This is an optimization exercise on Yosys and OpenROAD, whose aim is small area, not a production implementation.
Where RTL was checked, it was by simulation tests only, not by an equivalence proof against the original.
Some runs may be left out. An edit can pass the tests and still lose a function that they never use.
Function not checked in run 11: the RTL went through the layout flow alone.
Treat power and IR drop as tool artefacts here; the default activity estimate runs too high for this design.

Figure 1. Metal 1 (run 1).
Scale: 2 px per micron.
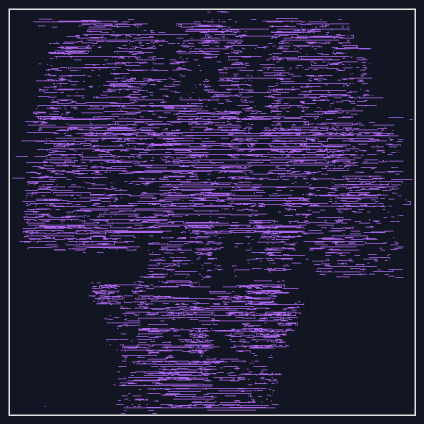
Figure 2. M2 wires (run 1).
Scale: 2 px per micron.
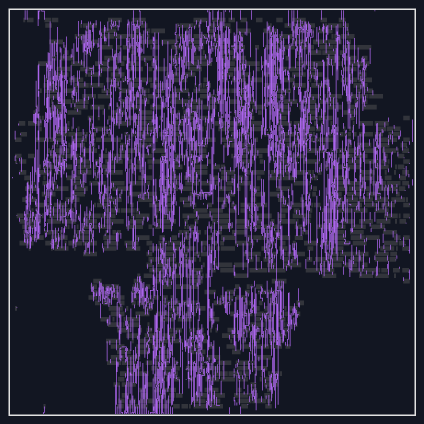
Figure 3. The metal 3 layer (run 1).
Scale: 3 px per micron.
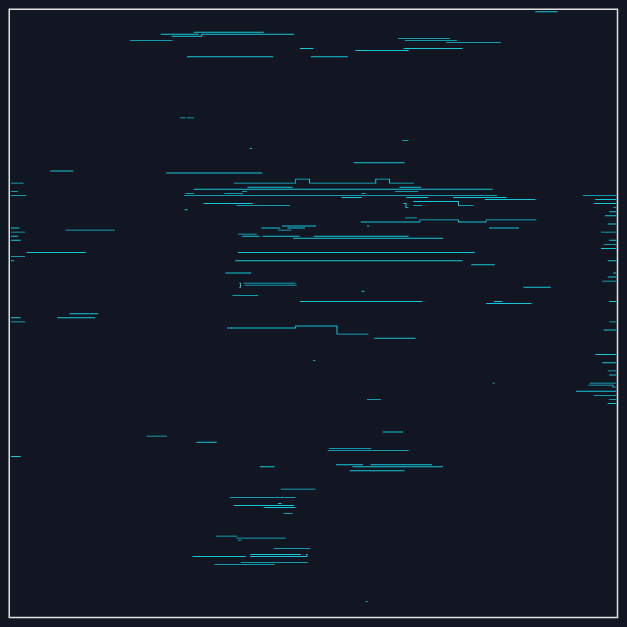
File: flow/constraint.sdc
create_clock -name core_clock -period 33.0 [get_ports {clk_i}]
set_input_delay 6.6000 -clock core_clock [delete_from_list [all_inputs] [get_ports {clk_i}]]
set_output_delay 6.6000 -clock core_clock [all_outputs]
set_load 0.01 [all_outputs]
File: flow/config.mk
export PLATFORM = sky130hd
export DESIGN_NAME = top
export DESIGN_NICKNAME = top
export VERILOG_FILES = /design/flow/design.v
export SDC_FILE = /design/flow/constraint.sdc
export NUM_CORES = 4
export LEC_CHECK = 0
export CAP_MARGIN = 20
export CORE_MARGIN = 2
export CORE_UTILIZATION = 40
export SLEW_MARGIN = 20
export SYNTH_HIERARCHICAL = 1
export SYNTH_MINIMUM_KEEP_SIZE = 0
File: flow/design.v
module FA (input wire a, input wire b, input wire c, output wire s, output wire co);
assign s = a ^ b ^ c;
assign co = (a & b) | (a & c) | (b & c);
endmodule
module HA (input wire a, input wire b, output wire s, output wire co);
assign s = a ^ b;
assign co = a & b;
endmodule
module XOR2 (input wire a, input wire b, output wire y);
assign y = a ^ b;
endmodule
module Quantize (
    input  wire [31:0] din_i,
    output wire [7:0]  q_o
);
wire [31:0] x = din_i;
wire [9:0] V;
wire [7:0] W;
wire [5:0] r43;
wire [2:0] tA, tB, t, u;
wire [3:0] tsum;
wire c;
wire [8:0] D, U73, s9;
wire q1s;
wire q1c;
wire q2s;
wire q2c;
wire q3s;
wire q3c;
wire q4s;
wire q4c;
wire q5s;
wire q5c;
wire q6s;
wire q6c;
wire q7s;
wire q7c;
wire q8s;
wire q8c;
wire q9;
wire q10;
wire q11s;
wire q11c;
wire q12s;
wire q12c;
wire q13s;
wire q13c;
wire q14;
wire q15;
wire q16s;
wire q16c;
wire q17s;
wire q17c;
wire q18s;
wire q18c;
wire q19;
wire q20;
wire q21s;
wire q21c;
wire q22s;
wire q22c;
wire q23s;
wire q23c;
wire q24;
wire q25;
wire q26s;
wire q26c;
wire q27s;
wire q27c;
wire q28s;
wire q28c;
wire q29;
wire q30;
wire q31s;
wire q31c;
wire q32;
wire q33;
wire q34s;
wire q34c;
wire q35;
wire q36;
wire q37s;
wire q37c;
wire q38s;
wire q38c;
wire q39s;
wire q39c;
wire q40s;
wire q40c;
wire q41;
wire q42;
wire q43s;
wire q43c;
wire q44s;
wire q44c;
wire q45s;
wire q45c;
wire q46s;
wire q46c;
wire q47s;
wire q47c;
wire q48s;
wire q48c;
wire q49s;
wire q49c;
wire q50s;
wire q50c;
wire q51s;
wire q51c;
wire q52s;
wire q52c;
wire q53s;
wire q53c;
wire q54s;
wire q54c;
wire q55s;
wire q55c;
wire q56s;
wire q56c;
wire q57s;
wire q57c;
wire q58s;
wire q58c;
wire q59s;
wire q59c;
wire q60s;
wire q60c;
wire q61s;
wire q61c;
wire q62s;
wire q62c;
wire q63s;
wire q63c;
wire q64s;
wire q64c;
wire q65s;
wire q65c;
wire q66s;
wire q66c;
wire q67s;
wire q67c;
wire q68s;
wire q68c;
wire q69s;
wire q69c;
wire q70s;
wire q70c;
wire q71s;
wire q71c;
wire q72s;
wire q72c;
wire q73s;
wire q73c;
wire q74s;
wire q74c;
wire q75;
wire q76;
wire q77s;
wire q77c;
wire q78s;
wire q78c;
wire q79s;
wire q79c;
wire q80s;
wire q80c;
wire q81s;
wire q81c;
wire q82;
wire q83;
wire q84;
wire q85;
wire q86;
wire q87s;
wire q87c;
wire q88s;
wire q88c;
wire q89s;
wire q89c;
wire q90s;
wire q90c;
wire q91s;
wire q91c;
wire q92s;
wire q92c;
wire q93s;
wire q93c;
wire q94s;
wire q94c;
wire q95s;
wire q95c;
wire q96s;
wire q96c;
wire q97s;
wire q97c;
wire q98s;
wire q98c;
wire q99s;
wire q99c;
wire q100s;
wire q100c;
wire q101s;
wire q101c;
wire q102s;
wire q102c;
wire q103s;
wire q103c;
wire q104;
wire q105;
wire q106;
wire q107;
wire q108;
wire q109;
wire q110;
wire q111;
wire q112;
wire q113;
FA uq1 (.a(x[10]), .b(x[24]), .c(x[31]), .s(q1s), .co(q1c));
FA uq2 (.a(x[3]), .b(x[17]), .c(~q1s), .s(q2s), .co(q2c));
FA uq3 (.a(x[11]), .b(x[25]), .c(q1c), .s(q3s), .co(q3c));
FA uq4 (.a(x[4]), .b(x[18]), .c(q2c), .s(q4s), .co(q4c));
FA uq5 (.a(~q3s), .b(q2s), .c(q4s), .s(q5s), .co(q5c));
FA uq6 (.a(x[12]), .b(x[26]), .c(q3c), .s(q6s), .co(q6c));
FA uq7 (.a(x[5]), .b(x[19]), .c(q4c), .s(q7s), .co(q7c));
FA uq8 (.a(q5c), .b(q7s), .c(q5s), .s(q8s), .co(q8c));
XOR2 uq9 (.a(q6s), .b(q8s), .y(q9));
assign q10 = ~q6s & q8s;
FA uq11 (.a(x[13]), .b(x[27]), .c(q6c), .s(q11s), .co(q11c));
FA uq12 (.a(x[6]), .b(x[20]), .c(q7c), .s(q12s), .co(q12c));
FA uq13 (.a(q12s), .b(q8c), .c(q10), .s(q13s), .co(q13c));
XOR2 uq14 (.a(q11s), .b(q13s), .y(q14));
assign q15 = ~q11s & q13s;
FA uq16 (.a(x[14]), .b(x[28]), .c(q11c), .s(q16s), .co(q16c));
FA uq17 (.a(x[7]), .b(x[21]), .c(q12c), .s(q17s), .co(q17c));
FA uq18 (.a(q17s), .b(q13c), .c(q15), .s(q18s), .co(q18c));
XOR2 uq19 (.a(q16s), .b(q18s), .y(q19));
assign q20 = ~q16s & q18s;
FA uq21 (.a(x[15]), .b(x[29]), .c(q16c), .s(q21s), .co(q21c));
FA uq22 (.a(x[8]), .b(x[22]), .c(q17c), .s(q22s), .co(q22c));
FA uq23 (.a(q22s), .b(q18c), .c(q20), .s(q23s), .co(q23c));
XOR2 uq24 (.a(q21s), .b(q23s), .y(q24));
assign q25 = ~q21s & q23s;
FA uq26 (.a(x[16]), .b(x[30]), .c(q21c), .s(q26s), .co(q26c));
FA uq27 (.a(x[9]), .b(x[23]), .c(q22c), .s(q27s), .co(q27c));
FA uq28 (.a(q27s), .b(q23c), .c(q25), .s(q28s), .co(q28c));
XOR2 uq29 (.a(q26s), .b(q28s), .y(q29));
assign q30 = ~q26s & q28s;
FA uq31 (.a(q27c), .b(q28c), .c(q30), .s(q31s), .co(q31c));
XOR2 uq32 (.a(q26c), .b(q31s), .y(q32));
assign q33 = ~q26c & q31s;
HA uq34 (.a(q31c), .b(q33), .s(q34s), .co(q34c));
assign V = {q34c, q34s, ~q32, ~q29, ~q24, ~q19, ~q14, ~q9, ~q5s, ~q2s};
XOR2 uq35 (.a(V[0]), .b(V[7]), .y(q35));
assign q36 = V[0] & ~V[7];
FA uq37 (.a(V[1]), .b(~V[8]), .c(q36), .s(q37s), .co(q37c));
FA uq38 (.a(V[2]), .b(~V[9]), .c(q37c), .s(q38s), .co(q38c));
FA uq39 (.a(V[3]), .b(q38c), .c(q38s), .s(q39s), .co(q39c));
HA uq40 (.a(V[4]), .b(q39c), .s(q40s), .co(q40c));
XOR2 uq41 (.a(V[5]), .b(q40c), .y(q41));
assign q42 = V[5] | q40c;
HA uq43 (.a(V[6]), .b(q42), .s(q43s), .co(q43c));
assign W = {q43c, q43s, ~q41, q40s, q39s, ~q38s, q37s, ~q35};
assign r43 = (W >= 8'd129) ? W - 8'd129 : (W >= 8'd86) ? W - 8'd86 : (W >= 8'd43) ? W - 8'd43 : W;
FA uq44 (.a(x[3]), .b(x[6]), .c(x[9]), .s(q44s), .co(q44c));
FA uq45 (.a(x[12]), .b(x[15]), .c(x[18]), .s(q45s), .co(q45c));
FA uq46 (.a(x[21]), .b(x[24]), .c(x[27]), .s(q46s), .co(q46c));
FA uq47 (.a(x[30]), .b(x[31]), .c(q44s), .s(q47s), .co(q47c));
FA uq48 (.a(q45s), .b(q46s), .c(q47s), .s(q48s), .co(q48c));
FA uq49 (.a(r43[0]), .b(r43[3]), .c(~q48s), .s(q49s), .co(q49c));
FA uq50 (.a(x[4]), .b(x[7]), .c(x[10]), .s(q50s), .co(q50c));
FA uq51 (.a(x[13]), .b(x[16]), .c(x[19]), .s(q51s), .co(q51c));
FA uq52 (.a(x[22]), .b(x[25]), .c(x[28]), .s(q52s), .co(q52c));
FA uq53 (.a(q44c), .b(q45c), .c(q46c), .s(q53s), .co(q53c));
FA uq54 (.a(q50s), .b(q51s), .c(q52s), .s(q54s), .co(q54c));
FA uq55 (.a(q47c), .b(q53s), .c(q54s), .s(q55s), .co(q55c));
FA uq56 (.a(r43[1]), .b(r43[4]), .c(q49c), .s(q56s), .co(q56c));
FA uq57 (.a(q48c), .b(q55s), .c(~q56s), .s(q57s), .co(q57c));
FA uq58 (.a(x[5]), .b(x[8]), .c(x[11]), .s(q58s), .co(q58c));
FA uq59 (.a(x[14]), .b(x[17]), .c(x[20]), .s(q59s), .co(q59c));
FA uq60 (.a(x[23]), .b(x[26]), .c(x[29]), .s(q60s), .co(q60c));
FA uq61 (.a(x[31]), .b(q50c), .c(q51c), .s(q61s), .co(q61c));
FA uq62 (.a(q52c), .b(q58s), .c(q59s), .s(q62s), .co(q62c));
FA uq63 (.a(q60s), .b(q53c), .c(q54c), .s(q63s), .co(q63c));
FA uq64 (.a(q61s), .b(q62s), .c(q55c), .s(q64s), .co(q64c));
FA uq65 (.a(r43[2]), .b(r43[5]), .c(q56c), .s(q65s), .co(q65c));
FA uq66 (.a(q63s), .b(q64s), .c(q57c), .s(q66s), .co(q66c));
FA uq67 (.a(q58c), .b(q59c), .c(q60c), .s(q67s), .co(q67c));
FA uq68 (.a(q61c), .b(q62c), .c(q67s), .s(q68s), .co(q68c));
FA uq69 (.a(q63c), .b(q68s), .c(q64c), .s(q69s), .co(q69c));
FA uq70 (.a(q49s), .b(~q69s), .c(q65c), .s(q70s), .co(q70c));
FA uq71 (.a(q67c), .b(q68c), .c(q69c), .s(q71s), .co(q71c));
FA uq72 (.a(q71s), .b(q57s), .c(~q70c), .s(q72s), .co(q72c));
FA uq73 (.a(q71c), .b(q66s), .c(q72c), .s(q73s), .co(q73c));
FA uq74 (.a(q66c), .b(~q70s), .c(q73c), .s(q74s), .co(q74c));
assign tA = {~q65s, q72s, q74s};
assign tB = {q73s, q74c, 1'b0};
assign tsum = tA + tB;
assign t = tsum % 4'd7;
assign c = (t >= 3'd4) | ((t == 3'd3) & ((r43 >= 6'd22) | ((r43 == 6'd21) & x[2] & (~x[31] | x[1] | x[0]))));
assign u = c ? t + 3'd1 : t;
XOR2 uq75 (.a(x[3]), .b(r43[0]), .y(q75));
assign q76 = x[3] | ~r43[0];
FA uq77 (.a(x[4]), .b(~r43[1]), .c(q76), .s(q77s), .co(q77c));
FA uq78 (.a(x[5]), .b(~r43[2]), .c(q77c), .s(q78s), .co(q78c));
FA uq79 (.a(x[6]), .b(~r43[3]), .c(q78c), .s(q79s), .co(q79c));
FA uq80 (.a(x[7]), .b(~r43[4]), .c(q79c), .s(q80s), .co(q80c));
FA uq81 (.a(x[8]), .b(~r43[5]), .c(q80c), .s(q81s), .co(q81c));
XOR2 uq82 (.a(x[9]), .b(q81c), .y(q82));
assign q83 = x[9] | q81c;
XOR2 uq84 (.a(x[10]), .b(q83), .y(q84));
assign q85 = x[10] | q83;
XOR2 uq86 (.a(x[11]), .b(q85), .y(q86));
assign D = {~q86, ~q84, ~q82, q81s, q80s, q79s, q78s, q77s, q75};
assign U73 = {{6{u[2]}}, u} * 9'd73;
HA uq87 (.a(U73[0]), .b(q75), .s(q87s), .co(q87c));
FA uq88 (.a(U73[1]), .b(q87c), .c(q77s), .s(q88s), .co(q88c));
FA uq89 (.a(U73[2]), .b(q75), .c(q78s), .s(q89s), .co(q89c));
HA uq90 (.a(q88c), .b(q89s), .s(q90s), .co(q90c));
FA uq91 (.a(U73[3]), .b(q77s), .c(q79s), .s(q91s), .co(q91c));
FA uq92 (.a(q89c), .b(q90c), .c(q91s), .s(q92s), .co(q92c));
FA uq93 (.a(U73[4]), .b(q78s), .c(q80s), .s(q93s), .co(q93c));
FA uq94 (.a(q91c), .b(q92c), .c(q93s), .s(q94s), .co(q94c));
FA uq95 (.a(U73[5]), .b(q75), .c(q79s), .s(q95s), .co(q95c));
FA uq96 (.a(q95s), .b(q81s), .c(q93c), .s(q96s), .co(q96c));
HA uq97 (.a(q94c), .b(q96s), .s(q97s), .co(q97c));
FA uq98 (.a(U73[6]), .b(q77s), .c(q80s), .s(q98s), .co(q98c));
FA uq99 (.a(q95c), .b(q98s), .c(q96c), .s(q99s), .co(q99c));
FA uq100 (.a(~q82), .b(q97c), .c(q99s), .s(q100s), .co(q100c));
FA uq101 (.a(U73[7]), .b(q75), .c(q78s), .s(q101s), .co(q101c));
FA uq102 (.a(q101s), .b(q81s), .c(q98c), .s(q102s), .co(q102c));
FA uq103 (.a(q102s), .b(q99c), .c(q100c), .s(q103s), .co(q103c));
XOR2 uq104 (.a(q84), .b(q103s), .y(q104));
assign q105 = ~q84 & q103s;
XOR2 uq106 (.a(U73[8]), .b(q77s), .y(q106));
XOR2 uq107 (.a(q106), .b(q79s), .y(q107));
XOR2 uq108 (.a(q107), .b(q101c), .y(q108));
XOR2 uq109 (.a(q108), .b(q82), .y(q109));
XOR2 uq110 (.a(q109), .b(q102c), .y(q110));
XOR2 uq111 (.a(q110), .b(q86), .y(q111));
XOR2 uq112 (.a(q111), .b(q103c), .y(q112));
XOR2 uq113 (.a(q112), .b(q105), .y(q113));
assign s9 = {q113, ~q104, q100s, q97s, q94s, q92s, q90s, q88s, q87s};
wire sat = s9[8] ^ s9[7];
wire [7:0] qn = {s9[8], sat ? {7{s9[7]}} : s9[6:0]};
wire wp = ~x[31] & (&x[30:11]) & (x[10:0] >= 11'd844);
wire wn = x[31] & ~(|x[30:11]) & (x[10:0] < 11'd1204);
wire [7:0] qw = x[31] ? ((x[10:0] >= 11'd852) ? 8'd164 : 8'd163) : ((x[10:0] > 11'd1196) ? 8'd93 : 8'd92);
assign q_o = (wp | wn) ? qw : qn;
endmodule
module top(
    input  wire         clk_i,
    input  wire         rstn_i,
    input  wire         start_i,
    input  wire [31:0]  vector_x_i,
    input  wire [31:0]  quant_w_i,
    output wire         done_o,
    output wire [31:0]  dout_o
);
reg [4:0] cnt;
always @(posedge clk_i or negedge rstn_i) begin
    if (!rstn_i)           cnt <= 5'd0;
    else if (cnt == 5'd0)  cnt <= {4'd0, start_i};
    else if (cnt == 5'd17) cnt <= 5'd0;
    else                   cnt <= cnt + 5'd1;
end
wire [7:0] q;
Quantize quantize_inst (.din_i(vector_x_i), .q_o(q));
wire qen = (cnt == 5'd0) ? start_i : (cnt <= 5'd8);
reg [7:0] q1, q2;
always @(posedge clk_i) begin
    q1 <= qen ? q : 8'd0;
    q2 <= q1;
end
wire clr = (cnt == 5'd2);
wire [7:0] w0 = quant_w_i[31:24], w1 = quant_w_i[23:16], w2 = quant_w_i[15:8], w3 = quant_w_i[7:0];
reg [18:0] acc0, acc1, acc2, acc3;
wire [18:0] a0 = clr ? 19'd134398 : acc0;
wire [18:0] v0 = acc0 ^ 19'd254;    
wire [18:0] a1 = clr ? 19'd101886 : acc1;
wire [18:0] v1 = acc1 ^ 19'd254;    
wire [18:0] a2 = clr ? 19'd69374 : acc2;
wire [18:0] v2 = acc2 ^ 19'd254;    
wire [18:0] a3 = clr ? 19'd36862 : acc3;
wire [18:0] v3 = acc3 ^ 19'd254;    
wire t1s;
wire t1c;
wire t2s;
wire t2c;
wire t3;
wire t4;
wire t5s;
wire t5c;
wire t6s;
wire t6c;
wire t7;
wire t8;
wire t9s;
wire t9c;
wire t10s;
wire t10c;
wire t11s;
wire t11c;
wire t12;
wire t13;
wire t14s;
wire t14c;
wire t15s;
wire t15c;
wire t16s;
wire t16c;
wire t17s;
wire t17c;
wire t18;
wire t19;
wire t20s;
wire t20c;
wire t21s;
wire t21c;
wire t22s;
wire t22c;
wire t23s;
wire t23c;
wire t24s;
wire t24c;
wire t25;
wire t26;
wire t27s;
wire t27c;
wire t28s;
wire t28c;
wire t29s;
wire t29c;
wire t30s;
wire t30c;
wire t31s;
wire t31c;
wire t32s;
wire t32c;
wire t33;
wire t34;
wire t35s;
wire t35c;
wire t36s;
wire t36c;
wire t37s;
wire t37c;
wire t38s;
wire t38c;
wire t39s;
wire t39c;
wire t40s;
wire t40c;
wire t41s;
wire t41c;
wire t42;
wire t43;
wire t44s;
wire t44c;
wire t45s;
wire t45c;
wire t46s;
wire t46c;
wire t47s;
wire t47c;
wire t48s;
wire t48c;
wire t49s;
wire t49c;
wire t50s;
wire t50c;
wire t51;
wire t52;
wire t53s;
wire t53c;
wire t54s;
wire t54c;
wire t55s;
wire t55c;
wire t56s;
wire t56c;
wire t57s;
wire t57c;
wire t58s;
wire t58c;
wire t59s;
wire t59c;
wire t60s;
wire t60c;
wire t61s;
wire t61c;
wire t62s;
wire t62c;
wire t63s;
wire t63c;
wire t64s;
wire t64c;
wire t65s;
wire t65c;
wire t66s;
wire t66c;
wire t67s;
wire t67c;
wire t68s;
wire t68c;
wire t69s;
wire t69c;
wire t70s;
wire t70c;
wire t71s;
wire t71c;
wire t72s;
wire t72c;
wire t73s;
wire t73c;
wire t74s;
wire t74c;
wire t75s;
wire t75c;
wire t76s;
wire t76c;
wire t77s;
wire t77c;
wire t78s;
wire t78c;
wire t79s;
wire t79c;
wire t80s;
wire t80c;
wire t81s;
wire t81c;
wire t82s;
wire t82c;
wire t83;
wire t84s;
wire t84c;
wire t85s;
wire t85c;
wire t86;
wire t87;
wire t88s;
wire t88c;
wire t89s;
wire t89c;
wire t90;
wire t91;
wire t92s;
wire t92c;
wire t93s;
wire t93c;
wire t94s;
wire t94c;
wire t95;
wire t96;
wire t97s;
wire t97c;
wire t98s;
wire t98c;
wire t99s;
wire t99c;
wire t100s;
wire t100c;
wire t101;
wire t102;
wire t103s;
wire t103c;
wire t104s;
wire t104c;
wire t105s;
wire t105c;
wire t106s;
wire t106c;
wire t107s;
wire t107c;
wire t108;
wire t109;
wire t110s;
wire t110c;
wire t111s;
wire t111c;
wire t112s;
wire t112c;
wire t113s;
wire t113c;
wire t114s;
wire t114c;
wire t115s;
wire t115c;
wire t116;
wire t117;
wire t118s;
wire t118c;
wire t119s;
wire t119c;
wire t120s;
wire t120c;
wire t121s;
wire t121c;
wire t122s;
wire t122c;
wire t123s;
wire t123c;
wire t124s;
wire t124c;
wire t125;
wire t126;
wire t127s;
wire t127c;
wire t128s;
wire t128c;
wire t129s;
wire t129c;
wire t130s;
wire t130c;
wire t131s;
wire t131c;
wire t132s;
wire t132c;
wire t133s;
wire t133c;
wire t134;
wire t135;
wire t136s;
wire t136c;
wire t137s;
wire t137c;
wire t138s;
wire t138c;
wire t139s;
wire t139c;
wire t140s;
wire t140c;
wire t141s;
wire t141c;
wire t142s;
wire t142c;
wire t143s;
wire t143c;
wire t144s;
wire t144c;
wire t145s;
wire t145c;
wire t146s;
wire t146c;
wire t147s;
wire t147c;
wire t148s;
wire t148c;
wire t149s;
wire t149c;
wire t150s;
wire t150c;
wire t151s;
wire t151c;
wire t152s;
wire t152c;
wire t153s;
wire t153c;
wire t154s;
wire t154c;
wire t155s;
wire t155c;
wire t156s;
wire t156c;
wire t157s;
wire t157c;
wire t158s;
wire t158c;
wire t159s;
wire t159c;
wire t160s;
wire t160c;
wire t161s;
wire t161c;
wire t162s;
wire t162c;
wire t163s;
wire t163c;
wire t164s;
wire t164c;
wire t165s;
wire t165c;
wire t166;
wire t167s;
wire t167c;
wire t168s;
wire t168c;
wire t169;
wire t170;
wire t171s;
wire t171c;
wire t172s;
wire t172c;
wire t173;
wire t174;
wire t175s;
wire t175c;
wire t176s;
wire t176c;
wire t177s;
wire t177c;
wire t178;
wire t179;
wire t180s;
wire t180c;
wire t181s;
wire t181c;
wire t182s;
wire t182c;
wire t183s;
wire t183c;
wire t184;
wire t185;
wire t186s;
wire t186c;
wire t187s;
wire t187c;
wire t188s;
wire t188c;
wire t189s;
wire t189c;
wire t190s;
wire t190c;
wire t191;
wire t192;
wire t193s;
wire t193c;
wire t194s;
wire t194c;
wire t195s;
wire t195c;
wire t196s;
wire t196c;
wire t197s;
wire t197c;
wire t198s;
wire t198c;
wire t199;
wire t200;
wire t201s;
wire t201c;
wire t202s;
wire t202c;
wire t203s;
wire t203c;
wire t204s;
wire t204c;
wire t205s;
wire t205c;
wire t206s;
wire t206c;
wire t207s;
wire t207c;
wire t208;
wire t209;
wire t210s;
wire t210c;
wire t211s;
wire t211c;
wire t212s;
wire t212c;
wire t213s;
wire t213c;
wire t214s;
wire t214c;
wire t215s;
wire t215c;
wire t216s;
wire t216c;
wire t217;
wire t218;
wire t219s;
wire t219c;
wire t220s;
wire t220c;
wire t221s;
wire t221c;
wire t222s;
wire t222c;
wire t223s;
wire t223c;
wire t224s;
wire t224c;
wire t225s;
wire t225c;
wire t226s;
wire t226c;
wire t227s;
wire t227c;
wire t228s;
wire t228c;
wire t229s;
wire t229c;
wire t230s;
wire t230c;
wire t231s;
wire t231c;
wire t232s;
wire t232c;
wire t233s;
wire t233c;
wire t234s;
wire t234c;
wire t235s;
wire t235c;
wire t236s;
wire t236c;
wire t237s;
wire t237c;
wire t238s;
wire t238c;
wire t239s;
wire t239c;
wire t240s;
wire t240c;
wire t241s;
wire t241c;
wire t242s;
wire t242c;
wire t243s;
wire t243c;
wire t244s;
wire t244c;
wire t245s;
wire t245c;
wire t246s;
wire t246c;
wire t247s;
wire t247c;
wire t248s;
wire t248c;
wire t249;
wire t250s;
wire t250c;
wire t251s;
wire t251c;
wire t252;
wire t253;
wire t254s;
wire t254c;
wire t255s;
wire t255c;
wire t256;
wire t257;
wire t258s;
wire t258c;
wire t259s;
wire t259c;
wire t260s;
wire t260c;
wire t261;
wire t262;
wire t263s;
wire t263c;
wire t264s;
wire t264c;
wire t265s;
wire t265c;
wire t266s;
wire t266c;
wire t267;
wire t268;
wire t269s;
wire t269c;
wire t270s;
wire t270c;
wire t271s;
wire t271c;
wire t272s;
wire t272c;
wire t273s;
wire t273c;
wire t274;
wire t275;
wire t276s;
wire t276c;
wire t277s;
wire t277c;
wire t278s;
wire t278c;
wire t279s;
wire t279c;
wire t280s;
wire t280c;
wire t281s;
wire t281c;
wire t282;
wire t283;
wire t284s;
wire t284c;
wire t285s;
wire t285c;
wire t286s;
wire t286c;
wire t287s;
wire t287c;
wire t288s;
wire t288c;
wire t289s;
wire t289c;
wire t290s;
wire t290c;
wire t291;
wire t292;
wire t293s;
wire t293c;
wire t294s;
wire t294c;
wire t295s;
wire t295c;
wire t296s;
wire t296c;
wire t297s;
wire t297c;
wire t298s;
wire t298c;
wire t299s;
wire t299c;
wire t300;
wire t301;
wire t302s;
wire t302c;
wire t303s;
wire t303c;
wire t304s;
wire t304c;
wire t305s;
wire t305c;
wire t306s;
wire t306c;
wire t307s;
wire t307c;
wire t308s;
wire t308c;
wire t309s;
wire t309c;
wire t310s;
wire t310c;
wire t311s;
wire t311c;
wire t312s;
wire t312c;
wire t313s;
wire t313c;
wire t314s;
wire t314c;
wire t315s;
wire t315c;
wire t316s;
wire t316c;
wire t317s;
wire t317c;
wire t318s;
wire t318c;
wire t319s;
wire t319c;
wire t320s;
wire t320c;
wire t321s;
wire t321c;
wire t322s;
wire t322c;
wire t323s;
wire t323c;
wire t324s;
wire t324c;
wire t325s;
wire t325c;
wire t326s;
wire t326c;
wire t327s;
wire t327c;
wire t328s;
wire t328c;
wire t329s;
wire t329c;
wire t330s;
wire t330c;
wire t331s;
wire t331c;
wire t332;
HA ut1 (.a((q2[0] & w0[0])), .b(a0[0]), .s(t1s), .co(t1c));
FA ut2 (.a(~(q2[0] & w0[1])), .b(~(q2[1] & w0[0])), .c(a0[1]), .s(t2s), .co(t2c));
XOR2 ut3 (.a(t1c), .b(t2s), .y(t3));
assign t4 = t1c & ~t2s;
FA ut5 (.a(~(q2[0] & w0[2])), .b(~(q2[1] & w0[1])), .c(~(q2[2] & w0[0])), .s(t5s), .co(t5c));
FA ut6 (.a(a0[2]), .b(t2c), .c(t5s), .s(t6s), .co(t6c));
XOR2 ut7 (.a(t4), .b(t6s), .y(t7));
assign t8 = t4 & ~t6s;
FA ut9 (.a(~(q2[0] & w0[3])), .b(~(q2[1] & w0[2])), .c(~(q2[2] & w0[1])), .s(t9s), .co(t9c));
FA ut10 (.a(~(q2[3] & w0[0])), .b(a0[3]), .c(t5c), .s(t10s), .co(t10c));
FA ut11 (.a(t9s), .b(t6c), .c(t10s), .s(t11s), .co(t11c));
XOR2 ut12 (.a(t8), .b(t11s), .y(t12));
assign t13 = t8 & ~t11s;
FA ut14 (.a(~(q2[0] & w0[4])), .b(~(q2[1] & w0[3])), .c(~(q2[2] & w0[2])), .s(t14s), .co(t14c));
FA ut15 (.a(~(q2[3] & w0[1])), .b(~(q2[4] & w0[0])), .c(a0[4]), .s(t15s), .co(t15c));
FA ut16 (.a(t9c), .b(t14s), .c(t15s), .s(t16s), .co(t16c));
FA ut17 (.a(t10c), .b(t16s), .c(t11c), .s(t17s), .co(t17c));
XOR2 ut18 (.a(t13), .b(t17s), .y(t18));
assign t19 = t13 & ~t17s;
FA ut20 (.a(~(q2[0] & w0[5])), .b(~(q2[1] & w0[4])), .c(~(q2[2] & w0[3])), .s(t20s), .co(t20c));
FA ut21 (.a(~(q2[3] & w0[2])), .b(~(q2[4] & w0[1])), .c(~(q2[5] & w0[0])), .s(t21s), .co(t21c));
FA ut22 (.a(a0[5]), .b(t14c), .c(t15c), .s(t22s), .co(t22c));
FA ut23 (.a(t20s), .b(t21s), .c(t16c), .s(t23s), .co(t23c));
FA ut24 (.a(t22s), .b(t23s), .c(t17c), .s(t24s), .co(t24c));
XOR2 ut25 (.a(t19), .b(t24s), .y(t25));
assign t26 = t19 & ~t24s;
FA ut27 (.a(~(q2[0] & w0[6])), .b(~(q2[1] & w0[5])), .c(~(q2[2] & w0[4])), .s(t27s), .co(t27c));
FA ut28 (.a(~(q2[3] & w0[3])), .b(~(q2[4] & w0[2])), .c(~(q2[5] & w0[1])), .s(t28s), .co(t28c));
FA ut29 (.a(~(q2[6] & w0[0])), .b(a0[6]), .c(t20c), .s(t29s), .co(t29c));
FA ut30 (.a(t21c), .b(t27s), .c(t28s), .s(t30s), .co(t30c));
FA ut31 (.a(t22c), .b(t29s), .c(t30s), .s(t31s), .co(t31c));
FA ut32 (.a(t23c), .b(t31s), .c(t24c), .s(t32s), .co(t32c));
XOR2 ut33 (.a(t26), .b(t32s), .y(t33));
assign t34 = t26 & ~t32s;
FA ut35 (.a(~(q2[1] & w0[6])), .b(~(q2[2] & w0[5])), .c(~(q2[3] & w0[4])), .s(t35s), .co(t35c));
FA ut36 (.a(~(q2[4] & w0[3])), .b(~(q2[5] & w0[2])), .c(~(q2[6] & w0[1])), .s(t36s), .co(t36c));
FA ut37 (.a(a0[7]), .b(t27c), .c(t28c), .s(t37s), .co(t37c));
FA ut38 (.a(t35s), .b(t36s), .c(t29c), .s(t38s), .co(t38c));
FA ut39 (.a(t30c), .b(t37s), .c(t38s), .s(t39s), .co(t39c));
FA ut40 (.a(t31c), .b(t39s), .c(t32c), .s(t40s), .co(t40c));
FA ut41 (.a(~(q2[0] & w0[7])), .b(~(q2[7] & w0[0])), .c(t34), .s(t41s), .co(t41c));
XOR2 ut42 (.a(t40s), .b(t41s), .y(t42));
assign t43 = ~t40s & t41s;
FA ut44 (.a(~(q2[1] & w0[7])), .b(~(q2[7] & w0[1])), .c(a0[8]), .s(t44s), .co(t44c));
FA ut45 (.a(~(q2[2] & w0[6])), .b(~(q2[3] & w0[5])), .c(~(q2[4] & w0[4])), .s(t45s), .co(t45c));
FA ut46 (.a(~(q2[5] & w0[3])), .b(~(q2[6] & w0[2])), .c(t35c), .s(t46s), .co(t46c));
FA ut47 (.a(t36c), .b(t45s), .c(t37c), .s(t47s), .co(t47c));
FA ut48 (.a(t46s), .b(t38c), .c(t47s), .s(t48s), .co(t48c));
FA ut49 (.a(t39c), .b(t48s), .c(t40c), .s(t49s), .co(t49c));
FA ut50 (.a(t44s), .b(t41c), .c(t43), .s(t50s), .co(t50c));
XOR2 ut51 (.a(t49s), .b(t50s), .y(t51));
assign t52 = ~t49s & t50s;
FA ut53 (.a(~(q2[2] & w0[7])), .b(~(q2[7] & w0[2])), .c(a0[9]), .s(t53s), .co(t53c));
FA ut54 (.a(~(q2[3] & w0[6])), .b(~(q2[4] & w0[5])), .c(~(q2[5] & w0[4])), .s(t54s), .co(t54c));
FA ut55 (.a(~(q2[6] & w0[3])), .b(t45c), .c(t54s), .s(t55s), .co(t55c));
FA ut56 (.a(t46c), .b(t55s), .c(t47c), .s(t56s), .co(t56c));
FA ut57 (.a(t48c), .b(t56s), .c(t49c), .s(t57s), .co(t57c));
FA ut58 (.a(t44c), .b(t53s), .c(t50c), .s(t58s), .co(t58c));
FA ut59 (.a(~t57s), .b(t52), .c(t58s), .s(t59s), .co(t59c));
FA ut60 (.a(~(q2[3] & w0[7])), .b(~(q2[7] & w0[3])), .c(a0[10]), .s(t60s), .co(t60c));
FA ut61 (.a(~(q2[4] & w0[6])), .b(~(q2[5] & w0[5])), .c(~(q2[6] & w0[4])), .s(t61s), .co(t61c));
FA ut62 (.a(t54c), .b(t61s), .c(t55c), .s(t62s), .co(t62c));
FA ut63 (.a(t62s), .b(t56c), .c(t57c), .s(t63s), .co(t63c));
FA ut64 (.a(t53c), .b(t60s), .c(t58c), .s(t64s), .co(t64c));
FA ut65 (.a(~t63s), .b(t59c), .c(t64s), .s(t65s), .co(t65c));
FA ut66 (.a(~(q2[4] & w0[7])), .b(~(q2[7] & w0[4])), .c(a0[11]), .s(t66s), .co(t66c));
FA ut67 (.a(~(q2[5] & w0[6])), .b(~(q2[6] & w0[5])), .c(t61c), .s(t67s), .co(t67c));
FA ut68 (.a(t67s), .b(t62c), .c(t63c), .s(t68s), .co(t68c));
FA ut69 (.a(t60c), .b(t66s), .c(t64c), .s(t69s), .co(t69c));
FA ut70 (.a(~t68s), .b(t65c), .c(t69s), .s(t70s), .co(t70c));
FA ut71 (.a(~(q2[5] & w0[7])), .b(~(q2[7] & w0[5])), .c(a0[12]), .s(t71s), .co(t71c));
FA ut72 (.a(~(q2[6] & w0[6])), .b(t67c), .c(t68c), .s(t72s), .co(t72c));
FA ut73 (.a(t66c), .b(t71s), .c(t69c), .s(t73s), .co(t73c));
FA ut74 (.a(~t72s), .b(t70c), .c(t73s), .s(t74s), .co(t74c));
FA ut75 (.a(~(q2[6] & w0[7])), .b(~(q2[7] & w0[6])), .c(a0[13]), .s(t75s), .co(t75c));
FA ut76 (.a(t71c), .b(t75s), .c(t73c), .s(t76s), .co(t76c));
FA ut77 (.a(~t72c), .b(t74c), .c(t76s), .s(t77s), .co(t77c));
FA ut78 (.a(a0[14]), .b(t75c), .c(t76c), .s(t78s), .co(t78c));
FA ut79 (.a((q2[7] & w0[7])), .b(t77c), .c(t78s), .s(t79s), .co(t79c));
FA ut80 (.a(a0[15]), .b(t78c), .c(t79c), .s(t80s), .co(t80c));
HA ut81 (.a(a0[16]), .b(t80c), .s(t81s), .co(t81c));
HA ut82 (.a(a0[17]), .b(t81c), .s(t82s), .co(t82c));
XOR2 ut83 (.a(a0[18]), .b(t82c), .y(t83));
HA ut84 (.a((q2[0] & w1[0])), .b(a1[0]), .s(t84s), .co(t84c));
FA ut85 (.a(~(q2[0] & w1[1])), .b(~(q2[1] & w1[0])), .c(a1[1]), .s(t85s), .co(t85c));
XOR2 ut86 (.a(t84c), .b(t85s), .y(t86));
assign t87 = t84c & ~t85s;
FA ut88 (.a(~(q2[0] & w1[2])), .b(~(q2[1] & w1[1])), .c(~(q2[2] & w1[0])), .s(t88s), .co(t88c));
FA ut89 (.a(a1[2]), .b(t85c), .c(t88s), .s(t89s), .co(t89c));
XOR2 ut90 (.a(t87), .b(t89s), .y(t90));
assign t91 = t87 & ~t89s;
FA ut92 (.a(~(q2[0] & w1[3])), .b(~(q2[1] & w1[2])), .c(~(q2[2] & w1[1])), .s(t92s), .co(t92c));
FA ut93 (.a(~(q2[3] & w1[0])), .b(a1[3]), .c(t88c), .s(t93s), .co(t93c));
FA ut94 (.a(t92s), .b(t89c), .c(t93s), .s(t94s), .co(t94c));
XOR2 ut95 (.a(t91), .b(t94s), .y(t95));
assign t96 = t91 & ~t94s;
FA ut97 (.a(~(q2[0] & w1[4])), .b(~(q2[1] & w1[3])), .c(~(q2[2] & w1[2])), .s(t97s), .co(t97c));
FA ut98 (.a(~(q2[3] & w1[1])), .b(~(q2[4] & w1[0])), .c(a1[4]), .s(t98s), .co(t98c));
FA ut99 (.a(t92c), .b(t97s), .c(t98s), .s(t99s), .co(t99c));
FA ut100 (.a(t93c), .b(t99s), .c(t94c), .s(t100s), .co(t100c));
XOR2 ut101 (.a(t96), .b(t100s), .y(t101));
assign t102 = t96 & ~t100s;
FA ut103 (.a(~(q2[0] & w1[5])), .b(~(q2[1] & w1[4])), .c(~(q2[2] & w1[3])), .s(t103s), .co(t103c));
FA ut104 (.a(~(q2[3] & w1[2])), .b(~(q2[4] & w1[1])), .c(~(q2[5] & w1[0])), .s(t104s), .co(t104c));
FA ut105 (.a(a1[5]), .b(t97c), .c(t98c), .s(t105s), .co(t105c));
FA ut106 (.a(t103s), .b(t104s), .c(t99c), .s(t106s), .co(t106c));
FA ut107 (.a(t105s), .b(t106s), .c(t100c), .s(t107s), .co(t107c));
XOR2 ut108 (.a(t102), .b(t107s), .y(t108));
assign t109 = t102 & ~t107s;
FA ut110 (.a(~(q2[0] & w1[6])), .b(~(q2[1] & w1[5])), .c(~(q2[2] & w1[4])), .s(t110s), .co(t110c));
FA ut111 (.a(~(q2[3] & w1[3])), .b(~(q2[4] & w1[2])), .c(~(q2[5] & w1[1])), .s(t111s), .co(t111c));
FA ut112 (.a(~(q2[6] & w1[0])), .b(a1[6]), .c(t103c), .s(t112s), .co(t112c));
FA ut113 (.a(t104c), .b(t110s), .c(t111s), .s(t113s), .co(t113c));
FA ut114 (.a(t105c), .b(t112s), .c(t113s), .s(t114s), .co(t114c));
FA ut115 (.a(t106c), .b(t114s), .c(t107c), .s(t115s), .co(t115c));
XOR2 ut116 (.a(t109), .b(t115s), .y(t116));
assign t117 = t109 & ~t115s;
FA ut118 (.a(~(q2[1] & w1[6])), .b(~(q2[2] & w1[5])), .c(~(q2[3] & w1[4])), .s(t118s), .co(t118c));
FA ut119 (.a(~(q2[4] & w1[3])), .b(~(q2[5] & w1[2])), .c(~(q2[6] & w1[1])), .s(t119s), .co(t119c));
FA ut120 (.a(a1[7]), .b(t110c), .c(t111c), .s(t120s), .co(t120c));
FA ut121 (.a(t118s), .b(t119s), .c(t112c), .s(t121s), .co(t121c));
FA ut122 (.a(t113c), .b(t120s), .c(t121s), .s(t122s), .co(t122c));
FA ut123 (.a(t114c), .b(t122s), .c(t115c), .s(t123s), .co(t123c));
FA ut124 (.a(~(q2[0] & w1[7])), .b(~(q2[7] & w1[0])), .c(t117), .s(t124s), .co(t124c));
XOR2 ut125 (.a(t123s), .b(t124s), .y(t125));
assign t126 = ~t123s & t124s;
FA ut127 (.a(~(q2[1] & w1[7])), .b(~(q2[7] & w1[1])), .c(a1[8]), .s(t127s), .co(t127c));
FA ut128 (.a(~(q2[2] & w1[6])), .b(~(q2[3] & w1[5])), .c(~(q2[4] & w1[4])), .s(t128s), .co(t128c));
FA ut129 (.a(~(q2[5] & w1[3])), .b(~(q2[6] & w1[2])), .c(t118c), .s(t129s), .co(t129c));
FA ut130 (.a(t119c), .b(t128s), .c(t120c), .s(t130s), .co(t130c));
FA ut131 (.a(t129s), .b(t121c), .c(t130s), .s(t131s), .co(t131c));
FA ut132 (.a(t122c), .b(t131s), .c(t123c), .s(t132s), .co(t132c));
FA ut133 (.a(t127s), .b(t124c), .c(t126), .s(t133s), .co(t133c));
XOR2 ut134 (.a(t132s), .b(t133s), .y(t134));
assign t135 = ~t132s & t133s;
FA ut136 (.a(~(q2[2] & w1[7])), .b(~(q2[7] & w1[2])), .c(a1[9]), .s(t136s), .co(t136c));
FA ut137 (.a(~(q2[3] & w1[6])), .b(~(q2[4] & w1[5])), .c(~(q2[5] & w1[4])), .s(t137s), .co(t137c));
FA ut138 (.a(~(q2[6] & w1[3])), .b(t128c), .c(t137s), .s(t138s), .co(t138c));
FA ut139 (.a(t129c), .b(t138s), .c(t130c), .s(t139s), .co(t139c));
FA ut140 (.a(t131c), .b(t139s), .c(t132c), .s(t140s), .co(t140c));
FA ut141 (.a(t127c), .b(t136s), .c(t133c), .s(t141s), .co(t141c));
FA ut142 (.a(~t140s), .b(t135), .c(t141s), .s(t142s), .co(t142c));
FA ut143 (.a(~(q2[3] & w1[7])), .b(~(q2[7] & w1[3])), .c(a1[10]), .s(t143s), .co(t143c));
FA ut144 (.a(~(q2[4] & w1[6])), .b(~(q2[5] & w1[5])), .c(~(q2[6] & w1[4])), .s(t144s), .co(t144c));
FA ut145 (.a(t137c), .b(t144s), .c(t138c), .s(t145s), .co(t145c));
FA ut146 (.a(t145s), .b(t139c), .c(t140c), .s(t146s), .co(t146c));
FA ut147 (.a(t136c), .b(t143s), .c(t141c), .s(t147s), .co(t147c));
FA ut148 (.a(~t146s), .b(t142c), .c(t147s), .s(t148s), .co(t148c));
FA ut149 (.a(~(q2[4] & w1[7])), .b(~(q2[7] & w1[4])), .c(a1[11]), .s(t149s), .co(t149c));
FA ut150 (.a(~(q2[5] & w1[6])), .b(~(q2[6] & w1[5])), .c(t144c), .s(t150s), .co(t150c));
FA ut151 (.a(t150s), .b(t145c), .c(t146c), .s(t151s), .co(t151c));
FA ut152 (.a(t143c), .b(t149s), .c(t147c), .s(t152s), .co(t152c));
FA ut153 (.a(~t151s), .b(t148c), .c(t152s), .s(t153s), .co(t153c));
FA ut154 (.a(~(q2[5] & w1[7])), .b(~(q2[7] & w1[5])), .c(a1[12]), .s(t154s), .co(t154c));
FA ut155 (.a(~(q2[6] & w1[6])), .b(t150c), .c(t151c), .s(t155s), .co(t155c));
FA ut156 (.a(t149c), .b(t154s), .c(t152c), .s(t156s), .co(t156c));
FA ut157 (.a(~t155s), .b(t153c), .c(t156s), .s(t157s), .co(t157c));
FA ut158 (.a(~(q2[6] & w1[7])), .b(~(q2[7] & w1[6])), .c(a1[13]), .s(t158s), .co(t158c));
FA ut159 (.a(t154c), .b(t158s), .c(t156c), .s(t159s), .co(t159c));
FA ut160 (.a(~t155c), .b(t157c), .c(t159s), .s(t160s), .co(t160c));
FA ut161 (.a(a1[14]), .b(t158c), .c(t159c), .s(t161s), .co(t161c));
FA ut162 (.a((q2[7] & w1[7])), .b(t160c), .c(t161s), .s(t162s), .co(t162c));
FA ut163 (.a(a1[15]), .b(t161c), .c(t162c), .s(t163s), .co(t163c));
HA ut164 (.a(a1[16]), .b(t163c), .s(t164s), .co(t164c));
HA ut165 (.a(a1[17]), .b(t164c), .s(t165s), .co(t165c));
XOR2 ut166 (.a(a1[18]), .b(t165c), .y(t166));
HA ut167 (.a((q2[0] & w2[0])), .b(a2[0]), .s(t167s), .co(t167c));
FA ut168 (.a(~(q2[0] & w2[1])), .b(~(q2[1] & w2[0])), .c(a2[1]), .s(t168s), .co(t168c));
XOR2 ut169 (.a(t167c), .b(t168s), .y(t169));
assign t170 = t167c & ~t168s;
FA ut171 (.a(~(q2[0] & w2[2])), .b(~(q2[1] & w2[1])), .c(~(q2[2] & w2[0])), .s(t171s), .co(t171c));
FA ut172 (.a(a2[2]), .b(t168c), .c(t171s), .s(t172s), .co(t172c));
XOR2 ut173 (.a(t170), .b(t172s), .y(t173));
assign t174 = t170 & ~t172s;
FA ut175 (.a(~(q2[0] & w2[3])), .b(~(q2[1] & w2[2])), .c(~(q2[2] & w2[1])), .s(t175s), .co(t175c));
FA ut176 (.a(~(q2[3] & w2[0])), .b(a2[3]), .c(t171c), .s(t176s), .co(t176c));
FA ut177 (.a(t175s), .b(t172c), .c(t176s), .s(t177s), .co(t177c));
XOR2 ut178 (.a(t174), .b(t177s), .y(t178));
assign t179 = t174 & ~t177s;
FA ut180 (.a(~(q2[0] & w2[4])), .b(~(q2[1] & w2[3])), .c(~(q2[2] & w2[2])), .s(t180s), .co(t180c));
FA ut181 (.a(~(q2[3] & w2[1])), .b(~(q2[4] & w2[0])), .c(a2[4]), .s(t181s), .co(t181c));
FA ut182 (.a(t175c), .b(t180s), .c(t181s), .s(t182s), .co(t182c));
FA ut183 (.a(t176c), .b(t182s), .c(t177c), .s(t183s), .co(t183c));
XOR2 ut184 (.a(t179), .b(t183s), .y(t184));
assign t185 = t179 & ~t183s;
FA ut186 (.a(~(q2[0] & w2[5])), .b(~(q2[1] & w2[4])), .c(~(q2[2] & w2[3])), .s(t186s), .co(t186c));
FA ut187 (.a(~(q2[3] & w2[2])), .b(~(q2[4] & w2[1])), .c(~(q2[5] & w2[0])), .s(t187s), .co(t187c));
FA ut188 (.a(a2[5]), .b(t180c), .c(t181c), .s(t188s), .co(t188c));
FA ut189 (.a(t186s), .b(t187s), .c(t182c), .s(t189s), .co(t189c));
FA ut190 (.a(t188s), .b(t189s), .c(t183c), .s(t190s), .co(t190c));
XOR2 ut191 (.a(t185), .b(t190s), .y(t191));
assign t192 = t185 & ~t190s;
FA ut193 (.a(~(q2[0] & w2[6])), .b(~(q2[1] & w2[5])), .c(~(q2[2] & w2[4])), .s(t193s), .co(t193c));
FA ut194 (.a(~(q2[3] & w2[3])), .b(~(q2[4] & w2[2])), .c(~(q2[5] & w2[1])), .s(t194s), .co(t194c));
FA ut195 (.a(~(q2[6] & w2[0])), .b(a2[6]), .c(t186c), .s(t195s), .co(t195c));
FA ut196 (.a(t187c), .b(t193s), .c(t194s), .s(t196s), .co(t196c));
FA ut197 (.a(t188c), .b(t195s), .c(t196s), .s(t197s), .co(t197c));
FA ut198 (.a(t189c), .b(t197s), .c(t190c), .s(t198s), .co(t198c));
XOR2 ut199 (.a(t192), .b(t198s), .y(t199));
assign t200 = t192 & ~t198s;
FA ut201 (.a(~(q2[1] & w2[6])), .b(~(q2[2] & w2[5])), .c(~(q2[3] & w2[4])), .s(t201s), .co(t201c));
FA ut202 (.a(~(q2[4] & w2[3])), .b(~(q2[5] & w2[2])), .c(~(q2[6] & w2[1])), .s(t202s), .co(t202c));
FA ut203 (.a(a2[7]), .b(t193c), .c(t194c), .s(t203s), .co(t203c));
FA ut204 (.a(t201s), .b(t202s), .c(t195c), .s(t204s), .co(t204c));
FA ut205 (.a(t196c), .b(t203s), .c(t204s), .s(t205s), .co(t205c));
FA ut206 (.a(t197c), .b(t205s), .c(t198c), .s(t206s), .co(t206c));
FA ut207 (.a(~(q2[0] & w2[7])), .b(~(q2[7] & w2[0])), .c(t200), .s(t207s), .co(t207c));
XOR2 ut208 (.a(t206s), .b(t207s), .y(t208));
assign t209 = ~t206s & t207s;
FA ut210 (.a(~(q2[1] & w2[7])), .b(~(q2[7] & w2[1])), .c(a2[8]), .s(t210s), .co(t210c));
FA ut211 (.a(~(q2[2] & w2[6])), .b(~(q2[3] & w2[5])), .c(~(q2[4] & w2[4])), .s(t211s), .co(t211c));
FA ut212 (.a(~(q2[5] & w2[3])), .b(~(q2[6] & w2[2])), .c(t201c), .s(t212s), .co(t212c));
FA ut213 (.a(t202c), .b(t211s), .c(t203c), .s(t213s), .co(t213c));
FA ut214 (.a(t212s), .b(t204c), .c(t213s), .s(t214s), .co(t214c));
FA ut215 (.a(t205c), .b(t214s), .c(t206c), .s(t215s), .co(t215c));
FA ut216 (.a(t210s), .b(t207c), .c(t209), .s(t216s), .co(t216c));
XOR2 ut217 (.a(t215s), .b(t216s), .y(t217));
assign t218 = ~t215s & t216s;
FA ut219 (.a(~(q2[2] & w2[7])), .b(~(q2[7] & w2[2])), .c(a2[9]), .s(t219s), .co(t219c));
FA ut220 (.a(~(q2[3] & w2[6])), .b(~(q2[4] & w2[5])), .c(~(q2[5] & w2[4])), .s(t220s), .co(t220c));
FA ut221 (.a(~(q2[6] & w2[3])), .b(t211c), .c(t220s), .s(t221s), .co(t221c));
FA ut222 (.a(t212c), .b(t221s), .c(t213c), .s(t222s), .co(t222c));
FA ut223 (.a(t214c), .b(t222s), .c(t215c), .s(t223s), .co(t223c));
FA ut224 (.a(t210c), .b(t219s), .c(t216c), .s(t224s), .co(t224c));
FA ut225 (.a(~t223s), .b(t218), .c(t224s), .s(t225s), .co(t225c));
FA ut226 (.a(~(q2[3] & w2[7])), .b(~(q2[7] & w2[3])), .c(a2[10]), .s(t226s), .co(t226c));
FA ut227 (.a(~(q2[4] & w2[6])), .b(~(q2[5] & w2[5])), .c(~(q2[6] & w2[4])), .s(t227s), .co(t227c));
FA ut228 (.a(t220c), .b(t227s), .c(t221c), .s(t228s), .co(t228c));
FA ut229 (.a(t228s), .b(t222c), .c(t223c), .s(t229s), .co(t229c));
FA ut230 (.a(t219c), .b(t226s), .c(t224c), .s(t230s), .co(t230c));
FA ut231 (.a(~t229s), .b(t225c), .c(t230s), .s(t231s), .co(t231c));
FA ut232 (.a(~(q2[4] & w2[7])), .b(~(q2[7] & w2[4])), .c(a2[11]), .s(t232s), .co(t232c));
FA ut233 (.a(~(q2[5] & w2[6])), .b(~(q2[6] & w2[5])), .c(t227c), .s(t233s), .co(t233c));
FA ut234 (.a(t233s), .b(t228c), .c(t229c), .s(t234s), .co(t234c));
FA ut235 (.a(t226c), .b(t232s), .c(t230c), .s(t235s), .co(t235c));
FA ut236 (.a(~t234s), .b(t231c), .c(t235s), .s(t236s), .co(t236c));
FA ut237 (.a(~(q2[5] & w2[7])), .b(~(q2[7] & w2[5])), .c(a2[12]), .s(t237s), .co(t237c));
FA ut238 (.a(~(q2[6] & w2[6])), .b(t233c), .c(t234c), .s(t238s), .co(t238c));
FA ut239 (.a(t232c), .b(t237s), .c(t235c), .s(t239s), .co(t239c));
FA ut240 (.a(~t238s), .b(t236c), .c(t239s), .s(t240s), .co(t240c));
FA ut241 (.a(~(q2[6] & w2[7])), .b(~(q2[7] & w2[6])), .c(a2[13]), .s(t241s), .co(t241c));
FA ut242 (.a(t237c), .b(t241s), .c(t239c), .s(t242s), .co(t242c));
FA ut243 (.a(~t238c), .b(t240c), .c(t242s), .s(t243s), .co(t243c));
FA ut244 (.a(a2[14]), .b(t241c), .c(t242c), .s(t244s), .co(t244c));
FA ut245 (.a((q2[7] & w2[7])), .b(t243c), .c(t244s), .s(t245s), .co(t245c));
FA ut246 (.a(a2[15]), .b(t244c), .c(t245c), .s(t246s), .co(t246c));
HA ut247 (.a(a2[16]), .b(t246c), .s(t247s), .co(t247c));
HA ut248 (.a(a2[17]), .b(t247c), .s(t248s), .co(t248c));
XOR2 ut249 (.a(a2[18]), .b(t248c), .y(t249));
HA ut250 (.a((q2[0] & w3[0])), .b(a3[0]), .s(t250s), .co(t250c));
FA ut251 (.a(~(q2[0] & w3[1])), .b(~(q2[1] & w3[0])), .c(a3[1]), .s(t251s), .co(t251c));
XOR2 ut252 (.a(t250c), .b(t251s), .y(t252));
assign t253 = t250c & ~t251s;
FA ut254 (.a(~(q2[0] & w3[2])), .b(~(q2[1] & w3[1])), .c(~(q2[2] & w3[0])), .s(t254s), .co(t254c));
FA ut255 (.a(a3[2]), .b(t251c), .c(t254s), .s(t255s), .co(t255c));
XOR2 ut256 (.a(t253), .b(t255s), .y(t256));
assign t257 = t253 & ~t255s;
FA ut258 (.a(~(q2[0] & w3[3])), .b(~(q2[1] & w3[2])), .c(~(q2[2] & w3[1])), .s(t258s), .co(t258c));
FA ut259 (.a(~(q2[3] & w3[0])), .b(a3[3]), .c(t254c), .s(t259s), .co(t259c));
FA ut260 (.a(t258s), .b(t255c), .c(t259s), .s(t260s), .co(t260c));
XOR2 ut261 (.a(t257), .b(t260s), .y(t261));
assign t262 = t257 & ~t260s;
FA ut263 (.a(~(q2[0] & w3[4])), .b(~(q2[1] & w3[3])), .c(~(q2[2] & w3[2])), .s(t263s), .co(t263c));
FA ut264 (.a(~(q2[3] & w3[1])), .b(~(q2[4] & w3[0])), .c(a3[4]), .s(t264s), .co(t264c));
FA ut265 (.a(t258c), .b(t263s), .c(t264s), .s(t265s), .co(t265c));
FA ut266 (.a(t259c), .b(t265s), .c(t260c), .s(t266s), .co(t266c));
XOR2 ut267 (.a(t262), .b(t266s), .y(t267));
assign t268 = t262 & ~t266s;
FA ut269 (.a(~(q2[0] & w3[5])), .b(~(q2[1] & w3[4])), .c(~(q2[2] & w3[3])), .s(t269s), .co(t269c));
FA ut270 (.a(~(q2[3] & w3[2])), .b(~(q2[4] & w3[1])), .c(~(q2[5] & w3[0])), .s(t270s), .co(t270c));
FA ut271 (.a(a3[5]), .b(t263c), .c(t264c), .s(t271s), .co(t271c));
FA ut272 (.a(t269s), .b(t270s), .c(t265c), .s(t272s), .co(t272c));
FA ut273 (.a(t271s), .b(t272s), .c(t266c), .s(t273s), .co(t273c));
XOR2 ut274 (.a(t268), .b(t273s), .y(t274));
assign t275 = t268 & ~t273s;
FA ut276 (.a(~(q2[0] & w3[6])), .b(~(q2[1] & w3[5])), .c(~(q2[2] & w3[4])), .s(t276s), .co(t276c));
FA ut277 (.a(~(q2[3] & w3[3])), .b(~(q2[4] & w3[2])), .c(~(q2[5] & w3[1])), .s(t277s), .co(t277c));
FA ut278 (.a(~(q2[6] & w3[0])), .b(a3[6]), .c(t269c), .s(t278s), .co(t278c));
FA ut279 (.a(t270c), .b(t276s), .c(t277s), .s(t279s), .co(t279c));
FA ut280 (.a(t271c), .b(t278s), .c(t279s), .s(t280s), .co(t280c));
FA ut281 (.a(t272c), .b(t280s), .c(t273c), .s(t281s), .co(t281c));
XOR2 ut282 (.a(t275), .b(t281s), .y(t282));
assign t283 = t275 & ~t281s;
FA ut284 (.a(~(q2[1] & w3[6])), .b(~(q2[2] & w3[5])), .c(~(q2[3] & w3[4])), .s(t284s), .co(t284c));
FA ut285 (.a(~(q2[4] & w3[3])), .b(~(q2[5] & w3[2])), .c(~(q2[6] & w3[1])), .s(t285s), .co(t285c));
FA ut286 (.a(a3[7]), .b(t276c), .c(t277c), .s(t286s), .co(t286c));
FA ut287 (.a(t284s), .b(t285s), .c(t278c), .s(t287s), .co(t287c));
FA ut288 (.a(t279c), .b(t286s), .c(t287s), .s(t288s), .co(t288c));
FA ut289 (.a(t280c), .b(t288s), .c(t281c), .s(t289s), .co(t289c));
FA ut290 (.a(~(q2[0] & w3[7])), .b(~(q2[7] & w3[0])), .c(t283), .s(t290s), .co(t290c));
XOR2 ut291 (.a(t289s), .b(t290s), .y(t291));
assign t292 = ~t289s & t290s;
FA ut293 (.a(~(q2[1] & w3[7])), .b(~(q2[7] & w3[1])), .c(a3[8]), .s(t293s), .co(t293c));
FA ut294 (.a(~(q2[2] & w3[6])), .b(~(q2[3] & w3[5])), .c(~(q2[4] & w3[4])), .s(t294s), .co(t294c));
FA ut295 (.a(~(q2[5] & w3[3])), .b(~(q2[6] & w3[2])), .c(t284c), .s(t295s), .co(t295c));
FA ut296 (.a(t285c), .b(t294s), .c(t286c), .s(t296s), .co(t296c));
FA ut297 (.a(t295s), .b(t287c), .c(t296s), .s(t297s), .co(t297c));
FA ut298 (.a(t288c), .b(t297s), .c(t289c), .s(t298s), .co(t298c));
FA ut299 (.a(t293s), .b(t290c), .c(t292), .s(t299s), .co(t299c));
XOR2 ut300 (.a(t298s), .b(t299s), .y(t300));
assign t301 = ~t298s & t299s;
FA ut302 (.a(~(q2[2] & w3[7])), .b(~(q2[7] & w3[2])), .c(a3[9]), .s(t302s), .co(t302c));
FA ut303 (.a(~(q2[3] & w3[6])), .b(~(q2[4] & w3[5])), .c(~(q2[5] & w3[4])), .s(t303s), .co(t303c));
FA ut304 (.a(~(q2[6] & w3[3])), .b(t294c), .c(t303s), .s(t304s), .co(t304c));
FA ut305 (.a(t295c), .b(t304s), .c(t296c), .s(t305s), .co(t305c));
FA ut306 (.a(t297c), .b(t305s), .c(t298c), .s(t306s), .co(t306c));
FA ut307 (.a(t293c), .b(t302s), .c(t299c), .s(t307s), .co(t307c));
FA ut308 (.a(~t306s), .b(t301), .c(t307s), .s(t308s), .co(t308c));
FA ut309 (.a(~(q2[3] & w3[7])), .b(~(q2[7] & w3[3])), .c(a3[10]), .s(t309s), .co(t309c));
FA ut310 (.a(~(q2[4] & w3[6])), .b(~(q2[5] & w3[5])), .c(~(q2[6] & w3[4])), .s(t310s), .co(t310c));
FA ut311 (.a(t303c), .b(t310s), .c(t304c), .s(t311s), .co(t311c));
FA ut312 (.a(t311s), .b(t305c), .c(t306c), .s(t312s), .co(t312c));
FA ut313 (.a(t302c), .b(t309s), .c(t307c), .s(t313s), .co(t313c));
FA ut314 (.a(~t312s), .b(t308c), .c(t313s), .s(t314s), .co(t314c));
FA ut315 (.a(~(q2[4] & w3[7])), .b(~(q2[7] & w3[4])), .c(a3[11]), .s(t315s), .co(t315c));
FA ut316 (.a(~(q2[5] & w3[6])), .b(~(q2[6] & w3[5])), .c(t310c), .s(t316s), .co(t316c));
FA ut317 (.a(t316s), .b(t311c), .c(t312c), .s(t317s), .co(t317c));
FA ut318 (.a(t309c), .b(t315s), .c(t313c), .s(t318s), .co(t318c));
FA ut319 (.a(~t317s), .b(t314c), .c(t318s), .s(t319s), .co(t319c));
FA ut320 (.a(~(q2[5] & w3[7])), .b(~(q2[7] & w3[5])), .c(a3[12]), .s(t320s), .co(t320c));
FA ut321 (.a(~(q2[6] & w3[6])), .b(t316c), .c(t317c), .s(t321s), .co(t321c));
FA ut322 (.a(t315c), .b(t320s), .c(t318c), .s(t322s), .co(t322c));
FA ut323 (.a(~t321s), .b(t319c), .c(t322s), .s(t323s), .co(t323c));
FA ut324 (.a(~(q2[6] & w3[7])), .b(~(q2[7] & w3[6])), .c(a3[13]), .s(t324s), .co(t324c));
FA ut325 (.a(t320c), .b(t324s), .c(t322c), .s(t325s), .co(t325c));
FA ut326 (.a(~t321c), .b(t323c), .c(t325s), .s(t326s), .co(t326c));
FA ut327 (.a(a3[14]), .b(t324c), .c(t325c), .s(t327s), .co(t327c));
FA ut328 (.a((q2[7] & w3[7])), .b(t326c), .c(t327s), .s(t328s), .co(t328c));
FA ut329 (.a(a3[15]), .b(t327c), .c(t328c), .s(t329s), .co(t329c));
HA ut330 (.a(a3[16]), .b(t329c), .s(t330s), .co(t330c));
HA ut331 (.a(a3[17]), .b(t330c), .s(t331s), .co(t331c));
XOR2 ut332 (.a(a3[18]), .b(t331c), .y(t332));
always @(posedge clk_i) acc0 <= {t83, t82s, t81s, t80s, t79s, t77s, t74s, t70s, t65s, t59s, ~t51, t42, t33, t25, t18, t12, t7, t3, t1s};
always @(posedge clk_i) acc1 <= {t166, t165s, t164s, t163s, t162s, t160s, t157s, t153s, t148s, t142s, ~t134, t125, t116, t108, t101, t95, t90, t86, t84s};
always @(posedge clk_i) acc2 <= {t249, t248s, t247s, t246s, t245s, t243s, t240s, t236s, t231s, t225s, ~t217, t208, t199, t191, t184, t178, t173, t169, t167s};
always @(posedge clk_i) acc3 <= {t332, t331s, t330s, t329s, t328s, t326s, t323s, t319s, t314s, t308s, ~t300, t291, t282, t274, t267, t261, t256, t252, t250s};
wire s0 = (cnt == 5'd14), s1 = (cnt == 5'd15), s2 = (cnt == 5'd16), s3 = (cnt == 5'd17);
wire [18:0] m = ({19{s0}} & v0) | ({19{s1}} & v1) | ({19{s2}} & v2) | ({19{s3}} & v3);
wire d1s;
wire d1c;
wire d2s;
wire d2c;
wire d3s;
wire d3c;
wire d4s;
wire d4c;
wire d5s;
wire d5c;
wire d6s;
wire d6c;
wire d7;
wire d8;
wire d9s;
wire d9c;
wire d10s;
wire d10c;
wire d11s;
wire d11c;
wire d12s;
wire d12c;
wire d13;
wire d14;
wire d15s;
wire d15c;
wire d16s;
wire d16c;
wire d17s;
wire d17c;
wire d18s;
wire d18c;
wire d19s;
wire d19c;
wire d20s;
wire d20c;
wire d21s;
wire d21c;
wire d22s;
wire d22c;
wire d23s;
wire d23c;
wire d24s;
wire d24c;
wire d25s;
wire d25c;
wire d26s;
wire d26c;
wire d27;
wire d28;
wire d29s;
wire d29c;
wire d30s;
wire d30c;
wire d31s;
wire d31c;
wire d32s;
wire d32c;
wire d33s;
wire d33c;
wire d34s;
wire d34c;
wire d35s;
wire d35c;
wire d36s;
wire d36c;
wire d37;
wire d38;
wire d39s;
wire d39c;
wire d40s;
wire d40c;
wire d41s;
wire d41c;
wire d42s;
wire d42c;
wire d43s;
wire d43c;
wire d44s;
wire d44c;
wire d45s;
wire d45c;
wire d46s;
wire d46c;
wire d47s;
wire d47c;
wire d48s;
wire d48c;
wire d49s;
wire d49c;
wire d50s;
wire d50c;
wire d51s;
wire d51c;
wire d52s;
wire d52c;
wire d53s;
wire d53c;
wire d54s;
wire d54c;
wire d55s;
wire d55c;
wire d56s;
wire d56c;
wire d57s;
wire d57c;
wire d58s;
wire d58c;
wire d59s;
wire d59c;
wire d60s;
wire d60c;
wire d61s;
wire d61c;
wire d62s;
wire d62c;
wire d63s;
wire d63c;
wire d64s;
wire d64c;
wire d65s;
wire d65c;
wire d66s;
wire d66c;
wire d67s;
wire d67c;
wire d68s;
wire d68c;
wire d69s;
wire d69c;
wire d70s;
wire d70c;
wire d71s;
wire d71c;
wire d72s;
wire d72c;
wire d73s;
wire d73c;
wire d74s;
wire d74c;
wire d75s;
wire d75c;
wire d76s;
wire d76c;
wire d77s;
wire d77c;
wire d78s;
wire d78c;
wire d79s;
wire d79c;
wire d80s;
wire d80c;
wire d81s;
wire d81c;
wire d82s;
wire d82c;
wire d83s;
wire d83c;
wire d84s;
wire d84c;
wire d85s;
wire d85c;
wire d86s;
wire d86c;
wire d87s;
wire d87c;
wire d88s;
wire d88c;
wire d89s;
wire d89c;
wire d90s;
wire d90c;
wire d91s;
wire d91c;
wire d92;
wire d93;
wire d94;
wire d95;
HA ud1 (.a(~m[1]), .b(~m[0]), .s(d1s), .co(d1c));
HA ud2 (.a(~m[2]), .b(d1c), .s(d2s), .co(d2c));
FA ud3 (.a(m[0]), .b(~m[3]), .c(d2c), .s(d3s), .co(d3c));
FA ud4 (.a(m[1]), .b(~m[4]), .c(d3c), .s(d4s), .co(d4c));
FA ud5 (.a(m[2]), .b(~m[5]), .c(d4c), .s(d5s), .co(d5c));
FA ud6 (.a(m[0]), .b(~m[3]), .c(m[6]), .s(d6s), .co(d6c));
XOR2 ud7 (.a(d6s), .b(d5c), .y(d7));
assign d8 = ~d6s | d5c;
FA ud9 (.a(m[1]), .b(~m[4]), .c(m[7]), .s(d9s), .co(d9c));
FA ud10 (.a(d6c), .b(d9s), .c(~d8), .s(d10s), .co(d10c));
FA ud11 (.a(m[0]), .b(m[2]), .c(~m[5]), .s(d11s), .co(d11c));
FA ud12 (.a(m[8]), .b(d9c), .c(d11s), .s(d12s), .co(d12c));
XOR2 ud13 (.a(d12s), .b(d10c), .y(d13));
assign d14 = ~d12s | ~d10c;
FA ud15 (.a(m[1]), .b(m[3]), .c(~m[6]), .s(d15s), .co(d15c));
FA ud16 (.a(m[9]), .b(d11c), .c(d15s), .s(d16s), .co(d16c));
FA ud17 (.a(d12c), .b(d16s), .c(~d14), .s(d17s), .co(d17c));
FA ud18 (.a(m[2]), .b(m[4]), .c(~m[7]), .s(d18s), .co(d18c));
FA ud19 (.a(m[10]), .b(d15c), .c(d18s), .s(d19s), .co(d19c));
FA ud20 (.a(d16c), .b(d19s), .c(d17c), .s(d20s), .co(d20c));
FA ud21 (.a(m[3]), .b(m[5]), .c(~m[8]), .s(d21s), .co(d21c));
FA ud22 (.a(m[11]), .b(d18c), .c(d21s), .s(d22s), .co(d22c));
FA ud23 (.a(d19c), .b(d22s), .c(d20c), .s(d23s), .co(d23c));
FA ud24 (.a(~m[0]), .b(m[4]), .c(m[6]), .s(d24s), .co(d24c));
FA ud25 (.a(~m[9]), .b(m[12]), .c(d21c), .s(d25s), .co(d25c));
FA ud26 (.a(d24s), .b(d22c), .c(d25s), .s(d26s), .co(d26c));
XOR2 ud27 (.a(d26s), .b(d23c), .y(d27));
assign d28 = ~d26s & ~d23c;
FA ud29 (.a(~m[1]), .b(m[5]), .c(m[7]), .s(d29s), .co(d29c));
FA ud30 (.a(~m[10]), .b(m[13]), .c(d24c), .s(d30s), .co(d30c));
FA ud31 (.a(d29s), .b(d25c), .c(d30s), .s(d31s), .co(d31c));
FA ud32 (.a(d26c), .b(d31s), .c(~d28), .s(d32s), .co(d32c));
FA ud33 (.a(~m[0]), .b(~m[2]), .c(m[6]), .s(d33s), .co(d33c));
FA ud34 (.a(m[8]), .b(~m[11]), .c(m[14]), .s(d34s), .co(d34c));
FA ud35 (.a(d29c), .b(d33s), .c(d34s), .s(d35s), .co(d35c));
FA ud36 (.a(d30c), .b(d35s), .c(d31c), .s(d36s), .co(d36c));
XOR2 ud37 (.a(d36s), .b(d32c), .y(d37));
assign d38 = ~d36s & ~d32c;
FA ud39 (.a(~m[1]), .b(~m[3]), .c(m[7]), .s(d39s), .co(d39c));
FA ud40 (.a(m[9]), .b(~m[12]), .c(m[15]), .s(d40s), .co(d40c));
FA ud41 (.a(d33c), .b(d34c), .c(d39s), .s(d41s), .co(d41c));
FA ud42 (.a(d40s), .b(d35c), .c(d41s), .s(d42s), .co(d42c));
FA ud43 (.a(d42s), .b(d36c), .c(~d38), .s(d43s), .co(d43c));
FA ud44 (.a(~m[2]), .b(~m[4]), .c(m[8]), .s(d44s), .co(d44c));
FA ud45 (.a(m[10]), .b(~m[13]), .c(m[16]), .s(d45s), .co(d45c));
FA ud46 (.a(d39c), .b(d40c), .c(d44s), .s(d46s), .co(d46c));
FA ud47 (.a(d45s), .b(d41c), .c(d46s), .s(d47s), .co(d47c));
FA ud48 (.a(d42c), .b(d47s), .c(d43c), .s(d48s), .co(d48c));
FA ud49 (.a(~m[3]), .b(~m[5]), .c(m[9]), .s(d49s), .co(d49c));
FA ud50 (.a(m[11]), .b(~m[14]), .c(m[17]), .s(d50s), .co(d50c));
FA ud51 (.a(d44c), .b(d45c), .c(d49s), .s(d51s), .co(d51c));
FA ud52 (.a(d50s), .b(d46c), .c(d51s), .s(d52s), .co(d52c));
FA ud53 (.a(d47c), .b(d52s), .c(d48c), .s(d53s), .co(d53c));
FA ud54 (.a(~m[4]), .b(~m[6]), .c(m[10]), .s(d54s), .co(d54c));
FA ud55 (.a(m[12]), .b(~m[15]), .c(~m[18]), .s(d55s), .co(d55c));
FA ud56 (.a(d49c), .b(d50c), .c(d54s), .s(d56s), .co(d56c));
FA ud57 (.a(d55s), .b(d51c), .c(d56s), .s(d57s), .co(d57c));
FA ud58 (.a(d52c), .b(d57s), .c(d53c), .s(d58s), .co(d58c));
FA ud59 (.a(~m[5]), .b(~m[7]), .c(m[11]), .s(d59s), .co(d59c));
FA ud60 (.a(m[13]), .b(~m[16]), .c(d54c), .s(d60s), .co(d60c));
FA ud61 (.a(d55c), .b(d59s), .c(d56c), .s(d61s), .co(d61c));
FA ud62 (.a(d60s), .b(d57c), .c(d61s), .s(d62s), .co(d62c));
FA ud63 (.a(d62s), .b(d58c), .c(d58s), .s(d63s), .co(d63c));
FA ud64 (.a(~m[6]), .b(~m[8]), .c(m[12]), .s(d64s), .co(d64c));
FA ud65 (.a(m[14]), .b(~m[17]), .c(d59c), .s(d65s), .co(d65c));
FA ud66 (.a(d64s), .b(d60c), .c(d65s), .s(d66s), .co(d66c));
FA ud67 (.a(d61c), .b(d66s), .c(d62c), .s(d67s), .co(d67c));
FA ud68 (.a(d67s), .b(d63c), .c(d63s), .s(d68s), .co(d68c));
FA ud69 (.a(~m[7]), .b(~m[9]), .c(m[13]), .s(d69s), .co(d69c));
FA ud70 (.a(m[15]), .b(m[18]), .c(d64c), .s(d70s), .co(d70c));
FA ud71 (.a(d69s), .b(d65c), .c(d70s), .s(d71s), .co(d71c));
FA ud72 (.a(d66c), .b(d71s), .c(d67c), .s(d72s), .co(d72c));
FA ud73 (.a(d72s), .b(d68c), .c(d68s), .s(d73s), .co(d73c));
FA ud74 (.a(~m[8]), .b(~m[10]), .c(m[14]), .s(d74s), .co(d74c));
FA ud75 (.a(m[16]), .b(d69c), .c(d74s), .s(d75s), .co(d75c));
FA ud76 (.a(d70c), .b(d75s), .c(d71c), .s(d76s), .co(d76c));
FA ud77 (.a(d76s), .b(d72c), .c(d73c), .s(d77s), .co(d77c));
FA ud78 (.a(~m[9]), .b(~m[11]), .c(m[15]), .s(d78s), .co(d78c));
FA ud79 (.a(m[17]), .b(d74c), .c(d78s), .s(d79s), .co(d79c));
FA ud80 (.a(d75c), .b(d79s), .c(d76c), .s(d80s), .co(d80c));
FA ud81 (.a(d80s), .b(d77c), .c(d77s), .s(d81s), .co(d81c));
FA ud82 (.a(~m[10]), .b(~m[12]), .c(m[16]), .s(d82s), .co(d82c));
FA ud83 (.a(~m[18]), .b(d78c), .c(d82s), .s(d83s), .co(d83c));
FA ud84 (.a(d79c), .b(d83s), .c(d80c), .s(d84s), .co(d84c));
FA ud85 (.a(d84s), .b(d81c), .c(d81s), .s(d85s), .co(d85c));
FA ud86 (.a(~m[11]), .b(~m[13]), .c(m[17]), .s(d86s), .co(d86c));
FA ud87 (.a(d82c), .b(d86s), .c(d83c), .s(d87s), .co(d87c));
FA ud88 (.a(d87s), .b(d84c), .c(d85c), .s(d88s), .co(d88c));
FA ud89 (.a(~m[12]), .b(~m[14]), .c(~m[18]), .s(d89s), .co(d89c));
FA ud90 (.a(d86c), .b(d89s), .c(d87c), .s(d90s), .co(d90c));
FA ud91 (.a(d90s), .b(d88c), .c(d88s), .s(d91s), .co(d91c));
XOR2 ud92 (.a(m[13]), .b(m[15]), .y(d92));
XOR2 ud93 (.a(d92), .b(d89c), .y(d93));
XOR2 ud94 (.a(d93), .b(d90c), .y(d94));
XOR2 ud95 (.a(d94), .b(d91c), .y(d95));
assign dout_o = {d95, ~d91s, d88s, ~d85s, d81s, d77s, ~d73s, d68s, d63s, d58s, ~d53s, ~d48s, ~d43s, d37, ~d32s, d27, ~d23s, ~d20s, ~d17s, ~d13, ~d10s, d7, d5s, d4s, d3s, d2s, d1s, m[0], 4'b0000};
assign done_o = s3;
endmodule
File: flow/run.sh
#!/bin/bash
# synth_recipe.tcl (not shown) runs the flow's synth.tcl, then flattens the netlist and writes it again
# the make line also repeats each setting of config.mk as NAME=value (left out here)
make -C /OpenROAD-flow-scripts/flow DESIGN_CONFIG=/design/flow/config.mk WORK_HOME=/design/flow/orfs CLKGATE_MAP_FILE= SYNTH_SCRIPT=/design/flow/synth_recipe.tcl finish
==> results.sh, run 1 <==
export IMPL_status="complete, no violations"
export IMPL_skew_ps=13.09
export IMPL_crit_fanout=13
export IMPL_port_buffers=95
export IMPL_post_cts_buffers=0
export IMPL_rsz0062_at_grt="no"
export IMPL_diodes=0
export IMPL_arrival_ps=27810
export IMPL_hp_class="register to register"
export IMPL_drive_gt1_share_pct=6.099
export IMPL_synthXorXnorAreaFrac_pct=4.116
export IMPL_final_cell_mix="fa_1, nand2_1, clkdlybuf4s50_1"
export IMPL_cp_common_cell="fa_1"
export IMPL_clock_sinks=97
export IMPL_grt_pass1_vias=11436
export IMPL_synthArstFlopShare_pct=5.155
export IMPL_wl_met3_microns=1824
export IMPL_worstSetupStartpointType="input port"
export IMPL_grt_max_degree=58
export IMPL_grt_use_total_pct=19.12
export IMPL_final_common_cell="fa_1"
export IMPL_drt_initial_drc_count=607
export IMPL_post_cts_resized=0
export IMPL_fp_dieW_microns=202.2
export IMPL_drcViolationCount=0
export IMPL_ys_seq_area_share_pct=12.51
export IMPL_holdWs_ps=326.8
export IMPL_area_growth_pct=9.234
export IMPL_reg2reg_from="cnt[0]$_DFF_PN0_"
export IMPL_place_gp_congestion=0.9212
export IMPL_syn_area_per_cell_sq_um=10.68
export IMPL_die_y_microns=202.2
export IMPL_synth_top_flop_cell="dfxtp_1"
export IMPL_initial_utilization_pct=40.57
export IMPL_core_area_sq_um=38740
export IMPL_synth_cell_types=81
export IMPL_cts_reportedPaths_clkPinSlew_ps=70
export IMPL_endpoint_kind="register"
export IMPL_cp_top_family="adder cells"
export IMPL_worstHoldStart="q1[1]$_SDFF_PN0_"
export IMPL_ant_nets=0
export IMPL_utilization_pct=44.32
export IMPL_max_freq_mhz=36.28
export IMPL_fin_crit_ps=27560
export IMPL_drv_cap=0
export IMPL_wl_met2_microns=18350
-- Figure 1 (at the start) --
longest straight run: 79.6 microns
nets with wire on the layer: 1,812
share of all routed wire: 45%

-- Figure 2 (at the start) --
main direction: vertical
longest straight run: 69.7 microns
share of all routed wire: 49%

-- Figure 3 (at the start) --
wire length on this layer: 1,820 microns
main direction: horizontal

## run 1: layer usage
metal	global-route usage [%]	vias to the layer above
li1	-	4634
met1	26.59	5453
met2	32.34	242
met3	3.064	20
met4	2.815	0
met5	0	-
## run 1: layout make-up
class	count	area, sq um	area share (%)
Clock buffer	10	229.0	1.334
Sequential cell	97	1968	11.46
Timing Repair Buffer	103	1011	5.888
Clock inverter	6	56.30	0.3279
Inverter	95	359.1	2.092
Multi-Input combinational cell	1181	12900	75.12
Tap cell	518	648.1	3.775
## run 1: worst paths after layout
path	depth (start not counted)	slack, ps	endpoint
min in group asynchronous	1	6500	cnt[1]$_DFF_PN0_
worst max-delay path	69	5440	q1[0]$_SDFF_PN0_
worst min register to register	0	330	q2[1]$_DFF_P_
worst max register to register	26	23220	acc1[18]$_DFF_P_
worst min-delay path	0	330	q2[1]$_DFF_P_
max in group asynchronous	1	26260	cnt[2]$_DFF_PN0_
## run 1: metrics by stage
stage | std cells | area [sq um]
final | 2010 | 17170
after global routing | 2010 | 17170
after CTS | 2010 | 17170
after detailed placement | 1994 | 16880
after global placement | 1994 | 16880
after floorplan | 1475 | 15730
## run 1: registers in the layout, indices dropped and copies added, names as in the netlist
name  flops
acc0     19
acc1     19
acc2     19
acc3     19
cnt       5
q1        8
q2        8
## run 1: cells in the mapped netlist, drive strengths merged (3+ instances only)
master | count | share of area [%]
o211ai | 3 | 0.14
nand3 | 7 | 0.22
or2 | 50 | 2.0
a31oi | 3 | 0.12
dfxtp | 92 | 12
a21oi | 13 | 0.41
a2111oi | 4 | 0.26
nor3 | 21 | 0.67
a222oi | 13 | 0.83
nand2 | 284 | 6.8
inv | 94 | 2.3
o31ai | 5 | 0.36
ha | 43 | 3.4
nor4 | 5 | 0.24
or3 | 10 | 0.40
xnor2 | 5 | 0.33
o21bai | 4 | 0.19
maj3 | 6 | 0.38
buf | 39 | 1.7
a211oi | 3 | 0.14
xor2 | 68 | 3.8
and2 | 32 | 1.3
a211o | 4 | 0.22
nor2 | 42 | 1.0
nand4b | 3 | 0.17
nor2b | 51 | 2.1
fa | 409 | 52
clkbuf | 63 | 1.5
o21a | 3 | 0.14
nand4 | 5 | 0.20
or4 | 8 | 0.38
nand2b | 11 | 0.44
o21ai | 11 | 0.35
o22ai | 8 | 0.32
dfrtp | 5 | 0.80
Figure 4. Metal 4 (run 1).
Scale: 2 px per micron.
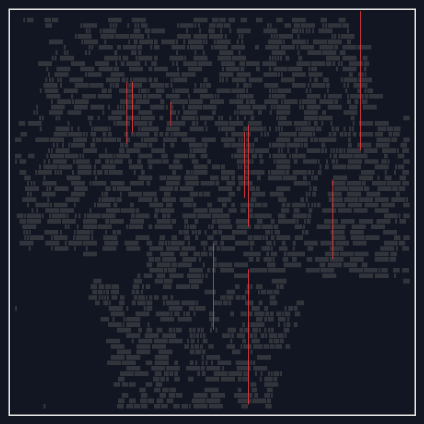

## Run 2: files that changed since run 1, shown whole
removed: flow/run.sh
==> flow/design.v <==
module FA (input wire a, input wire b, input wire c, output wire s, output wire co);
assign s = a ^ b ^ c;
assign co = (a & b) | (a & c) | (b & c);
endmodule
module HA (input wire a, input wire b, output wire s, output wire co);
assign s = a ^ b;
assign co = a & b;
endmodule
module XOR2 (input wire a, input wire b, output wire y);
assign y = a ^ b;
endmodule
module Quantize (
    input  wire [31:0] din_i,
    output wire [7:0]  q_o
);
wire [31:0] x = din_i;
wire e = x[2] & (~x[31] | x[1] | x[0]);
wire [9:0] V;
wire [7:0] W;
wire [1:0] m;
wire [2:0] tA, tB, tz;
wire [3:0] ts;
wire t7 = &tz;
wire [8:0] D, s9;
wire q1s;
wire q1c;
wire q2s;
wire q2c;
wire q3;
wire q4;
wire q5s;
wire q5c;
wire q6s;
wire q6c;
wire q7s;
wire q7c;
wire q8s;
wire q8c;
wire q9s;
wire q9c;
wire q10s;
wire q10c;
wire q11s;
wire q11c;
wire q12s;
wire q12c;
wire q13s;
wire q13c;
wire q14s;
wire q14c;
wire q15s;
wire q15c;
wire q16s;
wire q16c;
wire q17;
wire q18;
wire q19s;
wire q19c;
wire q20s;
wire q20c;
wire q21s;
wire q21c;
wire q22;
wire q23;
wire q24s;
wire q24c;
wire q25s;
wire q25c;
wire q26s;
wire q26c;
wire q27;
wire q28;
wire q29s;
wire q29c;
wire q30;
wire q31;
wire q32s;
wire q32c;
wire q33;
wire q34;
wire q35s;
wire q35c;
wire q36s;
wire q36c;
wire q37s;
wire q37c;
wire q38s;
wire q38c;
wire q39;
wire q40;
wire q41s;
wire q41c;
wire q42s;
wire q42c;
wire q43s;
wire q43c;
wire q44s;
wire q44c;
wire q45s;
wire q45c;
wire q46s;
wire q46c;
wire q47s;
wire q47c;
wire q48s;
wire q48c;
wire q49s;
wire q49c;
wire q50s;
wire q50c;
wire q51s;
wire q51c;
wire q52s;
wire q52c;
wire q53s;
wire q53c;
wire q54s;
wire q54c;
wire q55s;
wire q55c;
wire q56s;
wire q56c;
wire q57s;
wire q57c;
wire q58s;
wire q58c;
wire q59s;
wire q59c;
wire q60s;
wire q60c;
wire q61s;
wire q61c;
wire q62s;
wire q62c;
wire q63s;
wire q63c;
wire q64s;
wire q64c;
wire q65s;
wire q65c;
wire q66s;
wire q66c;
wire q67s;
wire q67c;
wire q68s;
wire q68c;
wire q69s;
wire q69c;
wire q70s;
wire q70c;
wire q71s;
wire q71c;
wire q72s;
wire q72c;
wire q73s;
wire q73c;
wire q74s;
wire q74c;
wire q75s;
wire q75c;
wire q76s;
wire q76c;
wire q77s;
wire q77c;
wire q78s;
wire q78c;
wire q79s;
wire q79c;
wire q80;
wire q81;
wire q82s;
wire q82c;
wire q83;
wire q84;
wire q85s;
wire q85c;
wire q86;
wire q87;
wire q88s;
wire q88c;
wire q89;
wire q90;
wire q91s;
wire q91c;
wire q92;
wire q93;
wire q94s;
wire q94c;
wire q95;
wire q96;
wire q97s;
wire q97c;
wire q98;
wire q99;
wire q100;
wire q101;
wire q102s;
wire q102c;
wire q103;
wire q104;
wire q105s;
wire q105c;
wire q106s;
wire q106c;
wire q107s;
wire q107c;
wire q108s;
wire q108c;
wire q109s;
wire q109c;
wire q110s;
wire q110c;
wire q111s;
wire q111c;
wire q112s;
wire q112c;
wire q113s;
wire q113c;
wire q114s;
wire q114c;
wire q115s;
wire q115c;
wire q116s;
wire q116c;
wire q117s;
wire q117c;
wire q118s;
wire q118c;
wire q119s;
wire q119c;
wire q120s;
wire q120c;
wire q121s;
wire q121c;
wire q122s;
wire q122c;
wire q123s;
wire q123c;
wire q124s;
wire q124c;
wire q125s;
wire q125c;
wire q126;
wire q127;
wire q128;
wire q129;
wire q130;
wire q131;
wire q132;
wire q133;
wire q134;
wire q135;
wire q136;
FA uq1 (.a(x[3]), .b(x[17]), .c(e), .s(q1s), .co(q1c));
FA uq2 (.a(x[10]), .b(x[24]), .c(x[31]), .s(q2s), .co(q2c));
XOR2 uq3 (.a(q1s), .b(q2s), .y(q3));
assign q4 = q1s & ~q2s;
FA uq5 (.a(x[4]), .b(x[18]), .c(q1c), .s(q5s), .co(q5c));
FA uq6 (.a(x[11]), .b(x[25]), .c(q2c), .s(q6s), .co(q6c));
FA uq7 (.a(q4), .b(q5s), .c(~q6s), .s(q7s), .co(q7c));
FA uq8 (.a(x[5]), .b(x[19]), .c(q5c), .s(q8s), .co(q8c));
FA uq9 (.a(x[12]), .b(x[26]), .c(q6c), .s(q9s), .co(q9c));
FA uq10 (.a(q7c), .b(q8s), .c(~q9s), .s(q10s), .co(q10c));
FA uq11 (.a(x[6]), .b(x[20]), .c(q8c), .s(q11s), .co(q11c));
FA uq12 (.a(x[13]), .b(x[27]), .c(q9c), .s(q12s), .co(q12c));
FA uq13 (.a(q10c), .b(q11s), .c(~q12s), .s(q13s), .co(q13c));
FA uq14 (.a(x[7]), .b(x[21]), .c(q11c), .s(q14s), .co(q14c));
FA uq15 (.a(x[14]), .b(x[28]), .c(q12c), .s(q15s), .co(q15c));
FA uq16 (.a(q13c), .b(q14s), .c(q13s), .s(q16s), .co(q16c));
XOR2 uq17 (.a(q15s), .b(q16s), .y(q17));
assign q18 = ~q15s | q16s;
FA uq19 (.a(x[8]), .b(x[22]), .c(q14c), .s(q19s), .co(q19c));
FA uq20 (.a(x[15]), .b(x[29]), .c(q15c), .s(q20s), .co(q20c));
FA uq21 (.a(q19s), .b(q16c), .c(q18), .s(q21s), .co(q21c));
XOR2 uq22 (.a(q20s), .b(q21s), .y(q22));
assign q23 = ~q20s & q21s;
FA uq24 (.a(x[9]), .b(x[23]), .c(q19c), .s(q24s), .co(q24c));
FA uq25 (.a(x[16]), .b(x[30]), .c(q20c), .s(q25s), .co(q25c));
FA uq26 (.a(q24s), .b(q21c), .c(q23), .s(q26s), .co(q26c));
XOR2 uq27 (.a(q25s), .b(q26s), .y(q27));
assign q28 = ~q25s & q26s;
FA uq29 (.a(q24c), .b(q26c), .c(q28), .s(q29s), .co(q29c));
XOR2 uq30 (.a(q25c), .b(q29s), .y(q30));
assign q31 = ~q25c & q29s;
HA uq32 (.a(q29c), .b(q31), .s(q32s), .co(q32c));
assign V = {q32c, q32s, ~q30, ~q27, ~q22, q17, ~q13s, q10s, q7s, ~q3};
XOR2 uq33 (.a(V[0]), .b(V[7]), .y(q33));
assign q34 = V[0] & ~V[7];
FA uq35 (.a(V[1]), .b(~V[8]), .c(q34), .s(q35s), .co(q35c));
FA uq36 (.a(V[2]), .b(~V[9]), .c(q35c), .s(q36s), .co(q36c));
FA uq37 (.a(V[3]), .b(q36c), .c(q36s), .s(q37s), .co(q37c));
HA uq38 (.a(V[4]), .b(q37c), .s(q38s), .co(q38c));
XOR2 uq39 (.a(V[5]), .b(q38c), .y(q39));
assign q40 = V[5] | q38c;
HA uq41 (.a(V[6]), .b(q40), .s(q41s), .co(q41c));
assign W = {q41c, q41s, ~q39, q38s, q37s, ~q36s, q35s, ~q33};
assign m = {W >= 8'd86, (W >= 8'd43 && W < 8'd86) || W >= 8'd129};
FA uq42 (.a(x[3]), .b(x[6]), .c(x[9]), .s(q42s), .co(q42c));
FA uq43 (.a(x[12]), .b(x[15]), .c(x[18]), .s(q43s), .co(q43c));
FA uq44 (.a(x[21]), .b(x[24]), .c(x[27]), .s(q44s), .co(q44c));
FA uq45 (.a(x[30]), .b(x[31]), .c(e), .s(q45s), .co(q45c));
FA uq46 (.a(q42s), .b(q43s), .c(q44s), .s(q46s), .co(q46c));
FA uq47 (.a(W[0]), .b(W[3]), .c(W[6]), .s(q47s), .co(q47c));
FA uq48 (.a(q45s), .b(q46s), .c(m[0]), .s(q48s), .co(q48c));
FA uq49 (.a(x[4]), .b(x[7]), .c(x[10]), .s(q49s), .co(q49c));
FA uq50 (.a(x[13]), .b(x[16]), .c(x[19]), .s(q50s), .co(q50c));
FA uq51 (.a(x[22]), .b(x[25]), .c(x[28]), .s(q51s), .co(q51c));
FA uq52 (.a(q42c), .b(q43c), .c(q44c), .s(q52s), .co(q52c));
FA uq53 (.a(q45c), .b(q49s), .c(q50s), .s(q53s), .co(q53c));
FA uq54 (.a(q51s), .b(q46c), .c(q52s), .s(q54s), .co(q54c));
FA uq55 (.a(W[1]), .b(W[4]), .c(W[7]), .s(q55s), .co(q55c));
FA uq56 (.a(q53s), .b(m[1]), .c(q54s), .s(q56s), .co(q56c));
FA uq57 (.a(q47c), .b(q55s), .c(~q48c), .s(q57s), .co(q57c));
FA uq58 (.a(x[5]), .b(x[8]), .c(x[11]), .s(q58s), .co(q58c));
FA uq59 (.a(x[14]), .b(x[17]), .c(x[20]), .s(q59s), .co(q59c));
FA uq60 (.a(x[23]), .b(x[26]), .c(x[29]), .s(q60s), .co(q60c));
FA uq61 (.a(x[31]), .b(q49c), .c(q50c), .s(q61s), .co(q61c));
FA uq62 (.a(q51c), .b(q58s), .c(q59s), .s(q62s), .co(q62c));
FA uq63 (.a(q60s), .b(q52c), .c(q53c), .s(q63s), .co(q63c));
FA uq64 (.a(q61s), .b(q62s), .c(q54c), .s(q64s), .co(q64c));
FA uq65 (.a(W[2]), .b(W[5]), .c(q55c), .s(q65s), .co(q65c));
FA uq66 (.a(q63s), .b(q56c), .c(q64s), .s(q66s), .co(q66c));
FA uq67 (.a(q65s), .b(q57c), .c(~q66s), .s(q67s), .co(q67c));
FA uq68 (.a(q58c), .b(q59c), .c(q60c), .s(q68s), .co(q68c));
FA uq69 (.a(q61c), .b(q62c), .c(q68s), .s(q69s), .co(q69c));
FA uq70 (.a(q63c), .b(q69s), .c(q64c), .s(q70s), .co(q70c));
FA uq71 (.a(q48s), .b(q66c), .c(q70s), .s(q71s), .co(q71c));
FA uq72 (.a(q47s), .b(q65c), .c(q67c), .s(q72s), .co(q72c));
FA uq73 (.a(q68c), .b(q69c), .c(q56s), .s(q73s), .co(q73c));
FA uq74 (.a(q70c), .b(q73s), .c(q71c), .s(q74s), .co(q74c));
FA uq75 (.a(q57s), .b(q72c), .c(~q74s), .s(q75s), .co(q75c));
FA uq76 (.a(q73c), .b(~q67s), .c(q74c), .s(q76s), .co(q76c));
FA uq77 (.a(q71s), .b(~q72s), .c(q76c), .s(q77s), .co(q77c));
assign tA = {~q75c, ~q75s, q77s};
assign tB = {q76s, q77c, 1'b0};
assign ts = tA + tB;
assign tz = ts[2:0] + ts[3];    
FA uq78 (.a(x[3]), .b(e), .c(~W[0]), .s(q78s), .co(q78c));
FA uq79 (.a(x[4]), .b(q78c), .c(q78s), .s(q79s), .co(q79c));
XOR2 uq80 (.a(W[1]), .b(q79s), .y(q80));
assign q81 = ~W[1] | q79s;
FA uq82 (.a(x[5]), .b(q79c), .c(q81), .s(q82s), .co(q82c));
XOR2 uq83 (.a(W[2]), .b(q82s), .y(q83));
assign q84 = ~W[2] | q82s;
FA uq85 (.a(x[6]), .b(q82c), .c(q84), .s(q85s), .co(q85c));
XOR2 uq86 (.a(W[3]), .b(q85s), .y(q86));
assign q87 = ~W[3] & q85s;
FA uq88 (.a(x[7]), .b(q85c), .c(q87), .s(q88s), .co(q88c));
XOR2 uq89 (.a(W[4]), .b(q88s), .y(q89));
assign q90 = ~W[4] | q88s;
FA uq91 (.a(x[8]), .b(q88c), .c(q90), .s(q91s), .co(q91c));
XOR2 uq92 (.a(W[5]), .b(q91s), .y(q92));
assign q93 = ~W[5] & q91s;
FA uq94 (.a(x[9]), .b(q91c), .c(q93), .s(q94s), .co(q94c));
XOR2 uq95 (.a(W[6]), .b(q94s), .y(q95));
assign q96 = ~W[6] & q94s;
FA uq97 (.a(x[10]), .b(q94c), .c(q96), .s(q97s), .co(q97c));
XOR2 uq98 (.a(W[7]), .b(q97s), .y(q98));
assign q99 = ~W[7] | q97s;
XOR2 uq100 (.a(x[11]), .b(q97c), .y(q100));
XOR2 uq101 (.a(q100), .b(q99), .y(q101));
assign D = {~q101, q98, ~q95, ~q92, q89, ~q86, q83, q80, ~q78s};
FA uq102 (.a(q78s), .b(m[0]), .c(~tz[0]), .s(q102s), .co(q102c));
XOR2 uq103 (.a(t7), .b(q102s), .y(q103));
assign q104 = t7 | ~q102s;
FA uq105 (.a(q80), .b(tz[1]), .c(q104), .s(q105s), .co(q105c));
FA uq106 (.a(m[1]), .b(q102c), .c(~q105s), .s(q106s), .co(q106c));
FA uq107 (.a(q83), .b(tz[2]), .c(q105c), .s(q107s), .co(q107c));
FA uq108 (.a(q78s), .b(q106c), .c(~q107s), .s(q108s), .co(q108c));
FA uq109 (.a(q80), .b(tz[0]), .c(q107c), .s(q109s), .co(q109c));
FA uq110 (.a(m[0]), .b(q86), .c(q108c), .s(q110s), .co(q110c));
FA uq111 (.a(~q109s), .b(q108s), .c(q110s), .s(q111s), .co(q111c));
FA uq112 (.a(q83), .b(tz[1]), .c(q89), .s(q112s), .co(q112c));
FA uq113 (.a(m[1]), .b(q110c), .c(q111c), .s(q113s), .co(q113c));
FA uq114 (.a(q109c), .b(q112s), .c(~q113s), .s(q114s), .co(q114c));
FA uq115 (.a(q78s), .b(q86), .c(q92), .s(q115s), .co(q115c));
FA uq116 (.a(tz[2]), .b(q112c), .c(q114c), .s(q116s), .co(q116c));
FA uq117 (.a(q115s), .b(q113c), .c(~q116s), .s(q117s), .co(q117c));
FA uq118 (.a(q80), .b(tz[0]), .c(q89), .s(q118s), .co(q118c));
FA uq119 (.a(m[0]), .b(q115c), .c(q95), .s(q119s), .co(q119c));
FA uq120 (.a(q119s), .b(q117c), .c(q117s), .s(q120s), .co(q120c));
FA uq121 (.a(q118s), .b(q116c), .c(~q120s), .s(q121s), .co(q121c));
FA uq122 (.a(q83), .b(tz[1]), .c(q118c), .s(q122s), .co(q122c));
FA uq123 (.a(q78s), .b(m[1]), .c(q92), .s(q123s), .co(q123c));
FA uq124 (.a(q123s), .b(q119c), .c(q120c), .s(q124s), .co(q124c));
FA uq125 (.a(q122s), .b(q98), .c(q121c), .s(q125s), .co(q125c));
XOR2 uq126 (.a(q124s), .b(q125s), .y(q126));
assign q127 = ~q124s & q125s;
XOR2 uq128 (.a(q80), .b(tz[2]), .y(q128));
XOR2 uq129 (.a(q128), .b(q86), .y(q129));
XOR2 uq130 (.a(q129), .b(q122c), .y(q130));
XOR2 uq131 (.a(q130), .b(q123c), .y(q131));
XOR2 uq132 (.a(q131), .b(q95), .y(q132));
XOR2 uq133 (.a(q132), .b(q101), .y(q133));
XOR2 uq134 (.a(q133), .b(q124c), .y(q134));
XOR2 uq135 (.a(q134), .b(q125c), .y(q135));
XOR2 uq136 (.a(q135), .b(q127), .y(q136));
assign s9 = {q136, ~q126, q121s, q117s, q114s, ~q111s, q108s, ~q106s, q103};
wire sat = s9[8] ^ s9[7];
wire [7:0] qn = {s9[8], sat ? {7{s9[7]}} : s9[6:0]};
wire wp = ~x[31] & (&x[30:11]) & (x[10:0] >= 11'd844);
wire wn = x[31] & ~(|x[30:11]) & (x[10:0] < 11'd1204);
wire [7:0] qw = x[31] ? ((x[10:0] >= 11'd852) ? 8'd164 : 8'd163) : ((x[10:0] > 11'd1196) ? 8'd93 : 8'd92);
assign q_o = (wp | wn) ? qw : qn;
endmodule
module top(
    input  wire         clk_i,
    input  wire         rstn_i,
    input  wire         start_i,
    input  wire [31:0]  vector_x_i,
    input  wire [31:0]  quant_w_i,
    output wire         done_o,
    output wire [31:0]  dout_o
);
reg [4:0] cnt;
always @(posedge clk_i or negedge rstn_i) begin
    if (!rstn_i)           cnt <= 5'd0;
    else if (cnt == 5'd0)  cnt <= {4'd0, start_i};
    else if (cnt == 5'd17) cnt <= 5'd0;
    else                   cnt <= cnt + 5'd1;
end
wire [7:0] q;
Quantize quantize_inst (.din_i(vector_x_i), .q_o(q));
wire qen = (cnt == 5'd0) ? start_i : (cnt <= 5'd8);
reg [7:0] q1, q2;
always @(posedge clk_i) begin
    q1 <= qen ? q : 8'd0;
    q2 <= q1;
end
wire clr = (cnt == 5'd2);
wire [7:0] w0 = quant_w_i[31:24], w1 = quant_w_i[23:16], w2 = quant_w_i[15:8], w3 = quant_w_i[7:0];
reg [18:0] acc0, acc1, acc2, acc3;
wire [8:0] qx = {q2, 1'b0};
wire bo0 = qx[1] ^ qx[0], bo1 = qx[3] ^ qx[2], bo2 = qx[5] ^ qx[4], bo3 = qx[7] ^ qx[6];
wire bt0 = (qx[2] & ~qx[1] & ~qx[0]) | (~qx[2] & qx[1] & qx[0]);
wire bt1 = (qx[4] & ~qx[3] & ~qx[2]) | (~qx[4] & qx[3] & qx[2]);
wire bt2 = (qx[6] & ~qx[5] & ~qx[4]) | (~qx[6] & qx[5] & qx[4]);
wire bt3 = (qx[8] & ~qx[7] & ~qx[6]) | (~qx[8] & qx[7] & qx[6]);
wire bn0 = qx[2] & ~(qx[1] & qx[0]), bn1 = qx[4] & ~(qx[3] & qx[2]);
wire bn2 = qx[6] & ~(qx[5] & qx[4]), bn3 = qx[8] & ~(qx[7] & qx[6]);
wire [18:0] a0 = clr ? 19'd272888 : acc0;
wire [18:0] v0 = acc0 ^ 19'd11768;    
wire [18:0] a1 = clr ? 19'd230136 : acc1;
wire [18:0] v1 = acc1 ^ 19'd11768;    
wire [18:0] a2 = clr ? 19'd227320 : acc2;
wire [18:0] v2 = acc2 ^ 19'd11768;    
wire [18:0] a3 = clr ? 19'd207096 : acc3;
wire [18:0] v3 = acc3 ^ 19'd11768;    
wire xw0_0_0;
wire xw0_0_1;
wire xw0_0_2;
wire xw0_0_3;
wire xw0_0_4;
wire xw0_0_5;
wire xw0_0_6;
wire xw0_0_7;
wire xw0_1_0;
wire xw0_1_1;
wire xw0_1_2;
wire xw0_1_3;
wire xw0_1_4;
wire xw0_1_5;
wire xw0_1_6;
wire xw0_1_7;
wire xw0_2_0;
wire xw0_2_1;
wire xw0_2_2;
wire xw0_2_3;
wire xw0_2_4;
wire xw0_2_5;
wire xw0_2_6;
wire xw0_2_7;
wire xw0_3_0;
wire xw0_3_1;
wire xw0_3_2;
wire xw0_3_3;
wire xw0_3_4;
wire xw0_3_5;
wire xw0_3_6;
wire xw0_3_7;
wire t1s;
wire t1c;
wire t2s;
wire t2c;
wire t3s;
wire t3c;
wire t4s;
wire t4c;
wire t5s;
wire t5c;
wire t6s;
wire t6c;
wire t7s;
wire t7c;
wire t8s;
wire t8c;
wire t9s;
wire t9c;
wire t10s;
wire t10c;
wire t11s;
wire t11c;
wire t12s;
wire t12c;
wire t13s;
wire t13c;
wire t14s;
wire t14c;
wire t15s;
wire t15c;
wire t16s;
wire t16c;
wire t17s;
wire t17c;
wire t18s;
wire t18c;
wire t19s;
wire t19c;
wire t20s;
wire t20c;
wire t21s;
wire t21c;
wire t22s;
wire t22c;
wire t23s;
wire t23c;
wire t24s;
wire t24c;
wire t25s;
wire t25c;
wire t26s;
wire t26c;
wire t27s;
wire t27c;
wire t28;
wire t29;
wire t30s;
wire t30c;
wire t31s;
wire t31c;
wire t32s;
wire t32c;
wire t33;
wire t34;
wire t35s;
wire t35c;
wire t36s;
wire t36c;
wire t37s;
wire t37c;
wire t38s;
wire t38c;
wire t39s;
wire t39c;
wire t40;
wire t41;
wire t42s;
wire t42c;
wire t43s;
wire t43c;
wire t44s;
wire t44c;
wire t45;
wire t46;
wire t47s;
wire t47c;
wire t48s;
wire t48c;
wire t49s;
wire t49c;
wire t50;
wire xw1_0_0;
wire xw1_0_1;
wire xw1_0_2;
wire xw1_0_3;
wire xw1_0_4;
wire xw1_0_5;
wire xw1_0_6;
wire xw1_0_7;
wire xw1_1_0;
wire xw1_1_1;
wire xw1_1_2;
wire xw1_1_3;
wire xw1_1_4;
wire xw1_1_5;
wire xw1_1_6;
wire xw1_1_7;
wire xw1_2_0;
wire xw1_2_1;
wire xw1_2_2;
wire xw1_2_3;
wire xw1_2_4;
wire xw1_2_5;
wire xw1_2_6;
wire xw1_2_7;
wire xw1_3_0;
wire xw1_3_1;
wire xw1_3_2;
wire xw1_3_3;
wire xw1_3_4;
wire xw1_3_5;
wire xw1_3_6;
wire xw1_3_7;
wire t51s;
wire t51c;
wire t52s;
wire t52c;
wire t53s;
wire t53c;
wire t54s;
wire t54c;
wire t55s;
wire t55c;
wire t56s;
wire t56c;
wire t57s;
wire t57c;
wire t58s;
wire t58c;
wire t59s;
wire t59c;
wire t60s;
wire t60c;
wire t61s;
wire t61c;
wire t62s;
wire t62c;
wire t63s;
wire t63c;
wire t64s;
wire t64c;
wire t65s;
wire t65c;
wire t66s;
wire t66c;
wire t67s;
wire t67c;
wire t68s;
wire t68c;
wire t69s;
wire t69c;
wire t70s;
wire t70c;
wire t71s;
wire t71c;
wire t72s;
wire t72c;
wire t73s;
wire t73c;
wire t74s;
wire t74c;
wire t75s;
wire t75c;
wire t76s;
wire t76c;
wire t77s;
wire t77c;
wire t78;
wire t79;
wire t80s;
wire t80c;
wire t81s;
wire t81c;
wire t82s;
wire t82c;
wire t83;
wire t84;
wire t85s;
wire t85c;
wire t86s;
wire t86c;
wire t87s;
wire t87c;
wire t88s;
wire t88c;
wire t89s;
wire t89c;
wire t90;
wire t91;
wire t92s;
wire t92c;
wire t93s;
wire t93c;
wire t94s;
wire t94c;
wire t95;
wire t96;
wire t97s;
wire t97c;
wire t98s;
wire t98c;
wire t99s;
wire t99c;
wire t100;
wire xw2_0_0;
wire xw2_0_1;
wire xw2_0_2;
wire xw2_0_3;
wire xw2_0_4;
wire xw2_0_5;
wire xw2_0_6;
wire xw2_0_7;
wire xw2_1_0;
wire xw2_1_1;
wire xw2_1_2;
wire xw2_1_3;
wire xw2_1_4;
wire xw2_1_5;
wire xw2_1_6;
wire xw2_1_7;
wire xw2_2_0;
wire xw2_2_1;
wire xw2_2_2;
wire xw2_2_3;
wire xw2_2_4;
wire xw2_2_5;
wire xw2_2_6;
wire xw2_2_7;
wire xw2_3_0;
wire xw2_3_1;
wire xw2_3_2;
wire xw2_3_3;
wire xw2_3_4;
wire xw2_3_5;
wire xw2_3_6;
wire xw2_3_7;
wire t101s;
wire t101c;
wire t102s;
wire t102c;
wire t103s;
wire t103c;
wire t104s;
wire t104c;
wire t105s;
wire t105c;
wire t106s;
wire t106c;
wire t107s;
wire t107c;
wire t108s;
wire t108c;
wire t109s;
wire t109c;
wire t110s;
wire t110c;
wire t111s;
wire t111c;
wire t112s;
wire t112c;
wire t113s;
wire t113c;
wire t114s;
wire t114c;
wire t115s;
wire t115c;
wire t116s;
wire t116c;
wire t117s;
wire t117c;
wire t118s;
wire t118c;
wire t119s;
wire t119c;
wire t120s;
wire t120c;
wire t121s;
wire t121c;
wire t122s;
wire t122c;
wire t123s;
wire t123c;
wire t124s;
wire t124c;
wire t125s;
wire t125c;
wire t126s;
wire t126c;
wire t127s;
wire t127c;
wire t128;
wire t129;
wire t130s;
wire t130c;
wire t131s;
wire t131c;
wire t132s;
wire t132c;
wire t133;
wire t134;
wire t135s;
wire t135c;
wire t136s;
wire t136c;
wire t137s;
wire t137c;
wire t138s;
wire t138c;
wire t139s;
wire t139c;
wire t140;
wire t141;
wire t142s;
wire t142c;
wire t143s;
wire t143c;
wire t144s;
wire t144c;
wire t145;
wire t146;
wire t147s;
wire t147c;
wire t148s;
wire t148c;
wire t149s;
wire t149c;
wire t150;
wire xw3_0_0;
wire xw3_0_1;
wire xw3_0_2;
wire xw3_0_3;
wire xw3_0_4;
wire xw3_0_5;
wire xw3_0_6;
wire xw3_0_7;
wire xw3_1_0;
wire xw3_1_1;
wire xw3_1_2;
wire xw3_1_3;
wire xw3_1_4;
wire xw3_1_5;
wire xw3_1_6;
wire xw3_1_7;
wire xw3_2_0;
wire xw3_2_1;
wire xw3_2_2;
wire xw3_2_3;
wire xw3_2_4;
wire xw3_2_5;
wire xw3_2_6;
wire xw3_2_7;
wire xw3_3_0;
wire xw3_3_1;
wire xw3_3_2;
wire xw3_3_3;
wire xw3_3_4;
wire xw3_3_5;
wire xw3_3_6;
wire xw3_3_7;
wire t151s;
wire t151c;
wire t152s;
wire t152c;
wire t153s;
wire t153c;
wire t154s;
wire t154c;
wire t155s;
wire t155c;
wire t156s;
wire t156c;
wire t157s;
wire t157c;
wire t158s;
wire t158c;
wire t159s;
wire t159c;
wire t160s;
wire t160c;
wire t161s;
wire t161c;
wire t162s;
wire t162c;
wire t163s;
wire t163c;
wire t164s;
wire t164c;
wire t165s;
wire t165c;
wire t166s;
wire t166c;
wire t167s;
wire t167c;
wire t168s;
wire t168c;
wire t169s;
wire t169c;
wire t170s;
wire t170c;
wire t171s;
wire t171c;
wire t172s;
wire t172c;
wire t173s;
wire t173c;
wire t174s;
wire t174c;
wire t175s;
wire t175c;
wire t176s;
wire t176c;
wire t177s;
wire t177c;
wire t178;
wire t179;
wire t180s;
wire t180c;
wire t181s;
wire t181c;
wire t182s;
wire t182c;
wire t183;
wire t184;
wire t185s;
wire t185c;
wire t186s;
wire t186c;
wire t187s;
wire t187c;
wire t188s;
wire t188c;
wire t189s;
wire t189c;
wire t190;
wire t191;
wire t192s;
wire t192c;
wire t193s;
wire t193c;
wire t194s;
wire t194c;
wire t195;
wire t196;
wire t197s;
wire t197c;
wire t198s;
wire t198c;
wire t199s;
wire t199c;
wire t200;
XOR2 uxw0_0_0 (.a(w0[0]), .b(bn0), .y(xw0_0_0));
XOR2 uxw0_0_1 (.a(w0[1]), .b(bn0), .y(xw0_0_1));
XOR2 uxw0_0_2 (.a(w0[2]), .b(bn0), .y(xw0_0_2));
XOR2 uxw0_0_3 (.a(w0[3]), .b(bn0), .y(xw0_0_3));
XOR2 uxw0_0_4 (.a(w0[4]), .b(bn0), .y(xw0_0_4));
XOR2 uxw0_0_5 (.a(w0[5]), .b(bn0), .y(xw0_0_5));
XOR2 uxw0_0_6 (.a(w0[6]), .b(bn0), .y(xw0_0_6));
XOR2 uxw0_0_7 (.a(w0[7]), .b(bn0), .y(xw0_0_7));
XOR2 uxw0_1_0 (.a(w0[0]), .b(bn1), .y(xw0_1_0));
XOR2 uxw0_1_1 (.a(w0[1]), .b(bn1), .y(xw0_1_1));
XOR2 uxw0_1_2 (.a(w0[2]), .b(bn1), .y(xw0_1_2));
XOR2 uxw0_1_3 (.a(w0[3]), .b(bn1), .y(xw0_1_3));
XOR2 uxw0_1_4 (.a(w0[4]), .b(bn1), .y(xw0_1_4));
XOR2 uxw0_1_5 (.a(w0[5]), .b(bn1), .y(xw0_1_5));
XOR2 uxw0_1_6 (.a(w0[6]), .b(bn1), .y(xw0_1_6));
XOR2 uxw0_1_7 (.a(w0[7]), .b(bn1), .y(xw0_1_7));
XOR2 uxw0_2_0 (.a(w0[0]), .b(bn2), .y(xw0_2_0));
XOR2 uxw0_2_1 (.a(w0[1]), .b(bn2), .y(xw0_2_1));
XOR2 uxw0_2_2 (.a(w0[2]), .b(bn2), .y(xw0_2_2));
XOR2 uxw0_2_3 (.a(w0[3]), .b(bn2), .y(xw0_2_3));
XOR2 uxw0_2_4 (.a(w0[4]), .b(bn2), .y(xw0_2_4));
XOR2 uxw0_2_5 (.a(w0[5]), .b(bn2), .y(xw0_2_5));
XOR2 uxw0_2_6 (.a(w0[6]), .b(bn2), .y(xw0_2_6));
XOR2 uxw0_2_7 (.a(w0[7]), .b(bn2), .y(xw0_2_7));
XOR2 uxw0_3_0 (.a(w0[0]), .b(bn3), .y(xw0_3_0));
XOR2 uxw0_3_1 (.a(w0[1]), .b(bn3), .y(xw0_3_1));
XOR2 uxw0_3_2 (.a(w0[2]), .b(bn3), .y(xw0_3_2));
XOR2 uxw0_3_3 (.a(w0[3]), .b(bn3), .y(xw0_3_3));
XOR2 uxw0_3_4 (.a(w0[4]), .b(bn3), .y(xw0_3_4));
XOR2 uxw0_3_5 (.a(w0[5]), .b(bn3), .y(xw0_3_5));
XOR2 uxw0_3_6 (.a(w0[6]), .b(bn3), .y(xw0_3_6));
XOR2 uxw0_3_7 (.a(w0[7]), .b(bn3), .y(xw0_3_7));
FA ut1 (.a(((bo0 & xw0_0_0) | (bt0 & bn0))), .b(bn0), .c(a0[0]), .s(t1s), .co(t1c));
FA ut2 (.a(((bo0 & xw0_0_1) | (bt0 & xw0_0_0))), .b(a0[1]), .c(t1c), .s(t2s), .co(t2c));
FA ut3 (.a(~((bo0 & xw0_0_2) | (bt0 & xw0_0_1))), .b(~((bo1 & xw0_1_0) | (bt1 & bn1))), .c(~a0[2]), .s(t3s), .co(t3c));
FA ut4 (.a(bn1), .b(~t3s), .c(t2c), .s(t4s), .co(t4c));
FA ut5 (.a(~((bo0 & xw0_0_3) | (bt0 & xw0_0_2))), .b(~((bo1 & xw0_1_1) | (bt1 & xw0_1_0))), .c(t3c), .s(t5s), .co(t5c));
FA ut6 (.a(a0[3]), .b(t5s), .c(~t4c), .s(t6s), .co(t6c));
FA ut7 (.a(~((bo0 & xw0_0_4) | (bt0 & xw0_0_3))), .b(~((bo1 & xw0_1_2) | (bt1 & xw0_1_1))), .c(~((bo2 & xw0_2_0) | (bt2 & bn2))), .s(t7s), .co(t7c));
FA ut8 (.a(t7s), .b(t5c), .c(t6c), .s(t8s), .co(t8c));
FA ut9 (.a(~bn2), .b(a0[4]), .c(t8s), .s(t9s), .co(t9c));
FA ut10 (.a(~((bo0 & xw0_0_5) | (bt0 & xw0_0_4))), .b(~((bo1 & xw0_1_3) | (bt1 & xw0_1_2))), .c(~((bo2 & xw0_2_1) | (bt2 & xw0_2_0))), .s(t10s), .co(t10c));
FA ut11 (.a(t7c), .b(t10s), .c(t8c), .s(t11s), .co(t11c));
FA ut12 (.a(a0[5]), .b(t9c), .c(t11s), .s(t12s), .co(t12c));
FA ut13 (.a(~((bo0 & xw0_0_6) | (bt0 & xw0_0_5))), .b(~((bo1 & xw0_1_4) | (bt1 & xw0_1_3))), .c(~((bo2 & xw0_2_2) | (bt2 & xw0_2_1))), .s(t13s), .co(t13c));
FA ut14 (.a(~((bo3 & xw0_3_0) | (bt3 & bn3))), .b(t10c), .c(t13s), .s(t14s), .co(t14c));
FA ut15 (.a(t14s), .b(t11c), .c(t12c), .s(t15s), .co(t15c));
FA ut16 (.a(~bn3), .b(a0[6]), .c(t15s), .s(t16s), .co(t16c));
FA ut17 (.a(~((bo0 & xw0_0_7) | (bt0 & xw0_0_6))), .b(~((bo1 & xw0_1_5) | (bt1 & xw0_1_4))), .c(~((bo2 & xw0_2_3) | (bt2 & xw0_2_2))), .s(t17s), .co(t17c));
FA ut18 (.a(~((bo3 & xw0_3_1) | (bt3 & xw0_3_0))), .b(t13c), .c(t17s), .s(t18s), .co(t18c));
FA ut19 (.a(t14c), .b(t18s), .c(t15c), .s(t19s), .co(t19c));
FA ut20 (.a(a0[7]), .b(t16c), .c(t19s), .s(t20s), .co(t20c));
FA ut21 (.a(((bo0 | bt0) & xw0_0_7)), .b(~((bo1 & xw0_1_6) | (bt1 & xw0_1_5))), .c(~((bo2 & xw0_2_4) | (bt2 & xw0_2_3))), .s(t21s), .co(t21c));
FA ut22 (.a(~((bo3 & xw0_3_2) | (bt3 & xw0_3_1))), .b(t17c), .c(t21s), .s(t22s), .co(t22c));
FA ut23 (.a(t18c), .b(t22s), .c(t19c), .s(t23s), .co(t23c));
FA ut24 (.a(a0[8]), .b(t20c), .c(t23s), .s(t24s), .co(t24c));
FA ut25 (.a(~((bo1 & xw0_1_7) | (bt1 & xw0_1_6))), .b(~((bo2 & xw0_2_5) | (bt2 & xw0_2_4))), .c(~((bo3 & xw0_3_3) | (bt3 & xw0_3_2))), .s(t25s), .co(t25c));
FA ut26 (.a(~a0[9]), .b(t21c), .c(t25s), .s(t26s), .co(t26c));
FA ut27 (.a(t22c), .b(t26s), .c(t23c), .s(t27s), .co(t27c));
XOR2 ut28 (.a(t24c), .b(t27s), .y(t28));
assign t29 = ~t24c & ~t27s;
FA ut30 (.a(((bo1 | bt1) & xw0_1_7)), .b(~((bo2 & xw0_2_6) | (bt2 & xw0_2_5))), .c(~((bo3 & xw0_3_4) | (bt3 & xw0_3_3))), .s(t30s), .co(t30c));
FA ut31 (.a(t25c), .b(t30s), .c(t26c), .s(t31s), .co(t31c));
FA ut32 (.a(a0[10]), .b(t31s), .c(t27c), .s(t32s), .co(t32c));
XOR2 ut33 (.a(t29), .b(t32s), .y(t33));
assign t34 = t29 & ~t32s;
FA ut35 (.a(~((bo2 & xw0_2_7) | (bt2 & xw0_2_6))), .b(~((bo3 & xw0_3_5) | (bt3 & xw0_3_4))), .c(t30c), .s(t35s), .co(t35c));
FA ut36 (.a(t35s), .b(t31c), .c(t32c), .s(t36s), .co(t36c));
FA ut37 (.a(a0[11]), .b(~t34), .c(t36s), .s(t37s), .co(t37c));
FA ut38 (.a(((bo2 | bt2) & xw0_2_7)), .b(~((bo3 & xw0_3_6) | (bt3 & xw0_3_5))), .c(~a0[12]), .s(t38s), .co(t38c));
FA ut39 (.a(t38s), .b(t35c), .c(t36c), .s(t39s), .co(t39c));
XOR2 ut40 (.a(t37c), .b(t39s), .y(t40));
assign t41 = ~t37c & ~t39s;
FA ut42 (.a(~((bo3 & xw0_3_7) | (bt3 & xw0_3_6))), .b(t38c), .c(t39c), .s(t42s), .co(t42c));
FA ut43 (.a(a0[13]), .b(~t41), .c(t42s), .s(t43s), .co(t43c));
FA ut44 (.a(((bo3 | bt3) & xw0_3_7)), .b(~a0[14]), .c(t42c), .s(t44s), .co(t44c));
XOR2 ut45 (.a(t43c), .b(t44s), .y(t45));
assign t46 = ~t43c & ~t44s;
FA ut47 (.a(a0[15]), .b(~t44c), .c(t46), .s(t47s), .co(t47c));
HA ut48 (.a(a0[16]), .b(t47c), .s(t48s), .co(t48c));
HA ut49 (.a(a0[17]), .b(t48c), .s(t49s), .co(t49c));
XOR2 ut50 (.a(a0[18]), .b(t49c), .y(t50));
XOR2 uxw1_0_0 (.a(w1[0]), .b(bn0), .y(xw1_0_0));
XOR2 uxw1_0_1 (.a(w1[1]), .b(bn0), .y(xw1_0_1));
XOR2 uxw1_0_2 (.a(w1[2]), .b(bn0), .y(xw1_0_2));
XOR2 uxw1_0_3 (.a(w1[3]), .b(bn0), .y(xw1_0_3));
XOR2 uxw1_0_4 (.a(w1[4]), .b(bn0), .y(xw1_0_4));
XOR2 uxw1_0_5 (.a(w1[5]), .b(bn0), .y(xw1_0_5));
XOR2 uxw1_0_6 (.a(w1[6]), .b(bn0), .y(xw1_0_6));
XOR2 uxw1_0_7 (.a(w1[7]), .b(bn0), .y(xw1_0_7));
XOR2 uxw1_1_0 (.a(w1[0]), .b(bn1), .y(xw1_1_0));
XOR2 uxw1_1_1 (.a(w1[1]), .b(bn1), .y(xw1_1_1));
XOR2 uxw1_1_2 (.a(w1[2]), .b(bn1), .y(xw1_1_2));
XOR2 uxw1_1_3 (.a(w1[3]), .b(bn1), .y(xw1_1_3));
XOR2 uxw1_1_4 (.a(w1[4]), .b(bn1), .y(xw1_1_4));
XOR2 uxw1_1_5 (.a(w1[5]), .b(bn1), .y(xw1_1_5));
XOR2 uxw1_1_6 (.a(w1[6]), .b(bn1), .y(xw1_1_6));
XOR2 uxw1_1_7 (.a(w1[7]), .b(bn1), .y(xw1_1_7));
XOR2 uxw1_2_0 (.a(w1[0]), .b(bn2), .y(xw1_2_0));
XOR2 uxw1_2_1 (.a(w1[1]), .b(bn2), .y(xw1_2_1));
XOR2 uxw1_2_2 (.a(w1[2]), .b(bn2), .y(xw1_2_2));
XOR2 uxw1_2_3 (.a(w1[3]), .b(bn2), .y(xw1_2_3));
XOR2 uxw1_2_4 (.a(w1[4]), .b(bn2), .y(xw1_2_4));
XOR2 uxw1_2_5 (.a(w1[5]), .b(bn2), .y(xw1_2_5));
XOR2 uxw1_2_6 (.a(w1[6]), .b(bn2), .y(xw1_2_6));
XOR2 uxw1_2_7 (.a(w1[7]), .b(bn2), .y(xw1_2_7));
XOR2 uxw1_3_0 (.a(w1[0]), .b(bn3), .y(xw1_3_0));
XOR2 uxw1_3_1 (.a(w1[1]), .b(bn3), .y(xw1_3_1));
XOR2 uxw1_3_2 (.a(w1[2]), .b(bn3), .y(xw1_3_2));
XOR2 uxw1_3_3 (.a(w1[3]), .b(bn3), .y(xw1_3_3));
XOR2 uxw1_3_4 (.a(w1[4]), .b(bn3), .y(xw1_3_4));
XOR2 uxw1_3_5 (.a(w1[5]), .b(bn3), .y(xw1_3_5));
XOR2 uxw1_3_6 (.a(w1[6]), .b(bn3), .y(xw1_3_6));
XOR2 uxw1_3_7 (.a(w1[7]), .b(bn3), .y(xw1_3_7));
FA ut51 (.a(((bo0 & xw1_0_0) | (bt0 & bn0))), .b(bn0), .c(a1[0]), .s(t51s), .co(t51c));
FA ut52 (.a(((bo0 & xw1_0_1) | (bt0 & xw1_0_0))), .b(a1[1]), .c(t51c), .s(t52s), .co(t52c));
FA ut53 (.a(~((bo0 & xw1_0_2) | (bt0 & xw1_0_1))), .b(~((bo1 & xw1_1_0) | (bt1 & bn1))), .c(~a1[2]), .s(t53s), .co(t53c));
FA ut54 (.a(bn1), .b(~t53s), .c(t52c), .s(t54s), .co(t54c));
FA ut55 (.a(~((bo0 & xw1_0_3) | (bt0 & xw1_0_2))), .b(~((bo1 & xw1_1_1) | (bt1 & xw1_1_0))), .c(t53c), .s(t55s), .co(t55c));
FA ut56 (.a(a1[3]), .b(t55s), .c(~t54c), .s(t56s), .co(t56c));
FA ut57 (.a(~((bo0 & xw1_0_4) | (bt0 & xw1_0_3))), .b(~((bo1 & xw1_1_2) | (bt1 & xw1_1_1))), .c(~((bo2 & xw1_2_0) | (bt2 & bn2))), .s(t57s), .co(t57c));
FA ut58 (.a(t57s), .b(t55c), .c(t56c), .s(t58s), .co(t58c));
FA ut59 (.a(~bn2), .b(a1[4]), .c(t58s), .s(t59s), .co(t59c));
FA ut60 (.a(~((bo0 & xw1_0_5) | (bt0 & xw1_0_4))), .b(~((bo1 & xw1_1_3) | (bt1 & xw1_1_2))), .c(~((bo2 & xw1_2_1) | (bt2 & xw1_2_0))), .s(t60s), .co(t60c));
FA ut61 (.a(t57c), .b(t60s), .c(t58c), .s(t61s), .co(t61c));
FA ut62 (.a(a1[5]), .b(t59c), .c(t61s), .s(t62s), .co(t62c));
FA ut63 (.a(~((bo0 & xw1_0_6) | (bt0 & xw1_0_5))), .b(~((bo1 & xw1_1_4) | (bt1 & xw1_1_3))), .c(~((bo2 & xw1_2_2) | (bt2 & xw1_2_1))), .s(t63s), .co(t63c));
FA ut64 (.a(~((bo3 & xw1_3_0) | (bt3 & bn3))), .b(t60c), .c(t63s), .s(t64s), .co(t64c));
FA ut65 (.a(t64s), .b(t61c), .c(t62c), .s(t65s), .co(t65c));
FA ut66 (.a(~bn3), .b(a1[6]), .c(t65s), .s(t66s), .co(t66c));
FA ut67 (.a(~((bo0 & xw1_0_7) | (bt0 & xw1_0_6))), .b(~((bo1 & xw1_1_5) | (bt1 & xw1_1_4))), .c(~((bo2 & xw1_2_3) | (bt2 & xw1_2_2))), .s(t67s), .co(t67c));
FA ut68 (.a(~((bo3 & xw1_3_1) | (bt3 & xw1_3_0))), .b(t63c), .c(t67s), .s(t68s), .co(t68c));
FA ut69 (.a(t64c), .b(t68s), .c(t65c), .s(t69s), .co(t69c));
FA ut70 (.a(a1[7]), .b(t66c), .c(t69s), .s(t70s), .co(t70c));
FA ut71 (.a(((bo0 | bt0) & xw1_0_7)), .b(~((bo1 & xw1_1_6) | (bt1 & xw1_1_5))), .c(~((bo2 & xw1_2_4) | (bt2 & xw1_2_3))), .s(t71s), .co(t71c));
FA ut72 (.a(~((bo3 & xw1_3_2) | (bt3 & xw1_3_1))), .b(t67c), .c(t71s), .s(t72s), .co(t72c));
FA ut73 (.a(t68c), .b(t72s), .c(t69c), .s(t73s), .co(t73c));
FA ut74 (.a(a1[8]), .b(t70c), .c(t73s), .s(t74s), .co(t74c));
FA ut75 (.a(~((bo1 & xw1_1_7) | (bt1 & xw1_1_6))), .b(~((bo2 & xw1_2_5) | (bt2 & xw1_2_4))), .c(~((bo3 & xw1_3_3) | (bt3 & xw1_3_2))), .s(t75s), .co(t75c));
FA ut76 (.a(~a1[9]), .b(t71c), .c(t75s), .s(t76s), .co(t76c));
FA ut77 (.a(t72c), .b(t76s), .c(t73c), .s(t77s), .co(t77c));
XOR2 ut78 (.a(t74c), .b(t77s), .y(t78));
assign t79 = ~t74c & ~t77s;
FA ut80 (.a(((bo1 | bt1) & xw1_1_7)), .b(~((bo2 & xw1_2_6) | (bt2 & xw1_2_5))), .c(~((bo3 & xw1_3_4) | (bt3 & xw1_3_3))), .s(t80s), .co(t80c));
FA ut81 (.a(t75c), .b(t80s), .c(t76c), .s(t81s), .co(t81c));
FA ut82 (.a(a1[10]), .b(t81s), .c(t77c), .s(t82s), .co(t82c));
XOR2 ut83 (.a(t79), .b(t82s), .y(t83));
assign t84 = t79 & ~t82s;
FA ut85 (.a(~((bo2 & xw1_2_7) | (bt2 & xw1_2_6))), .b(~((bo3 & xw1_3_5) | (bt3 & xw1_3_4))), .c(t80c), .s(t85s), .co(t85c));
FA ut86 (.a(t85s), .b(t81c), .c(t82c), .s(t86s), .co(t86c));
FA ut87 (.a(a1[11]), .b(~t84), .c(t86s), .s(t87s), .co(t87c));
FA ut88 (.a(((bo2 | bt2) & xw1_2_7)), .b(~((bo3 & xw1_3_6) | (bt3 & xw1_3_5))), .c(~a1[12]), .s(t88s), .co(t88c));
FA ut89 (.a(t88s), .b(t85c), .c(t86c), .s(t89s), .co(t89c));
XOR2 ut90 (.a(t87c), .b(t89s), .y(t90));
assign t91 = ~t87c & ~t89s;
FA ut92 (.a(~((bo3 & xw1_3_7) | (bt3 & xw1_3_6))), .b(t88c), .c(t89c), .s(t92s), .co(t92c));
FA ut93 (.a(a1[13]), .b(~t91), .c(t92s), .s(t93s), .co(t93c));
FA ut94 (.a(((bo3 | bt3) & xw1_3_7)), .b(~a1[14]), .c(t92c), .s(t94s), .co(t94c));
XOR2 ut95 (.a(t93c), .b(t94s), .y(t95));
assign t96 = ~t93c & ~t94s;
FA ut97 (.a(a1[15]), .b(~t94c), .c(t96), .s(t97s), .co(t97c));
HA ut98 (.a(a1[16]), .b(t97c), .s(t98s), .co(t98c));
HA ut99 (.a(a1[17]), .b(t98c), .s(t99s), .co(t99c));
XOR2 ut100 (.a(a1[18]), .b(t99c), .y(t100));
XOR2 uxw2_0_0 (.a(w2[0]), .b(bn0), .y(xw2_0_0));
XOR2 uxw2_0_1 (.a(w2[1]), .b(bn0), .y(xw2_0_1));
XOR2 uxw2_0_2 (.a(w2[2]), .b(bn0), .y(xw2_0_2));
XOR2 uxw2_0_3 (.a(w2[3]), .b(bn0), .y(xw2_0_3));
XOR2 uxw2_0_4 (.a(w2[4]), .b(bn0), .y(xw2_0_4));
XOR2 uxw2_0_5 (.a(w2[5]), .b(bn0), .y(xw2_0_5));
XOR2 uxw2_0_6 (.a(w2[6]), .b(bn0), .y(xw2_0_6));
XOR2 uxw2_0_7 (.a(w2[7]), .b(bn0), .y(xw2_0_7));
XOR2 uxw2_1_0 (.a(w2[0]), .b(bn1), .y(xw2_1_0));
XOR2 uxw2_1_1 (.a(w2[1]), .b(bn1), .y(xw2_1_1));
XOR2 uxw2_1_2 (.a(w2[2]), .b(bn1), .y(xw2_1_2));
XOR2 uxw2_1_3 (.a(w2[3]), .b(bn1), .y(xw2_1_3));
XOR2 uxw2_1_4 (.a(w2[4]), .b(bn1), .y(xw2_1_4));
XOR2 uxw2_1_5 (.a(w2[5]), .b(bn1), .y(xw2_1_5));
XOR2 uxw2_1_6 (.a(w2[6]), .b(bn1), .y(xw2_1_6));
XOR2 uxw2_1_7 (.a(w2[7]), .b(bn1), .y(xw2_1_7));
XOR2 uxw2_2_0 (.a(w2[0]), .b(bn2), .y(xw2_2_0));
XOR2 uxw2_2_1 (.a(w2[1]), .b(bn2), .y(xw2_2_1));
XOR2 uxw2_2_2 (.a(w2[2]), .b(bn2), .y(xw2_2_2));
XOR2 uxw2_2_3 (.a(w2[3]), .b(bn2), .y(xw2_2_3));
XOR2 uxw2_2_4 (.a(w2[4]), .b(bn2), .y(xw2_2_4));
XOR2 uxw2_2_5 (.a(w2[5]), .b(bn2), .y(xw2_2_5));
XOR2 uxw2_2_6 (.a(w2[6]), .b(bn2), .y(xw2_2_6));
XOR2 uxw2_2_7 (.a(w2[7]), .b(bn2), .y(xw2_2_7));
XOR2 uxw2_3_0 (.a(w2[0]), .b(bn3), .y(xw2_3_0));
XOR2 uxw2_3_1 (.a(w2[1]), .b(bn3), .y(xw2_3_1));
XOR2 uxw2_3_2 (.a(w2[2]), .b(bn3), .y(xw2_3_2));
XOR2 uxw2_3_3 (.a(w2[3]), .b(bn3), .y(xw2_3_3));
XOR2 uxw2_3_4 (.a(w2[4]), .b(bn3), .y(xw2_3_4));
XOR2 uxw2_3_5 (.a(w2[5]), .b(bn3), .y(xw2_3_5));
XOR2 uxw2_3_6 (.a(w2[6]), .b(bn3), .y(xw2_3_6));
XOR2 uxw2_3_7 (.a(w2[7]), .b(bn3), .y(xw2_3_7));
FA ut101 (.a(((bo0 & xw2_0_0) | (bt0 & bn0))), .b(bn0), .c(a2[0]), .s(t101s), .co(t101c));
FA ut102 (.a(((bo0 & xw2_0_1) | (bt0 & xw2_0_0))), .b(a2[1]), .c(t101c), .s(t102s), .co(t102c));
FA ut103 (.a(~((bo0 & xw2_0_2) | (bt0 & xw2_0_1))), .b(~((bo1 & xw2_1_0) | (bt1 & bn1))), .c(~a2[2]), .s(t103s), .co(t103c));
FA ut104 (.a(bn1), .b(~t103s), .c(t102c), .s(t104s), .co(t104c));
FA ut105 (.a(~((bo0 & xw2_0_3) | (bt0 & xw2_0_2))), .b(~((bo1 & xw2_1_1) | (bt1 & xw2_1_0))), .c(t103c), .s(t105s), .co(t105c));
FA ut106 (.a(a2[3]), .b(t105s), .c(~t104c), .s(t106s), .co(t106c));
FA ut107 (.a(~((bo0 & xw2_0_4) | (bt0 & xw2_0_3))), .b(~((bo1 & xw2_1_2) | (bt1 & xw2_1_1))), .c(~((bo2 & xw2_2_0) | (bt2 & bn2))), .s(t107s), .co(t107c));
FA ut108 (.a(t107s), .b(t105c), .c(t106c), .s(t108s), .co(t108c));
FA ut109 (.a(~bn2), .b(a2[4]), .c(t108s), .s(t109s), .co(t109c));
FA ut110 (.a(~((bo0 & xw2_0_5) | (bt0 & xw2_0_4))), .b(~((bo1 & xw2_1_3) | (bt1 & xw2_1_2))), .c(~((bo2 & xw2_2_1) | (bt2 & xw2_2_0))), .s(t110s), .co(t110c));
FA ut111 (.a(t107c), .b(t110s), .c(t108c), .s(t111s), .co(t111c));
FA ut112 (.a(a2[5]), .b(t109c), .c(t111s), .s(t112s), .co(t112c));
FA ut113 (.a(~((bo0 & xw2_0_6) | (bt0 & xw2_0_5))), .b(~((bo1 & xw2_1_4) | (bt1 & xw2_1_3))), .c(~((bo2 & xw2_2_2) | (bt2 & xw2_2_1))), .s(t113s), .co(t113c));
FA ut114 (.a(~((bo3 & xw2_3_0) | (bt3 & bn3))), .b(t110c), .c(t113s), .s(t114s), .co(t114c));
FA ut115 (.a(t114s), .b(t111c), .c(t112c), .s(t115s), .co(t115c));
FA ut116 (.a(~bn3), .b(a2[6]), .c(t115s), .s(t116s), .co(t116c));
FA ut117 (.a(~((bo0 & xw2_0_7) | (bt0 & xw2_0_6))), .b(~((bo1 & xw2_1_5) | (bt1 & xw2_1_4))), .c(~((bo2 & xw2_2_3) | (bt2 & xw2_2_2))), .s(t117s), .co(t117c));
FA ut118 (.a(~((bo3 & xw2_3_1) | (bt3 & xw2_3_0))), .b(t113c), .c(t117s), .s(t118s), .co(t118c));
FA ut119 (.a(t114c), .b(t118s), .c(t115c), .s(t119s), .co(t119c));
FA ut120 (.a(a2[7]), .b(t116c), .c(t119s), .s(t120s), .co(t120c));
FA ut121 (.a(((bo0 | bt0) & xw2_0_7)), .b(~((bo1 & xw2_1_6) | (bt1 & xw2_1_5))), .c(~((bo2 & xw2_2_4) | (bt2 & xw2_2_3))), .s(t121s), .co(t121c));
FA ut122 (.a(~((bo3 & xw2_3_2) | (bt3 & xw2_3_1))), .b(t117c), .c(t121s), .s(t122s), .co(t122c));
FA ut123 (.a(t118c), .b(t122s), .c(t119c), .s(t123s), .co(t123c));
FA ut124 (.a(a2[8]), .b(t120c), .c(t123s), .s(t124s), .co(t124c));
FA ut125 (.a(~((bo1 & xw2_1_7) | (bt1 & xw2_1_6))), .b(~((bo2 & xw2_2_5) | (bt2 & xw2_2_4))), .c(~((bo3 & xw2_3_3) | (bt3 & xw2_3_2))), .s(t125s), .co(t125c));
FA ut126 (.a(~a2[9]), .b(t121c), .c(t125s), .s(t126s), .co(t126c));
FA ut127 (.a(t122c), .b(t126s), .c(t123c), .s(t127s), .co(t127c));
XOR2 ut128 (.a(t124c), .b(t127s), .y(t128));
assign t129 = ~t124c & ~t127s;
FA ut130 (.a(((bo1 | bt1) & xw2_1_7)), .b(~((bo2 & xw2_2_6) | (bt2 & xw2_2_5))), .c(~((bo3 & xw2_3_4) | (bt3 & xw2_3_3))), .s(t130s), .co(t130c));
FA ut131 (.a(t125c), .b(t130s), .c(t126c), .s(t131s), .co(t131c));
FA ut132 (.a(a2[10]), .b(t131s), .c(t127c), .s(t132s), .co(t132c));
XOR2 ut133 (.a(t129), .b(t132s), .y(t133));
assign t134 = t129 & ~t132s;
FA ut135 (.a(~((bo2 & xw2_2_7) | (bt2 & xw2_2_6))), .b(~((bo3 & xw2_3_5) | (bt3 & xw2_3_4))), .c(t130c), .s(t135s), .co(t135c));
FA ut136 (.a(t135s), .b(t131c), .c(t132c), .s(t136s), .co(t136c));
FA ut137 (.a(a2[11]), .b(~t134), .c(t136s), .s(t137s), .co(t137c));
FA ut138 (.a(((bo2 | bt2) & xw2_2_7)), .b(~((bo3 & xw2_3_6) | (bt3 & xw2_3_5))), .c(~a2[12]), .s(t138s), .co(t138c));
FA ut139 (.a(t138s), .b(t135c), .c(t136c), .s(t139s), .co(t139c));
XOR2 ut140 (.a(t137c), .b(t139s), .y(t140));
assign t141 = ~t137c & ~t139s;
FA ut142 (.a(~((bo3 & xw2_3_7) | (bt3 & xw2_3_6))), .b(t138c), .c(t139c), .s(t142s), .co(t142c));
FA ut143 (.a(a2[13]), .b(~t141), .c(t142s), .s(t143s), .co(t143c));
FA ut144 (.a(((bo3 | bt3) & xw2_3_7)), .b(~a2[14]), .c(t142c), .s(t144s), .co(t144c));
XOR2 ut145 (.a(t143c), .b(t144s), .y(t145));
assign t146 = ~t143c & ~t144s;
FA ut147 (.a(a2[15]), .b(~t144c), .c(t146), .s(t147s), .co(t147c));
HA ut148 (.a(a2[16]), .b(t147c), .s(t148s), .co(t148c));
HA ut149 (.a(a2[17]), .b(t148c), .s(t149s), .co(t149c));
XOR2 ut150 (.a(a2[18]), .b(t149c), .y(t150));
XOR2 uxw3_0_0 (.a(w3[0]), .b(bn0), .y(xw3_0_0));
XOR2 uxw3_0_1 (.a(w3[1]), .b(bn0), .y(xw3_0_1));
XOR2 uxw3_0_2 (.a(w3[2]), .b(bn0), .y(xw3_0_2));
XOR2 uxw3_0_3 (.a(w3[3]), .b(bn0), .y(xw3_0_3));
XOR2 uxw3_0_4 (.a(w3[4]), .b(bn0), .y(xw3_0_4));
XOR2 uxw3_0_5 (.a(w3[5]), .b(bn0), .y(xw3_0_5));
XOR2 uxw3_0_6 (.a(w3[6]), .b(bn0), .y(xw3_0_6));
XOR2 uxw3_0_7 (.a(w3[7]), .b(bn0), .y(xw3_0_7));
XOR2 uxw3_1_0 (.a(w3[0]), .b(bn1), .y(xw3_1_0));
XOR2 uxw3_1_1 (.a(w3[1]), .b(bn1), .y(xw3_1_1));
XOR2 uxw3_1_2 (.a(w3[2]), .b(bn1), .y(xw3_1_2));
XOR2 uxw3_1_3 (.a(w3[3]), .b(bn1), .y(xw3_1_3));
XOR2 uxw3_1_4 (.a(w3[4]), .b(bn1), .y(xw3_1_4));
XOR2 uxw3_1_5 (.a(w3[5]), .b(bn1), .y(xw3_1_5));
XOR2 uxw3_1_6 (.a(w3[6]), .b(bn1), .y(xw3_1_6));
XOR2 uxw3_1_7 (.a(w3[7]), .b(bn1), .y(xw3_1_7));
XOR2 uxw3_2_0 (.a(w3[0]), .b(bn2), .y(xw3_2_0));
XOR2 uxw3_2_1 (.a(w3[1]), .b(bn2), .y(xw3_2_1));
XOR2 uxw3_2_2 (.a(w3[2]), .b(bn2), .y(xw3_2_2));
XOR2 uxw3_2_3 (.a(w3[3]), .b(bn2), .y(xw3_2_3));
XOR2 uxw3_2_4 (.a(w3[4]), .b(bn2), .y(xw3_2_4));
XOR2 uxw3_2_5 (.a(w3[5]), .b(bn2), .y(xw3_2_5));
XOR2 uxw3_2_6 (.a(w3[6]), .b(bn2), .y(xw3_2_6));
XOR2 uxw3_2_7 (.a(w3[7]), .b(bn2), .y(xw3_2_7));
XOR2 uxw3_3_0 (.a(w3[0]), .b(bn3), .y(xw3_3_0));
XOR2 uxw3_3_1 (.a(w3[1]), .b(bn3), .y(xw3_3_1));
XOR2 uxw3_3_2 (.a(w3[2]), .b(bn3), .y(xw3_3_2));
XOR2 uxw3_3_3 (.a(w3[3]), .b(bn3), .y(xw3_3_3));
XOR2 uxw3_3_4 (.a(w3[4]), .b(bn3), .y(xw3_3_4));
XOR2 uxw3_3_5 (.a(w3[5]), .b(bn3), .y(xw3_3_5));
XOR2 uxw3_3_6 (.a(w3[6]), .b(bn3), .y(xw3_3_6));
XOR2 uxw3_3_7 (.a(w3[7]), .b(bn3), .y(xw3_3_7));
FA ut151 (.a(((bo0 & xw3_0_0) | (bt0 & bn0))), .b(bn0), .c(a3[0]), .s(t151s), .co(t151c));
FA ut152 (.a(((bo0 & xw3_0_1) | (bt0 & xw3_0_0))), .b(a3[1]), .c(t151c), .s(t152s), .co(t152c));
FA ut153 (.a(~((bo0 & xw3_0_2) | (bt0 & xw3_0_1))), .b(~((bo1 & xw3_1_0) | (bt1 & bn1))), .c(~a3[2]), .s(t153s), .co(t153c));
FA ut154 (.a(bn1), .b(~t153s), .c(t152c), .s(t154s), .co(t154c));
FA ut155 (.a(~((bo0 & xw3_0_3) | (bt0 & xw3_0_2))), .b(~((bo1 & xw3_1_1) | (bt1 & xw3_1_0))), .c(t153c), .s(t155s), .co(t155c));
FA ut156 (.a(a3[3]), .b(t155s), .c(~t154c), .s(t156s), .co(t156c));
FA ut157 (.a(~((bo0 & xw3_0_4) | (bt0 & xw3_0_3))), .b(~((bo1 & xw3_1_2) | (bt1 & xw3_1_1))), .c(~((bo2 & xw3_2_0) | (bt2 & bn2))), .s(t157s), .co(t157c));
FA ut158 (.a(t157s), .b(t155c), .c(t156c), .s(t158s), .co(t158c));
FA ut159 (.a(~bn2), .b(a3[4]), .c(t158s), .s(t159s), .co(t159c));
FA ut160 (.a(~((bo0 & xw3_0_5) | (bt0 & xw3_0_4))), .b(~((bo1 & xw3_1_3) | (bt1 & xw3_1_2))), .c(~((bo2 & xw3_2_1) | (bt2 & xw3_2_0))), .s(t160s), .co(t160c));
FA ut161 (.a(t157c), .b(t160s), .c(t158c), .s(t161s), .co(t161c));
FA ut162 (.a(a3[5]), .b(t159c), .c(t161s), .s(t162s), .co(t162c));
FA ut163 (.a(~((bo0 & xw3_0_6) | (bt0 & xw3_0_5))), .b(~((bo1 & xw3_1_4) | (bt1 & xw3_1_3))), .c(~((bo2 & xw3_2_2) | (bt2 & xw3_2_1))), .s(t163s), .co(t163c));
FA ut164 (.a(~((bo3 & xw3_3_0) | (bt3 & bn3))), .b(t160c), .c(t163s), .s(t164s), .co(t164c));
FA ut165 (.a(t164s), .b(t161c), .c(t162c), .s(t165s), .co(t165c));
FA ut166 (.a(~bn3), .b(a3[6]), .c(t165s), .s(t166s), .co(t166c));
FA ut167 (.a(~((bo0 & xw3_0_7) | (bt0 & xw3_0_6))), .b(~((bo1 & xw3_1_5) | (bt1 & xw3_1_4))), .c(~((bo2 & xw3_2_3) | (bt2 & xw3_2_2))), .s(t167s), .co(t167c));
FA ut168 (.a(~((bo3 & xw3_3_1) | (bt3 & xw3_3_0))), .b(t163c), .c(t167s), .s(t168s), .co(t168c));
FA ut169 (.a(t164c), .b(t168s), .c(t165c), .s(t169s), .co(t169c));
FA ut170 (.a(a3[7]), .b(t166c), .c(t169s), .s(t170s), .co(t170c));
FA ut171 (.a(((bo0 | bt0) & xw3_0_7)), .b(~((bo1 & xw3_1_6) | (bt1 & xw3_1_5))), .c(~((bo2 & xw3_2_4) | (bt2 & xw3_2_3))), .s(t171s), .co(t171c));
FA ut172 (.a(~((bo3 & xw3_3_2) | (bt3 & xw3_3_1))), .b(t167c), .c(t171s), .s(t172s), .co(t172c));
FA ut173 (.a(t168c), .b(t172s), .c(t169c), .s(t173s), .co(t173c));
FA ut174 (.a(a3[8]), .b(t170c), .c(t173s), .s(t174s), .co(t174c));
FA ut175 (.a(~((bo1 & xw3_1_7) | (bt1 & xw3_1_6))), .b(~((bo2 & xw3_2_5) | (bt2 & xw3_2_4))), .c(~((bo3 & xw3_3_3) | (bt3 & xw3_3_2))), .s(t175s), .co(t175c));
FA ut176 (.a(~a3[9]), .b(t171c), .c(t175s), .s(t176s), .co(t176c));
FA ut177 (.a(t172c), .b(t176s), .c(t173c), .s(t177s), .co(t177c));
XOR2 ut178 (.a(t174c), .b(t177s), .y(t178));
assign t179 = ~t174c & ~t177s;
FA ut180 (.a(((bo1 | bt1) & xw3_1_7)), .b(~((bo2 & xw3_2_6) | (bt2 & xw3_2_5))), .c(~((bo3 & xw3_3_4) | (bt3 & xw3_3_3))), .s(t180s), .co(t180c));
FA ut181 (.a(t175c), .b(t180s), .c(t176c), .s(t181s), .co(t181c));
FA ut182 (.a(a3[10]), .b(t181s), .c(t177c), .s(t182s), .co(t182c));
XOR2 ut183 (.a(t179), .b(t182s), .y(t183));
assign t184 = t179 & ~t182s;
FA ut185 (.a(~((bo2 & xw3_2_7) | (bt2 & xw3_2_6))), .b(~((bo3 & xw3_3_5) | (bt3 & xw3_3_4))), .c(t180c), .s(t185s), .co(t185c));
FA ut186 (.a(t185s), .b(t181c), .c(t182c), .s(t186s), .co(t186c));
FA ut187 (.a(a3[11]), .b(~t184), .c(t186s), .s(t187s), .co(t187c));
FA ut188 (.a(((bo2 | bt2) & xw3_2_7)), .b(~((bo3 & xw3_3_6) | (bt3 & xw3_3_5))), .c(~a3[12]), .s(t188s), .co(t188c));
FA ut189 (.a(t188s), .b(t185c), .c(t186c), .s(t189s), .co(t189c));
XOR2 ut190 (.a(t187c), .b(t189s), .y(t190));
assign t191 = ~t187c & ~t189s;
FA ut192 (.a(~((bo3 & xw3_3_7) | (bt3 & xw3_3_6))), .b(t188c), .c(t189c), .s(t192s), .co(t192c));
FA ut193 (.a(a3[13]), .b(~t191), .c(t192s), .s(t193s), .co(t193c));
FA ut194 (.a(((bo3 | bt3) & xw3_3_7)), .b(~a3[14]), .c(t192c), .s(t194s), .co(t194c));
XOR2 ut195 (.a(t193c), .b(t194s), .y(t195));
assign t196 = ~t193c & ~t194s;
FA ut197 (.a(a3[15]), .b(~t194c), .c(t196), .s(t197s), .co(t197c));
HA ut198 (.a(a3[16]), .b(t197c), .s(t198s), .co(t198c));
HA ut199 (.a(a3[17]), .b(t198c), .s(t199s), .co(t199c));
XOR2 ut200 (.a(a3[18]), .b(t199c), .y(t200));
always @(posedge clk_i) acc0 <= {t50, t49s, t48s, t47s, t45, t43s, t40, t37s, t33, t28, t24s, t20s, t16s, t12s, t9s, t6s, t4s, t2s, t1s};
always @(posedge clk_i) acc1 <= {t100, t99s, t98s, t97s, t95, t93s, t90, t87s, t83, t78, t74s, t70s, t66s, t62s, t59s, t56s, t54s, t52s, t51s};
always @(posedge clk_i) acc2 <= {t150, t149s, t148s, t147s, t145, t143s, t140, t137s, t133, t128, t124s, t120s, t116s, t112s, t109s, t106s, t104s, t102s, t101s};
always @(posedge clk_i) acc3 <= {t200, t199s, t198s, t197s, t195, t193s, t190, t187s, t183, t178, t174s, t170s, t166s, t162s, t159s, t156s, t154s, t152s, t151s};
wire s0 = (cnt == 5'd14), s1 = (cnt == 5'd15), s2 = (cnt == 5'd16), s3 = (cnt == 5'd17);
wire [18:0] m = ({19{s0}} & v0) | ({19{s1}} & v1) | ({19{s2}} & v2) | ({19{s3}} & v3);
wire d1s;
wire d1c;
wire d2s;
wire d2c;
wire d3s;
wire d3c;
wire d4s;
wire d4c;
wire d5s;
wire d5c;
wire d6s;
wire d6c;
wire d7;
wire d8;
wire d9s;
wire d9c;
wire d10s;
wire d10c;
wire d11s;
wire d11c;
wire d12s;
wire d12c;
wire d13;
wire d14;
wire d15s;
wire d15c;
wire d16s;
wire d16c;
wire d17s;
wire d17c;
wire d18s;
wire d18c;
wire d19s;
wire d19c;
wire d20s;
wire d20c;
wire d21s;
wire d21c;
wire d22s;
wire d22c;
wire d23s;
wire d23c;
wire d24s;
wire d24c;
wire d25s;
wire d25c;
wire d26s;
wire d26c;
wire d27;
wire d28;
wire d29s;
wire d29c;
wire d30s;
wire d30c;
wire d31s;
wire d31c;
wire d32s;
wire d32c;
wire d33s;
wire d33c;
wire d34s;
wire d34c;
wire d35s;
wire d35c;
wire d36s;
wire d36c;
wire d37;
wire d38;
wire d39s;
wire d39c;
wire d40s;
wire d40c;
wire d41s;
wire d41c;
wire d42s;
wire d42c;
wire d43s;
wire d43c;
wire d44s;
wire d44c;
wire d45s;
wire d45c;
wire d46s;
wire d46c;
wire d47s;
wire d47c;
wire d48s;
wire d48c;
wire d49s;
wire d49c;
wire d50s;
wire d50c;
wire d51s;
wire d51c;
wire d52s;
wire d52c;
wire d53s;
wire d53c;
wire d54s;
wire d54c;
wire d55s;
wire d55c;
wire d56s;
wire d56c;
wire d57s;
wire d57c;
wire d58s;
wire d58c;
wire d59s;
wire d59c;
wire d60s;
wire d60c;
wire d61s;
wire d61c;
wire d62s;
wire d62c;
wire d63s;
wire d63c;
wire d64s;
wire d64c;
wire d65s;
wire d65c;
wire d66s;
wire d66c;
wire d67s;
wire d67c;
wire d68s;
wire d68c;
wire d69s;
wire d69c;
wire d70s;
wire d70c;
wire d71s;
wire d71c;
wire d72s;
wire d72c;
wire d73s;
wire d73c;
wire d74s;
wire d74c;
wire d75s;
wire d75c;
wire d76s;
wire d76c;
wire d77s;
wire d77c;
wire d78s;
wire d78c;
wire d79s;
wire d79c;
wire d80s;
wire d80c;
wire d81s;
wire d81c;
wire d82s;
wire d82c;
wire d83s;
wire d83c;
wire d84s;
wire d84c;
wire d85s;
wire d85c;
wire d86s;
wire d86c;
wire d87s;
wire d87c;
wire d88s;
wire d88c;
wire d89s;
wire d89c;
wire d90s;
wire d90c;
wire d91s;
wire d91c;
wire d92;
wire d93;
wire d94;
wire d95;
HA ud1 (.a(~m[1]), .b(~m[0]), .s(d1s), .co(d1c));
HA ud2 (.a(~m[2]), .b(d1c), .s(d2s), .co(d2c));
FA ud3 (.a(m[0]), .b(~m[3]), .c(d2c), .s(d3s), .co(d3c));
FA ud4 (.a(m[1]), .b(~m[4]), .c(d3c), .s(d4s), .co(d4c));
FA ud5 (.a(m[2]), .b(~m[5]), .c(d4c), .s(d5s), .co(d5c));
FA ud6 (.a(m[0]), .b(~m[3]), .c(m[6]), .s(d6s), .co(d6c));
XOR2 ud7 (.a(d6s), .b(d5c), .y(d7));
assign d8 = ~d6s | d5c;
FA ud9 (.a(m[1]), .b(~m[4]), .c(m[7]), .s(d9s), .co(d9c));
FA ud10 (.a(d6c), .b(d9s), .c(~d8), .s(d10s), .co(d10c));
FA ud11 (.a(m[0]), .b(m[2]), .c(~m[5]), .s(d11s), .co(d11c));
FA ud12 (.a(m[8]), .b(d9c), .c(d11s), .s(d12s), .co(d12c));
XOR2 ud13 (.a(d12s), .b(d10c), .y(d13));
assign d14 = ~d12s | ~d10c;
FA ud15 (.a(m[1]), .b(m[3]), .c(~m[6]), .s(d15s), .co(d15c));
FA ud16 (.a(m[9]), .b(d11c), .c(d15s), .s(d16s), .co(d16c));
FA ud17 (.a(d12c), .b(d16s), .c(~d14), .s(d17s), .co(d17c));
FA ud18 (.a(m[2]), .b(m[4]), .c(~m[7]), .s(d18s), .co(d18c));
FA ud19 (.a(m[10]), .b(d15c), .c(d18s), .s(d19s), .co(d19c));
FA ud20 (.a(d16c), .b(d19s), .c(d17c), .s(d20s), .co(d20c));
FA ud21 (.a(m[3]), .b(m[5]), .c(~m[8]), .s(d21s), .co(d21c));
FA ud22 (.a(m[11]), .b(d18c), .c(d21s), .s(d22s), .co(d22c));
FA ud23 (.a(d19c), .b(d22s), .c(d20c), .s(d23s), .co(d23c));
FA ud24 (.a(~m[0]), .b(m[4]), .c(m[6]), .s(d24s), .co(d24c));
FA ud25 (.a(~m[9]), .b(m[12]), .c(d21c), .s(d25s), .co(d25c));
FA ud26 (.a(d24s), .b(d22c), .c(d25s), .s(d26s), .co(d26c));
XOR2 ud27 (.a(d26s), .b(d23c), .y(d27));
assign d28 = ~d26s & ~d23c;
FA ud29 (.a(~m[1]), .b(m[5]), .c(m[7]), .s(d29s), .co(d29c));
FA ud30 (.a(~m[10]), .b(m[13]), .c(d24c), .s(d30s), .co(d30c));
FA ud31 (.a(d29s), .b(d25c), .c(d30s), .s(d31s), .co(d31c));
FA ud32 (.a(d26c), .b(d31s), .c(~d28), .s(d32s), .co(d32c));
FA ud33 (.a(~m[0]), .b(~m[2]), .c(m[6]), .s(d33s), .co(d33c));
FA ud34 (.a(m[8]), .b(~m[11]), .c(m[14]), .s(d34s), .co(d34c));
FA ud35 (.a(d29c), .b(d33s), .c(d34s), .s(d35s), .co(d35c));
FA ud36 (.a(d30c), .b(d35s), .c(d31c), .s(d36s), .co(d36c));
XOR2 ud37 (.a(d36s), .b(d32c), .y(d37));
assign d38 = ~d36s & ~d32c;
FA ud39 (.a(~m[1]), .b(~m[3]), .c(m[7]), .s(d39s), .co(d39c));
FA ud40 (.a(m[9]), .b(~m[12]), .c(m[15]), .s(d40s), .co(d40c));
FA ud41 (.a(d33c), .b(d34c), .c(d39s), .s(d41s), .co(d41c));
FA ud42 (.a(d40s), .b(d35c), .c(d41s), .s(d42s), .co(d42c));
FA ud43 (.a(d42s), .b(d36c), .c(~d38), .s(d43s), .co(d43c));
FA ud44 (.a(~m[2]), .b(~m[4]), .c(m[8]), .s(d44s), .co(d44c));
FA ud45 (.a(m[10]), .b(~m[13]), .c(m[16]), .s(d45s), .co(d45c));
FA ud46 (.a(d39c), .b(d40c), .c(d44s), .s(d46s), .co(d46c));
FA ud47 (.a(d45s), .b(d41c), .c(d46s), .s(d47s), .co(d47c));
FA ud48 (.a(d42c), .b(d47s), .c(d43c), .s(d48s), .co(d48c));
FA ud49 (.a(~m[3]), .b(~m[5]), .c(m[9]), .s(d49s), .co(d49c));
FA ud50 (.a(m[11]), .b(~m[14]), .c(m[17]), .s(d50s), .co(d50c));
FA ud51 (.a(d44c), .b(d45c), .c(d49s), .s(d51s), .co(d51c));
FA ud52 (.a(d50s), .b(d46c), .c(d51s), .s(d52s), .co(d52c));
FA ud53 (.a(d47c), .b(d52s), .c(d48c), .s(d53s), .co(d53c));
FA ud54 (.a(~m[4]), .b(~m[6]), .c(m[10]), .s(d54s), .co(d54c));
FA ud55 (.a(m[12]), .b(~m[15]), .c(~m[18]), .s(d55s), .co(d55c));
FA ud56 (.a(d49c), .b(d50c), .c(d54s), .s(d56s), .co(d56c));
FA ud57 (.a(d55s), .b(d51c), .c(d56s), .s(d57s), .co(d57c));
FA ud58 (.a(d52c), .b(d57s), .c(d53c), .s(d58s), .co(d58c));
FA ud59 (.a(~m[5]), .b(~m[7]), .c(m[11]), .s(d59s), .co(d59c));
FA ud60 (.a(m[13]), .b(~m[16]), .c(d54c), .s(d60s), .co(d60c));
FA ud61 (.a(d55c), .b(d59s), .c(d56c), .s(d61s), .co(d61c));
FA ud62 (.a(d60s), .b(d57c), .c(d61s), .s(d62s), .co(d62c));
FA ud63 (.a(d62s), .b(d58c), .c(d58s), .s(d63s), .co(d63c));
FA ud64 (.a(~m[6]), .b(~m[8]), .c(m[12]), .s(d64s), .co(d64c));
FA ud65 (.a(m[14]), .b(~m[17]), .c(d59c), .s(d65s), .co(d65c));
FA ud66 (.a(d64s), .b(d60c), .c(d65s), .s(d66s), .co(d66c));
FA ud67 (.a(d61c), .b(d66s), .c(d62c), .s(d67s), .co(d67c));
FA ud68 (.a(d67s), .b(d63c), .c(d63s), .s(d68s), .co(d68c));
FA ud69 (.a(~m[7]), .b(~m[9]), .c(m[13]), .s(d69s), .co(d69c));
FA ud70 (.a(m[15]), .b(m[18]), .c(d64c), .s(d70s), .co(d70c));
FA ud71 (.a(d69s), .b(d65c), .c(d70s), .s(d71s), .co(d71c));
FA ud72 (.a(d66c), .b(d71s), .c(d67c), .s(d72s), .co(d72c));
FA ud73 (.a(d72s), .b(d68c), .c(d68s), .s(d73s), .co(d73c));
FA ud74 (.a(~m[8]), .b(~m[10]), .c(m[14]), .s(d74s), .co(d74c));
FA ud75 (.a(m[16]), .b(d69c), .c(d74s), .s(d75s), .co(d75c));
FA ud76 (.a(d70c), .b(d75s), .c(d71c), .s(d76s), .co(d76c));
FA ud77 (.a(d76s), .b(d72c), .c(d73c), .s(d77s), .co(d77c));
FA ud78 (.a(~m[9]), .b(~m[11]), .c(m[15]), .s(d78s), .co(d78c));
FA ud79 (.a(m[17]), .b(d74c), .c(d78s), .s(d79s), .co(d79c));
FA ud80 (.a(d75c), .b(d79s), .c(d76c), .s(d80s), .co(d80c));
FA ud81 (.a(d80s), .b(d77c), .c(d77s), .s(d81s), .co(d81c));
FA ud82 (.a(~m[10]), .b(~m[12]), .c(m[16]), .s(d82s), .co(d82c));
FA ud83 (.a(~m[18]), .b(d78c), .c(d82s), .s(d83s), .co(d83c));
FA ud84 (.a(d79c), .b(d83s), .c(d80c), .s(d84s), .co(d84c));
FA ud85 (.a(d84s), .b(d81c), .c(d81s), .s(d85s), .co(d85c));
FA ud86 (.a(~m[11]), .b(~m[13]), .c(m[17]), .s(d86s), .co(d86c));
FA ud87 (.a(d82c), .b(d86s), .c(d83c), .s(d87s), .co(d87c));
FA ud88 (.a(d87s), .b(d84c), .c(d85c), .s(d88s), .co(d88c));
FA ud89 (.a(~m[12]), .b(~m[14]), .c(~m[18]), .s(d89s), .co(d89c));
FA ud90 (.a(d86c), .b(d89s), .c(d87c), .s(d90s), .co(d90c));
FA ud91 (.a(d90s), .b(d88c), .c(d88s), .s(d91s), .co(d91c));
XOR2 ud92 (.a(m[13]), .b(m[15]), .y(d92));
XOR2 ud93 (.a(d92), .b(d89c), .y(d93));
XOR2 ud94 (.a(d93), .b(d90c), .y(d94));
XOR2 ud95 (.a(d94), .b(d91c), .y(d95));
assign dout_o = {d95, ~d91s, d88s, ~d85s, d81s, d77s, ~d73s, d68s, d63s, d58s, ~d53s, ~d48s, ~d43s, d37, ~d32s, d27, ~d23s, ~d20s, ~d17s, ~d13, ~d10s, d7, d5s, d4s, d3s, d2s, d1s, m[0], 4'b0000};
assign done_o = s3;
endmodule
==> flow/flow/run.sh <==
#!/bin/bash
# The standard layout (standard.sh, unchanged synthesis), with one difference:
# the port buffers that global placement inserts are buf_1 cells.
set -euo pipefail
bash standard.sh 'BUFFER_PORTS_ARGS=-buffer_cell sky130_fd_sc_hd__buf_1' finish > flow.log 2>&1
==> flow/standard.sh <==
#!/bin/bash
# synth_recipe.tcl (not shown) runs the flow's synth.tcl, then flattens the netlist and writes it again
# the make line also repeats each setting of config.mk as NAME=value (left out here)
make -C /OpenROAD-flow-scripts/flow DESIGN_CONFIG=/design/flow/config.mk WORK_HOME=/design/flow/orfs CLKGATE_MAP_FILE= SYNTH_SCRIPT=/design/flow/synth_recipe.tcl "${@:-finish}"
==> flow/config.mk <==
export PLATFORM = sky130hd
export DESIGN_NAME = top
export DESIGN_NICKNAME = top
export VERILOG_FILES = /design/flow/design.v
export SDC_FILE = /design/flow/constraint.sdc
export NUM_CORES = 4
export LEC_CHECK = 0
export CAP_MARGIN = 20
export CORE_MARGIN = 2
export CORE_UTILIZATION = 40
export CTS_BUF_LIST = sky130_fd_sc_hd__clkbuf_8
export SLEW_MARGIN = 20
export SYNTH_HIERARCHICAL = 1
export SYNTH_MINIMUM_KEEP_SIZE = 0
Figure 5. Metal 4 (run 2).
Scale: 2 px per micron.
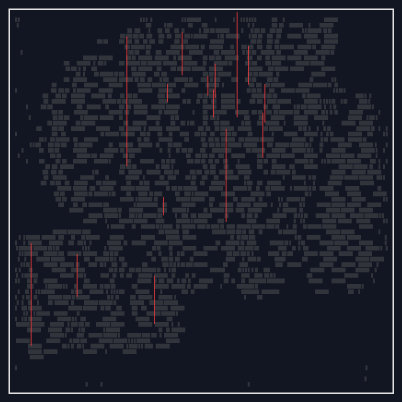
share of all routed wire: 1.2%
nets with wire on the layer: 12
main direction: vertical
longest straight run: 64.6 microns
wire length on this layer: 399 microns

Figure 6. IR drop over the die (run 2).
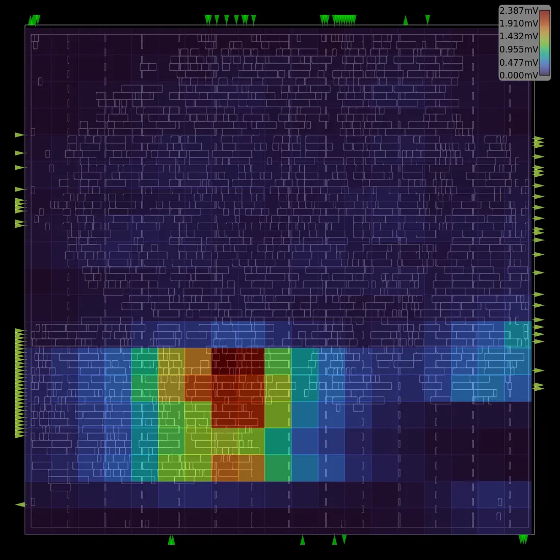

==> results.sh, run 2 <==
export IMPL_syn_area_per_cell_sq_um=11.41
export IMPL_grt_use_total_pct=19.35
export IMPL_drcViolationCount=0
export IMPL_worstSetupStartpointType="input port"
export IMPL_min_to="q2[1]$_DFF_P_"
export IMPL_synth_top_flop_cell="dfxtp_1"
export IMPL_synth_cell_types=61
export IMPL_ant_nets=0
export IMPL_layoutNonFillerInstCount=1750
export IMPL_cp_top_family="adder cells"
export IMPL_place_gp_congestion=0.8781
export IMPL_rr_worst_depth=25
export IMPL_timing_rr_end="acc1[18]$_DFF_P_"
export IMPL_grt_pass1_vias=10206
export IMPL_endpoint_kind="register"
export IMPL_area_growth_pct=6.970
export IMPL_synth_top_area_share_pct=46.84
export IMPL_fin_crit_ps=25850
export IMPL_synth_common_cells="fa_1, xor2_1, a22oi_1"
export IMPL_hold_violations=0
export IMPL_rsz0062_at_grt="no"
export IMPL_ys_seq_area_share_pct=14.03
export IMPL_grt_max_degree=43
export IMPL_dp_cells=1734
export IMPL_port_buffers=95
export IMPL_reg2reg_from="q2[1]$_DFF_P_"
export IMPL_final_common_cell="fa_1"
export IMPL_synth_top_area_cell="fa_1"
export IMPL_arrival_ps=26140
export IMPL_r2r_slack_ps=23320
export IMPL_cts_reportedPaths_clkPinSlew_ps=100
export IMPL_status="complete, no violations"
export IMPL_final_cell_mix="fa_1, xor2_1, a22oi_1"
export IMPL_synth_most_common_cell="fa_1"
export IMPL_synth_area_leaders="fa_1, dfxtp_1, xor2_1"
export IMPL_fp_dieW_microns=191.2
export IMPL_synthArstFlopShare_pct=5.155
export IMPL_drive_gt1_share_pct=4.324
export IMPL_drv_cap=0
export IMPL_holdWs_ps=334.1
export IMPL_core_area_sq_um=34540
export IMPL_max_freq_mhz=38.68
export IMPL_skew_ps=10.59
export IMPL_hp_class="register to register"
export IMPL_drt_initial_drc_count=662
-- run 2: per-module statistics from Yosys, one instance, submodules excluded --
module,area (sq um),cells
FA,20.02,1
XOR2,8.758,1
top,4928,577
HA,12.51,1
Quantize,778.2,129
-- run 2: worst max-delay path by stage --
stage | from | to | slack, ps | cells past startpoint
floorplan | vector_x_i[31] | q1[5]$_SDFF_PN0_ | 8020 | 61
finish | vector_x_i[31] | q1[5]$_SDFF_PN0_ | 7150 | 62
global placement | vector_x_i[31] | q1[5]$_SDFF_PN0_ | 7120 | 62
detailed placement | vector_x_i[31] | q1[5]$_SDFF_PN0_ | 6630 | 62
global route | vector_x_i[31] | q1[5]$_SDFF_PN0_ | 6330 | 62
CTS | vector_x_i[31] | q1[5]$_SDFF_PN0_ | 7080 | 62
-- run 2: kinds of logic after synthesis --
| group | count (synthesis) | synth area share (%) |
|---|---|---|
| adders and majority gates | 355 | 49.20 |
| xor gates and xnor gates | 185 | 11.56 |
| DFF | 97 | 14.03 |
| AOI/OAI and AO/OA | 202 | 10.51 |
| muxes | 3 | 0.2142 |
| other | 1 | 0.02675 |
| and+or+nand+nor | 255 | 10.17 |
| buffers and inverters | 131 | 4.302 |
-- run 2: per-layer routing --
| metal | global-route usage [%] | part of all wire, % |
|---|---|---|
| met5 | 0 | 0 |
| met4 | 3.905 | 1.2 |
| met3 | 2.111 | 5.0 |
| met2 | 32.62 | 49 |
| met1 | 27.07 | 45 |
-- run 2: stage by stage --
| stage | instance area (sq um) | util (%) | worst slack, ps |
|---|---|---|---|
| 6_report | 15000 | 43.41 | 7147 |
| 5_1_grt | 15000 | 43.41 | 6326 |
| 4_1_cts | 15000 | 43.41 | 7076 |
| 3_5_place_dp | 14780 | 42.78 | 6635 |
| 3_3_place_gp | 14780 | 42.78 | 7124 |
| 2_1_floorplan | 14030 | - | 8023 |
-- run 2: area by class of cell --
class	instances	area, sq um
multi-input cells	1004	11510
clock buffers	10	137.6
clock inverters	6	78.83
fillers	3367	19550
inverters	66	250.2
repair buffers	112	484.2
well taps	455	569.3
flip-flops and latches	97	1968
Figure 7. Clock nets (run 2).
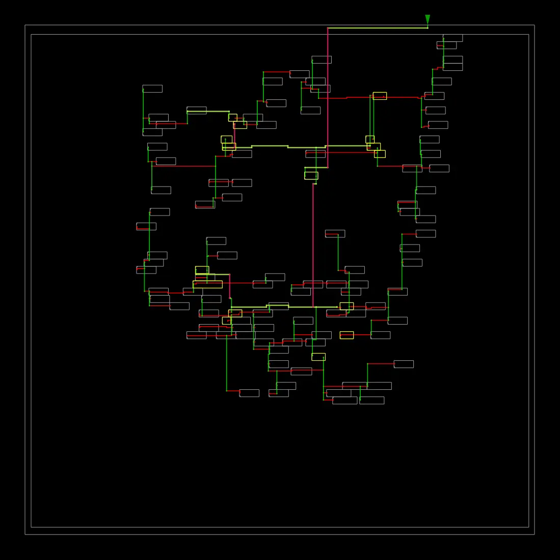

==> run 3, diff against run 2 <==
--- a/flow/config.mk
+++ b/flow/config.mk
@@ -8,7 +8,6 @@
 export CAP_MARGIN = 20
 export CORE_MARGIN = 2
 export CORE_UTILIZATION = 40
-export CTS_BUF_LIST = sky130_fd_sc_hd__clkbuf_8
 export SLEW_MARGIN = 20
 export SYNTH_HIERARCHICAL = 1
 export SYNTH_MINIMUM_KEEP_SIZE = 0
Figure 8. Clock nets (run 3).
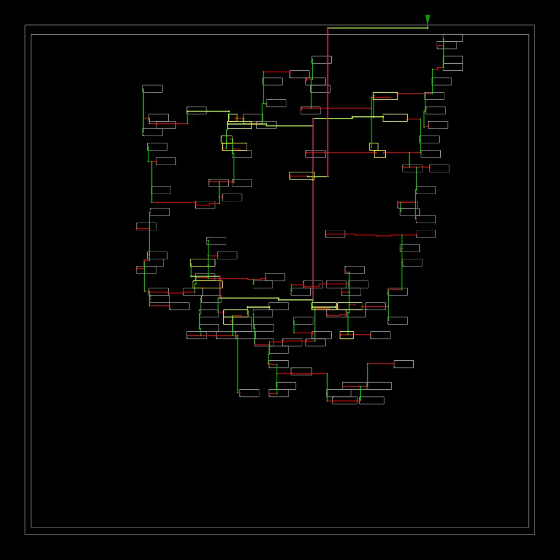
Clock Skews: 12.97 ps
clock latency (worst-skew pair): 360 ps
# clock sinks: 97
CTS Buf Count: 9

==> results.sh, run 3 <==
export IMPL_diodes=0
export IMPL_hold_violations=0
export IMPL_r2r_slack_ps=23310
export IMPL_synthMuxAreaShare_pct=0.2142
export IMPL_fillCellCount=3355
export IMPL_cts_reportedPaths_clkPinSlew_ps=80
export IMPL_synth_common_cells="fa_1, xor2_1, a22oi_1"
export IMPL_synth_most_common_cell="fa_1"
export IMPL_grt_pass1_vias=10240
export IMPL_cp_common_cell="fa_1"
export IMPL_worstSetupStartpointType="input port"
export IMPL_synth_top_area_share_pct=46.84
export IMPL_drt_initial_drc_count=676
export IMPL_grt_max_degree=43
export IMPL_synthArstFlopShare_pct=5.155
export IMPL_post_cts_buffers=0
export IMPL_rsz0062_at_grt="no"
export IMPL_fin_ws_ps=7127
export IMPL_fin_crit_ps=25870
export IMPL_ant_nets=0
export IMPL_status="complete, no violations"
export IMPL_synth_top_family_by_area="adder cells"
export IMPL_max_freq_mhz=38.65
export IMPL_port_buffers=95
Figure 9. Metal 4 (run 3).
Scale: 2 px per micron.
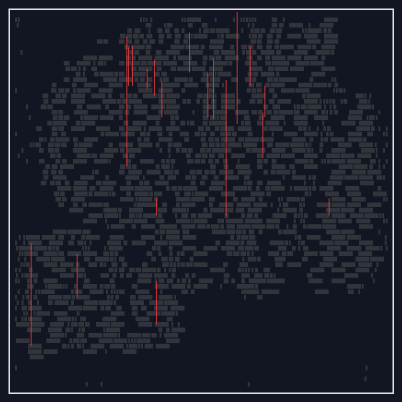
nets with wire on the layer: 17
share of all routed wire: 1.5%
longest straight run: 68.0 microns
main direction: vertical
wire length on this layer: 511 microns

## run 3: cell counts after synthesis
No cell type changed its count.
## run 3: routing by layer
layer,vias up,wire (microns),track usage (%)
met4,0,510,3.905
met3,43,1590,2.130
met1,4931,15460,27.12
met5,-,0,0
met2,297,16560,32.48
li1,4191,-,-
## run 3: through the flow
| stage | area (sq um) | cells | utilization (%) | hold WS [ps] |
|---|---|---|---|---|
| detailed placement | 14780 | 1734 | 42.78 | 315.0 |
| floorplan | 14030 | 1232 | - | 309.6 |
| global route | 15100 | 1750 | 43.70 | 339.6 |
| finish | 15100 | 1750 | 43.70 | 329.8 |
| CTS | 15100 | 1750 | 43.70 | 333.4 |
| global placement | 14780 | 1734 | 42.78 | 311.1 |
## run 3: worst paths after layout
check	start	cells past startpoint	endpoint
min reg2reg	q1[1]$_SDFF_PN0_	0	q2[1]$_DFF_P_
min in group asynchronous	rstn_i	1	cnt[2]$_DFF_PN0_
max reg2reg	q2[1]$_DFF_P_	25	acc1[18]$_DFF_P_
min	q1[1]$_SDFF_PN0_	0	q2[1]$_DFF_P_
max in group asynchronous	rstn_i	1	cnt[0]$_DFF_PN0_
max	vector_x_i[31]	62	q1[5]$_SDFF_PN0_
## run 3: area by class of cell
| cell class | instances | area, sq um | share of cell area [%] |
|---|---|---|---|
| multi-input combinational | 1004 | 11510 | 76.22 |
| sequential | 97 | 1968 | 13.04 |
| tap | 455 | 569.3 | 3.771 |
| timing repair buffer | 112 | 484.2 | 3.207 |
| inverter | 66 | 250.2 | 1.658 |
| clock buffer | 10 | 239.0 | 1.583 |
| clock inverter | 6 | 78.83 | 0.5221 |
## run 3: modules after synthesis (local to each module, per instance)
module,times used,flip-flops and latches,cells inside,area [sq um]
Quantize,1,0,129,778.2
FA,327,0,1,20.02
top,1,97,577,4928
XOR2,183,0,1,8.758
HA,13,0,1,12.51
## run 3: cell families after synthesis
| group | count (synthesis) |
|---|---|
| compound gates | 202 |
| xor+xnor | 185 |
| fa+ha+maj | 355 |
| buf+inv | 131 |
| flops | 97 |
| mux | 3 |
| other cells | 1 |
| simple gates | 255 |
Figure 10. IR drop over the die (run 3).
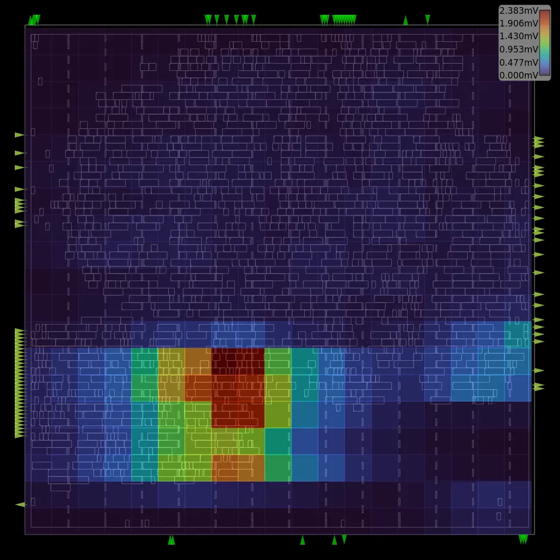

==> run 4, diff against run 3 <==
--- a/flow/design.v
+++ b/flow/design.v
@@ -15,13 +15,12 @@
 );
 wire [31:0] x = din_i;
 wire e = x[2] & (~x[31] | x[1] | x[0]);
-wire [9:0] V;
 wire [7:0] W;
 wire [1:0] m;
 wire [2:0] tA, tB, tz;
 wire [3:0] ts;
 wire t7 = &tz;
-wire [8:0] D, s9;
+wire [8:0] s9;
 wire q1s;
 wire q1c;
 wire q2s;
@@ -88,10 +87,8 @@
 wire q38c;
 wire q39;
 wire q40;
-wire q41s;
-wire q41c;
-wire q42s;
-wire q42c;
+wire q41;
+wire q42;
 wire q43s;
 wire q43c;
 wire q44s;
@@ -166,28 +163,30 @@
 wire q78c;
 wire q79s;
 wire q79c;
-wire q80;
+wire q80s;
+wire q80c;
 wire q81;
-wire q82s;
-wire q82c;
-wire q83;
+wire q82;
+wire q83s;
+wire q83c;
 wire q84;
-wire q85s;
-wire q85c;
-wire q86;
+wire q85;
+wire q86s;
+wire q86c;
 wire q87;
-wire q88s;
-wire q88c;
-wire q89;
+wire q88;
+wire q89s;
+wire q89c;
 wire q90;
-wire q91s;
-wire q91c;
-wire q92;
+wire q91;
+wire q92s;
+wire q92c;
 wire q93;
-wire q94s;
-wire q94c;
-wire q95;
-wire q96;
+wire q94;
+wire q95s;
+wire q95c;
+wire q96s;
+wire q96c;
 wire q97s;
 wire q97c;
 wire q98;
@@ -283,119 +282,117 @@
 XOR2 uq30 (.a(q25c), .b(q29s), .y(q30));
 assign q31 = ~q25c & q29s;
 HA uq32 (.a(q29c), .b(q31), .s(q32s), .co(q32c));
-assign V = {q32c, q32s, ~q30, ~q27, ~q22, q17, ~q13s, q10s, q7s, ~q3};
-XOR2 uq33 (.a(V[0]), .b(V[7]), .y(q33));
-assign q34 = V[0] & ~V[7];
-FA uq35 (.a(V[1]), .b(~V[8]), .c(q34), .s(q35s), .co(q35c));
-FA uq36 (.a(V[2]), .b(~V[9]), .c(q35c), .s(q36s), .co(q36c));
-FA uq37 (.a(V[3]), .b(q36c), .c(q36s), .s(q37s), .co(q37c));
-HA uq38 (.a(V[4]), .b(q37c), .s(q38s), .co(q38c));
-XOR2 uq39 (.a(V[5]), .b(q38c), .y(q39));
-assign q40 = V[5] | q38c;
-HA uq41 (.a(V[6]), .b(q40), .s(q41s), .co(q41c));
-assign W = {q41c, q41s, ~q39, q38s, q37s, ~q36s, q35s, ~q33};
+XOR2 uq33 (.a(q3), .b(q30), .y(q33));
+assign q34 = ~q3 & q30;
+FA uq35 (.a(q7s), .b(~q32s), .c(q34), .s(q35s), .co(q35c));
+FA uq36 (.a(q10s), .b(~q32c), .c(q35c), .s(q36s), .co(q36c));
+FA uq37 (.a(~q13s), .b(q36c), .c(q36s), .s(q37s), .co(q37c));
+HA uq38 (.a(q17), .b(q37c), .s(q38s), .co(q38c));
+XOR2 uq39 (.a(q22), .b(q38c), .y(q39));
+assign q40 = ~q22 | q38c;
+XOR2 uq41 (.a(q27), .b(q40), .y(q41));
+assign q42 = ~q27 & q40;
+assign W = {q42, ~q41, q39, q38s, q37s, ~q36s, q35s, ~q33};
 assign m = {W >= 8'd86, (W >= 8'd43 && W < 8'd86) || W >= 8'd129};
-FA uq42 (.a(x[3]), .b(x[6]), .c(x[9]), .s(q42s), .co(q42c));
-FA uq43 (.a(x[12]), .b(x[15]), .c(x[18]), .s(q43s), .co(q43c));
-FA uq44 (.a(x[21]), .b(x[24]), .c(x[27]), .s(q44s), .co(q44c));
-FA uq45 (.a(x[30]), .b(x[31]), .c(e), .s(q45s), .co(q45c));
-FA uq46 (.a(q42s), .b(q43s), .c(q44s), .s(q46s), .co(q46c));
-FA uq47 (.a(W[0]), .b(W[3]), .c(W[6]), .s(q47s), .co(q47c));
-FA uq48 (.a(q45s), .b(q46s), .c(m[0]), .s(q48s), .co(q48c));
-FA uq49 (.a(x[4]), .b(x[7]), .c(x[10]), .s(q49s), .co(q49c));
-FA uq50 (.a(x[13]), .b(x[16]), .c(x[19]), .s(q50s), .co(q50c));
-FA uq51 (.a(x[22]), .b(x[25]), .c(x[28]), .s(q51s), .co(q51c));
-FA uq52 (.a(q42c), .b(q43c), .c(q44c), .s(q52s), .co(q52c));
-FA uq53 (.a(q45c), .b(q49s), .c(q50s), .s(q53s), .co(q53c));
-FA uq54 (.a(q51s), .b(q46c), .c(q52s), .s(q54s), .co(q54c));
-FA uq55 (.a(W[1]), .b(W[4]), .c(W[7]), .s(q55s), .co(q55c));
-FA uq56 (.a(q53s), .b(m[1]), .c(q54s), .s(q56s), .co(q56c));
-FA uq57 (.a(q47c), .b(q55s), .c(~q48c), .s(q57s), .co(q57c));
-FA uq58 (.a(x[5]), .b(x[8]), .c(x[11]), .s(q58s), .co(q58c));
-FA uq59 (.a(x[14]), .b(x[17]), .c(x[20]), .s(q59s), .co(q59c));
-FA uq60 (.a(x[23]), .b(x[26]), .c(x[29]), .s(q60s), .co(q60c));
-FA uq61 (.a(x[31]), .b(q49c), .c(q50c), .s(q61s), .co(q61c));
-FA uq62 (.a(q51c), .b(q58s), .c(q59s), .s(q62s), .co(q62c));
-FA uq63 (.a(q60s), .b(q52c), .c(q53c), .s(q63s), .co(q63c));
-FA uq64 (.a(q61s), .b(q62s), .c(q54c), .s(q64s), .co(q64c));
-FA uq65 (.a(W[2]), .b(W[5]), .c(q55c), .s(q65s), .co(q65c));
-FA uq66 (.a(q63s), .b(q56c), .c(q64s), .s(q66s), .co(q66c));
-FA uq67 (.a(q65s), .b(q57c), .c(~q66s), .s(q67s), .co(q67c));
-FA uq68 (.a(q58c), .b(q59c), .c(q60c), .s(q68s), .co(q68c));
-FA uq69 (.a(q61c), .b(q62c), .c(q68s), .s(q69s), .co(q69c));
-FA uq70 (.a(q63c), .b(q69s), .c(q64c), .s(q70s), .co(q70c));
-FA uq71 (.a(q48s), .b(q66c), .c(q70s), .s(q71s), .co(q71c));
-FA uq72 (.a(q47s), .b(q65c), .c(q67c), .s(q72s), .co(q72c));
-FA uq73 (.a(q68c), .b(q69c), .c(q56s), .s(q73s), .co(q73c));
-FA uq74 (.a(q70c), .b(q73s), .c(q71c), .s(q74s), .co(q74c));
-FA uq75 (.a(q57s), .b(q72c), .c(~q74s), .s(q75s), .co(q75c));
-FA uq76 (.a(q73c), .b(~q67s), .c(q74c), .s(q76s), .co(q76c));
-FA uq77 (.a(q71s), .b(~q72s), .c(q76c), .s(q77s), .co(q77c));
-assign tA = {~q75c, ~q75s, q77s};
-assign tB = {q76s, q77c, 1'b0};
+FA uq43 (.a(x[3]), .b(x[6]), .c(x[9]), .s(q43s), .co(q43c));
+FA uq44 (.a(x[12]), .b(x[15]), .c(x[18]), .s(q44s), .co(q44c));
+FA uq45 (.a(x[21]), .b(x[24]), .c(x[27]), .s(q45s), .co(q45c));
+FA uq46 (.a(x[30]), .b(x[31]), .c(e), .s(q46s), .co(q46c));
+FA uq47 (.a(q43s), .b(q44s), .c(q45s), .s(q47s), .co(q47c));
+FA uq48 (.a(q46s), .b(q47s), .c(m[0]), .s(q48s), .co(q48c));
+FA uq49 (.a(q48s), .b(q33), .c(q41), .s(q49s), .co(q49c));
+FA uq50 (.a(x[4]), .b(x[7]), .c(x[10]), .s(q50s), .co(q50c));
+FA uq51 (.a(x[13]), .b(x[16]), .c(x[19]), .s(q51s), .co(q51c));
+FA uq52 (.a(x[22]), .b(x[25]), .c(x[28]), .s(q52s), .co(q52c));
+FA uq53 (.a(q43c), .b(q44c), .c(q45c), .s(q53s), .co(q53c));
+FA uq54 (.a(q46c), .b(q50s), .c(q51s), .s(q54s), .co(q54c));
+FA uq55 (.a(q52s), .b(q47c), .c(q53s), .s(q55s), .co(q55c));
+FA uq56 (.a(q54s), .b(m[1]), .c(q55s), .s(q56s), .co(q56c));
+FA uq57 (.a(q35s), .b(q38s), .c(q42), .s(q57s), .co(q57c));
+FA uq58 (.a(q48c), .b(q56s), .c(q49c), .s(q58s), .co(q58c));
+FA uq59 (.a(x[5]), .b(x[8]), .c(x[11]), .s(q59s), .co(q59c));
+FA uq60 (.a(x[14]), .b(x[17]), .c(x[20]), .s(q60s), .co(q60c));
+FA uq61 (.a(x[23]), .b(x[26]), .c(x[29]), .s(q61s), .co(q61c));
+FA uq62 (.a(x[31]), .b(q50c), .c(q51c), .s(q62s), .co(q62c));
+FA uq63 (.a(q52c), .b(q59s), .c(q60s), .s(q63s), .co(q63c));
+FA uq64 (.a(q61s), .b(q53c), .c(q54c), .s(q64s), .co(q64c));
+FA uq65 (.a(q62s), .b(q63s), .c(q55c), .s(q65s), .co(q65c));
+FA uq66 (.a(q64s), .b(q56c), .c(q65s), .s(q66s), .co(q66c));
+FA uq67 (.a(q66s), .b(q36s), .c(q58c), .s(q67s), .co(q67c));
+FA uq68 (.a(q39), .b(q57c), .c(~q67s), .s(q68s), .co(q68c));
+FA uq69 (.a(q59c), .b(q60c), .c(q61c), .s(q69s), .co(q69c));
+FA uq70 (.a(q62c), .b(q63c), .c(q69s), .s(q70s), .co(q70c));
+FA uq71 (.a(q64c), .b(q70s), .c(q65c), .s(q71s), .co(q71c));
+FA uq72 (.a(q66c), .b(q71s), .c(q49s), .s(q72s), .co(q72c));
+FA uq73 (.a(~q37s), .b(q72s), .c(q67c), .s(q73s), .co(q73c));
+FA uq74 (.a(q69c), .b(q70c), .c(q71c), .s(q74s), .co(q74c));
+FA uq75 (.a(q74s), .b(q58s), .c(q72c), .s(q75s), .co(q75c));
+FA uq76 (.a(~q57s), .b(q75s), .c(q73c), .s(q76s), .co(q76c));
+FA uq77 (.a(q74c), .b(q75c), .c(q76c), .s(q77s), .co(q77c));
+FA uq78 (.a(~q68c), .b(q73s), .c(q77c), .s(q78s), .co(q78c));
+assign tA = {~q68s, q76s, q78s};
+assign tB = {q77s, q78c, 1'b0};
 assign ts = tA + tB;
 assign tz = ts[2:0] + ts[3];    
-FA uq78 (.a(x[3]), .b(e), .c(~W[0]), .s(q78s), .co(q78c));
-FA uq79 (.a(x[4]), .b(q78c), .c(q78s), .s(q79s), .co(q79c));
-XOR2 uq80 (.a(W[1]), .b(q79s), .y(q80));
-assign q81 = ~W[1] | q79s;
-FA uq82 (.a(x[5]), .b(q79c), .c(q81), .s(q82s), .co(q82c));
-XOR2 uq83 (.a(W[2]), .b(q82s), .y(q83));
-assign q84 = ~W[2] | q82s;
-FA uq85 (.a(x[6]), .b(q82c), .c(q84), .s(q85s), .co(q85c));
-XOR2 uq86 (.a(W[3]), .b(q85s), .y(q86));
-assign q87 = ~W[3] & q85s;
-FA uq88 (.a(x[7]), .b(q85c), .c(q87), .s(q88s), .co(q88c));
-XOR2 uq89 (.a(W[4]), .b(q88s), .y(q89));
-assign q90 = ~W[4] | q88s;
-FA uq91 (.a(x[8]), .b(q88c), .c(q90), .s(q91s), .co(q91c));
-XOR2 uq92 (.a(W[5]), .b(q91s), .y(q92));
-assign q93 = ~W[5] & q91s;
-FA uq94 (.a(x[9]), .b(q91c), .c(q93), .s(q94s), .co(q94c));
-XOR2 uq95 (.a(W[6]), .b(q94s), .y(q95));
-assign q96 = ~W[6] & q94s;
-FA uq97 (.a(x[10]), .b(q94c), .c(q96), .s(q97s), .co(q97c));
-XOR2 uq98 (.a(W[7]), .b(q97s), .y(q98));
-assign q99 = ~W[7] | q97s;
+FA uq79 (.a(x[3]), .b(e), .c(q33), .s(q79s), .co(q79c));
+FA uq80 (.a(x[4]), .b(q79c), .c(q79s), .s(q80s), .co(q80c));
+XOR2 uq81 (.a(q35s), .b(q80s), .y(q81));
+assign q82 = ~q35s | q80s;
+FA uq83 (.a(x[5]), .b(q36s), .c(q80c), .s(q83s), .co(q83c));
+XOR2 uq84 (.a(q82), .b(q83s), .y(q84));
+assign q85 = q82 | q83s;
+FA uq86 (.a(x[6]), .b(q83c), .c(q85), .s(q86s), .co(q86c));
+XOR2 uq87 (.a(q37s), .b(q86s), .y(q87));
+assign q88 = ~q37s & q86s;
+FA uq89 (.a(x[7]), .b(q86c), .c(q88), .s(q89s), .co(q89c));
+XOR2 uq90 (.a(q38s), .b(q89s), .y(q90));
+assign q91 = ~q38s | q89s;
+FA uq92 (.a(x[8]), .b(q89c), .c(q91), .s(q92s), .co(q92c));
+XOR2 uq93 (.a(q39), .b(q92s), .y(q93));
+assign q94 = ~q39 & q92s;
+FA uq95 (.a(x[9]), .b(q41), .c(q92c), .s(q95s), .co(q95c));
+HA uq96 (.a(q94), .b(q95s), .s(q96s), .co(q96c));
+FA uq97 (.a(x[10]), .b(q95c), .c(q96c), .s(q97s), .co(q97c));
+XOR2 uq98 (.a(q42), .b(q97s), .y(q98));
+assign q99 = ~q42 | q97s;
 XOR2 uq100 (.a(x[11]), .b(q97c), .y(q100));
 XOR2 uq101 (.a(q100), .b(q99), .y(q101));
-assign D = {~q101, q98, ~q95, ~q92, q89, ~q86, q83, q80, ~q78s};
-FA uq102 (.a(q78s), .b(m[0]), .c(~tz[0]), .s(q102s), .co(q102c));
-XOR2 uq103 (.a(t7), .b(q102s), .y(q103));
-assign q104 = t7 | ~q102s;
-FA uq105 (.a(q80), .b(tz[1]), .c(q104), .s(q105s), .co(q105c));
-FA uq106 (.a(m[1]), .b(q102c), .c(~q105s), .s(q106s), .co(q106c));
-FA uq107 (.a(q83), .b(tz[2]), .c(q105c), .s(q107s), .co(q107c));
-FA uq108 (.a(q78s), .b(q106c), .c(~q107s), .s(q108s), .co(q108c));
-FA uq109 (.a(q80), .b(tz[0]), .c(q107c), .s(q109s), .co(q109c));
-FA uq110 (.a(m[0]), .b(q86), .c(q108c), .s(q110s), .co(q110c));
+FA uq102 (.a(~m[0]), .b(tz[0]), .c(t7), .s(q102s), .co(q102c));
+XOR2 uq103 (.a(q102s), .b(q79s), .y(q103));
+assign q104 = q102s | ~q79s;
+FA uq105 (.a(tz[1]), .b(q102c), .c(q104), .s(q105s), .co(q105c));
+FA uq106 (.a(~m[1]), .b(q81), .c(q105s), .s(q106s), .co(q106c));
+FA uq107 (.a(tz[2]), .b(q105c), .c(q106c), .s(q107s), .co(q107c));
+FA uq108 (.a(q79s), .b(q84), .c(~q107s), .s(q108s), .co(q108c));
+FA uq109 (.a(tz[0]), .b(q81), .c(q107c), .s(q109s), .co(q109c));
+FA uq110 (.a(m[0]), .b(q87), .c(q108c), .s(q110s), .co(q110c));
 FA uq111 (.a(~q109s), .b(q108s), .c(q110s), .s(q111s), .co(q111c));
-FA uq112 (.a(q83), .b(tz[1]), .c(q89), .s(q112s), .co(q112c));
-FA uq113 (.a(m[1]), .b(q110c), .c(q111c), .s(q113s), .co(q113c));
-FA uq114 (.a(q109c), .b(q112s), .c(~q113s), .s(q114s), .co(q114c));
-FA uq115 (.a(q78s), .b(q86), .c(q92), .s(q115s), .co(q115c));
-FA uq116 (.a(tz[2]), .b(q112c), .c(q114c), .s(q116s), .co(q116c));
-FA uq117 (.a(q115s), .b(q113c), .c(~q116s), .s(q117s), .co(q117c));
-FA uq118 (.a(q80), .b(tz[0]), .c(q89), .s(q118s), .co(q118c));
-FA uq119 (.a(m[0]), .b(q115c), .c(q95), .s(q119s), .co(q119c));
-FA uq120 (.a(q119s), .b(q117c), .c(q117s), .s(q120s), .co(q120c));
-FA uq121 (.a(q118s), .b(q116c), .c(~q120s), .s(q121s), .co(q121c));
-FA uq122 (.a(q83), .b(tz[1]), .c(q118c), .s(q122s), .co(q122c));
-FA uq123 (.a(q78s), .b(m[1]), .c(q92), .s(q123s), .co(q123c));
-FA uq124 (.a(q123s), .b(q119c), .c(q120c), .s(q124s), .co(q124c));
-FA uq125 (.a(q122s), .b(q98), .c(q121c), .s(q125s), .co(q125c));
-XOR2 uq126 (.a(q124s), .b(q125s), .y(q126));
-assign q127 = ~q124s & q125s;
-XOR2 uq128 (.a(q80), .b(tz[2]), .y(q128));
-XOR2 uq129 (.a(q128), .b(q86), .y(q129));
-XOR2 uq130 (.a(q129), .b(q122c), .y(q130));
-XOR2 uq131 (.a(q130), .b(q123c), .y(q131));
-XOR2 uq132 (.a(q131), .b(q95), .y(q132));
+FA uq112 (.a(m[1]), .b(q84), .c(q110c), .s(q112s), .co(q112c));
+FA uq113 (.a(tz[1]), .b(q109c), .c(q90), .s(q113s), .co(q113c));
+FA uq114 (.a(q111c), .b(q112s), .c(~q113s), .s(q114s), .co(q114c));
+FA uq115 (.a(q79s), .b(q87), .c(q112c), .s(q115s), .co(q115c));
+FA uq116 (.a(q115s), .b(q93), .c(q114c), .s(q116s), .co(q116c));
+FA uq117 (.a(tz[2]), .b(q113c), .c(~q116s), .s(q117s), .co(q117c));
+FA uq118 (.a(tz[0]), .b(q81), .c(q90), .s(q118s), .co(q118c));
+FA uq119 (.a(m[0]), .b(q115c), .c(q116c), .s(q119s), .co(q119c));
+FA uq120 (.a(q118s), .b(q96s), .c(q117c), .s(q120s), .co(q120c));
+FA uq121 (.a(~q119s), .b(q117s), .c(q120s), .s(q121s), .co(q121c));
+FA uq122 (.a(m[1]), .b(q79s), .c(q84), .s(q122s), .co(q122c));
+FA uq123 (.a(q122s), .b(q93), .c(q119c), .s(q123s), .co(q123c));
+FA uq124 (.a(tz[1]), .b(q118c), .c(q98), .s(q124s), .co(q124c));
+FA uq125 (.a(q120c), .b(q124s), .c(q121c), .s(q125s), .co(q125c));
+XOR2 uq126 (.a(q123s), .b(q125s), .y(q126));
+assign q127 = ~q123s & q125s;
+XOR2 uq128 (.a(tz[2]), .b(q81), .y(q128));
+XOR2 uq129 (.a(q128), .b(q122c), .y(q129));
+XOR2 uq130 (.a(q129), .b(q87), .y(q130));
+XOR2 uq131 (.a(q130), .b(q96s), .y(q131));
+XOR2 uq132 (.a(q131), .b(q123c), .y(q132));
 XOR2 uq133 (.a(q132), .b(q101), .y(q133));
 XOR2 uq134 (.a(q133), .b(q124c), .y(q134));
 XOR2 uq135 (.a(q134), .b(q125c), .y(q135));
 XOR2 uq136 (.a(q135), .b(q127), .y(q136));
-assign s9 = {q136, ~q126, q121s, q117s, q114s, ~q111s, q108s, ~q106s, q103};
+assign s9 = {~q136, ~q126, q121s, ~q117s, ~q114s, ~q111s, q108s, q106s, q103};
 wire sat = s9[8] ^ s9[7];
 wire [7:0] qn = {s9[8], sat ? {7{s9[7]}} : s9[6:0]};
 wire wp = ~x[31] & (&x[30:11]) & (x[10:0] >= 11'd844);
--- a/flow/config.mk
+++ b/flow/config.mk
@@ -8,6 +8,7 @@
 export CAP_MARGIN = 20
 export CORE_MARGIN = 2
 export CORE_UTILIZATION = 40
+export CTS_BUF_LIST = sky130_fd_sc_hd__clkbuf_4 sky130_fd_sc_hd__clkbuf_8
 export SLEW_MARGIN = 20
 export SYNTH_HIERARCHICAL = 1
 export SYNTH_MINIMUM_KEEP_SIZE = 0
Figure 11. IR drop over the die (run 4).
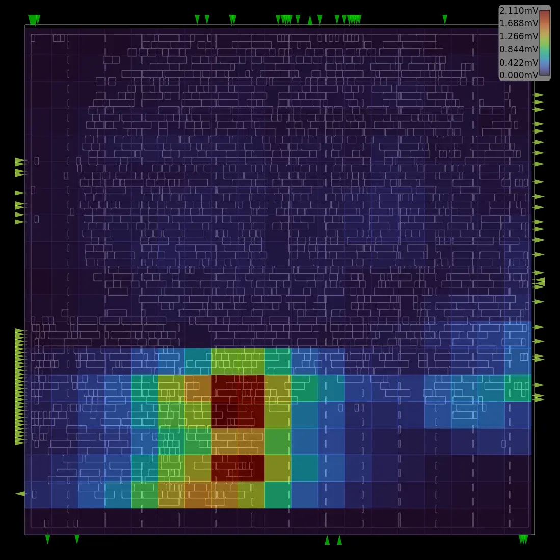

==> results.sh, run 4 <==
export IMPL_dp_cells=1720
export IMPL_synth_cell_types=64
export IMPL_initial_utilization_pct=40.57
export IMPL_final_common_cell="fa_1"
export IMPL_layoutNonFillerInstCount=1736
export IMPL_fillCellCount=3351
export IMPL_post_cts_buffers=0
export IMPL_core_area_sq_um=34540
export IMPL_synth_top_area_cell="fa_1"
export IMPL_max_freq_mhz=36.51
export IMPL_synth_area_leaders="fa_1, dfxtp_1, xor2_1"
export IMPL_place_gp_congestion=0.8926
export IMPL_fin_crit_ps=27390
export IMPL_status="complete, no violations"
export IMPL_synth_top_flop_cell="dfxtp_1"
export IMPL_synth_most_common_cell="fa_1"
export IMPL_synth_simple_gate_area_share_pct=10.07
export IMPL_met1_usage_pct=27.66
export IMPL_grt_use_total_pct=19.68
export IMPL_cp_top_family="adder cells"
export IMPL_regArea_sq_um=1968
export IMPL_die_y_microns=191.2
export IMPL_worstSetupStartpointType="input port"
export IMPL_diodes=0
export IMPL_use_met3_pct=2.791
export IMPL_synth_common_cells="fa_1, xor2_1, a22oi_1"
export IMPL_clkLatencyLatePin_ps=400
export IMPL_synthAdderAreaFrac_pct=49.29
export IMPL_synthArstFlopShare_pct=5.155
export IMPL_grt_max_degree=50
export IMPL_finish_instance_area_sq_um=14930
export IMPL_grt_busiest_layer="met2"
Figure 12. The metal 3 layer (run 4).
Scale: 3 px per micron.
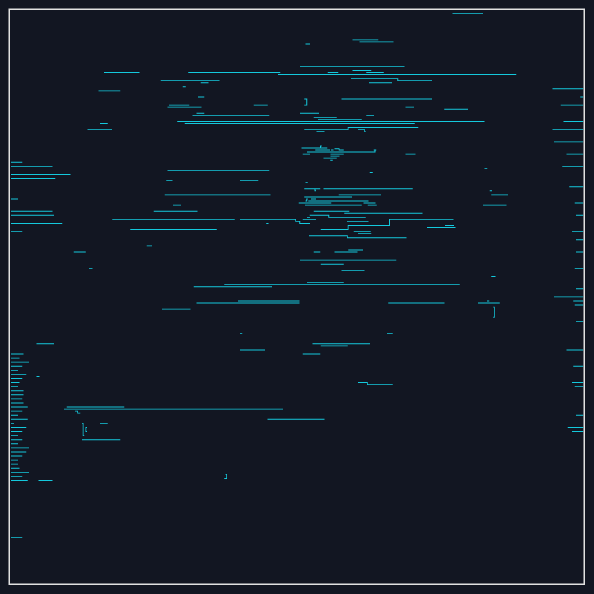
longest straight run: 102 microns
share of all routed wire: 5.7%

## run 4: Yosys stat by module (local to each module, per instance)
module,cell area (sq um),copies in the design
Quantize,772.0,1
XOR2,8.758,183
HA,12.51,13
FA,20.02,327
top,4930,1
## run 4: worst paths after layout
| kind | from | to | depth (start not counted) |
|---|---|---|---|
| min in group asynchronous | rstn_i | cnt[3]$_DFF_PN0_ | 1 |
| max | vector_x_i[31] | q1[3]$_SDFF_PN0_ | 66 |
| max reg2reg | q2[1]$_DFF_P_ | acc3[18]$_DFF_P_ | 26 |
| min | q1[1]$_SDFF_PN0_ | q2[1]$_DFF_P_ | 0 |
| min reg2reg | q1[1]$_SDFF_PN0_ | q2[1]$_DFF_P_ | 0 |
| max in group asynchronous | rstn_i | cnt[2]$_DFF_PN0_ | 1 |
## run 4: per-stage QoR
| stage | worst slack, ps | utilization, % | hold slack [ps] |
|---|---|---|---|
| finish | 5608 | 43.23 | 332.0 |
| global route | 4476 | 43.23 | 343.7 |
| CTS | 5533 | 43.20 | 332.2 |
| detailed placement | 5092 | 42.70 | 312.7 |
| global placement | 5502 | 42.70 | 313.5 |
| floorplan | 6643 | - | 309.6 |
## run 4: metal layers
layer | wire length [microns] | up-vias
li1 | - | 4139
met1 | 15570 | 4830
met2 | 16530 | 298
met3 | 1984 | 42
met4 | 561 | 2
met5 | 10 | -
## run 4: logic make-up (layout without fill, tap and decap cells)
kind of cell | Yosys count | after routing
adder cells (fa/ha/maj) | 356 | 356
other | 1 | 4
XOR/XNOR | 185 | 185
AO/OA/AOI/OAI | 199 | 199
multiplexers | 4 | 4
buffers and inverters | 122 | 182
AND/OR/NAND/NOR | 254 | 254
flip-flops | 97 | 97
## run 4: final cells by class
cell class                      count  share of cell area (%)
Clock inverter                      6                  0.2849
Tap cell                          455                   3.812
Multi-Input combinational cell   1002                   77.30
Sequential cell                    97                   13.18
Inverter                           57                   1.450
Clock buffer                       10                  0.8798
Timing Repair Buffer              109                   3.092
Figure 13. Clock nets (run 4).
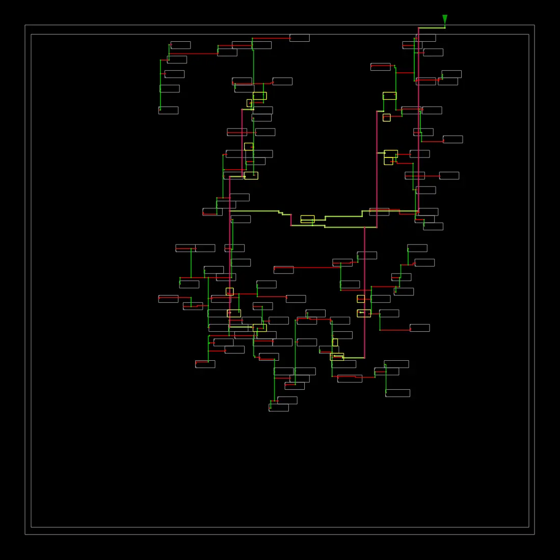

==> run 5, diff against run 4 <==
--- a/flow/config.mk
+++ b/flow/config.mk
@@ -8,7 +8,7 @@
 export CAP_MARGIN = 20
 export CORE_MARGIN = 2
 export CORE_UTILIZATION = 40
-export CTS_BUF_LIST = sky130_fd_sc_hd__clkbuf_4 sky130_fd_sc_hd__clkbuf_8
+export CTS_BUF_LIST = sky130_fd_sc_hd__clkbuf_8
 export SLEW_MARGIN = 20
 export SYNTH_HIERARCHICAL = 1
 export SYNTH_MINIMUM_KEEP_SIZE = 0
Figure 14. Clock nets (run 5).
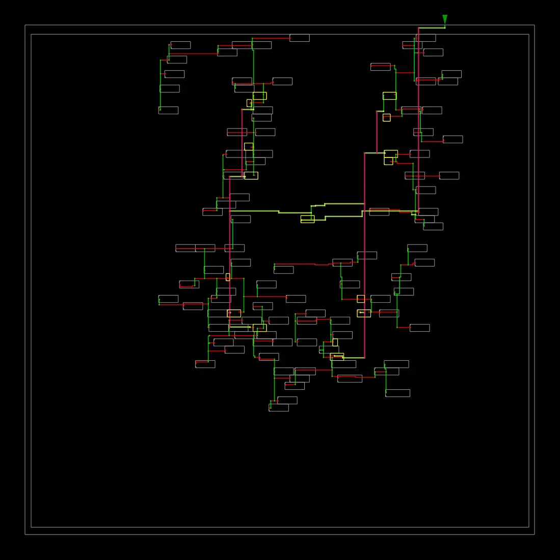
num sequential: 97
Clock Skews: 14.19 ps
clock latency (worst-skew pair): 400 ps

Figure 15. Metal 4 (run 5).
Scale: 2 px per micron.
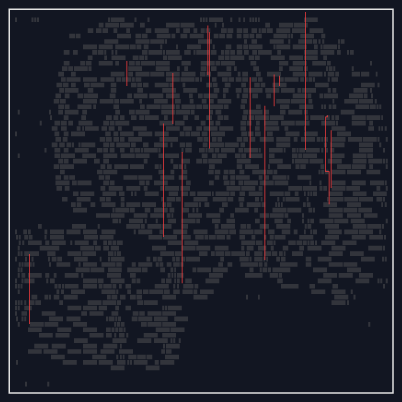
main direction: vertical
longest straight run: 76.8 microns
share of all routed wire: 1.6%
nets with wire on the layer: 10

==> results.sh, run 5 <==
export IMPL_max_freq_mhz=36.52
export IMPL_synth_top_area_share_pct=46.86
export IMPL_fin_crit_ps=27380
export IMPL_endpoint_kind="register"
export IMPL_synthArstFlopShare_pct=5.155
export IMPL_holdPathStages=0
export IMPL_synth_cell_types=64
export IMPL_grt_pass1_vias=10053
export IMPL_cp_depth=66
export IMPL_final_cell_mix="fa_1, xor2_1, a22oi_1"
export IMPL_status="complete, no violations"
export IMPL_fp_dieW_microns=191.2
export IMPL_die_y_microns=191.2
export IMPL_cp_common_cell="fa_1"
export IMPL_drcViolationCount=0
export IMPL_hp_class="register to register"
export IMPL_ys_seq_area_share_pct=14.04
export IMPL_post_cts_resized=0
export IMPL_final_common_cell="fa_1"
export IMPL_synth_area_leaders="fa_1, dfxtp_1, xor2_1"
export IMPL_initial_utilization_pct=40.57
export IMPL_timing_rr_end="acc3[18]$_DFF_P_"
export IMPL_ant_nets=0
export IMPL_fillCellCount=3352
export IMPL_syn_area_per_cell_sq_um=11.51
export IMPL_synth_top_flop_cell="dfxtp_1"
export IMPL_worstSetupStartpointType="input port"
export IMPL_synth_most_common_cell="fa_1"
export IMPL_cts_reportedPaths_clkPinSlew_ps=90
export IMPL_crit_fanout=7
export IMPL_crit_start="vector_x_i[31]"
-- run 5: logic make-up after synthesis --
kind of cell,synth area share (%)
AO/OA/AOI/OAI,10.58
XOR/XNOR,11.56
adder cells (fa/ha/maj),49.29
buffers and inverters,4.080
flip-flops,14.04
multiplexers,0.3572
other,0.02676
AND/OR/NAND/NOR,10.07
-- run 5: metal layers --
metal  vias to the layer above  wire [microns]  track usage, %
met4                         2             557           4.527
met3                        36            1944           2.791
li1                       4139               -               -
met5                         -              10               0
met1                      4806           15590           27.64
met2                       294           16480           32.29
-- run 5: layout make-up --
cell class / instances / area (sq um) / share of cell area, %
multi-input combinational: 1002 / 11540 / 77.32
sequential: 97 / 1968 / 13.18
clock buffer: 9 / 123.9 / 0.8297
tap: 455 / 569.3 / 3.813
clock inverter: 7 / 46.29 / 0.3101
timing repair buffer: 109 / 461.7 / 3.093
inverter: 57 / 216.5 / 1.450
-- run 5: how the worst min path moves through the flow --
stage | from | endpoint
floorplan | q1[0]$_SDFF_PN0_ | q2[0]$_DFF_P_
global placement | q1[1]$_SDFF_PN0_ | q2[1]$_DFF_P_
detailed placement | q1[1]$_SDFF_PN0_ | q2[1]$_DFF_P_
CTS | q1[1]$_SDFF_PN0_ | q2[1]$_DFF_P_
global route | q1[1]$_SDFF_PN0_ | q2[1]$_DFF_P_
finish | q1[1]$_SDFF_PN0_ | q2[1]$_DFF_P_
-- run 5: Yosys stat by module, one instance, submodules excluded --
module,times used,area [sq um],flip-flops and latches
FA,327,20.02,0
HA,13,12.51,0
Quantize,1,772.0,0
XOR2,183,8.758,0
top,1,4930,97
-- run 5: stage by stage --
step | worst slack (ps) | util, % | instance area (sq um) | hold WS [ps] | cells
floorplan | 6643 | - | 14020 | 309.6 | 1221
global placement | 5502 | 42.70 | 14750 | 313.5 | 1720
detailed placement | 5092 | 42.70 | 14750 | 312.7 | 1720
CTS | 5533 | 43.19 | 14920 | 332.2 | 1736
global route | 4476 | 43.22 | 14930 | 343.7 | 1736
finish | 5620 | 43.22 | 14930 | 331.3 | 1736
Figure 16. The metal 3 layer (run 5).
Scale: 3 px per micron.
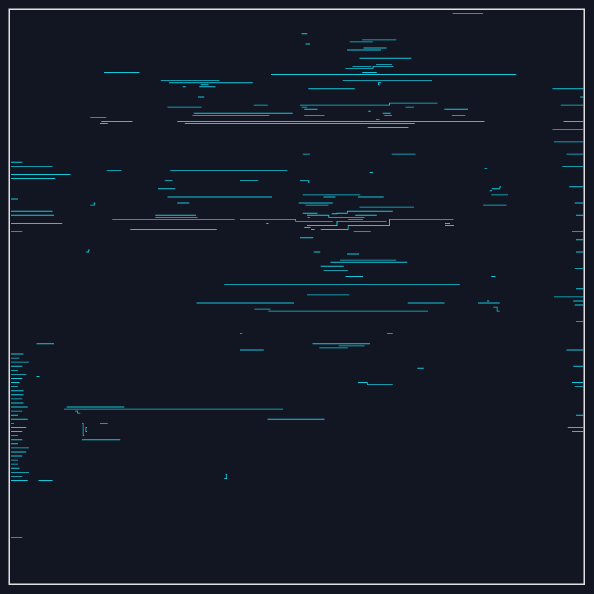

==> run 6, diff against run 5 <==
==> flow/flow/run.sh (replaced) <==
#!/bin/bash
# The standard layout (standard.sh, unchanged synthesis), with two differences:
# the port buffers that global placement inserts are buf_1 cells, and the buffers
# that synthesis (abc) inserted are taken out at floorplan (repair_design puts back
# whatever slew and capacitance need).
set -euo pipefail
bash standard.sh 'BUFFER_PORTS_ARGS=-buffer_cell sky130_fd_sc_hd__buf_1' REMOVE_ABC_BUFFERS=1 finish > flow.log 2>&1
--- a/flow/config.mk
+++ b/flow/config.mk
@@ -8,7 +8,7 @@
 export CAP_MARGIN = 20
 export CORE_MARGIN = 2
 export CORE_UTILIZATION = 40
-export CTS_BUF_LIST = sky130_fd_sc_hd__clkbuf_8
+export CTS_BUF_LIST = sky130_fd_sc_hd__clkbuf_4 sky130_fd_sc_hd__clkbuf_8
 export SLEW_MARGIN = 20
 export SYNTH_HIERARCHICAL = 1
 export SYNTH_MINIMUM_KEEP_SIZE = 0
Figure 17. The metal 3 layer (run 6).
Scale: 3 px per micron.
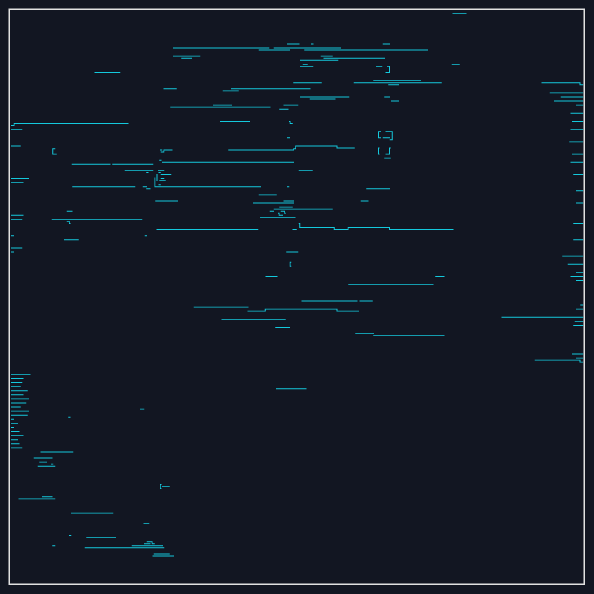
wire length on this layer: 1,400 microns
main direction: horizontal
share of all routed wire: 4.2%
longest straight run: 43.7 microns
nets with wire on the layer: 146

Figure 18. Clock nets (run 6).
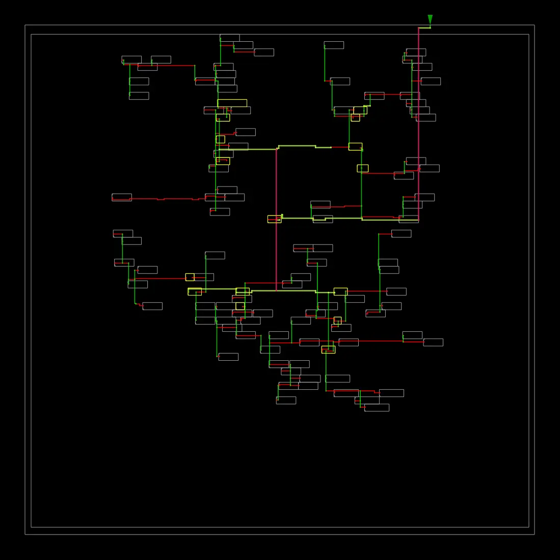
clk_buf instances: 9
clock latency (worst-skew pair): 380 ps

==> results.sh, run 6 <==
export IMPL_grt_pass1_vias=10234
export IMPL_max_freq_mhz=36.25
export IMPL_cp_common_cell="fa_1"
export IMPL_grt_max_degree=43
export IMPL_reg2reg_from="q2[1]$_DFF_P_"
export IMPL_synthArstFlopShare_pct=5.155
export IMPL_post_cts_buffers=0
export IMPL_initial_utilization_pct=40.57
export IMPL_timing_rr_end="acc0[18]$_DFF_P_"
export IMPL_synth_common_cells="fa_1, xor2_1, a22oi_1"
export IMPL_status="complete, no violations"
export IMPL_grt_busiest_layer="met2"
export IMPL_crit_start="vector_x_i[31]"
export IMPL_final_common_cell="fa_1"
export IMPL_met1_usage_pct=26.78
export IMPL_place_gp_congestion=0.8901
export IMPL_fp_dieW_microns=191.2
export IMPL_ys_seq_area_share_pct=14.04
export IMPL_hp_class="register to register"
export IMPL_area_growth_pct=6.840
export IMPL_drv_cap=0
export IMPL_worstHoldStart="q1[3]$_SDFF_PN0_"
export IMPL_cp_top_family="adder cells"
export IMPL_synth_most_common_cell="fa_1"
==> run 6: per-stage QoR <==
stage	setup WS (ps)	hold slack, ps	instances	cell area, sq um
2_1_floorplan	6643	309.6	1156	13670
3_3_place_gp	5642	313.2	1721	14760
3_5_place_dp	4995	312.1	1721	14760
4_1_cts	5415	327.8	1737	14960
5_1_grt	4426	330.8	1737	14970
6_report	5414	326.0	1738	14970
==> run 6: cells by family after synthesis <==
kind of cell / Yosys count / synth area share, %
fa+ha+maj: 356 / 49.29
simple gates: 254 / 10.07
compound gates: 199 / 10.58
xor+xnor: 185 / 11.56
buf+inv: 122 / 4.080
flops: 97 / 14.04
mux: 4 / 0.3572
other cells: 1 / 0.02676
==> run 6: how the worst min path moves through the flow <==
stage | end | slack [ps]
2_1_floorplan | q2[0]$_DFF_P_ | 310
3_3_place_gp | q2[1]$_DFF_P_ | 310
3_5_place_dp | q2[0]$_DFF_P_ | 310
4_1_cts | q2[3]$_DFF_P_ | 330
5_1_grt | q2[3]$_DFF_P_ | 330
6_report | q2[3]$_DFF_P_ | 330
==> run 6: cell type report <==
| type | instances | area, sq um | area share, % |
|---|---|---|---|
| Sequential cell | 97 | 1968 | 13.15 |
| Multi-Input combinational cell | 1002 | 11540 | 77.07 |
| Clock buffer | 9 | 123.9 | 0.8273 |
| Clock inverter | 7 | 83.83 | 0.5599 |
| Antenna cell | 1 | 2.502 | 0.01671 |
| Timing Repair Buffer | 110 | 469.2 | 3.134 |
| Inverter | 57 | 216.5 | 1.446 |
| Tap cell | 455 | 569.3 | 3.802 |
==> run 6: modules after synthesis (local to each module, per instance) <==
module / area [sq um] / flip-flops and latches
FA: 20.02 / 0
Quantize: 772.0 / 0
HA: 12.51 / 0
XOR2: 8.758 / 0
top: 4930 / 97
==> run 6: worst register-to-register path, delay by kind of cell, from the launching register on <==
| family | cells | cell delay [ps] |
|---|---|---|
| simple gates | 2 | 120 |
| flops | 1 | 330 |
| fa+ha+maj | 19 | 7610 |
| xor+xnor | 2 | 470 |
| compound gates | 1 | 120 |
| buf+inv | 2 | 890 |
==> run 6: routing by layer <==
layer | part of all wire, % | vias to the layer above
met4 | 1.7 | 0
met5 | 0 | -
met3 | 4.2 | 35
li1 | - | 4151
met2 | 49 | 283
met1 | 45 | 4817
Figure 19. IR drop over the die (run 6).
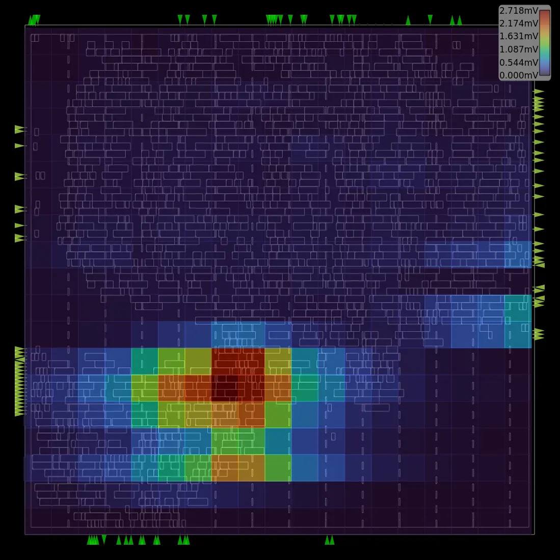

==> run 7: too many edits to list; what changed since run 6 <==
flow/design.v: 1547 -> 1544 lines; modules unchanged: 3
  Quantize: edited, 391 -> 392 lines
  top: edited, 1145 -> 1141 lines
==> flow/flow/run.sh (replaced) <==
#!/bin/bash
# The standard layout (standard.sh, unchanged synthesis), with one difference:
# the port buffers that global placement inserts are buf_1 cells.
set -euo pipefail
bash standard.sh 'BUFFER_PORTS_ARGS=-buffer_cell sky130_fd_sc_hd__buf_1' finish > flow.log 2>&1
Figure 20. IR drop over the die (run 7).
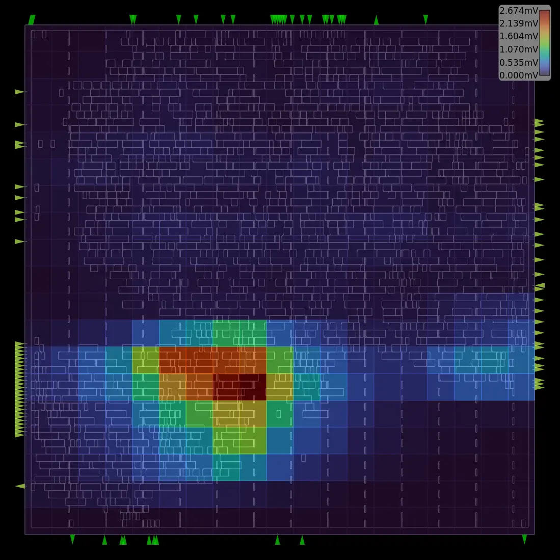

==> results.sh, run 7 <==
export IMPL_layoutNonFillerInstCount=1730
export IMPL_post_cts_buffers=0
export IMPL_cts_inserted_buffers=9
export IMPL_final_cell_mix="fa_1, xor2_1, a22oi_1"
export IMPL_cp_common_cell="fa_1"
export IMPL_synth_cell_types=58
export IMPL_syn_area_per_cell_sq_um=11.38
export IMPL_status="complete, no violations"
export IMPL_skew_ps=19.95
export IMPL_r2r_slack_ps=22770
export IMPL_synth_top_area_cell="fa_1"
export IMPL_die_y_microns=189.8
export IMPL_drt_initial_drc_count=660
export IMPL_fp_dieW_microns=189.8
export IMPL_grt_max_degree=43
export IMPL_clkLatencyLatePin_ps=400
export IMPL_wl_met1_microns=15020
export IMPL_fillCellCount=3278
export IMPL_worstSetupStartpointType="input port"
export IMPL_wl_met3_microns=1869
export IMPL_place_gp_congestion=0.8720
export IMPL_synth_top_flop_cell="dfxtp_1"
export IMPL_finish_instance_area_sq_um=14760
export IMPL_core_area_sq_um=34290
export IMPL_fin_crit_ps=27360
export IMPL_rsz0062_at_grt="no"
export IMPL_drcViolationCount=0
export IMPL_place_ws_ps=5171
export IMPL_dp_cells=1714
export IMPL_holdWs_ps=333.5
export IMPL_final_common_cell="fa_1"
export IMPL_grt_busiest_layer="met2"
Figure 21. The metal 3 layer (run 7).
Scale: 4 px per micron.
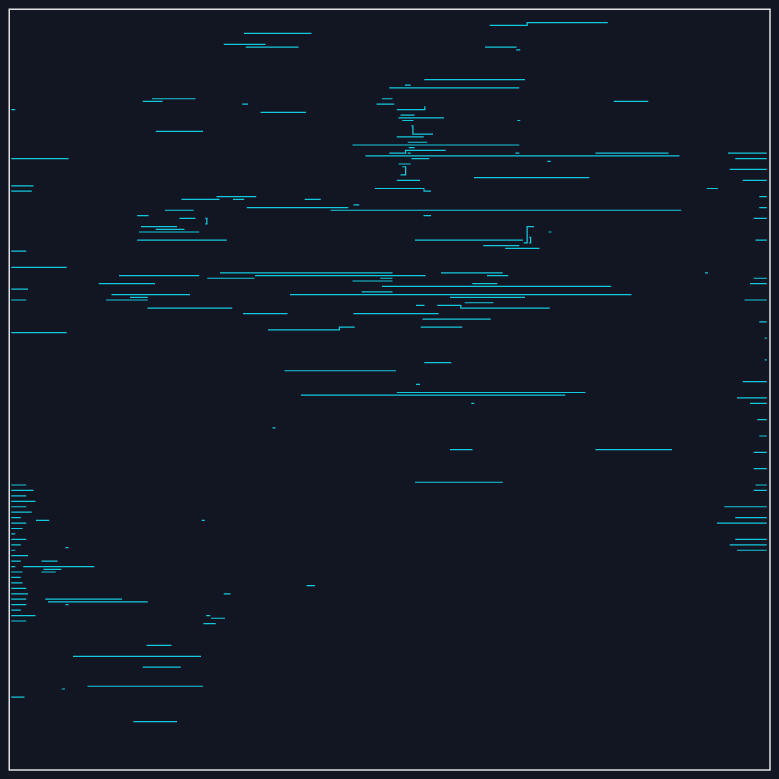
longest straight run: 87.4 microns
share of all routed wire: 5.6%
wire length on this layer: 1,870 microns
nets with wire on the layer: 149
main direction: horizontal

## run 7: layout make-up
cell class | instances | area (sq um) | area share, %
timing repair buffer | 110 | 469.2 | 3.180
clock buffer | 9 | 123.9 | 0.8394
sequential | 97 | 1968 | 13.34
clock inverter | 7 | 86.33 | 0.5850
tap | 455 | 569.3 | 3.858
inverter | 56 | 210.2 | 1.424
multi-input combinational | 996 | 11330 | 76.78
## run 7: worst paths after layout
check | cells after the start | startpoint | to
setup / recovery | 65 | vector_x_i[31] | q1[4]$_DFF_P_
hold / removal | 0 | q1[1]$_DFF_P_ | q2[1]$_DFF_P_
hold reg to reg | 0 | q1[1]$_DFF_P_ | q2[1]$_DFF_P_
setup reg to reg | 26 | q2[1]$_DFF_P_ | acc1[18]$_DFF_P_
min in group asynchronous | 1 | rstn_i | cnt[4]$_DFF_PN0_
max in group asynchronous | 1 | rstn_i | cnt[2]$_DFF_PN0_
## run 7: cells by family after synthesis
kind of cell | after synthesis | synth area share (%)
adder cells (fa/ha/maj) | 355 | 49.18
multiplexers | 2 | 0.1450
AND/OR/NAND/NOR | 246 | 9.704
AO/OA/AOI/OAI | 205 | 10.85
XOR/XNOR | 184 | 11.67
buffers and inverters | 124 | 4.177
flip-flops | 97 | 14.24
other | 1 | 0.02716
## run 7: Yosys stat by module, one instance, submodules excluded
module    copies in the design  area (sq um)  cells  flops+latches
XOR2                       182         8.758      1              0
top                          1          4865    568             97
Quantize                     1         747.0    124              0
HA                          27         12.51      1              0
FA                         313         20.02      1              0
## run 7: worst register-to-register path, stage by stage (launching register included)
cell and delay [ps]:
dfxtp_2 330, buf_4 310, ha_1 330, nor2b_4 110, buf_4 520, nor3b_1 940
a21oi_1 140, fa_1 460, fa_1 470, fa_1 420, fa_1 460, fa_1 400
fa_1 420, fa_1 400, fa_1 400, fa_1 390, fa_1 390, fa_1 390
fa_1 390, fa_1 390, fa_1 470, fa_1 560, nor2_1 80, fa_1 400
ha_1 210, ha_1 190, xor2_1 160
Figure 22. Metal 4 (run 7).
Scale: 2 px per micron.
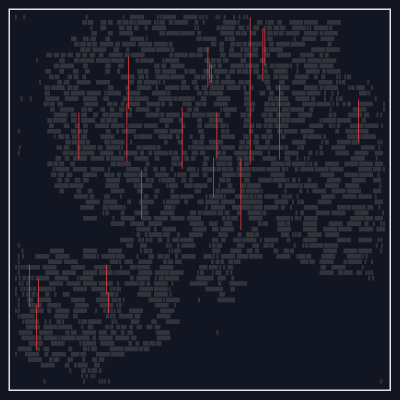

==> run 8, diff against run 7 <==
==> flow/flow/run.sh (replaced) <==
#!/bin/bash
# The standard layout (standard.sh, unchanged synthesis), with two differences:
# the port buffers that global placement inserts are buf_1 cells, and clock tree
# synthesis adds no dummy loads.
set -euo pipefail
bash standard.sh 'BUFFER_PORTS_ARGS=-buffer_cell sky130_fd_sc_hd__buf_1' \
  'CTS_ARGS=-sink_clustering_enable -repair_clock_nets -buf_list {sky130_fd_sc_hd__clkbuf_4 sky130_fd_sc_hd__clkbuf_8} -dont_use_dummy_load' \
  finish > flow.log 2>&1
Figure 23. Metal 4 (run 8).
Scale: 2 px per micron.
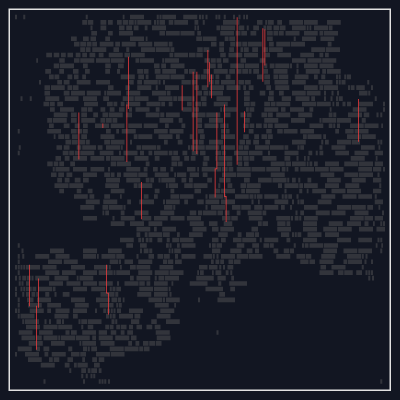
wire length on this layer: 563 microns
main direction: vertical
longest straight run: 73.4 microns
share of all routed wire: 1.7%

Figure 24. The metal 3 layer (run 8).
Scale: 4 px per micron.
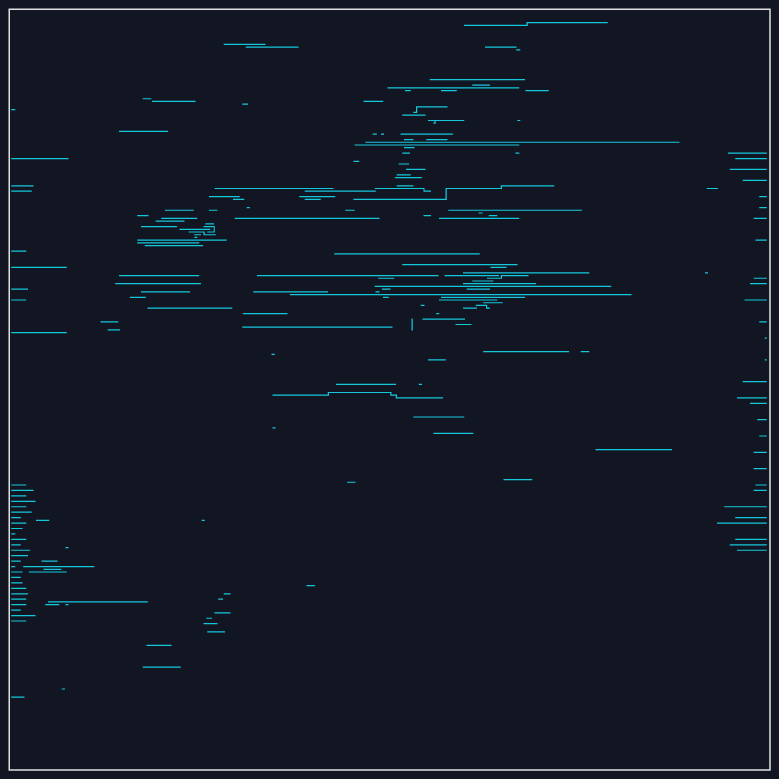
share of all routed wire: 5.4%
nets with wire on the layer: 161
longest straight run: 85.1 microns
main direction: horizontal
wire length on this layer: 1,790 microns

==> results.sh, run 8 <==
export IMPL_status="complete, no violations"
export IMPL_final_common_cell="fa_1"
export IMPL_multi_input_area_share_pct=77.21
export IMPL_cts_reportedPaths_clkPinSlew_ps=110
export IMPL_drt_initial_drc_count=593
export IMPL_synth_top_flop_cell="dfxtp_1"
export IMPL_final_cell_mix="fa_1, xor2_1, a22oi_1"
export IMPL_synth_area_leaders="fa_1, dfxtp_1, xor2_1"
export IMPL_dp_cells=1714
export IMPL_num_clock_buffers=9
export IMPL_layoutNonFillerInstCount=1724
export IMPL_multiInputGateArea_sq_um=11330
export IMPL_post_cts_buffers=0
export IMPL_rr_worst_depth=26
export IMPL_synth_top_area_share_pct=45.52
export IMPL_place_ws_ps=5171
export IMPL_crit_fanout=8
export IMPL_synth_cell_types=58
export IMPL_n_all_buffers=110
export IMPL_fin_ws_ps=5626
export IMPL_fp_dieW_microns=189.8
export IMPL_port_buffers=95
export IMPL_drv_cap=0
export IMPL_grt_use_total_pct=19.12
export IMPL_synth_top_area_cell="fa_1"
export IMPL_num_multi_input_gates=996
export IMPL_drcViolationCount=0
export IMPL_grt_max_degree=43
## run 8: cell types whose count changed in the layout (fill, tap and decap cells not counted)
cell | previous run | this run
clkinvlp_4 | 1 | 0
inv_8 | 2 | 0
diode_2 | 0 | 1
bufinv_16 | 1 | 0
inv_6 | 1 | 0
clkinv_4 | 2 | 0
## run 8: per-module statistics from Yosys, one instance, submodules excluded
module / cells inside / flops+latches
XOR2: 1 / 0
HA: 1 / 0
Quantize: 124 / 0
top: 568 / 97
FA: 1 / 0
## run 8: per-layer routing
metal  up-vias  routed length, microns  track usage (%)
met4         0                     563            4.621
li1       4131                       -                -
met2       310                   15670            31.43
met3        49                    1794            2.841
met1      4789                   15100            26.77
met5         -                       0                0
## run 8: cell families (layout without fill, tap and decap cells)
family / count (synthesis) / count (layout) / synth area share [%]
buf+inv: 124 / 175 / 4.177
other cells: 1 / 5 / 0.02716
compound gates: 205 / 205 / 10.85
xor+xnor: 184 / 184 / 11.67
simple gates: 246 / 246 / 9.704
mux: 2 / 2 / 0.1450
flops: 97 / 97 / 14.24
fa+ha+maj: 355 / 355 / 49.18
## run 8: worst paths after layout
| kind | start | endpoint | slack, ps |
|---|---|---|---|
| max in group asynchronous | rstn_i | cnt[2]$_DFF_PN0_ | 26750 |
| worst max register to register | q2[1]$_DFF_P_ | acc1[18]$_DFF_P_ | 22700 |
| min in group asynchronous | rstn_i | cnt[4]$_DFF_PN0_ | 6040 |
| worst min register to register | q1[7]$_DFF_P_ | q2[7]$_DFF_P_ | 330 |
| worst min-delay path | q1[7]$_DFF_P_ | q2[7]$_DFF_P_ | 330 |
| worst max-delay path | vector_x_i[31] | q1[4]$_DFF_P_ | 5630 |
## run 8: stage by stage
stage                     instance area, sq um  utilization, %
after floorplan                          13820               -
after global routing                     14670           42.79
after detailed placement                 14550           42.42
final                                    14670           42.79
after global placement                   14550           42.42
after CTS                                14670           42.79
## run 8: worst register-to-register path: cells and delay by family (launching register included)
kind / cells / cell delay (ps)
adder cells (fa/ha/maj): 19 / 7540
AND/OR/NAND/NOR: 3 / 1190
buffers and inverters: 2 / 840
flip-flops: 1 / 320
XOR/XNOR: 1 / 160
AO/OA/AOI/OAI: 1 / 140
Figure 25. Clock nets (run 8).
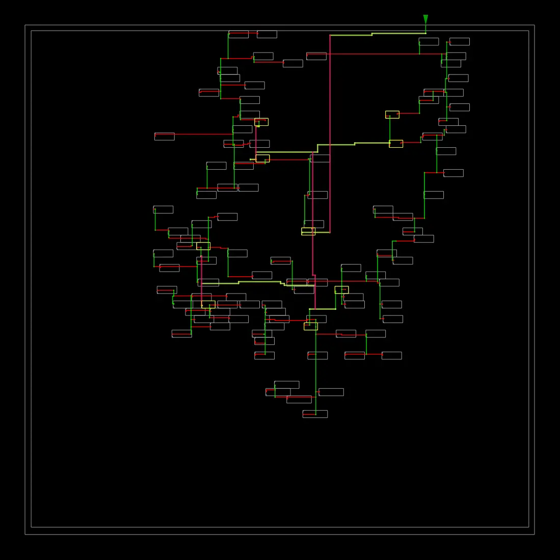

==> run 9, diff against run 8 <==
--- a/flow/config.mk
+++ b/flow/config.mk
@@ -7,8 +7,8 @@
 export LEC_CHECK = 0
 export CAP_MARGIN = 20
 export CORE_MARGIN = 2
-export CORE_UTILIZATION = 40
-export CTS_BUF_LIST = sky130_fd_sc_hd__clkbuf_4 sky130_fd_sc_hd__clkbuf_8
+export CORE_UTILIZATION = 65
+export PLACE_DENSITY = 0.75
 export SLEW_MARGIN = 20
 export SYNTH_HIERARCHICAL = 1
 export SYNTH_MINIMUM_KEEP_SIZE = 0
Figure 26. Clock nets (run 9).
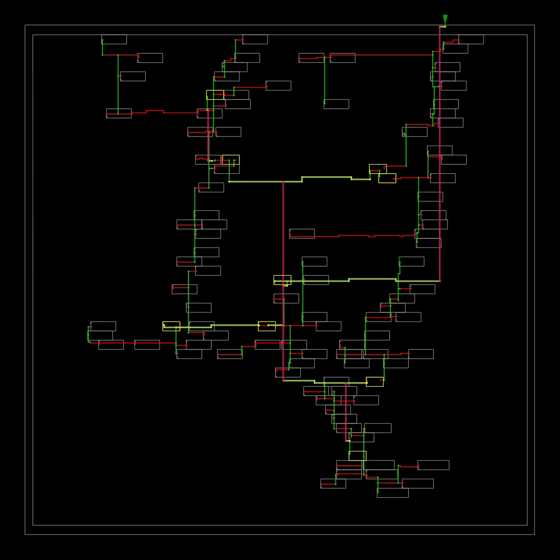
Clock Skews: 24.66 ps

Figure 27. Metal 4 (run 9).
Scale: 3 px per micron.
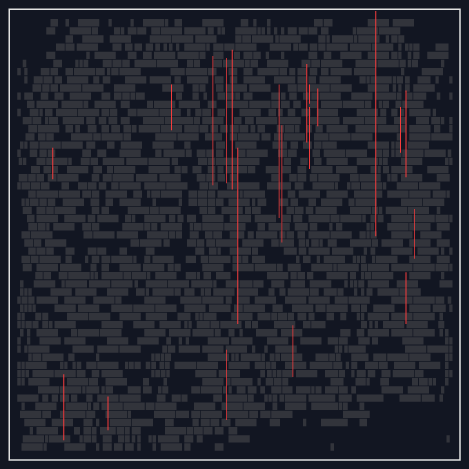
nets with wire on the layer: 19
wire length on this layer: 586 microns
longest straight run: 74.8 microns
share of all routed wire: 1.9%
main direction: vertical

==> results.sh, run 9 <==
export IMPL_timing_rr_end="acc0[18]$_DFF_P_"
export IMPL_holdWs_ps=332.3
export IMPL_rr_worst_depth=26
export IMPL_worstHoldStart="q1[1]$_DFF_P_"
export IMPL_port_buffers=95
export IMPL_die_y_microns=149.8
export IMPL_cts_inserted_buffers=9
export IMPL_hp_class="register to register"
export IMPL_synth_most_common_cell="fa_1"
export IMPL_grt_use_total_pct=29.67
export IMPL_r2r_slack_ps=22930
export IMPL_syn_area_per_cell_sq_um=11.38
export IMPL_ant_nets=0
export IMPL_place_gp_congestion=0.9179
export IMPL_post_cts_resized=0
export IMPL_synth_top_area_share_pct=45.52
export IMPL_endpoint_kind="register"
export IMPL_min_to="q2[1]$_DFF_P_"
export IMPL_drcViolationCount=0
export IMPL_final_common_cell="fa_1"
export IMPL_rsz0062_at_grt="no"
export IMPL_fin_crit_ps=27390
export IMPL_fin_ws_ps=5612
export IMPL_initial_utilization_pct=65.90
export IMPL_synth_common_cells="fa_1, xor2_1, a22oi_1"
export IMPL_drive_gt1_share_pct=3.785
export IMPL_diodes=0
export IMPL_synth_top_area_cell="fa_1"
export IMPL_synth_top_flop_cell="dfxtp_1"
export IMPL_post_cts_buffers=0
export IMPL_max_freq_mhz=36.51
export IMPL_synthArstFlopShare_pct=5.155
export IMPL_arrival_ps=27700
export IMPL_drt_initial_drc_count=732
export IMPL_status="complete, no violations"
export IMPL_worstSetupStartpointType="input port"
export IMPL_synth_area_leaders="fa_1, dfxtp_1, xor2_1"
export IMPL_grt_pass1_vias=9968
run 9: cell counts after synthesis:
No cell type changed its count.
run 9: per-stage QoR:
step | utilization, % | std cells | area, sq um
global placement | 68.31 | 1533 | 14310
finish | 68.92 | 1543 | 14440
detailed placement | 68.31 | 1533 | 14310
global route | 68.92 | 1543 | 14440
CTS | 68.90 | 1542 | 14440
floorplan | - | 1217 | 13820
run 9: cells by family after synthesis:
| family | Yosys count | synth area share [%] |
|---|---|---|
| adders and majority gates | 355 | 49.18 |
| and+or+nand+nor | 246 | 9.704 |
| AOI/OAI and AO/OA | 205 | 10.85 |
| xor gates and xnor gates | 184 | 11.67 |
| buffers and inverters | 124 | 4.177 |
| DFF | 97 | 14.24 |
| muxes | 2 | 0.1450 |
| other | 1 | 0.02716 |
run 9: area by class of cell:
type                       count  area [sq um]  share of cell area [%]
inverter                      56         210.2                   1.455
tap                          275         344.1                   2.382
sequential                    97          1968                   13.63
multi-input combinational    996         11330                   78.45
clock buffer                   9         123.9                  0.8577
timing repair buffer         110         466.7                   3.231
run 9: how the worst max path moves through the flow:
stage | start | to | depth (start not counted)
after CTS | vector_x_i[31] | q1[3]$_DFF_P_ | 65
after global routing | vector_x_i[31] | q1[3]$_DFF_P_ | 65
final | vector_x_i[31] | q1[3]$_DFF_P_ | 65
after detailed placement | vector_x_i[31] | q1[3]$_DFF_P_ | 65
after floorplan | vector_x_i[0] | q1[3]$_DFF_P_ | 65
after global placement | vector_x_i[31] | q1[3]$_DFF_P_ | 65
run 9: modules after synthesis (local to each module, per instance):
module    cells inside  flops+latches
top                568             97
Quantize           124              0
FA                   1              0
HA                   1              0
XOR2                 1              0
run 9: per-layer routing:
metal / up-vias / part of all wire [%] / global-route usage, %
met1: 4776 / 43 / 41.79
met2: 415 / 48 / 48.74
li1: 4149 / - / -
met3: 47 / 7.4 / 4.909
met5: - / 0 / 0
met4: 0 / 1.9 / 7.547
Figure 28. Metal 1 (run 9).
Scale: 3 px per micron.
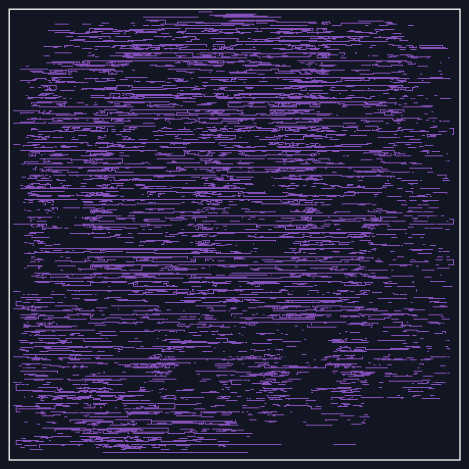

==> run 10, diff against run 9 <==
==> flow/flow/run.sh (replaced) <==
#!/bin/bash
# The standard layout (standard.sh, unchanged synthesis), with three differences:
# the port buffers that global placement inserts are buf_1 cells, cells on paths with
# slack to spare are sized down after global placement (flow/recover.tcl), and clock
# tree synthesis adds no dummy loads.
set -euo pipefail
bash standard.sh 'BUFFER_PORTS_ARGS=-buffer_cell sky130_fd_sc_hd__buf_1' \
  "POST_GLOBAL_PLACE_TCL=$PWD/flow/recover.tcl" \
  'CTS_ARGS=-sink_clustering_enable -repair_clock_nets -buf_list {sky130_fd_sc_hd__clkbuf_4 sky130_fd_sc_hd__clkbuf_8} -dont_use_dummy_load' \
  finish > flow.log 2>&1
==> flow/flow/recover.tcl (new file) <==
# After global placement: size down cells on paths with slack to spare
# (repair_timing's power recovery), before repair_design and detailed placement.
repair_timing -recover_power 100 -verbose
--- a/flow/config.mk
+++ b/flow/config.mk
@@ -7,8 +7,8 @@
 export LEC_CHECK = 0
 export CAP_MARGIN = 20
 export CORE_MARGIN = 2
-export CORE_UTILIZATION = 65
-export PLACE_DENSITY = 0.75
+export CORE_UTILIZATION = 40
+export CTS_BUF_LIST = sky130_fd_sc_hd__clkbuf_4 sky130_fd_sc_hd__clkbuf_8
 export SLEW_MARGIN = 20
 export SYNTH_HIERARCHICAL = 1
 export SYNTH_MINIMUM_KEEP_SIZE = 0
Figure 29. Metal 1 (run 10).
Scale: 2 px per micron.
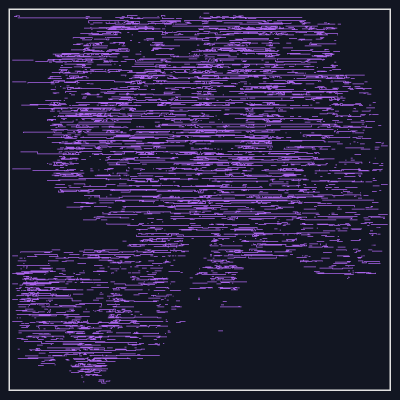
main direction: horizontal
share of all routed wire: 45%
longest straight run: 86.9 microns
wire length on this layer: 15,100 microns
nets with wire on the layer: 1,518

==> results.sh, run 10 <==
export IMPL_hold_violations=0
export IMPL_ys_ff_latch=97
export IMPL_drive_gt1_share_pct=3.628
export IMPL_drt_initial_drc_count=716
export IMPL_core_area_sq_um=34290
export IMPL_ys_seq_area_share_pct=14.24
export IMPL_synth_top_area_share_pct=45.52
export IMPL_synth_simple_gate_area_share_pct=9.704
export IMPL_fillCellCount=3285
export IMPL_arrival_ps=27710
export IMPL_synth_common_cells="fa_1, xor2_1, a22oi_1"
export IMPL_synth_top_area_cell="fa_1"
export IMPL_clkLatencyLatePin_ps=380
export IMPL_synthArstFlopShare_pct=5.155
export IMPL_max_freq_mhz=36.51
export IMPL_area_growth_pct=6.215
export IMPL_cts_reportedPaths_clkPinSlew_ps=100
export IMPL_syn_area_per_cell_sq_um=11.38
export IMPL_fp_dieW_microns=189.8
export IMPL_routed_top_layer="met4"
export IMPL_r2r_slack_ps=22770
export IMPL_grt_pass1_vias=10001
export IMPL_cts_hold_buf=0
export IMPL_dieArea_sq_um=36030
export IMPL_rsz0062_at_grt="no"
export IMPL_drcViolationCount=0
export IMPL_wl_met3_microns=1941
export IMPL_status="complete, no violations"
export IMPL_endpoint_kind="register"
export IMPL_wl_met2_microns=15570
export IMPL_ant_nets=0
export IMPL_clock_sinks=97
export IMPL_initial_utilization_pct=40.28
export IMPL_synth_warnings=7
export IMPL_synth_compound_area_share_pct=10.85
export IMPL_fin_crit_ps=27390
export IMPL_synth_top_family_by_area="adder cells"
export IMPL_final_common_cell="fa_1"
export IMPL_synth_most_common_cell="fa_1"
export IMPL_synth_area_leaders="fa_1, dfxtp_1, xor2_1"
export IMPL_grt_use_total_pct=19.17
export IMPL_post_cts_buffers=0
export IMPL_synthXorXnorAreaFrac_pct=11.67
export IMPL_reg2reg_from="q2[1]$_DFF_P_"
export IMPL_synth_cell_types=58
export IMPL_cts_inserted_buffers=9
export IMPL_crit_fanout=8
export IMPL_grt_max_degree=43
export IMPL_post_cts_resized=0
export IMPL_final_cell_mix="fa_1, xor2_1, a22oi_1"
export IMPL_synthMuxAreaShare_pct=0.1450
export IMPL_synthAdderAreaFrac_pct=49.18
export IMPL_port_buffers=95
export IMPL_synth_top_flop_cell="dfxtp_1"
Figure 30. Clock nets (run 10).
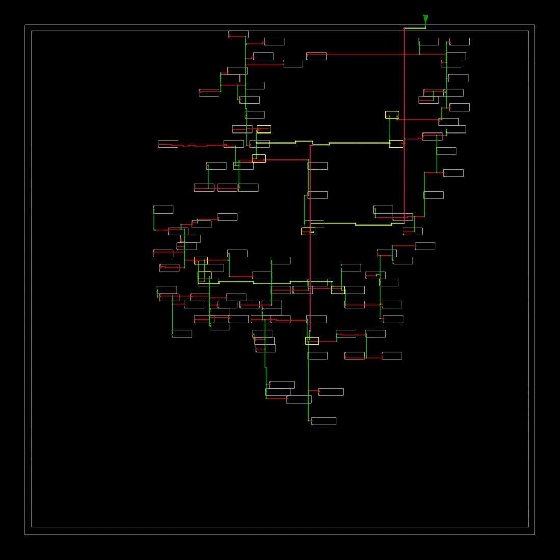
Clock Skews: 31.54 ps

## run 10: cell counts after synthesis
No cell type changed its count.
## run 10: logic make-up after synthesis
family                   after synthesis
other                                  1
flip-flops                            97
AO/OA/AOI/OAI                        205
AND/OR/NAND/NOR                      246
XOR/XNOR                             184
multiplexers                           2
adder cells (fa/ha/maj)              355
buffers and inverters                124
## run 10: path summary, 6_finish.rpt
| check | endpoint | cells after the start |
|---|---|---|
| worst min-delay path | q2[2]$_DFF_P_ | 0 |
| worst max-delay path | q1[5]$_DFF_P_ | 65 |
| min in group asynchronous | cnt[1]$_DFF_PN0_ | 1 |
| max in group asynchronous | cnt[2]$_DFF_PN0_ | 1 |
| worst min register to register | q2[2]$_DFF_P_ | 0 |
| worst max register to register | acc1[18]$_DFF_P_ | 26 |
## run 10: cell type report
type | count | area (sq um) | share of cell area, %
tap | 455 | 569.3 | 3.881
timing repair buffer | 110 | 469.2 | 3.199
antenna | 1 | 2.502 | 0.01706
multi-input combinational | 996 | 11320 | 77.21
clock buffer | 9 | 123.9 | 0.8445
sequential | 97 | 1968 | 13.42
inverter | 56 | 210.2 | 1.433
## run 10: per-module statistics from Yosys (local to each module, per instance)
module / flops+latches / cell area [sq um] / cells inside
Quantize: 0 / 747.0 / 124
HA: 0 / 12.51 / 1
top: 97 / 4865 / 568
FA: 0 / 20.02 / 1
XOR2: 0 / 8.758 / 1
## run 10: worst max-delay path: cells and delay by family
kind | cells | cell delay (ps)
adders and majority gates | 40 | 16320
and+or+nand+nor | 8 | 1460
buffers and inverters | 9 | 950
AOI/OAI and AO/OA | 5 | 1140
xor gates and xnor gates | 3 | 1240
## run 10: routing by layer
metal | global-route usage (%) | vias up
met5 | 0 | -
met1 | 27.39 | 4754
met2 | 31.43 | 352
met3 | 2.324 | 43
li1 | - | 4134
met4 | 4.264 | 0
## run 10: stage by stage
stage	cell area, sq um	hold slack (ps)	setup slack [ps]	util, %	std cells
3_5_place_dp	14540	318.4	5160	42.41	1714
4_1_cts	14670	309.0	5609	42.77	1723
6_report	14670	307.8	5610	42.78	1724
2_1_floorplan	13820	309.6	6780	-	1217
3_3_place_gp	14550	314.4	5623	42.42	1714
5_1_grt	14670	326.2	4491	42.77	1723
Figure 31. M2 wires (run 10).
Scale: 2 px per micron.
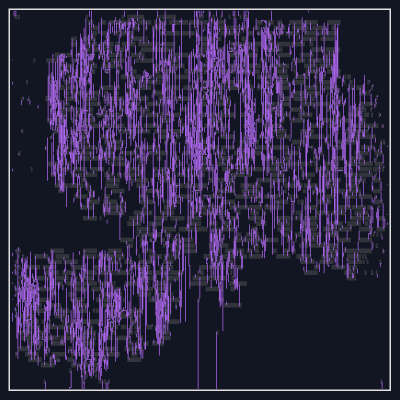

--- run 11: outline of the changes from run 10 ---
flow/design.v: 1544 -> 1509 lines; modules unchanged: 4
  XNOR2: new, 3 lines
  Quantize: edited, 392 -> 354 lines
==> module XNOR2 as of run 11 <==
module XNOR2 (input wire a, input wire b, output wire y);
assign y = ~(a ^ b);
endmodule
==> flow/flow/run.sh (replaced) <==
#!/bin/bash
# The standard layout (standard.sh, unchanged synthesis), with two differences:
# the port buffers that global placement inserts are buf_1 cells, and clock tree
# synthesis adds no dummy loads.
set -euo pipefail
bash standard.sh 'BUFFER_PORTS_ARGS=-buffer_cell sky130_fd_sc_hd__buf_1' \
  'CTS_ARGS=-sink_clustering_enable -repair_clock_nets -buf_list {sky130_fd_sc_hd__clkbuf_4 sky130_fd_sc_hd__clkbuf_8} -dont_use_dummy_load' \
  finish > flow.log 2>&1
removed: flow/flow/recover.tcl
Figure 32. M2 wires (run 11).
Scale: 2 px per micron.
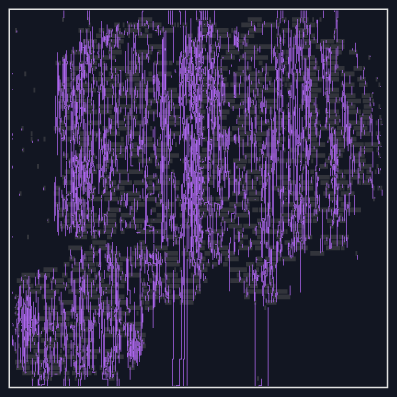
longest straight run: 73.4 microns
main direction: vertical

Figure 33. Clock nets (run 11).
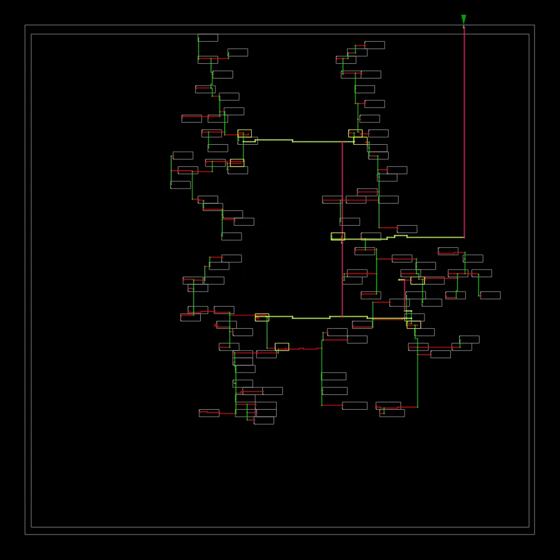
Clock Skews: 37.92 ps
clock latency (worst-skew pair): 390 ps

==> results.sh, run 11 <==
export IMPL_place_ws_ps=6643
export IMPL_hold_violations=0
export IMPL_grt_use_total_pct=18.84
export IMPL_synth_top_area_share_pct=45.07
export IMPL_cts_inserted_buffers=9
export IMPL_max_freq_mhz=38.64
export IMPL_status="complete, no violations"
export IMPL_synth_most_common_cell="fa_1"
export IMPL_cp_common_cell="fa_1"
export IMPL_layoutNonFillerInstCount=1693
export IMPL_synth_common_cells="fa_1, xor2_1, a22oi_1"
export IMPL_r2r_slack_ps=23340
export IMPL_post_cts_resized=0
export IMPL_drive_gt1_share_pct=4.100
export IMPL_cts_reportedPaths_clkPinSlew_ps=110
export IMPL_endpoint_kind="register"
export IMPL_drcViolationCount=0
export IMPL_area_growth_pct=6.316
export IMPL_dp_cells=1683
export IMPL_synth_top_flop_cell="dfxtp_1"
export IMPL_grt_max_degree=54
export IMPL_hp_class="register to register"
export IMPL_syn_area_per_cell_sq_um=11.41
export IMPL_grt_pass1_vias=9629
export IMPL_core_area_sq_um=33530
run 11: per-layer routing:
metal	vias up	global-route usage (%)	share of wire (%)
met3	43	1.714	3.7
li1	4078	-	-
met4	0	4.297	1.7
met2	264	30.90	47
met5	-	0	0
met1	4581	27.24	48
run 11: per-stage QoR:
step | util, % | area (sq um) | hold WS, ps
6_report | 43.09 | 14450 | 334.3
5_1_grt | 43.08 | 14450 | 337.5
4_1_cts | 43.06 | 14440 | 336.1
3_5_place_dp | 42.69 | 14320 | 312.1
3_3_place_gp | 42.69 | 14320 | 311.3
2_1_floorplan | - | 13600 | 309.6
run 11: worst max path at each step:
stage                              start             to  slack [ps]  depth (start not counted)
final                     vector_x_i[31]  q1[5]$_DFF_P_        7120                         59
after global routing      vector_x_i[31]  q1[5]$_DFF_P_        6260                         59
after CTS                 vector_x_i[31]  q1[5]$_DFF_P_        7110                         59
after detailed placement  vector_x_i[31]  q1[5]$_DFF_P_        6640                         59
after global placement    vector_x_i[31]  q1[5]$_DFF_P_        7160                         59
after floorplan           vector_x_i[31]  q1[5]$_DFF_P_        8220                         59
run 11: per-module statistics from Yosys (local to each module, per instance):
module	cell area (sq um)	flops+latches
top	4862	97
Quantize	701.9	0
FA	20.02	0
HA	12.51	0
XOR2	8.758	0
run 11: cells by family after synthesis:
group | after synthesis | share of synthesized area, %
compound gates | 199 | 10.93
xor+xnor | 179 | 11.54
fa+ha+maj | 348 | 48.89
buf+inv | 116 | 4.032
flops | 97 | 14.47
mux | 4 | 0.2946
other cells | 1 | 0.02759
simple gates | 247 | 9.823
run 11: cell type report:
cell class	count	area [sq um]	share of cell area [%]
Timing Repair Buffer	110	469.2	3.247
Multi-Input combinational cell	981	11150	77.16
Inverter	47	176.4	1.221
Tap cell	448	560.5	3.879
Clock buffer	9	123.9	0.8573
Antenna cell	1	2.502	0.01732
Sequential cell	97	1968	13.62
Figure 34. Metal 1 (run 11).
Scale: 2 px per micron.
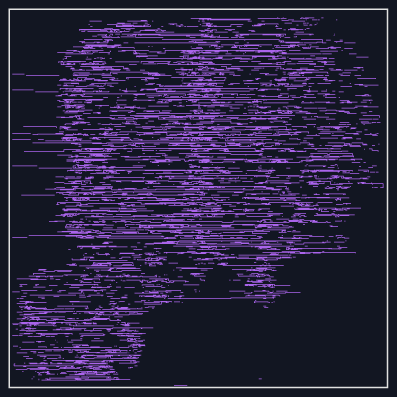

--- run 12: outline of the changes from run 11 ---
flow/design.v: 1509 -> 1513 lines; modules unchanged: 5
  Quantize: edited, 354 -> 358 lines
Figure 35. Metal 1 (run 12).
Scale: 2 px per micron.
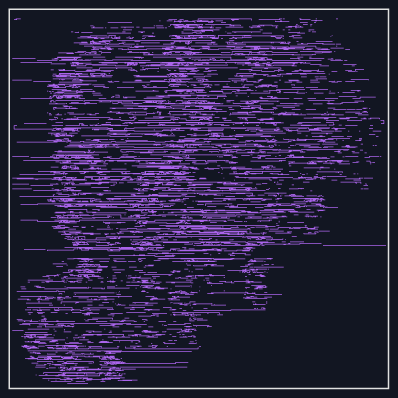
nets with wire on the layer: 1,544
share of all routed wire: 47%
main direction: horizontal
wire length on this layer: 15,800 microns
longest straight run: 63.2 microns

==> results.sh, run 12 <==
export IMPL_synth_top_flop_cell="dfxtp_1"
export IMPL_grt_use_total_pct=19.49
export IMPL_post_cts_buffers=0
export IMPL_crit_fanout=12
export IMPL_post_cts_resized=0
export IMPL_synth_common_cells="fa_1, xor2_1, a22oi_1"
export IMPL_min_to="q2[2]$_DFF_P_"
export IMPL_die_y_microns=188.9
export IMPL_port_buffers=95
export IMPL_r2r_slack_ps=23230
export IMPL_dieArea_sq_um=35690
export IMPL_timing_rr_end="acc3[18]$_DFF_P_"
export IMPL_rr_worst_depth=27
export IMPL_drv_cap=0
export IMPL_arrival_ps=24970
export IMPL_drive_gt1_share_pct=4.061
export IMPL_synth_simple_gate_area_share_pct=9.641
export IMPL_fp_dieW_microns=188.9
export IMPL_drt_initial_drc_count=635
export IMPL_skew_ps=34.86
export IMPL_dp_cells=1695
export IMPL_max_freq_mhz=40.51
export IMPL_utilization_pct=43.27
export IMPL_fin_ws_ps=8317
export IMPL_area_growth_pct=6.329
export IMPL_holdPathStages=0
export IMPL_grt_max_degree=44
export IMPL_cp_common_cell="fa_1"
export IMPL_placed_area_sq_um=14410
export IMPL_worstSetupStartpointType="input port"
export IMPL_finish_instance_area_sq_um=14550
export IMPL_ant_nets=0
export IMPL_ys_ff_latch=97
export IMPL_rsz0062_at_grt="no"
export IMPL_synth_top_area_cell="fa_1"
export IMPL_status="complete, no violations"
export IMPL_synth_compound_area_share_pct=10.89
export IMPL_clock_sinks=97
export IMPL_synthAdderAreaFrac_pct=48.99
Figure 36. M2 wires (run 12).
Scale: 2 px per micron.
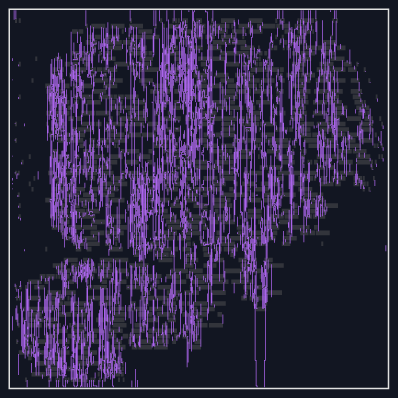
nets with wire on the layer: 1,464
longest straight run: 66.8 microns

## run 12: cell count changes in the layout (fill, tap and decap cells not counted), moves of 2 or more
| cell | delta |
|---|---|
| inv_1 | +6 |
| a21o_1 | +4 |
| nand3_1 | +4 |
| ha_1 | +3 |
| nand2_1 | -3 |
| nor2_1 | -3 |
| o21ai_0 | +3 |
| a21oi_1 | +2 |
| a311oi_1 | -2 |
| nand2b_1 | +2 |
| nor2b_1 | -2 |
| nor3_1 | -2 |
| xnor2_1 | +2 |
## run 12: how the worst max path moves through the flow
stage | startpoint | to | slack (ps) | depth (start not counted)
after floorplan | vector_x_i[31] | q1[3]$_DFF_P_ | 9420 | 56
after CTS | vector_x_i[31] | q1[5]$_DFF_P_ | 8230 | 57
after detailed placement | vector_x_i[31] | q1[5]$_DFF_P_ | 7810 | 57
final | vector_x_i[31] | q1[5]$_DFF_P_ | 8320 | 57
after global routing | vector_x_i[31] | q1[5]$_DFF_P_ | 7440 | 57
after global placement | vector_x_i[31] | q1[5]$_DFF_P_ | 8310 | 57
## run 12: Yosys stat by module, one instance, submodules excluded
| module | cells inside | times used | area [sq um] | flip-flops and latches |
|---|---|---|---|---|
| HA | 1 | 29 | 12.51 | 0 |
| FA | 1 | 306 | 20.02 | 0 |
| XOR2 | 1 | 178 | 8.758 | 0 |
| Quantize | 122 | 1 | 769.5 | 0 |
| top | 568 | 1 | 4862 | 97 |
## run 12: kinds of logic (layout without fill, tap and decap cells)
group           after synthesis  in the layout
compound gates              203            203
other cells                   1              6
simple gates                242            242
buf+inv                     123            173
flops                        97             97
xor+xnor                    181            181
mux                           4              4
fa+ha+maj                   352            352
## run 12: metal layers
layer | track usage (%) | up-vias | wire length, microns
li1 | - | 4118 | -
met1 | 28.08 | 4773 | 15770
met2 | 31.38 | 283 | 15410
met3 | 2.799 | 28 | 1759
met4 | 4.147 | 0 | 481
met5 | 0 | - | 0
## run 12: worst max-delay path: cells and delay by family
kind,cells,cell delay [ps]
AOI/OAI and AO/OA,7,1250
buffers and inverters,4,530
xor gates and xnor gates,4,1420
and+or+nand+nor,9,1630
adders and majority gates,33,13510
## run 12: final cells by class
cell class                      count  area, sq um
Timing Repair Buffer              111        476.7
Multi-Input combinational cell    986        11210
Clock buffer                        9        123.9
Antenna cell                        2        5.005
Inverter                           53        198.9
Sequential cell                    97         1968
Tap cell                          448        560.5
Fill cell                        3210        19070
Figure 37. Metal 4 (run 12).
Scale: 2 px per micron.
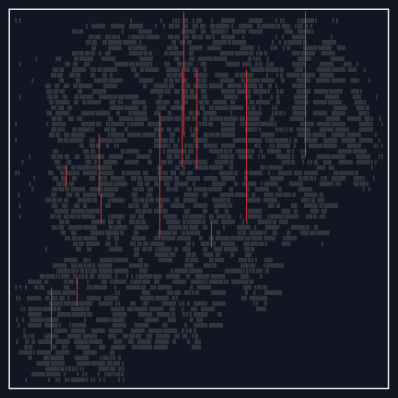

## Run 13: large edit since run 12, in outline
flow/design.v: 1513 -> 1490 lines; modules unchanged: 5
  Quantize: edited, 358 -> 335 lines
Figure 38. Metal 4 (run 13).
Scale: 2 px per micron.
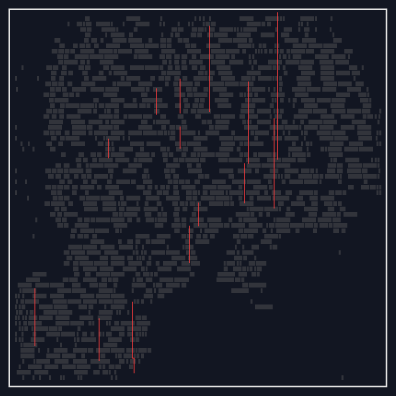
share of all routed wire: 1.2%
main direction: vertical

==> results.sh, run 13 <==
export IMPL_rr_worst_depth=26
export IMPL_post_cts_resized=0
export IMPL_ant_nets=0
export IMPL_cp_common_cell="fa_1"
export IMPL_cp_depth=54
export IMPL_synth_common_cells="fa_1, xor2_1, a22oi_1"
export IMPL_hold_violations=0
export IMPL_die_y_microns=187.9
export IMPL_grt_use_total_pct=19.02
export IMPL_critPathBufInv=4
export IMPL_multiInputGateArea_sq_um=11070
export IMPL_diodes=0
export IMPL_fp_dieW_microns=187.9
export IMPL_fillCellCount=3206
export IMPL_placed_area_sq_um=14250
export IMPL_clkLatencyLatePin_ps=390
export IMPL_post_cts_buffers=0
export IMPL_cts_reportedPaths_clkPinSlew_ps=80
export IMPL_holdPathStages=0
export IMPL_crit_start="vector_x_i[31]"
export IMPL_drv_cap=0
export IMPL_fin_crit_ps=24560
export IMPL_synthArstFlopShare_pct=5.155
export IMPL_initial_utilization_pct=40.44
export IMPL_dp_cells=1677
export IMPL_finish_instance_area_sq_um=14380
export IMPL_synth_top_area_cell="fa_1"
export IMPL_endpoint_kind="register"
export IMPL_drcViolationCount=0
export IMPL_fin_ws_ps=8441
export IMPL_final_common_cell="fa_1"
export IMPL_core_area_sq_um=33450
export IMPL_synth_cell_types=63
export IMPL_place_gp_congestion=0.9237
export IMPL_timing_rr_end="acc3[18]$_DFF_P_"
export IMPL_cts_hold_buf=0
export IMPL_ys_seq_area_share_pct=14.54
export IMPL_port_buffers=95
export IMPL_status="complete, no violations"
export IMPL_reg2reg_from="q2[1]$_DFF_P_"
export IMPL_min_to="q2[6]$_DFF_P_"
export IMPL_grt_max_degree=44
export IMPL_synth_area_leaders="fa_1, dfxtp_1, xor2_1"
export IMPL_synth_most_common_cell="fa_1"
export IMPL_syn_area_per_cell_sq_um=11.41
export IMPL_max_freq_mhz=40.72
export IMPL_worstSetupStartpointType="input port"
export IMPL_arrival_ps=24840
export IMPL_cp_top_family="adder cells"
export IMPL_synth_top_area_share_pct=44.99
export IMPL_layoutNonFillerInstCount=1686
export IMPL_final_cell_mix="fa_1, xor2_1, a22oi_1"
export IMPL_grt_pass1_vias=9555
export IMPL_crit_fanout=10
export IMPL_place_ws_ps=7980
Figure 39. Clock nets (run 13).
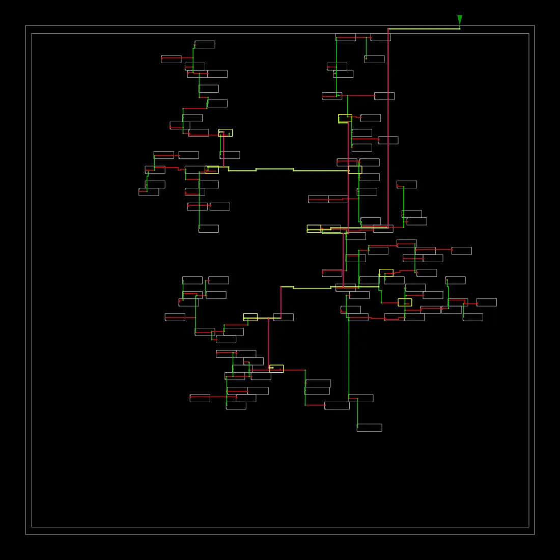
Clock Skews: 25.11 ps

-- run 13: cell count changes in the layout (fill, tap and decap cells not counted), sizes merged, moves of 3 or more --
cell    change
a21o        -4
a21boi      +3
nor2        +6
fa          -3
a21oi       -3
nand3       -4
xor2        -4
nand2b      -5
nand2       +3
-- run 13: worst max path at each step --
| stage | end | slack (ps) |
|---|---|---|
| after floorplan | q1[5]$_DFF_P_ | 9490 |
| after global placement | q1[5]$_DFF_P_ | 8480 |
| after detailed placement | q1[5]$_DFF_P_ | 7980 |
| after CTS | q1[5]$_DFF_P_ | 8430 |
| after global routing | q1[5]$_DFF_P_ | 7600 |
| final | q1[5]$_DFF_P_ | 8440 |
-- run 13: per-stage QoR --
| step | hold WS (ps) | utilization, % |
|---|---|---|
| floorplan | 309.6 | - |
| global placement | 312.6 | 42.59 |
| detailed placement | 312.1 | 42.59 |
| CTS | 333.5 | 42.96 |
| global route | 340.1 | 42.98 |
| finish | 332.1 | 42.98 |
-- run 13: layer usage --
layer,track usage (%),wire length [microns],up-vias
met5,0,0,-
met4,3.786,387,0
met3,2.545,1681,29
met2,30.26,14750,261
met1,27.95,15620,4649
li1,-,-,4049
-- run 13: cell families after synthesis --
group                    count (synthesis)  synth area share, %
AO/OA/AOI/OAI                          199                10.98
AND/OR/NAND/NOR                        243                9.758
XOR/XNOR                               175                11.33
adder cells (fa/ha/maj)                347                48.91
multiplexers                             4               0.2960
other                                    1              0.02772
buffers and inverters                  120                4.162
flip-flops                              97                14.54
-- run 13: layout make-up --
| type | count | area share [%] |
|---|---|---|
| inverters | 51 | 1.332 |
| clock buffers | 9 | 0.8616 |
| flip-flops and latches | 97 | 13.69 |
| well taps | 448 | 3.899 |
| repair buffers | 109 | 3.211 |
| multi-input cells | 972 | 77.01 |
-- run 13: per-module statistics from Yosys, one instance, submodules excluded --
module,cell area [sq um],cells inside,times used,flip-flops and latches
HA,12.51,1,29,0
top,4862,568,1,97
FA,20.02,1,304,0
XOR2,8.758,1,173,0
Quantize,701.9,112,1,0

## Gallery

Clock nets.
picture 1
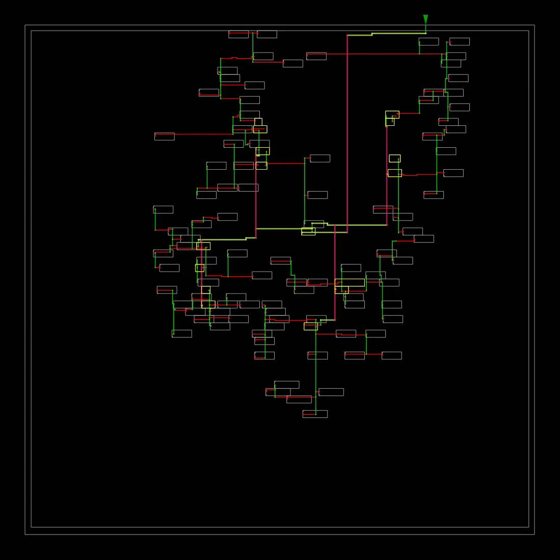
picture 2
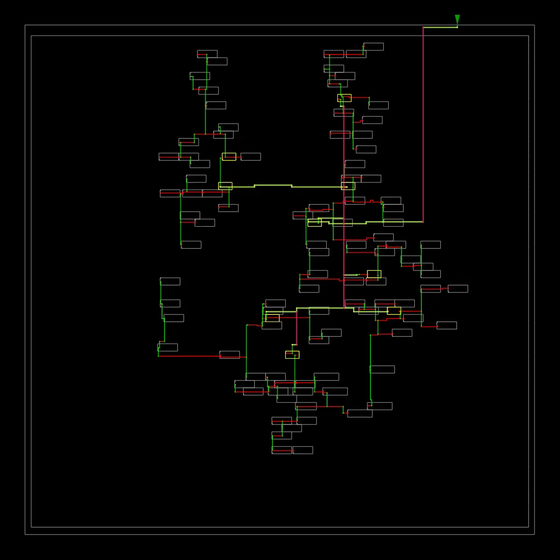
picture 3
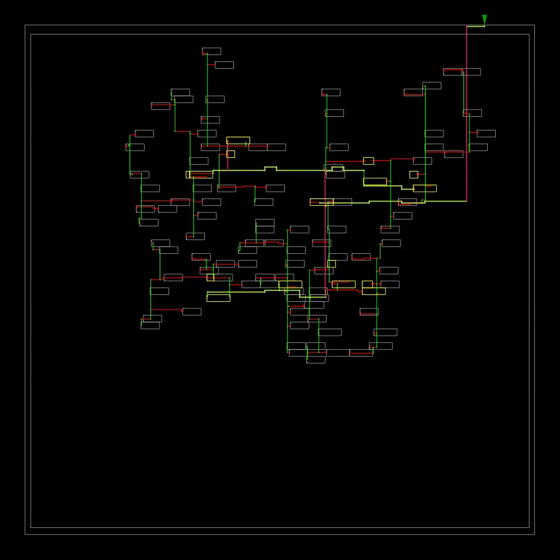
Run 1 is picture 3.
Run 7 is picture 1.
Run 12 is picture 2.


==> layout pictures side by side <==
IR drop over the die.
Plate I
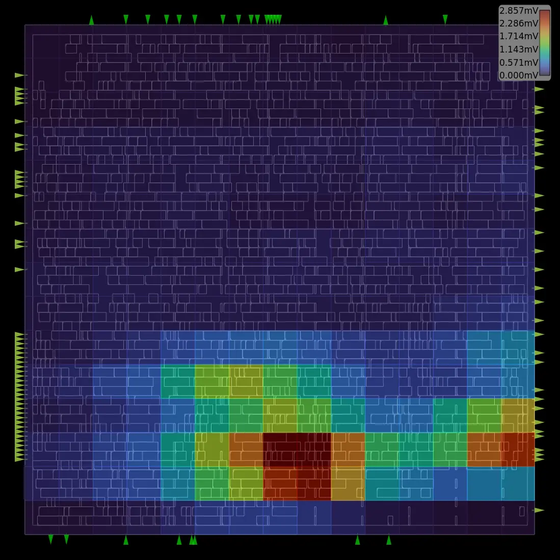
Plate II
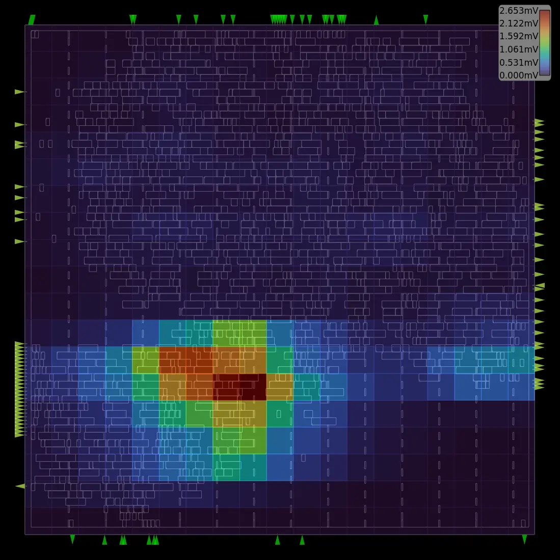
Plate III
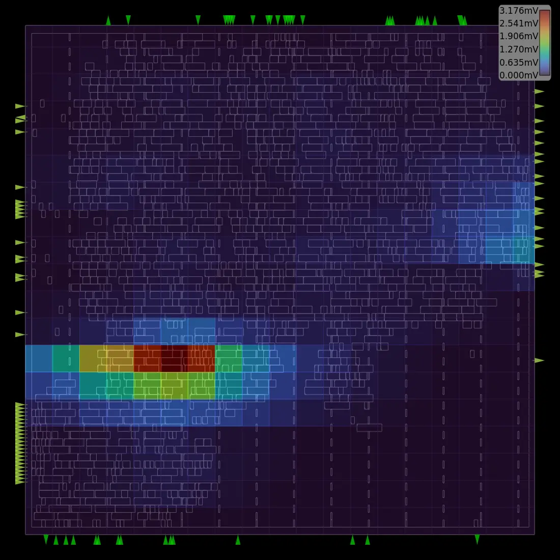
Plate IV
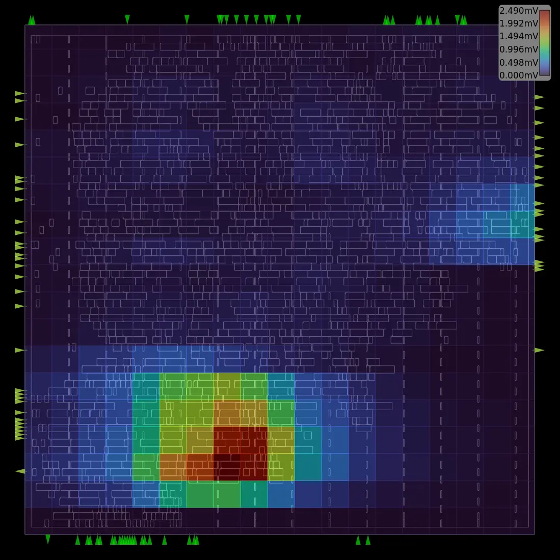
Plate V
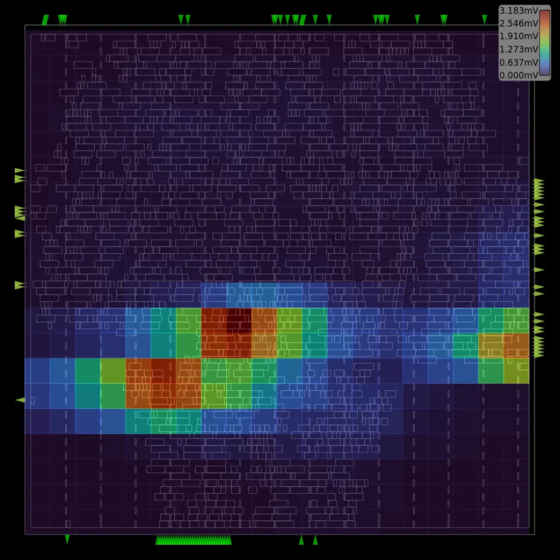
| from | picture |
|---|---|
| run 13 | Plate III |
| run 10 | Plate II |
| run 1 | Plate V |
| run 12 | Plate IV |
| run 9 | Plate I |

## afterwards: timing with drivers on the ports
In the flow no input, the clock included, has a driving cell. The finished layouts below were timed again as built, in two steps. Step 1: set_driving_cell puts a clkbuf_16 on clk_i and a buf_2 on each other input, an assumption about the parent block. Step 2 times the ports against the registers' clock, not the clock port: input delays grow and output delays shrink by t, the midpoint of the rising clock arrivals with the driver on. Three values: ideal ports, drivers, drivers and shift; two values: the first two.
run | t, ns | setup slack, ns | hold slack, ns | worst register clock-pin slew, ns | cell pins on the clock port's net
run 1 | 0.402 | 5.439 / 5.465 / 5.063 | 0.327 / 0.327 / 0.327 | 0.08 / 0.08 | 1
run 2 | 0.416 | 7.147 / 7.158 / 6.742 | 0.334 / 0.334 / 0.334 | 0.11 / 0.11 | 1
run 3 | 0.390 | 7.127 / 7.143 / 6.753 | 0.330 / 0.330 / 0.330 | 0.08 / 0.08 | 1
run 4 | 0.432 | 5.608 / 5.626 / 5.193 | 0.332 / 0.332 / 0.332 | 0.10 / 0.10 | 1
run 5 | 0.432 | 5.620 / 5.638 / 5.206 | 0.331 / 0.331 / 0.331 | 0.10 / 0.10 | 1
run 6 | 0.418 | 5.414 / 5.421 / 5.003 | 0.326 / 0.326 / 0.326 | 0.11 / 0.11 | 1
run 7 | 0.426 | 5.637 / 5.655 / 5.229 | 0.333 / 0.333 / 0.333 | 0.11 / 0.11 | 1
run 8 | 0.411 | 5.626 / 5.644 / 5.233 | 0.333 / 0.333 / 0.333 | 0.11 / 0.11 | 1
run 9 | 0.406 | 5.612 / 5.626 / 5.220 | 0.332 / 0.332 / 0.332 | 0.10 / 0.10 | 1
run 10 | 0.402 | 5.610 / 5.621 / 5.219 | 0.308 / 0.308 / 0.308 | 0.10 / 0.10 | 1
run 11 | 0.408 | 7.118 / 7.136 / 6.727 | 0.334 / 0.334 / 0.334 | 0.11 / 0.11 | 1
run 12 | 0.406 | 8.317 / 8.334 / 7.928 | 0.336 / 0.336 / 0.336 | 0.10 / 0.10 | 1
run 13 | 0.415 | 8.441 / 8.460 / 8.044 | 0.332 / 0.332 / 0.332 | 0.10 / 0.10 | 1
After both steps every run listed still meets setup and hold. The setup slack of run 4, which loses most, moves by +0.018 ns with the drivers and by -0.415 ns with both steps.
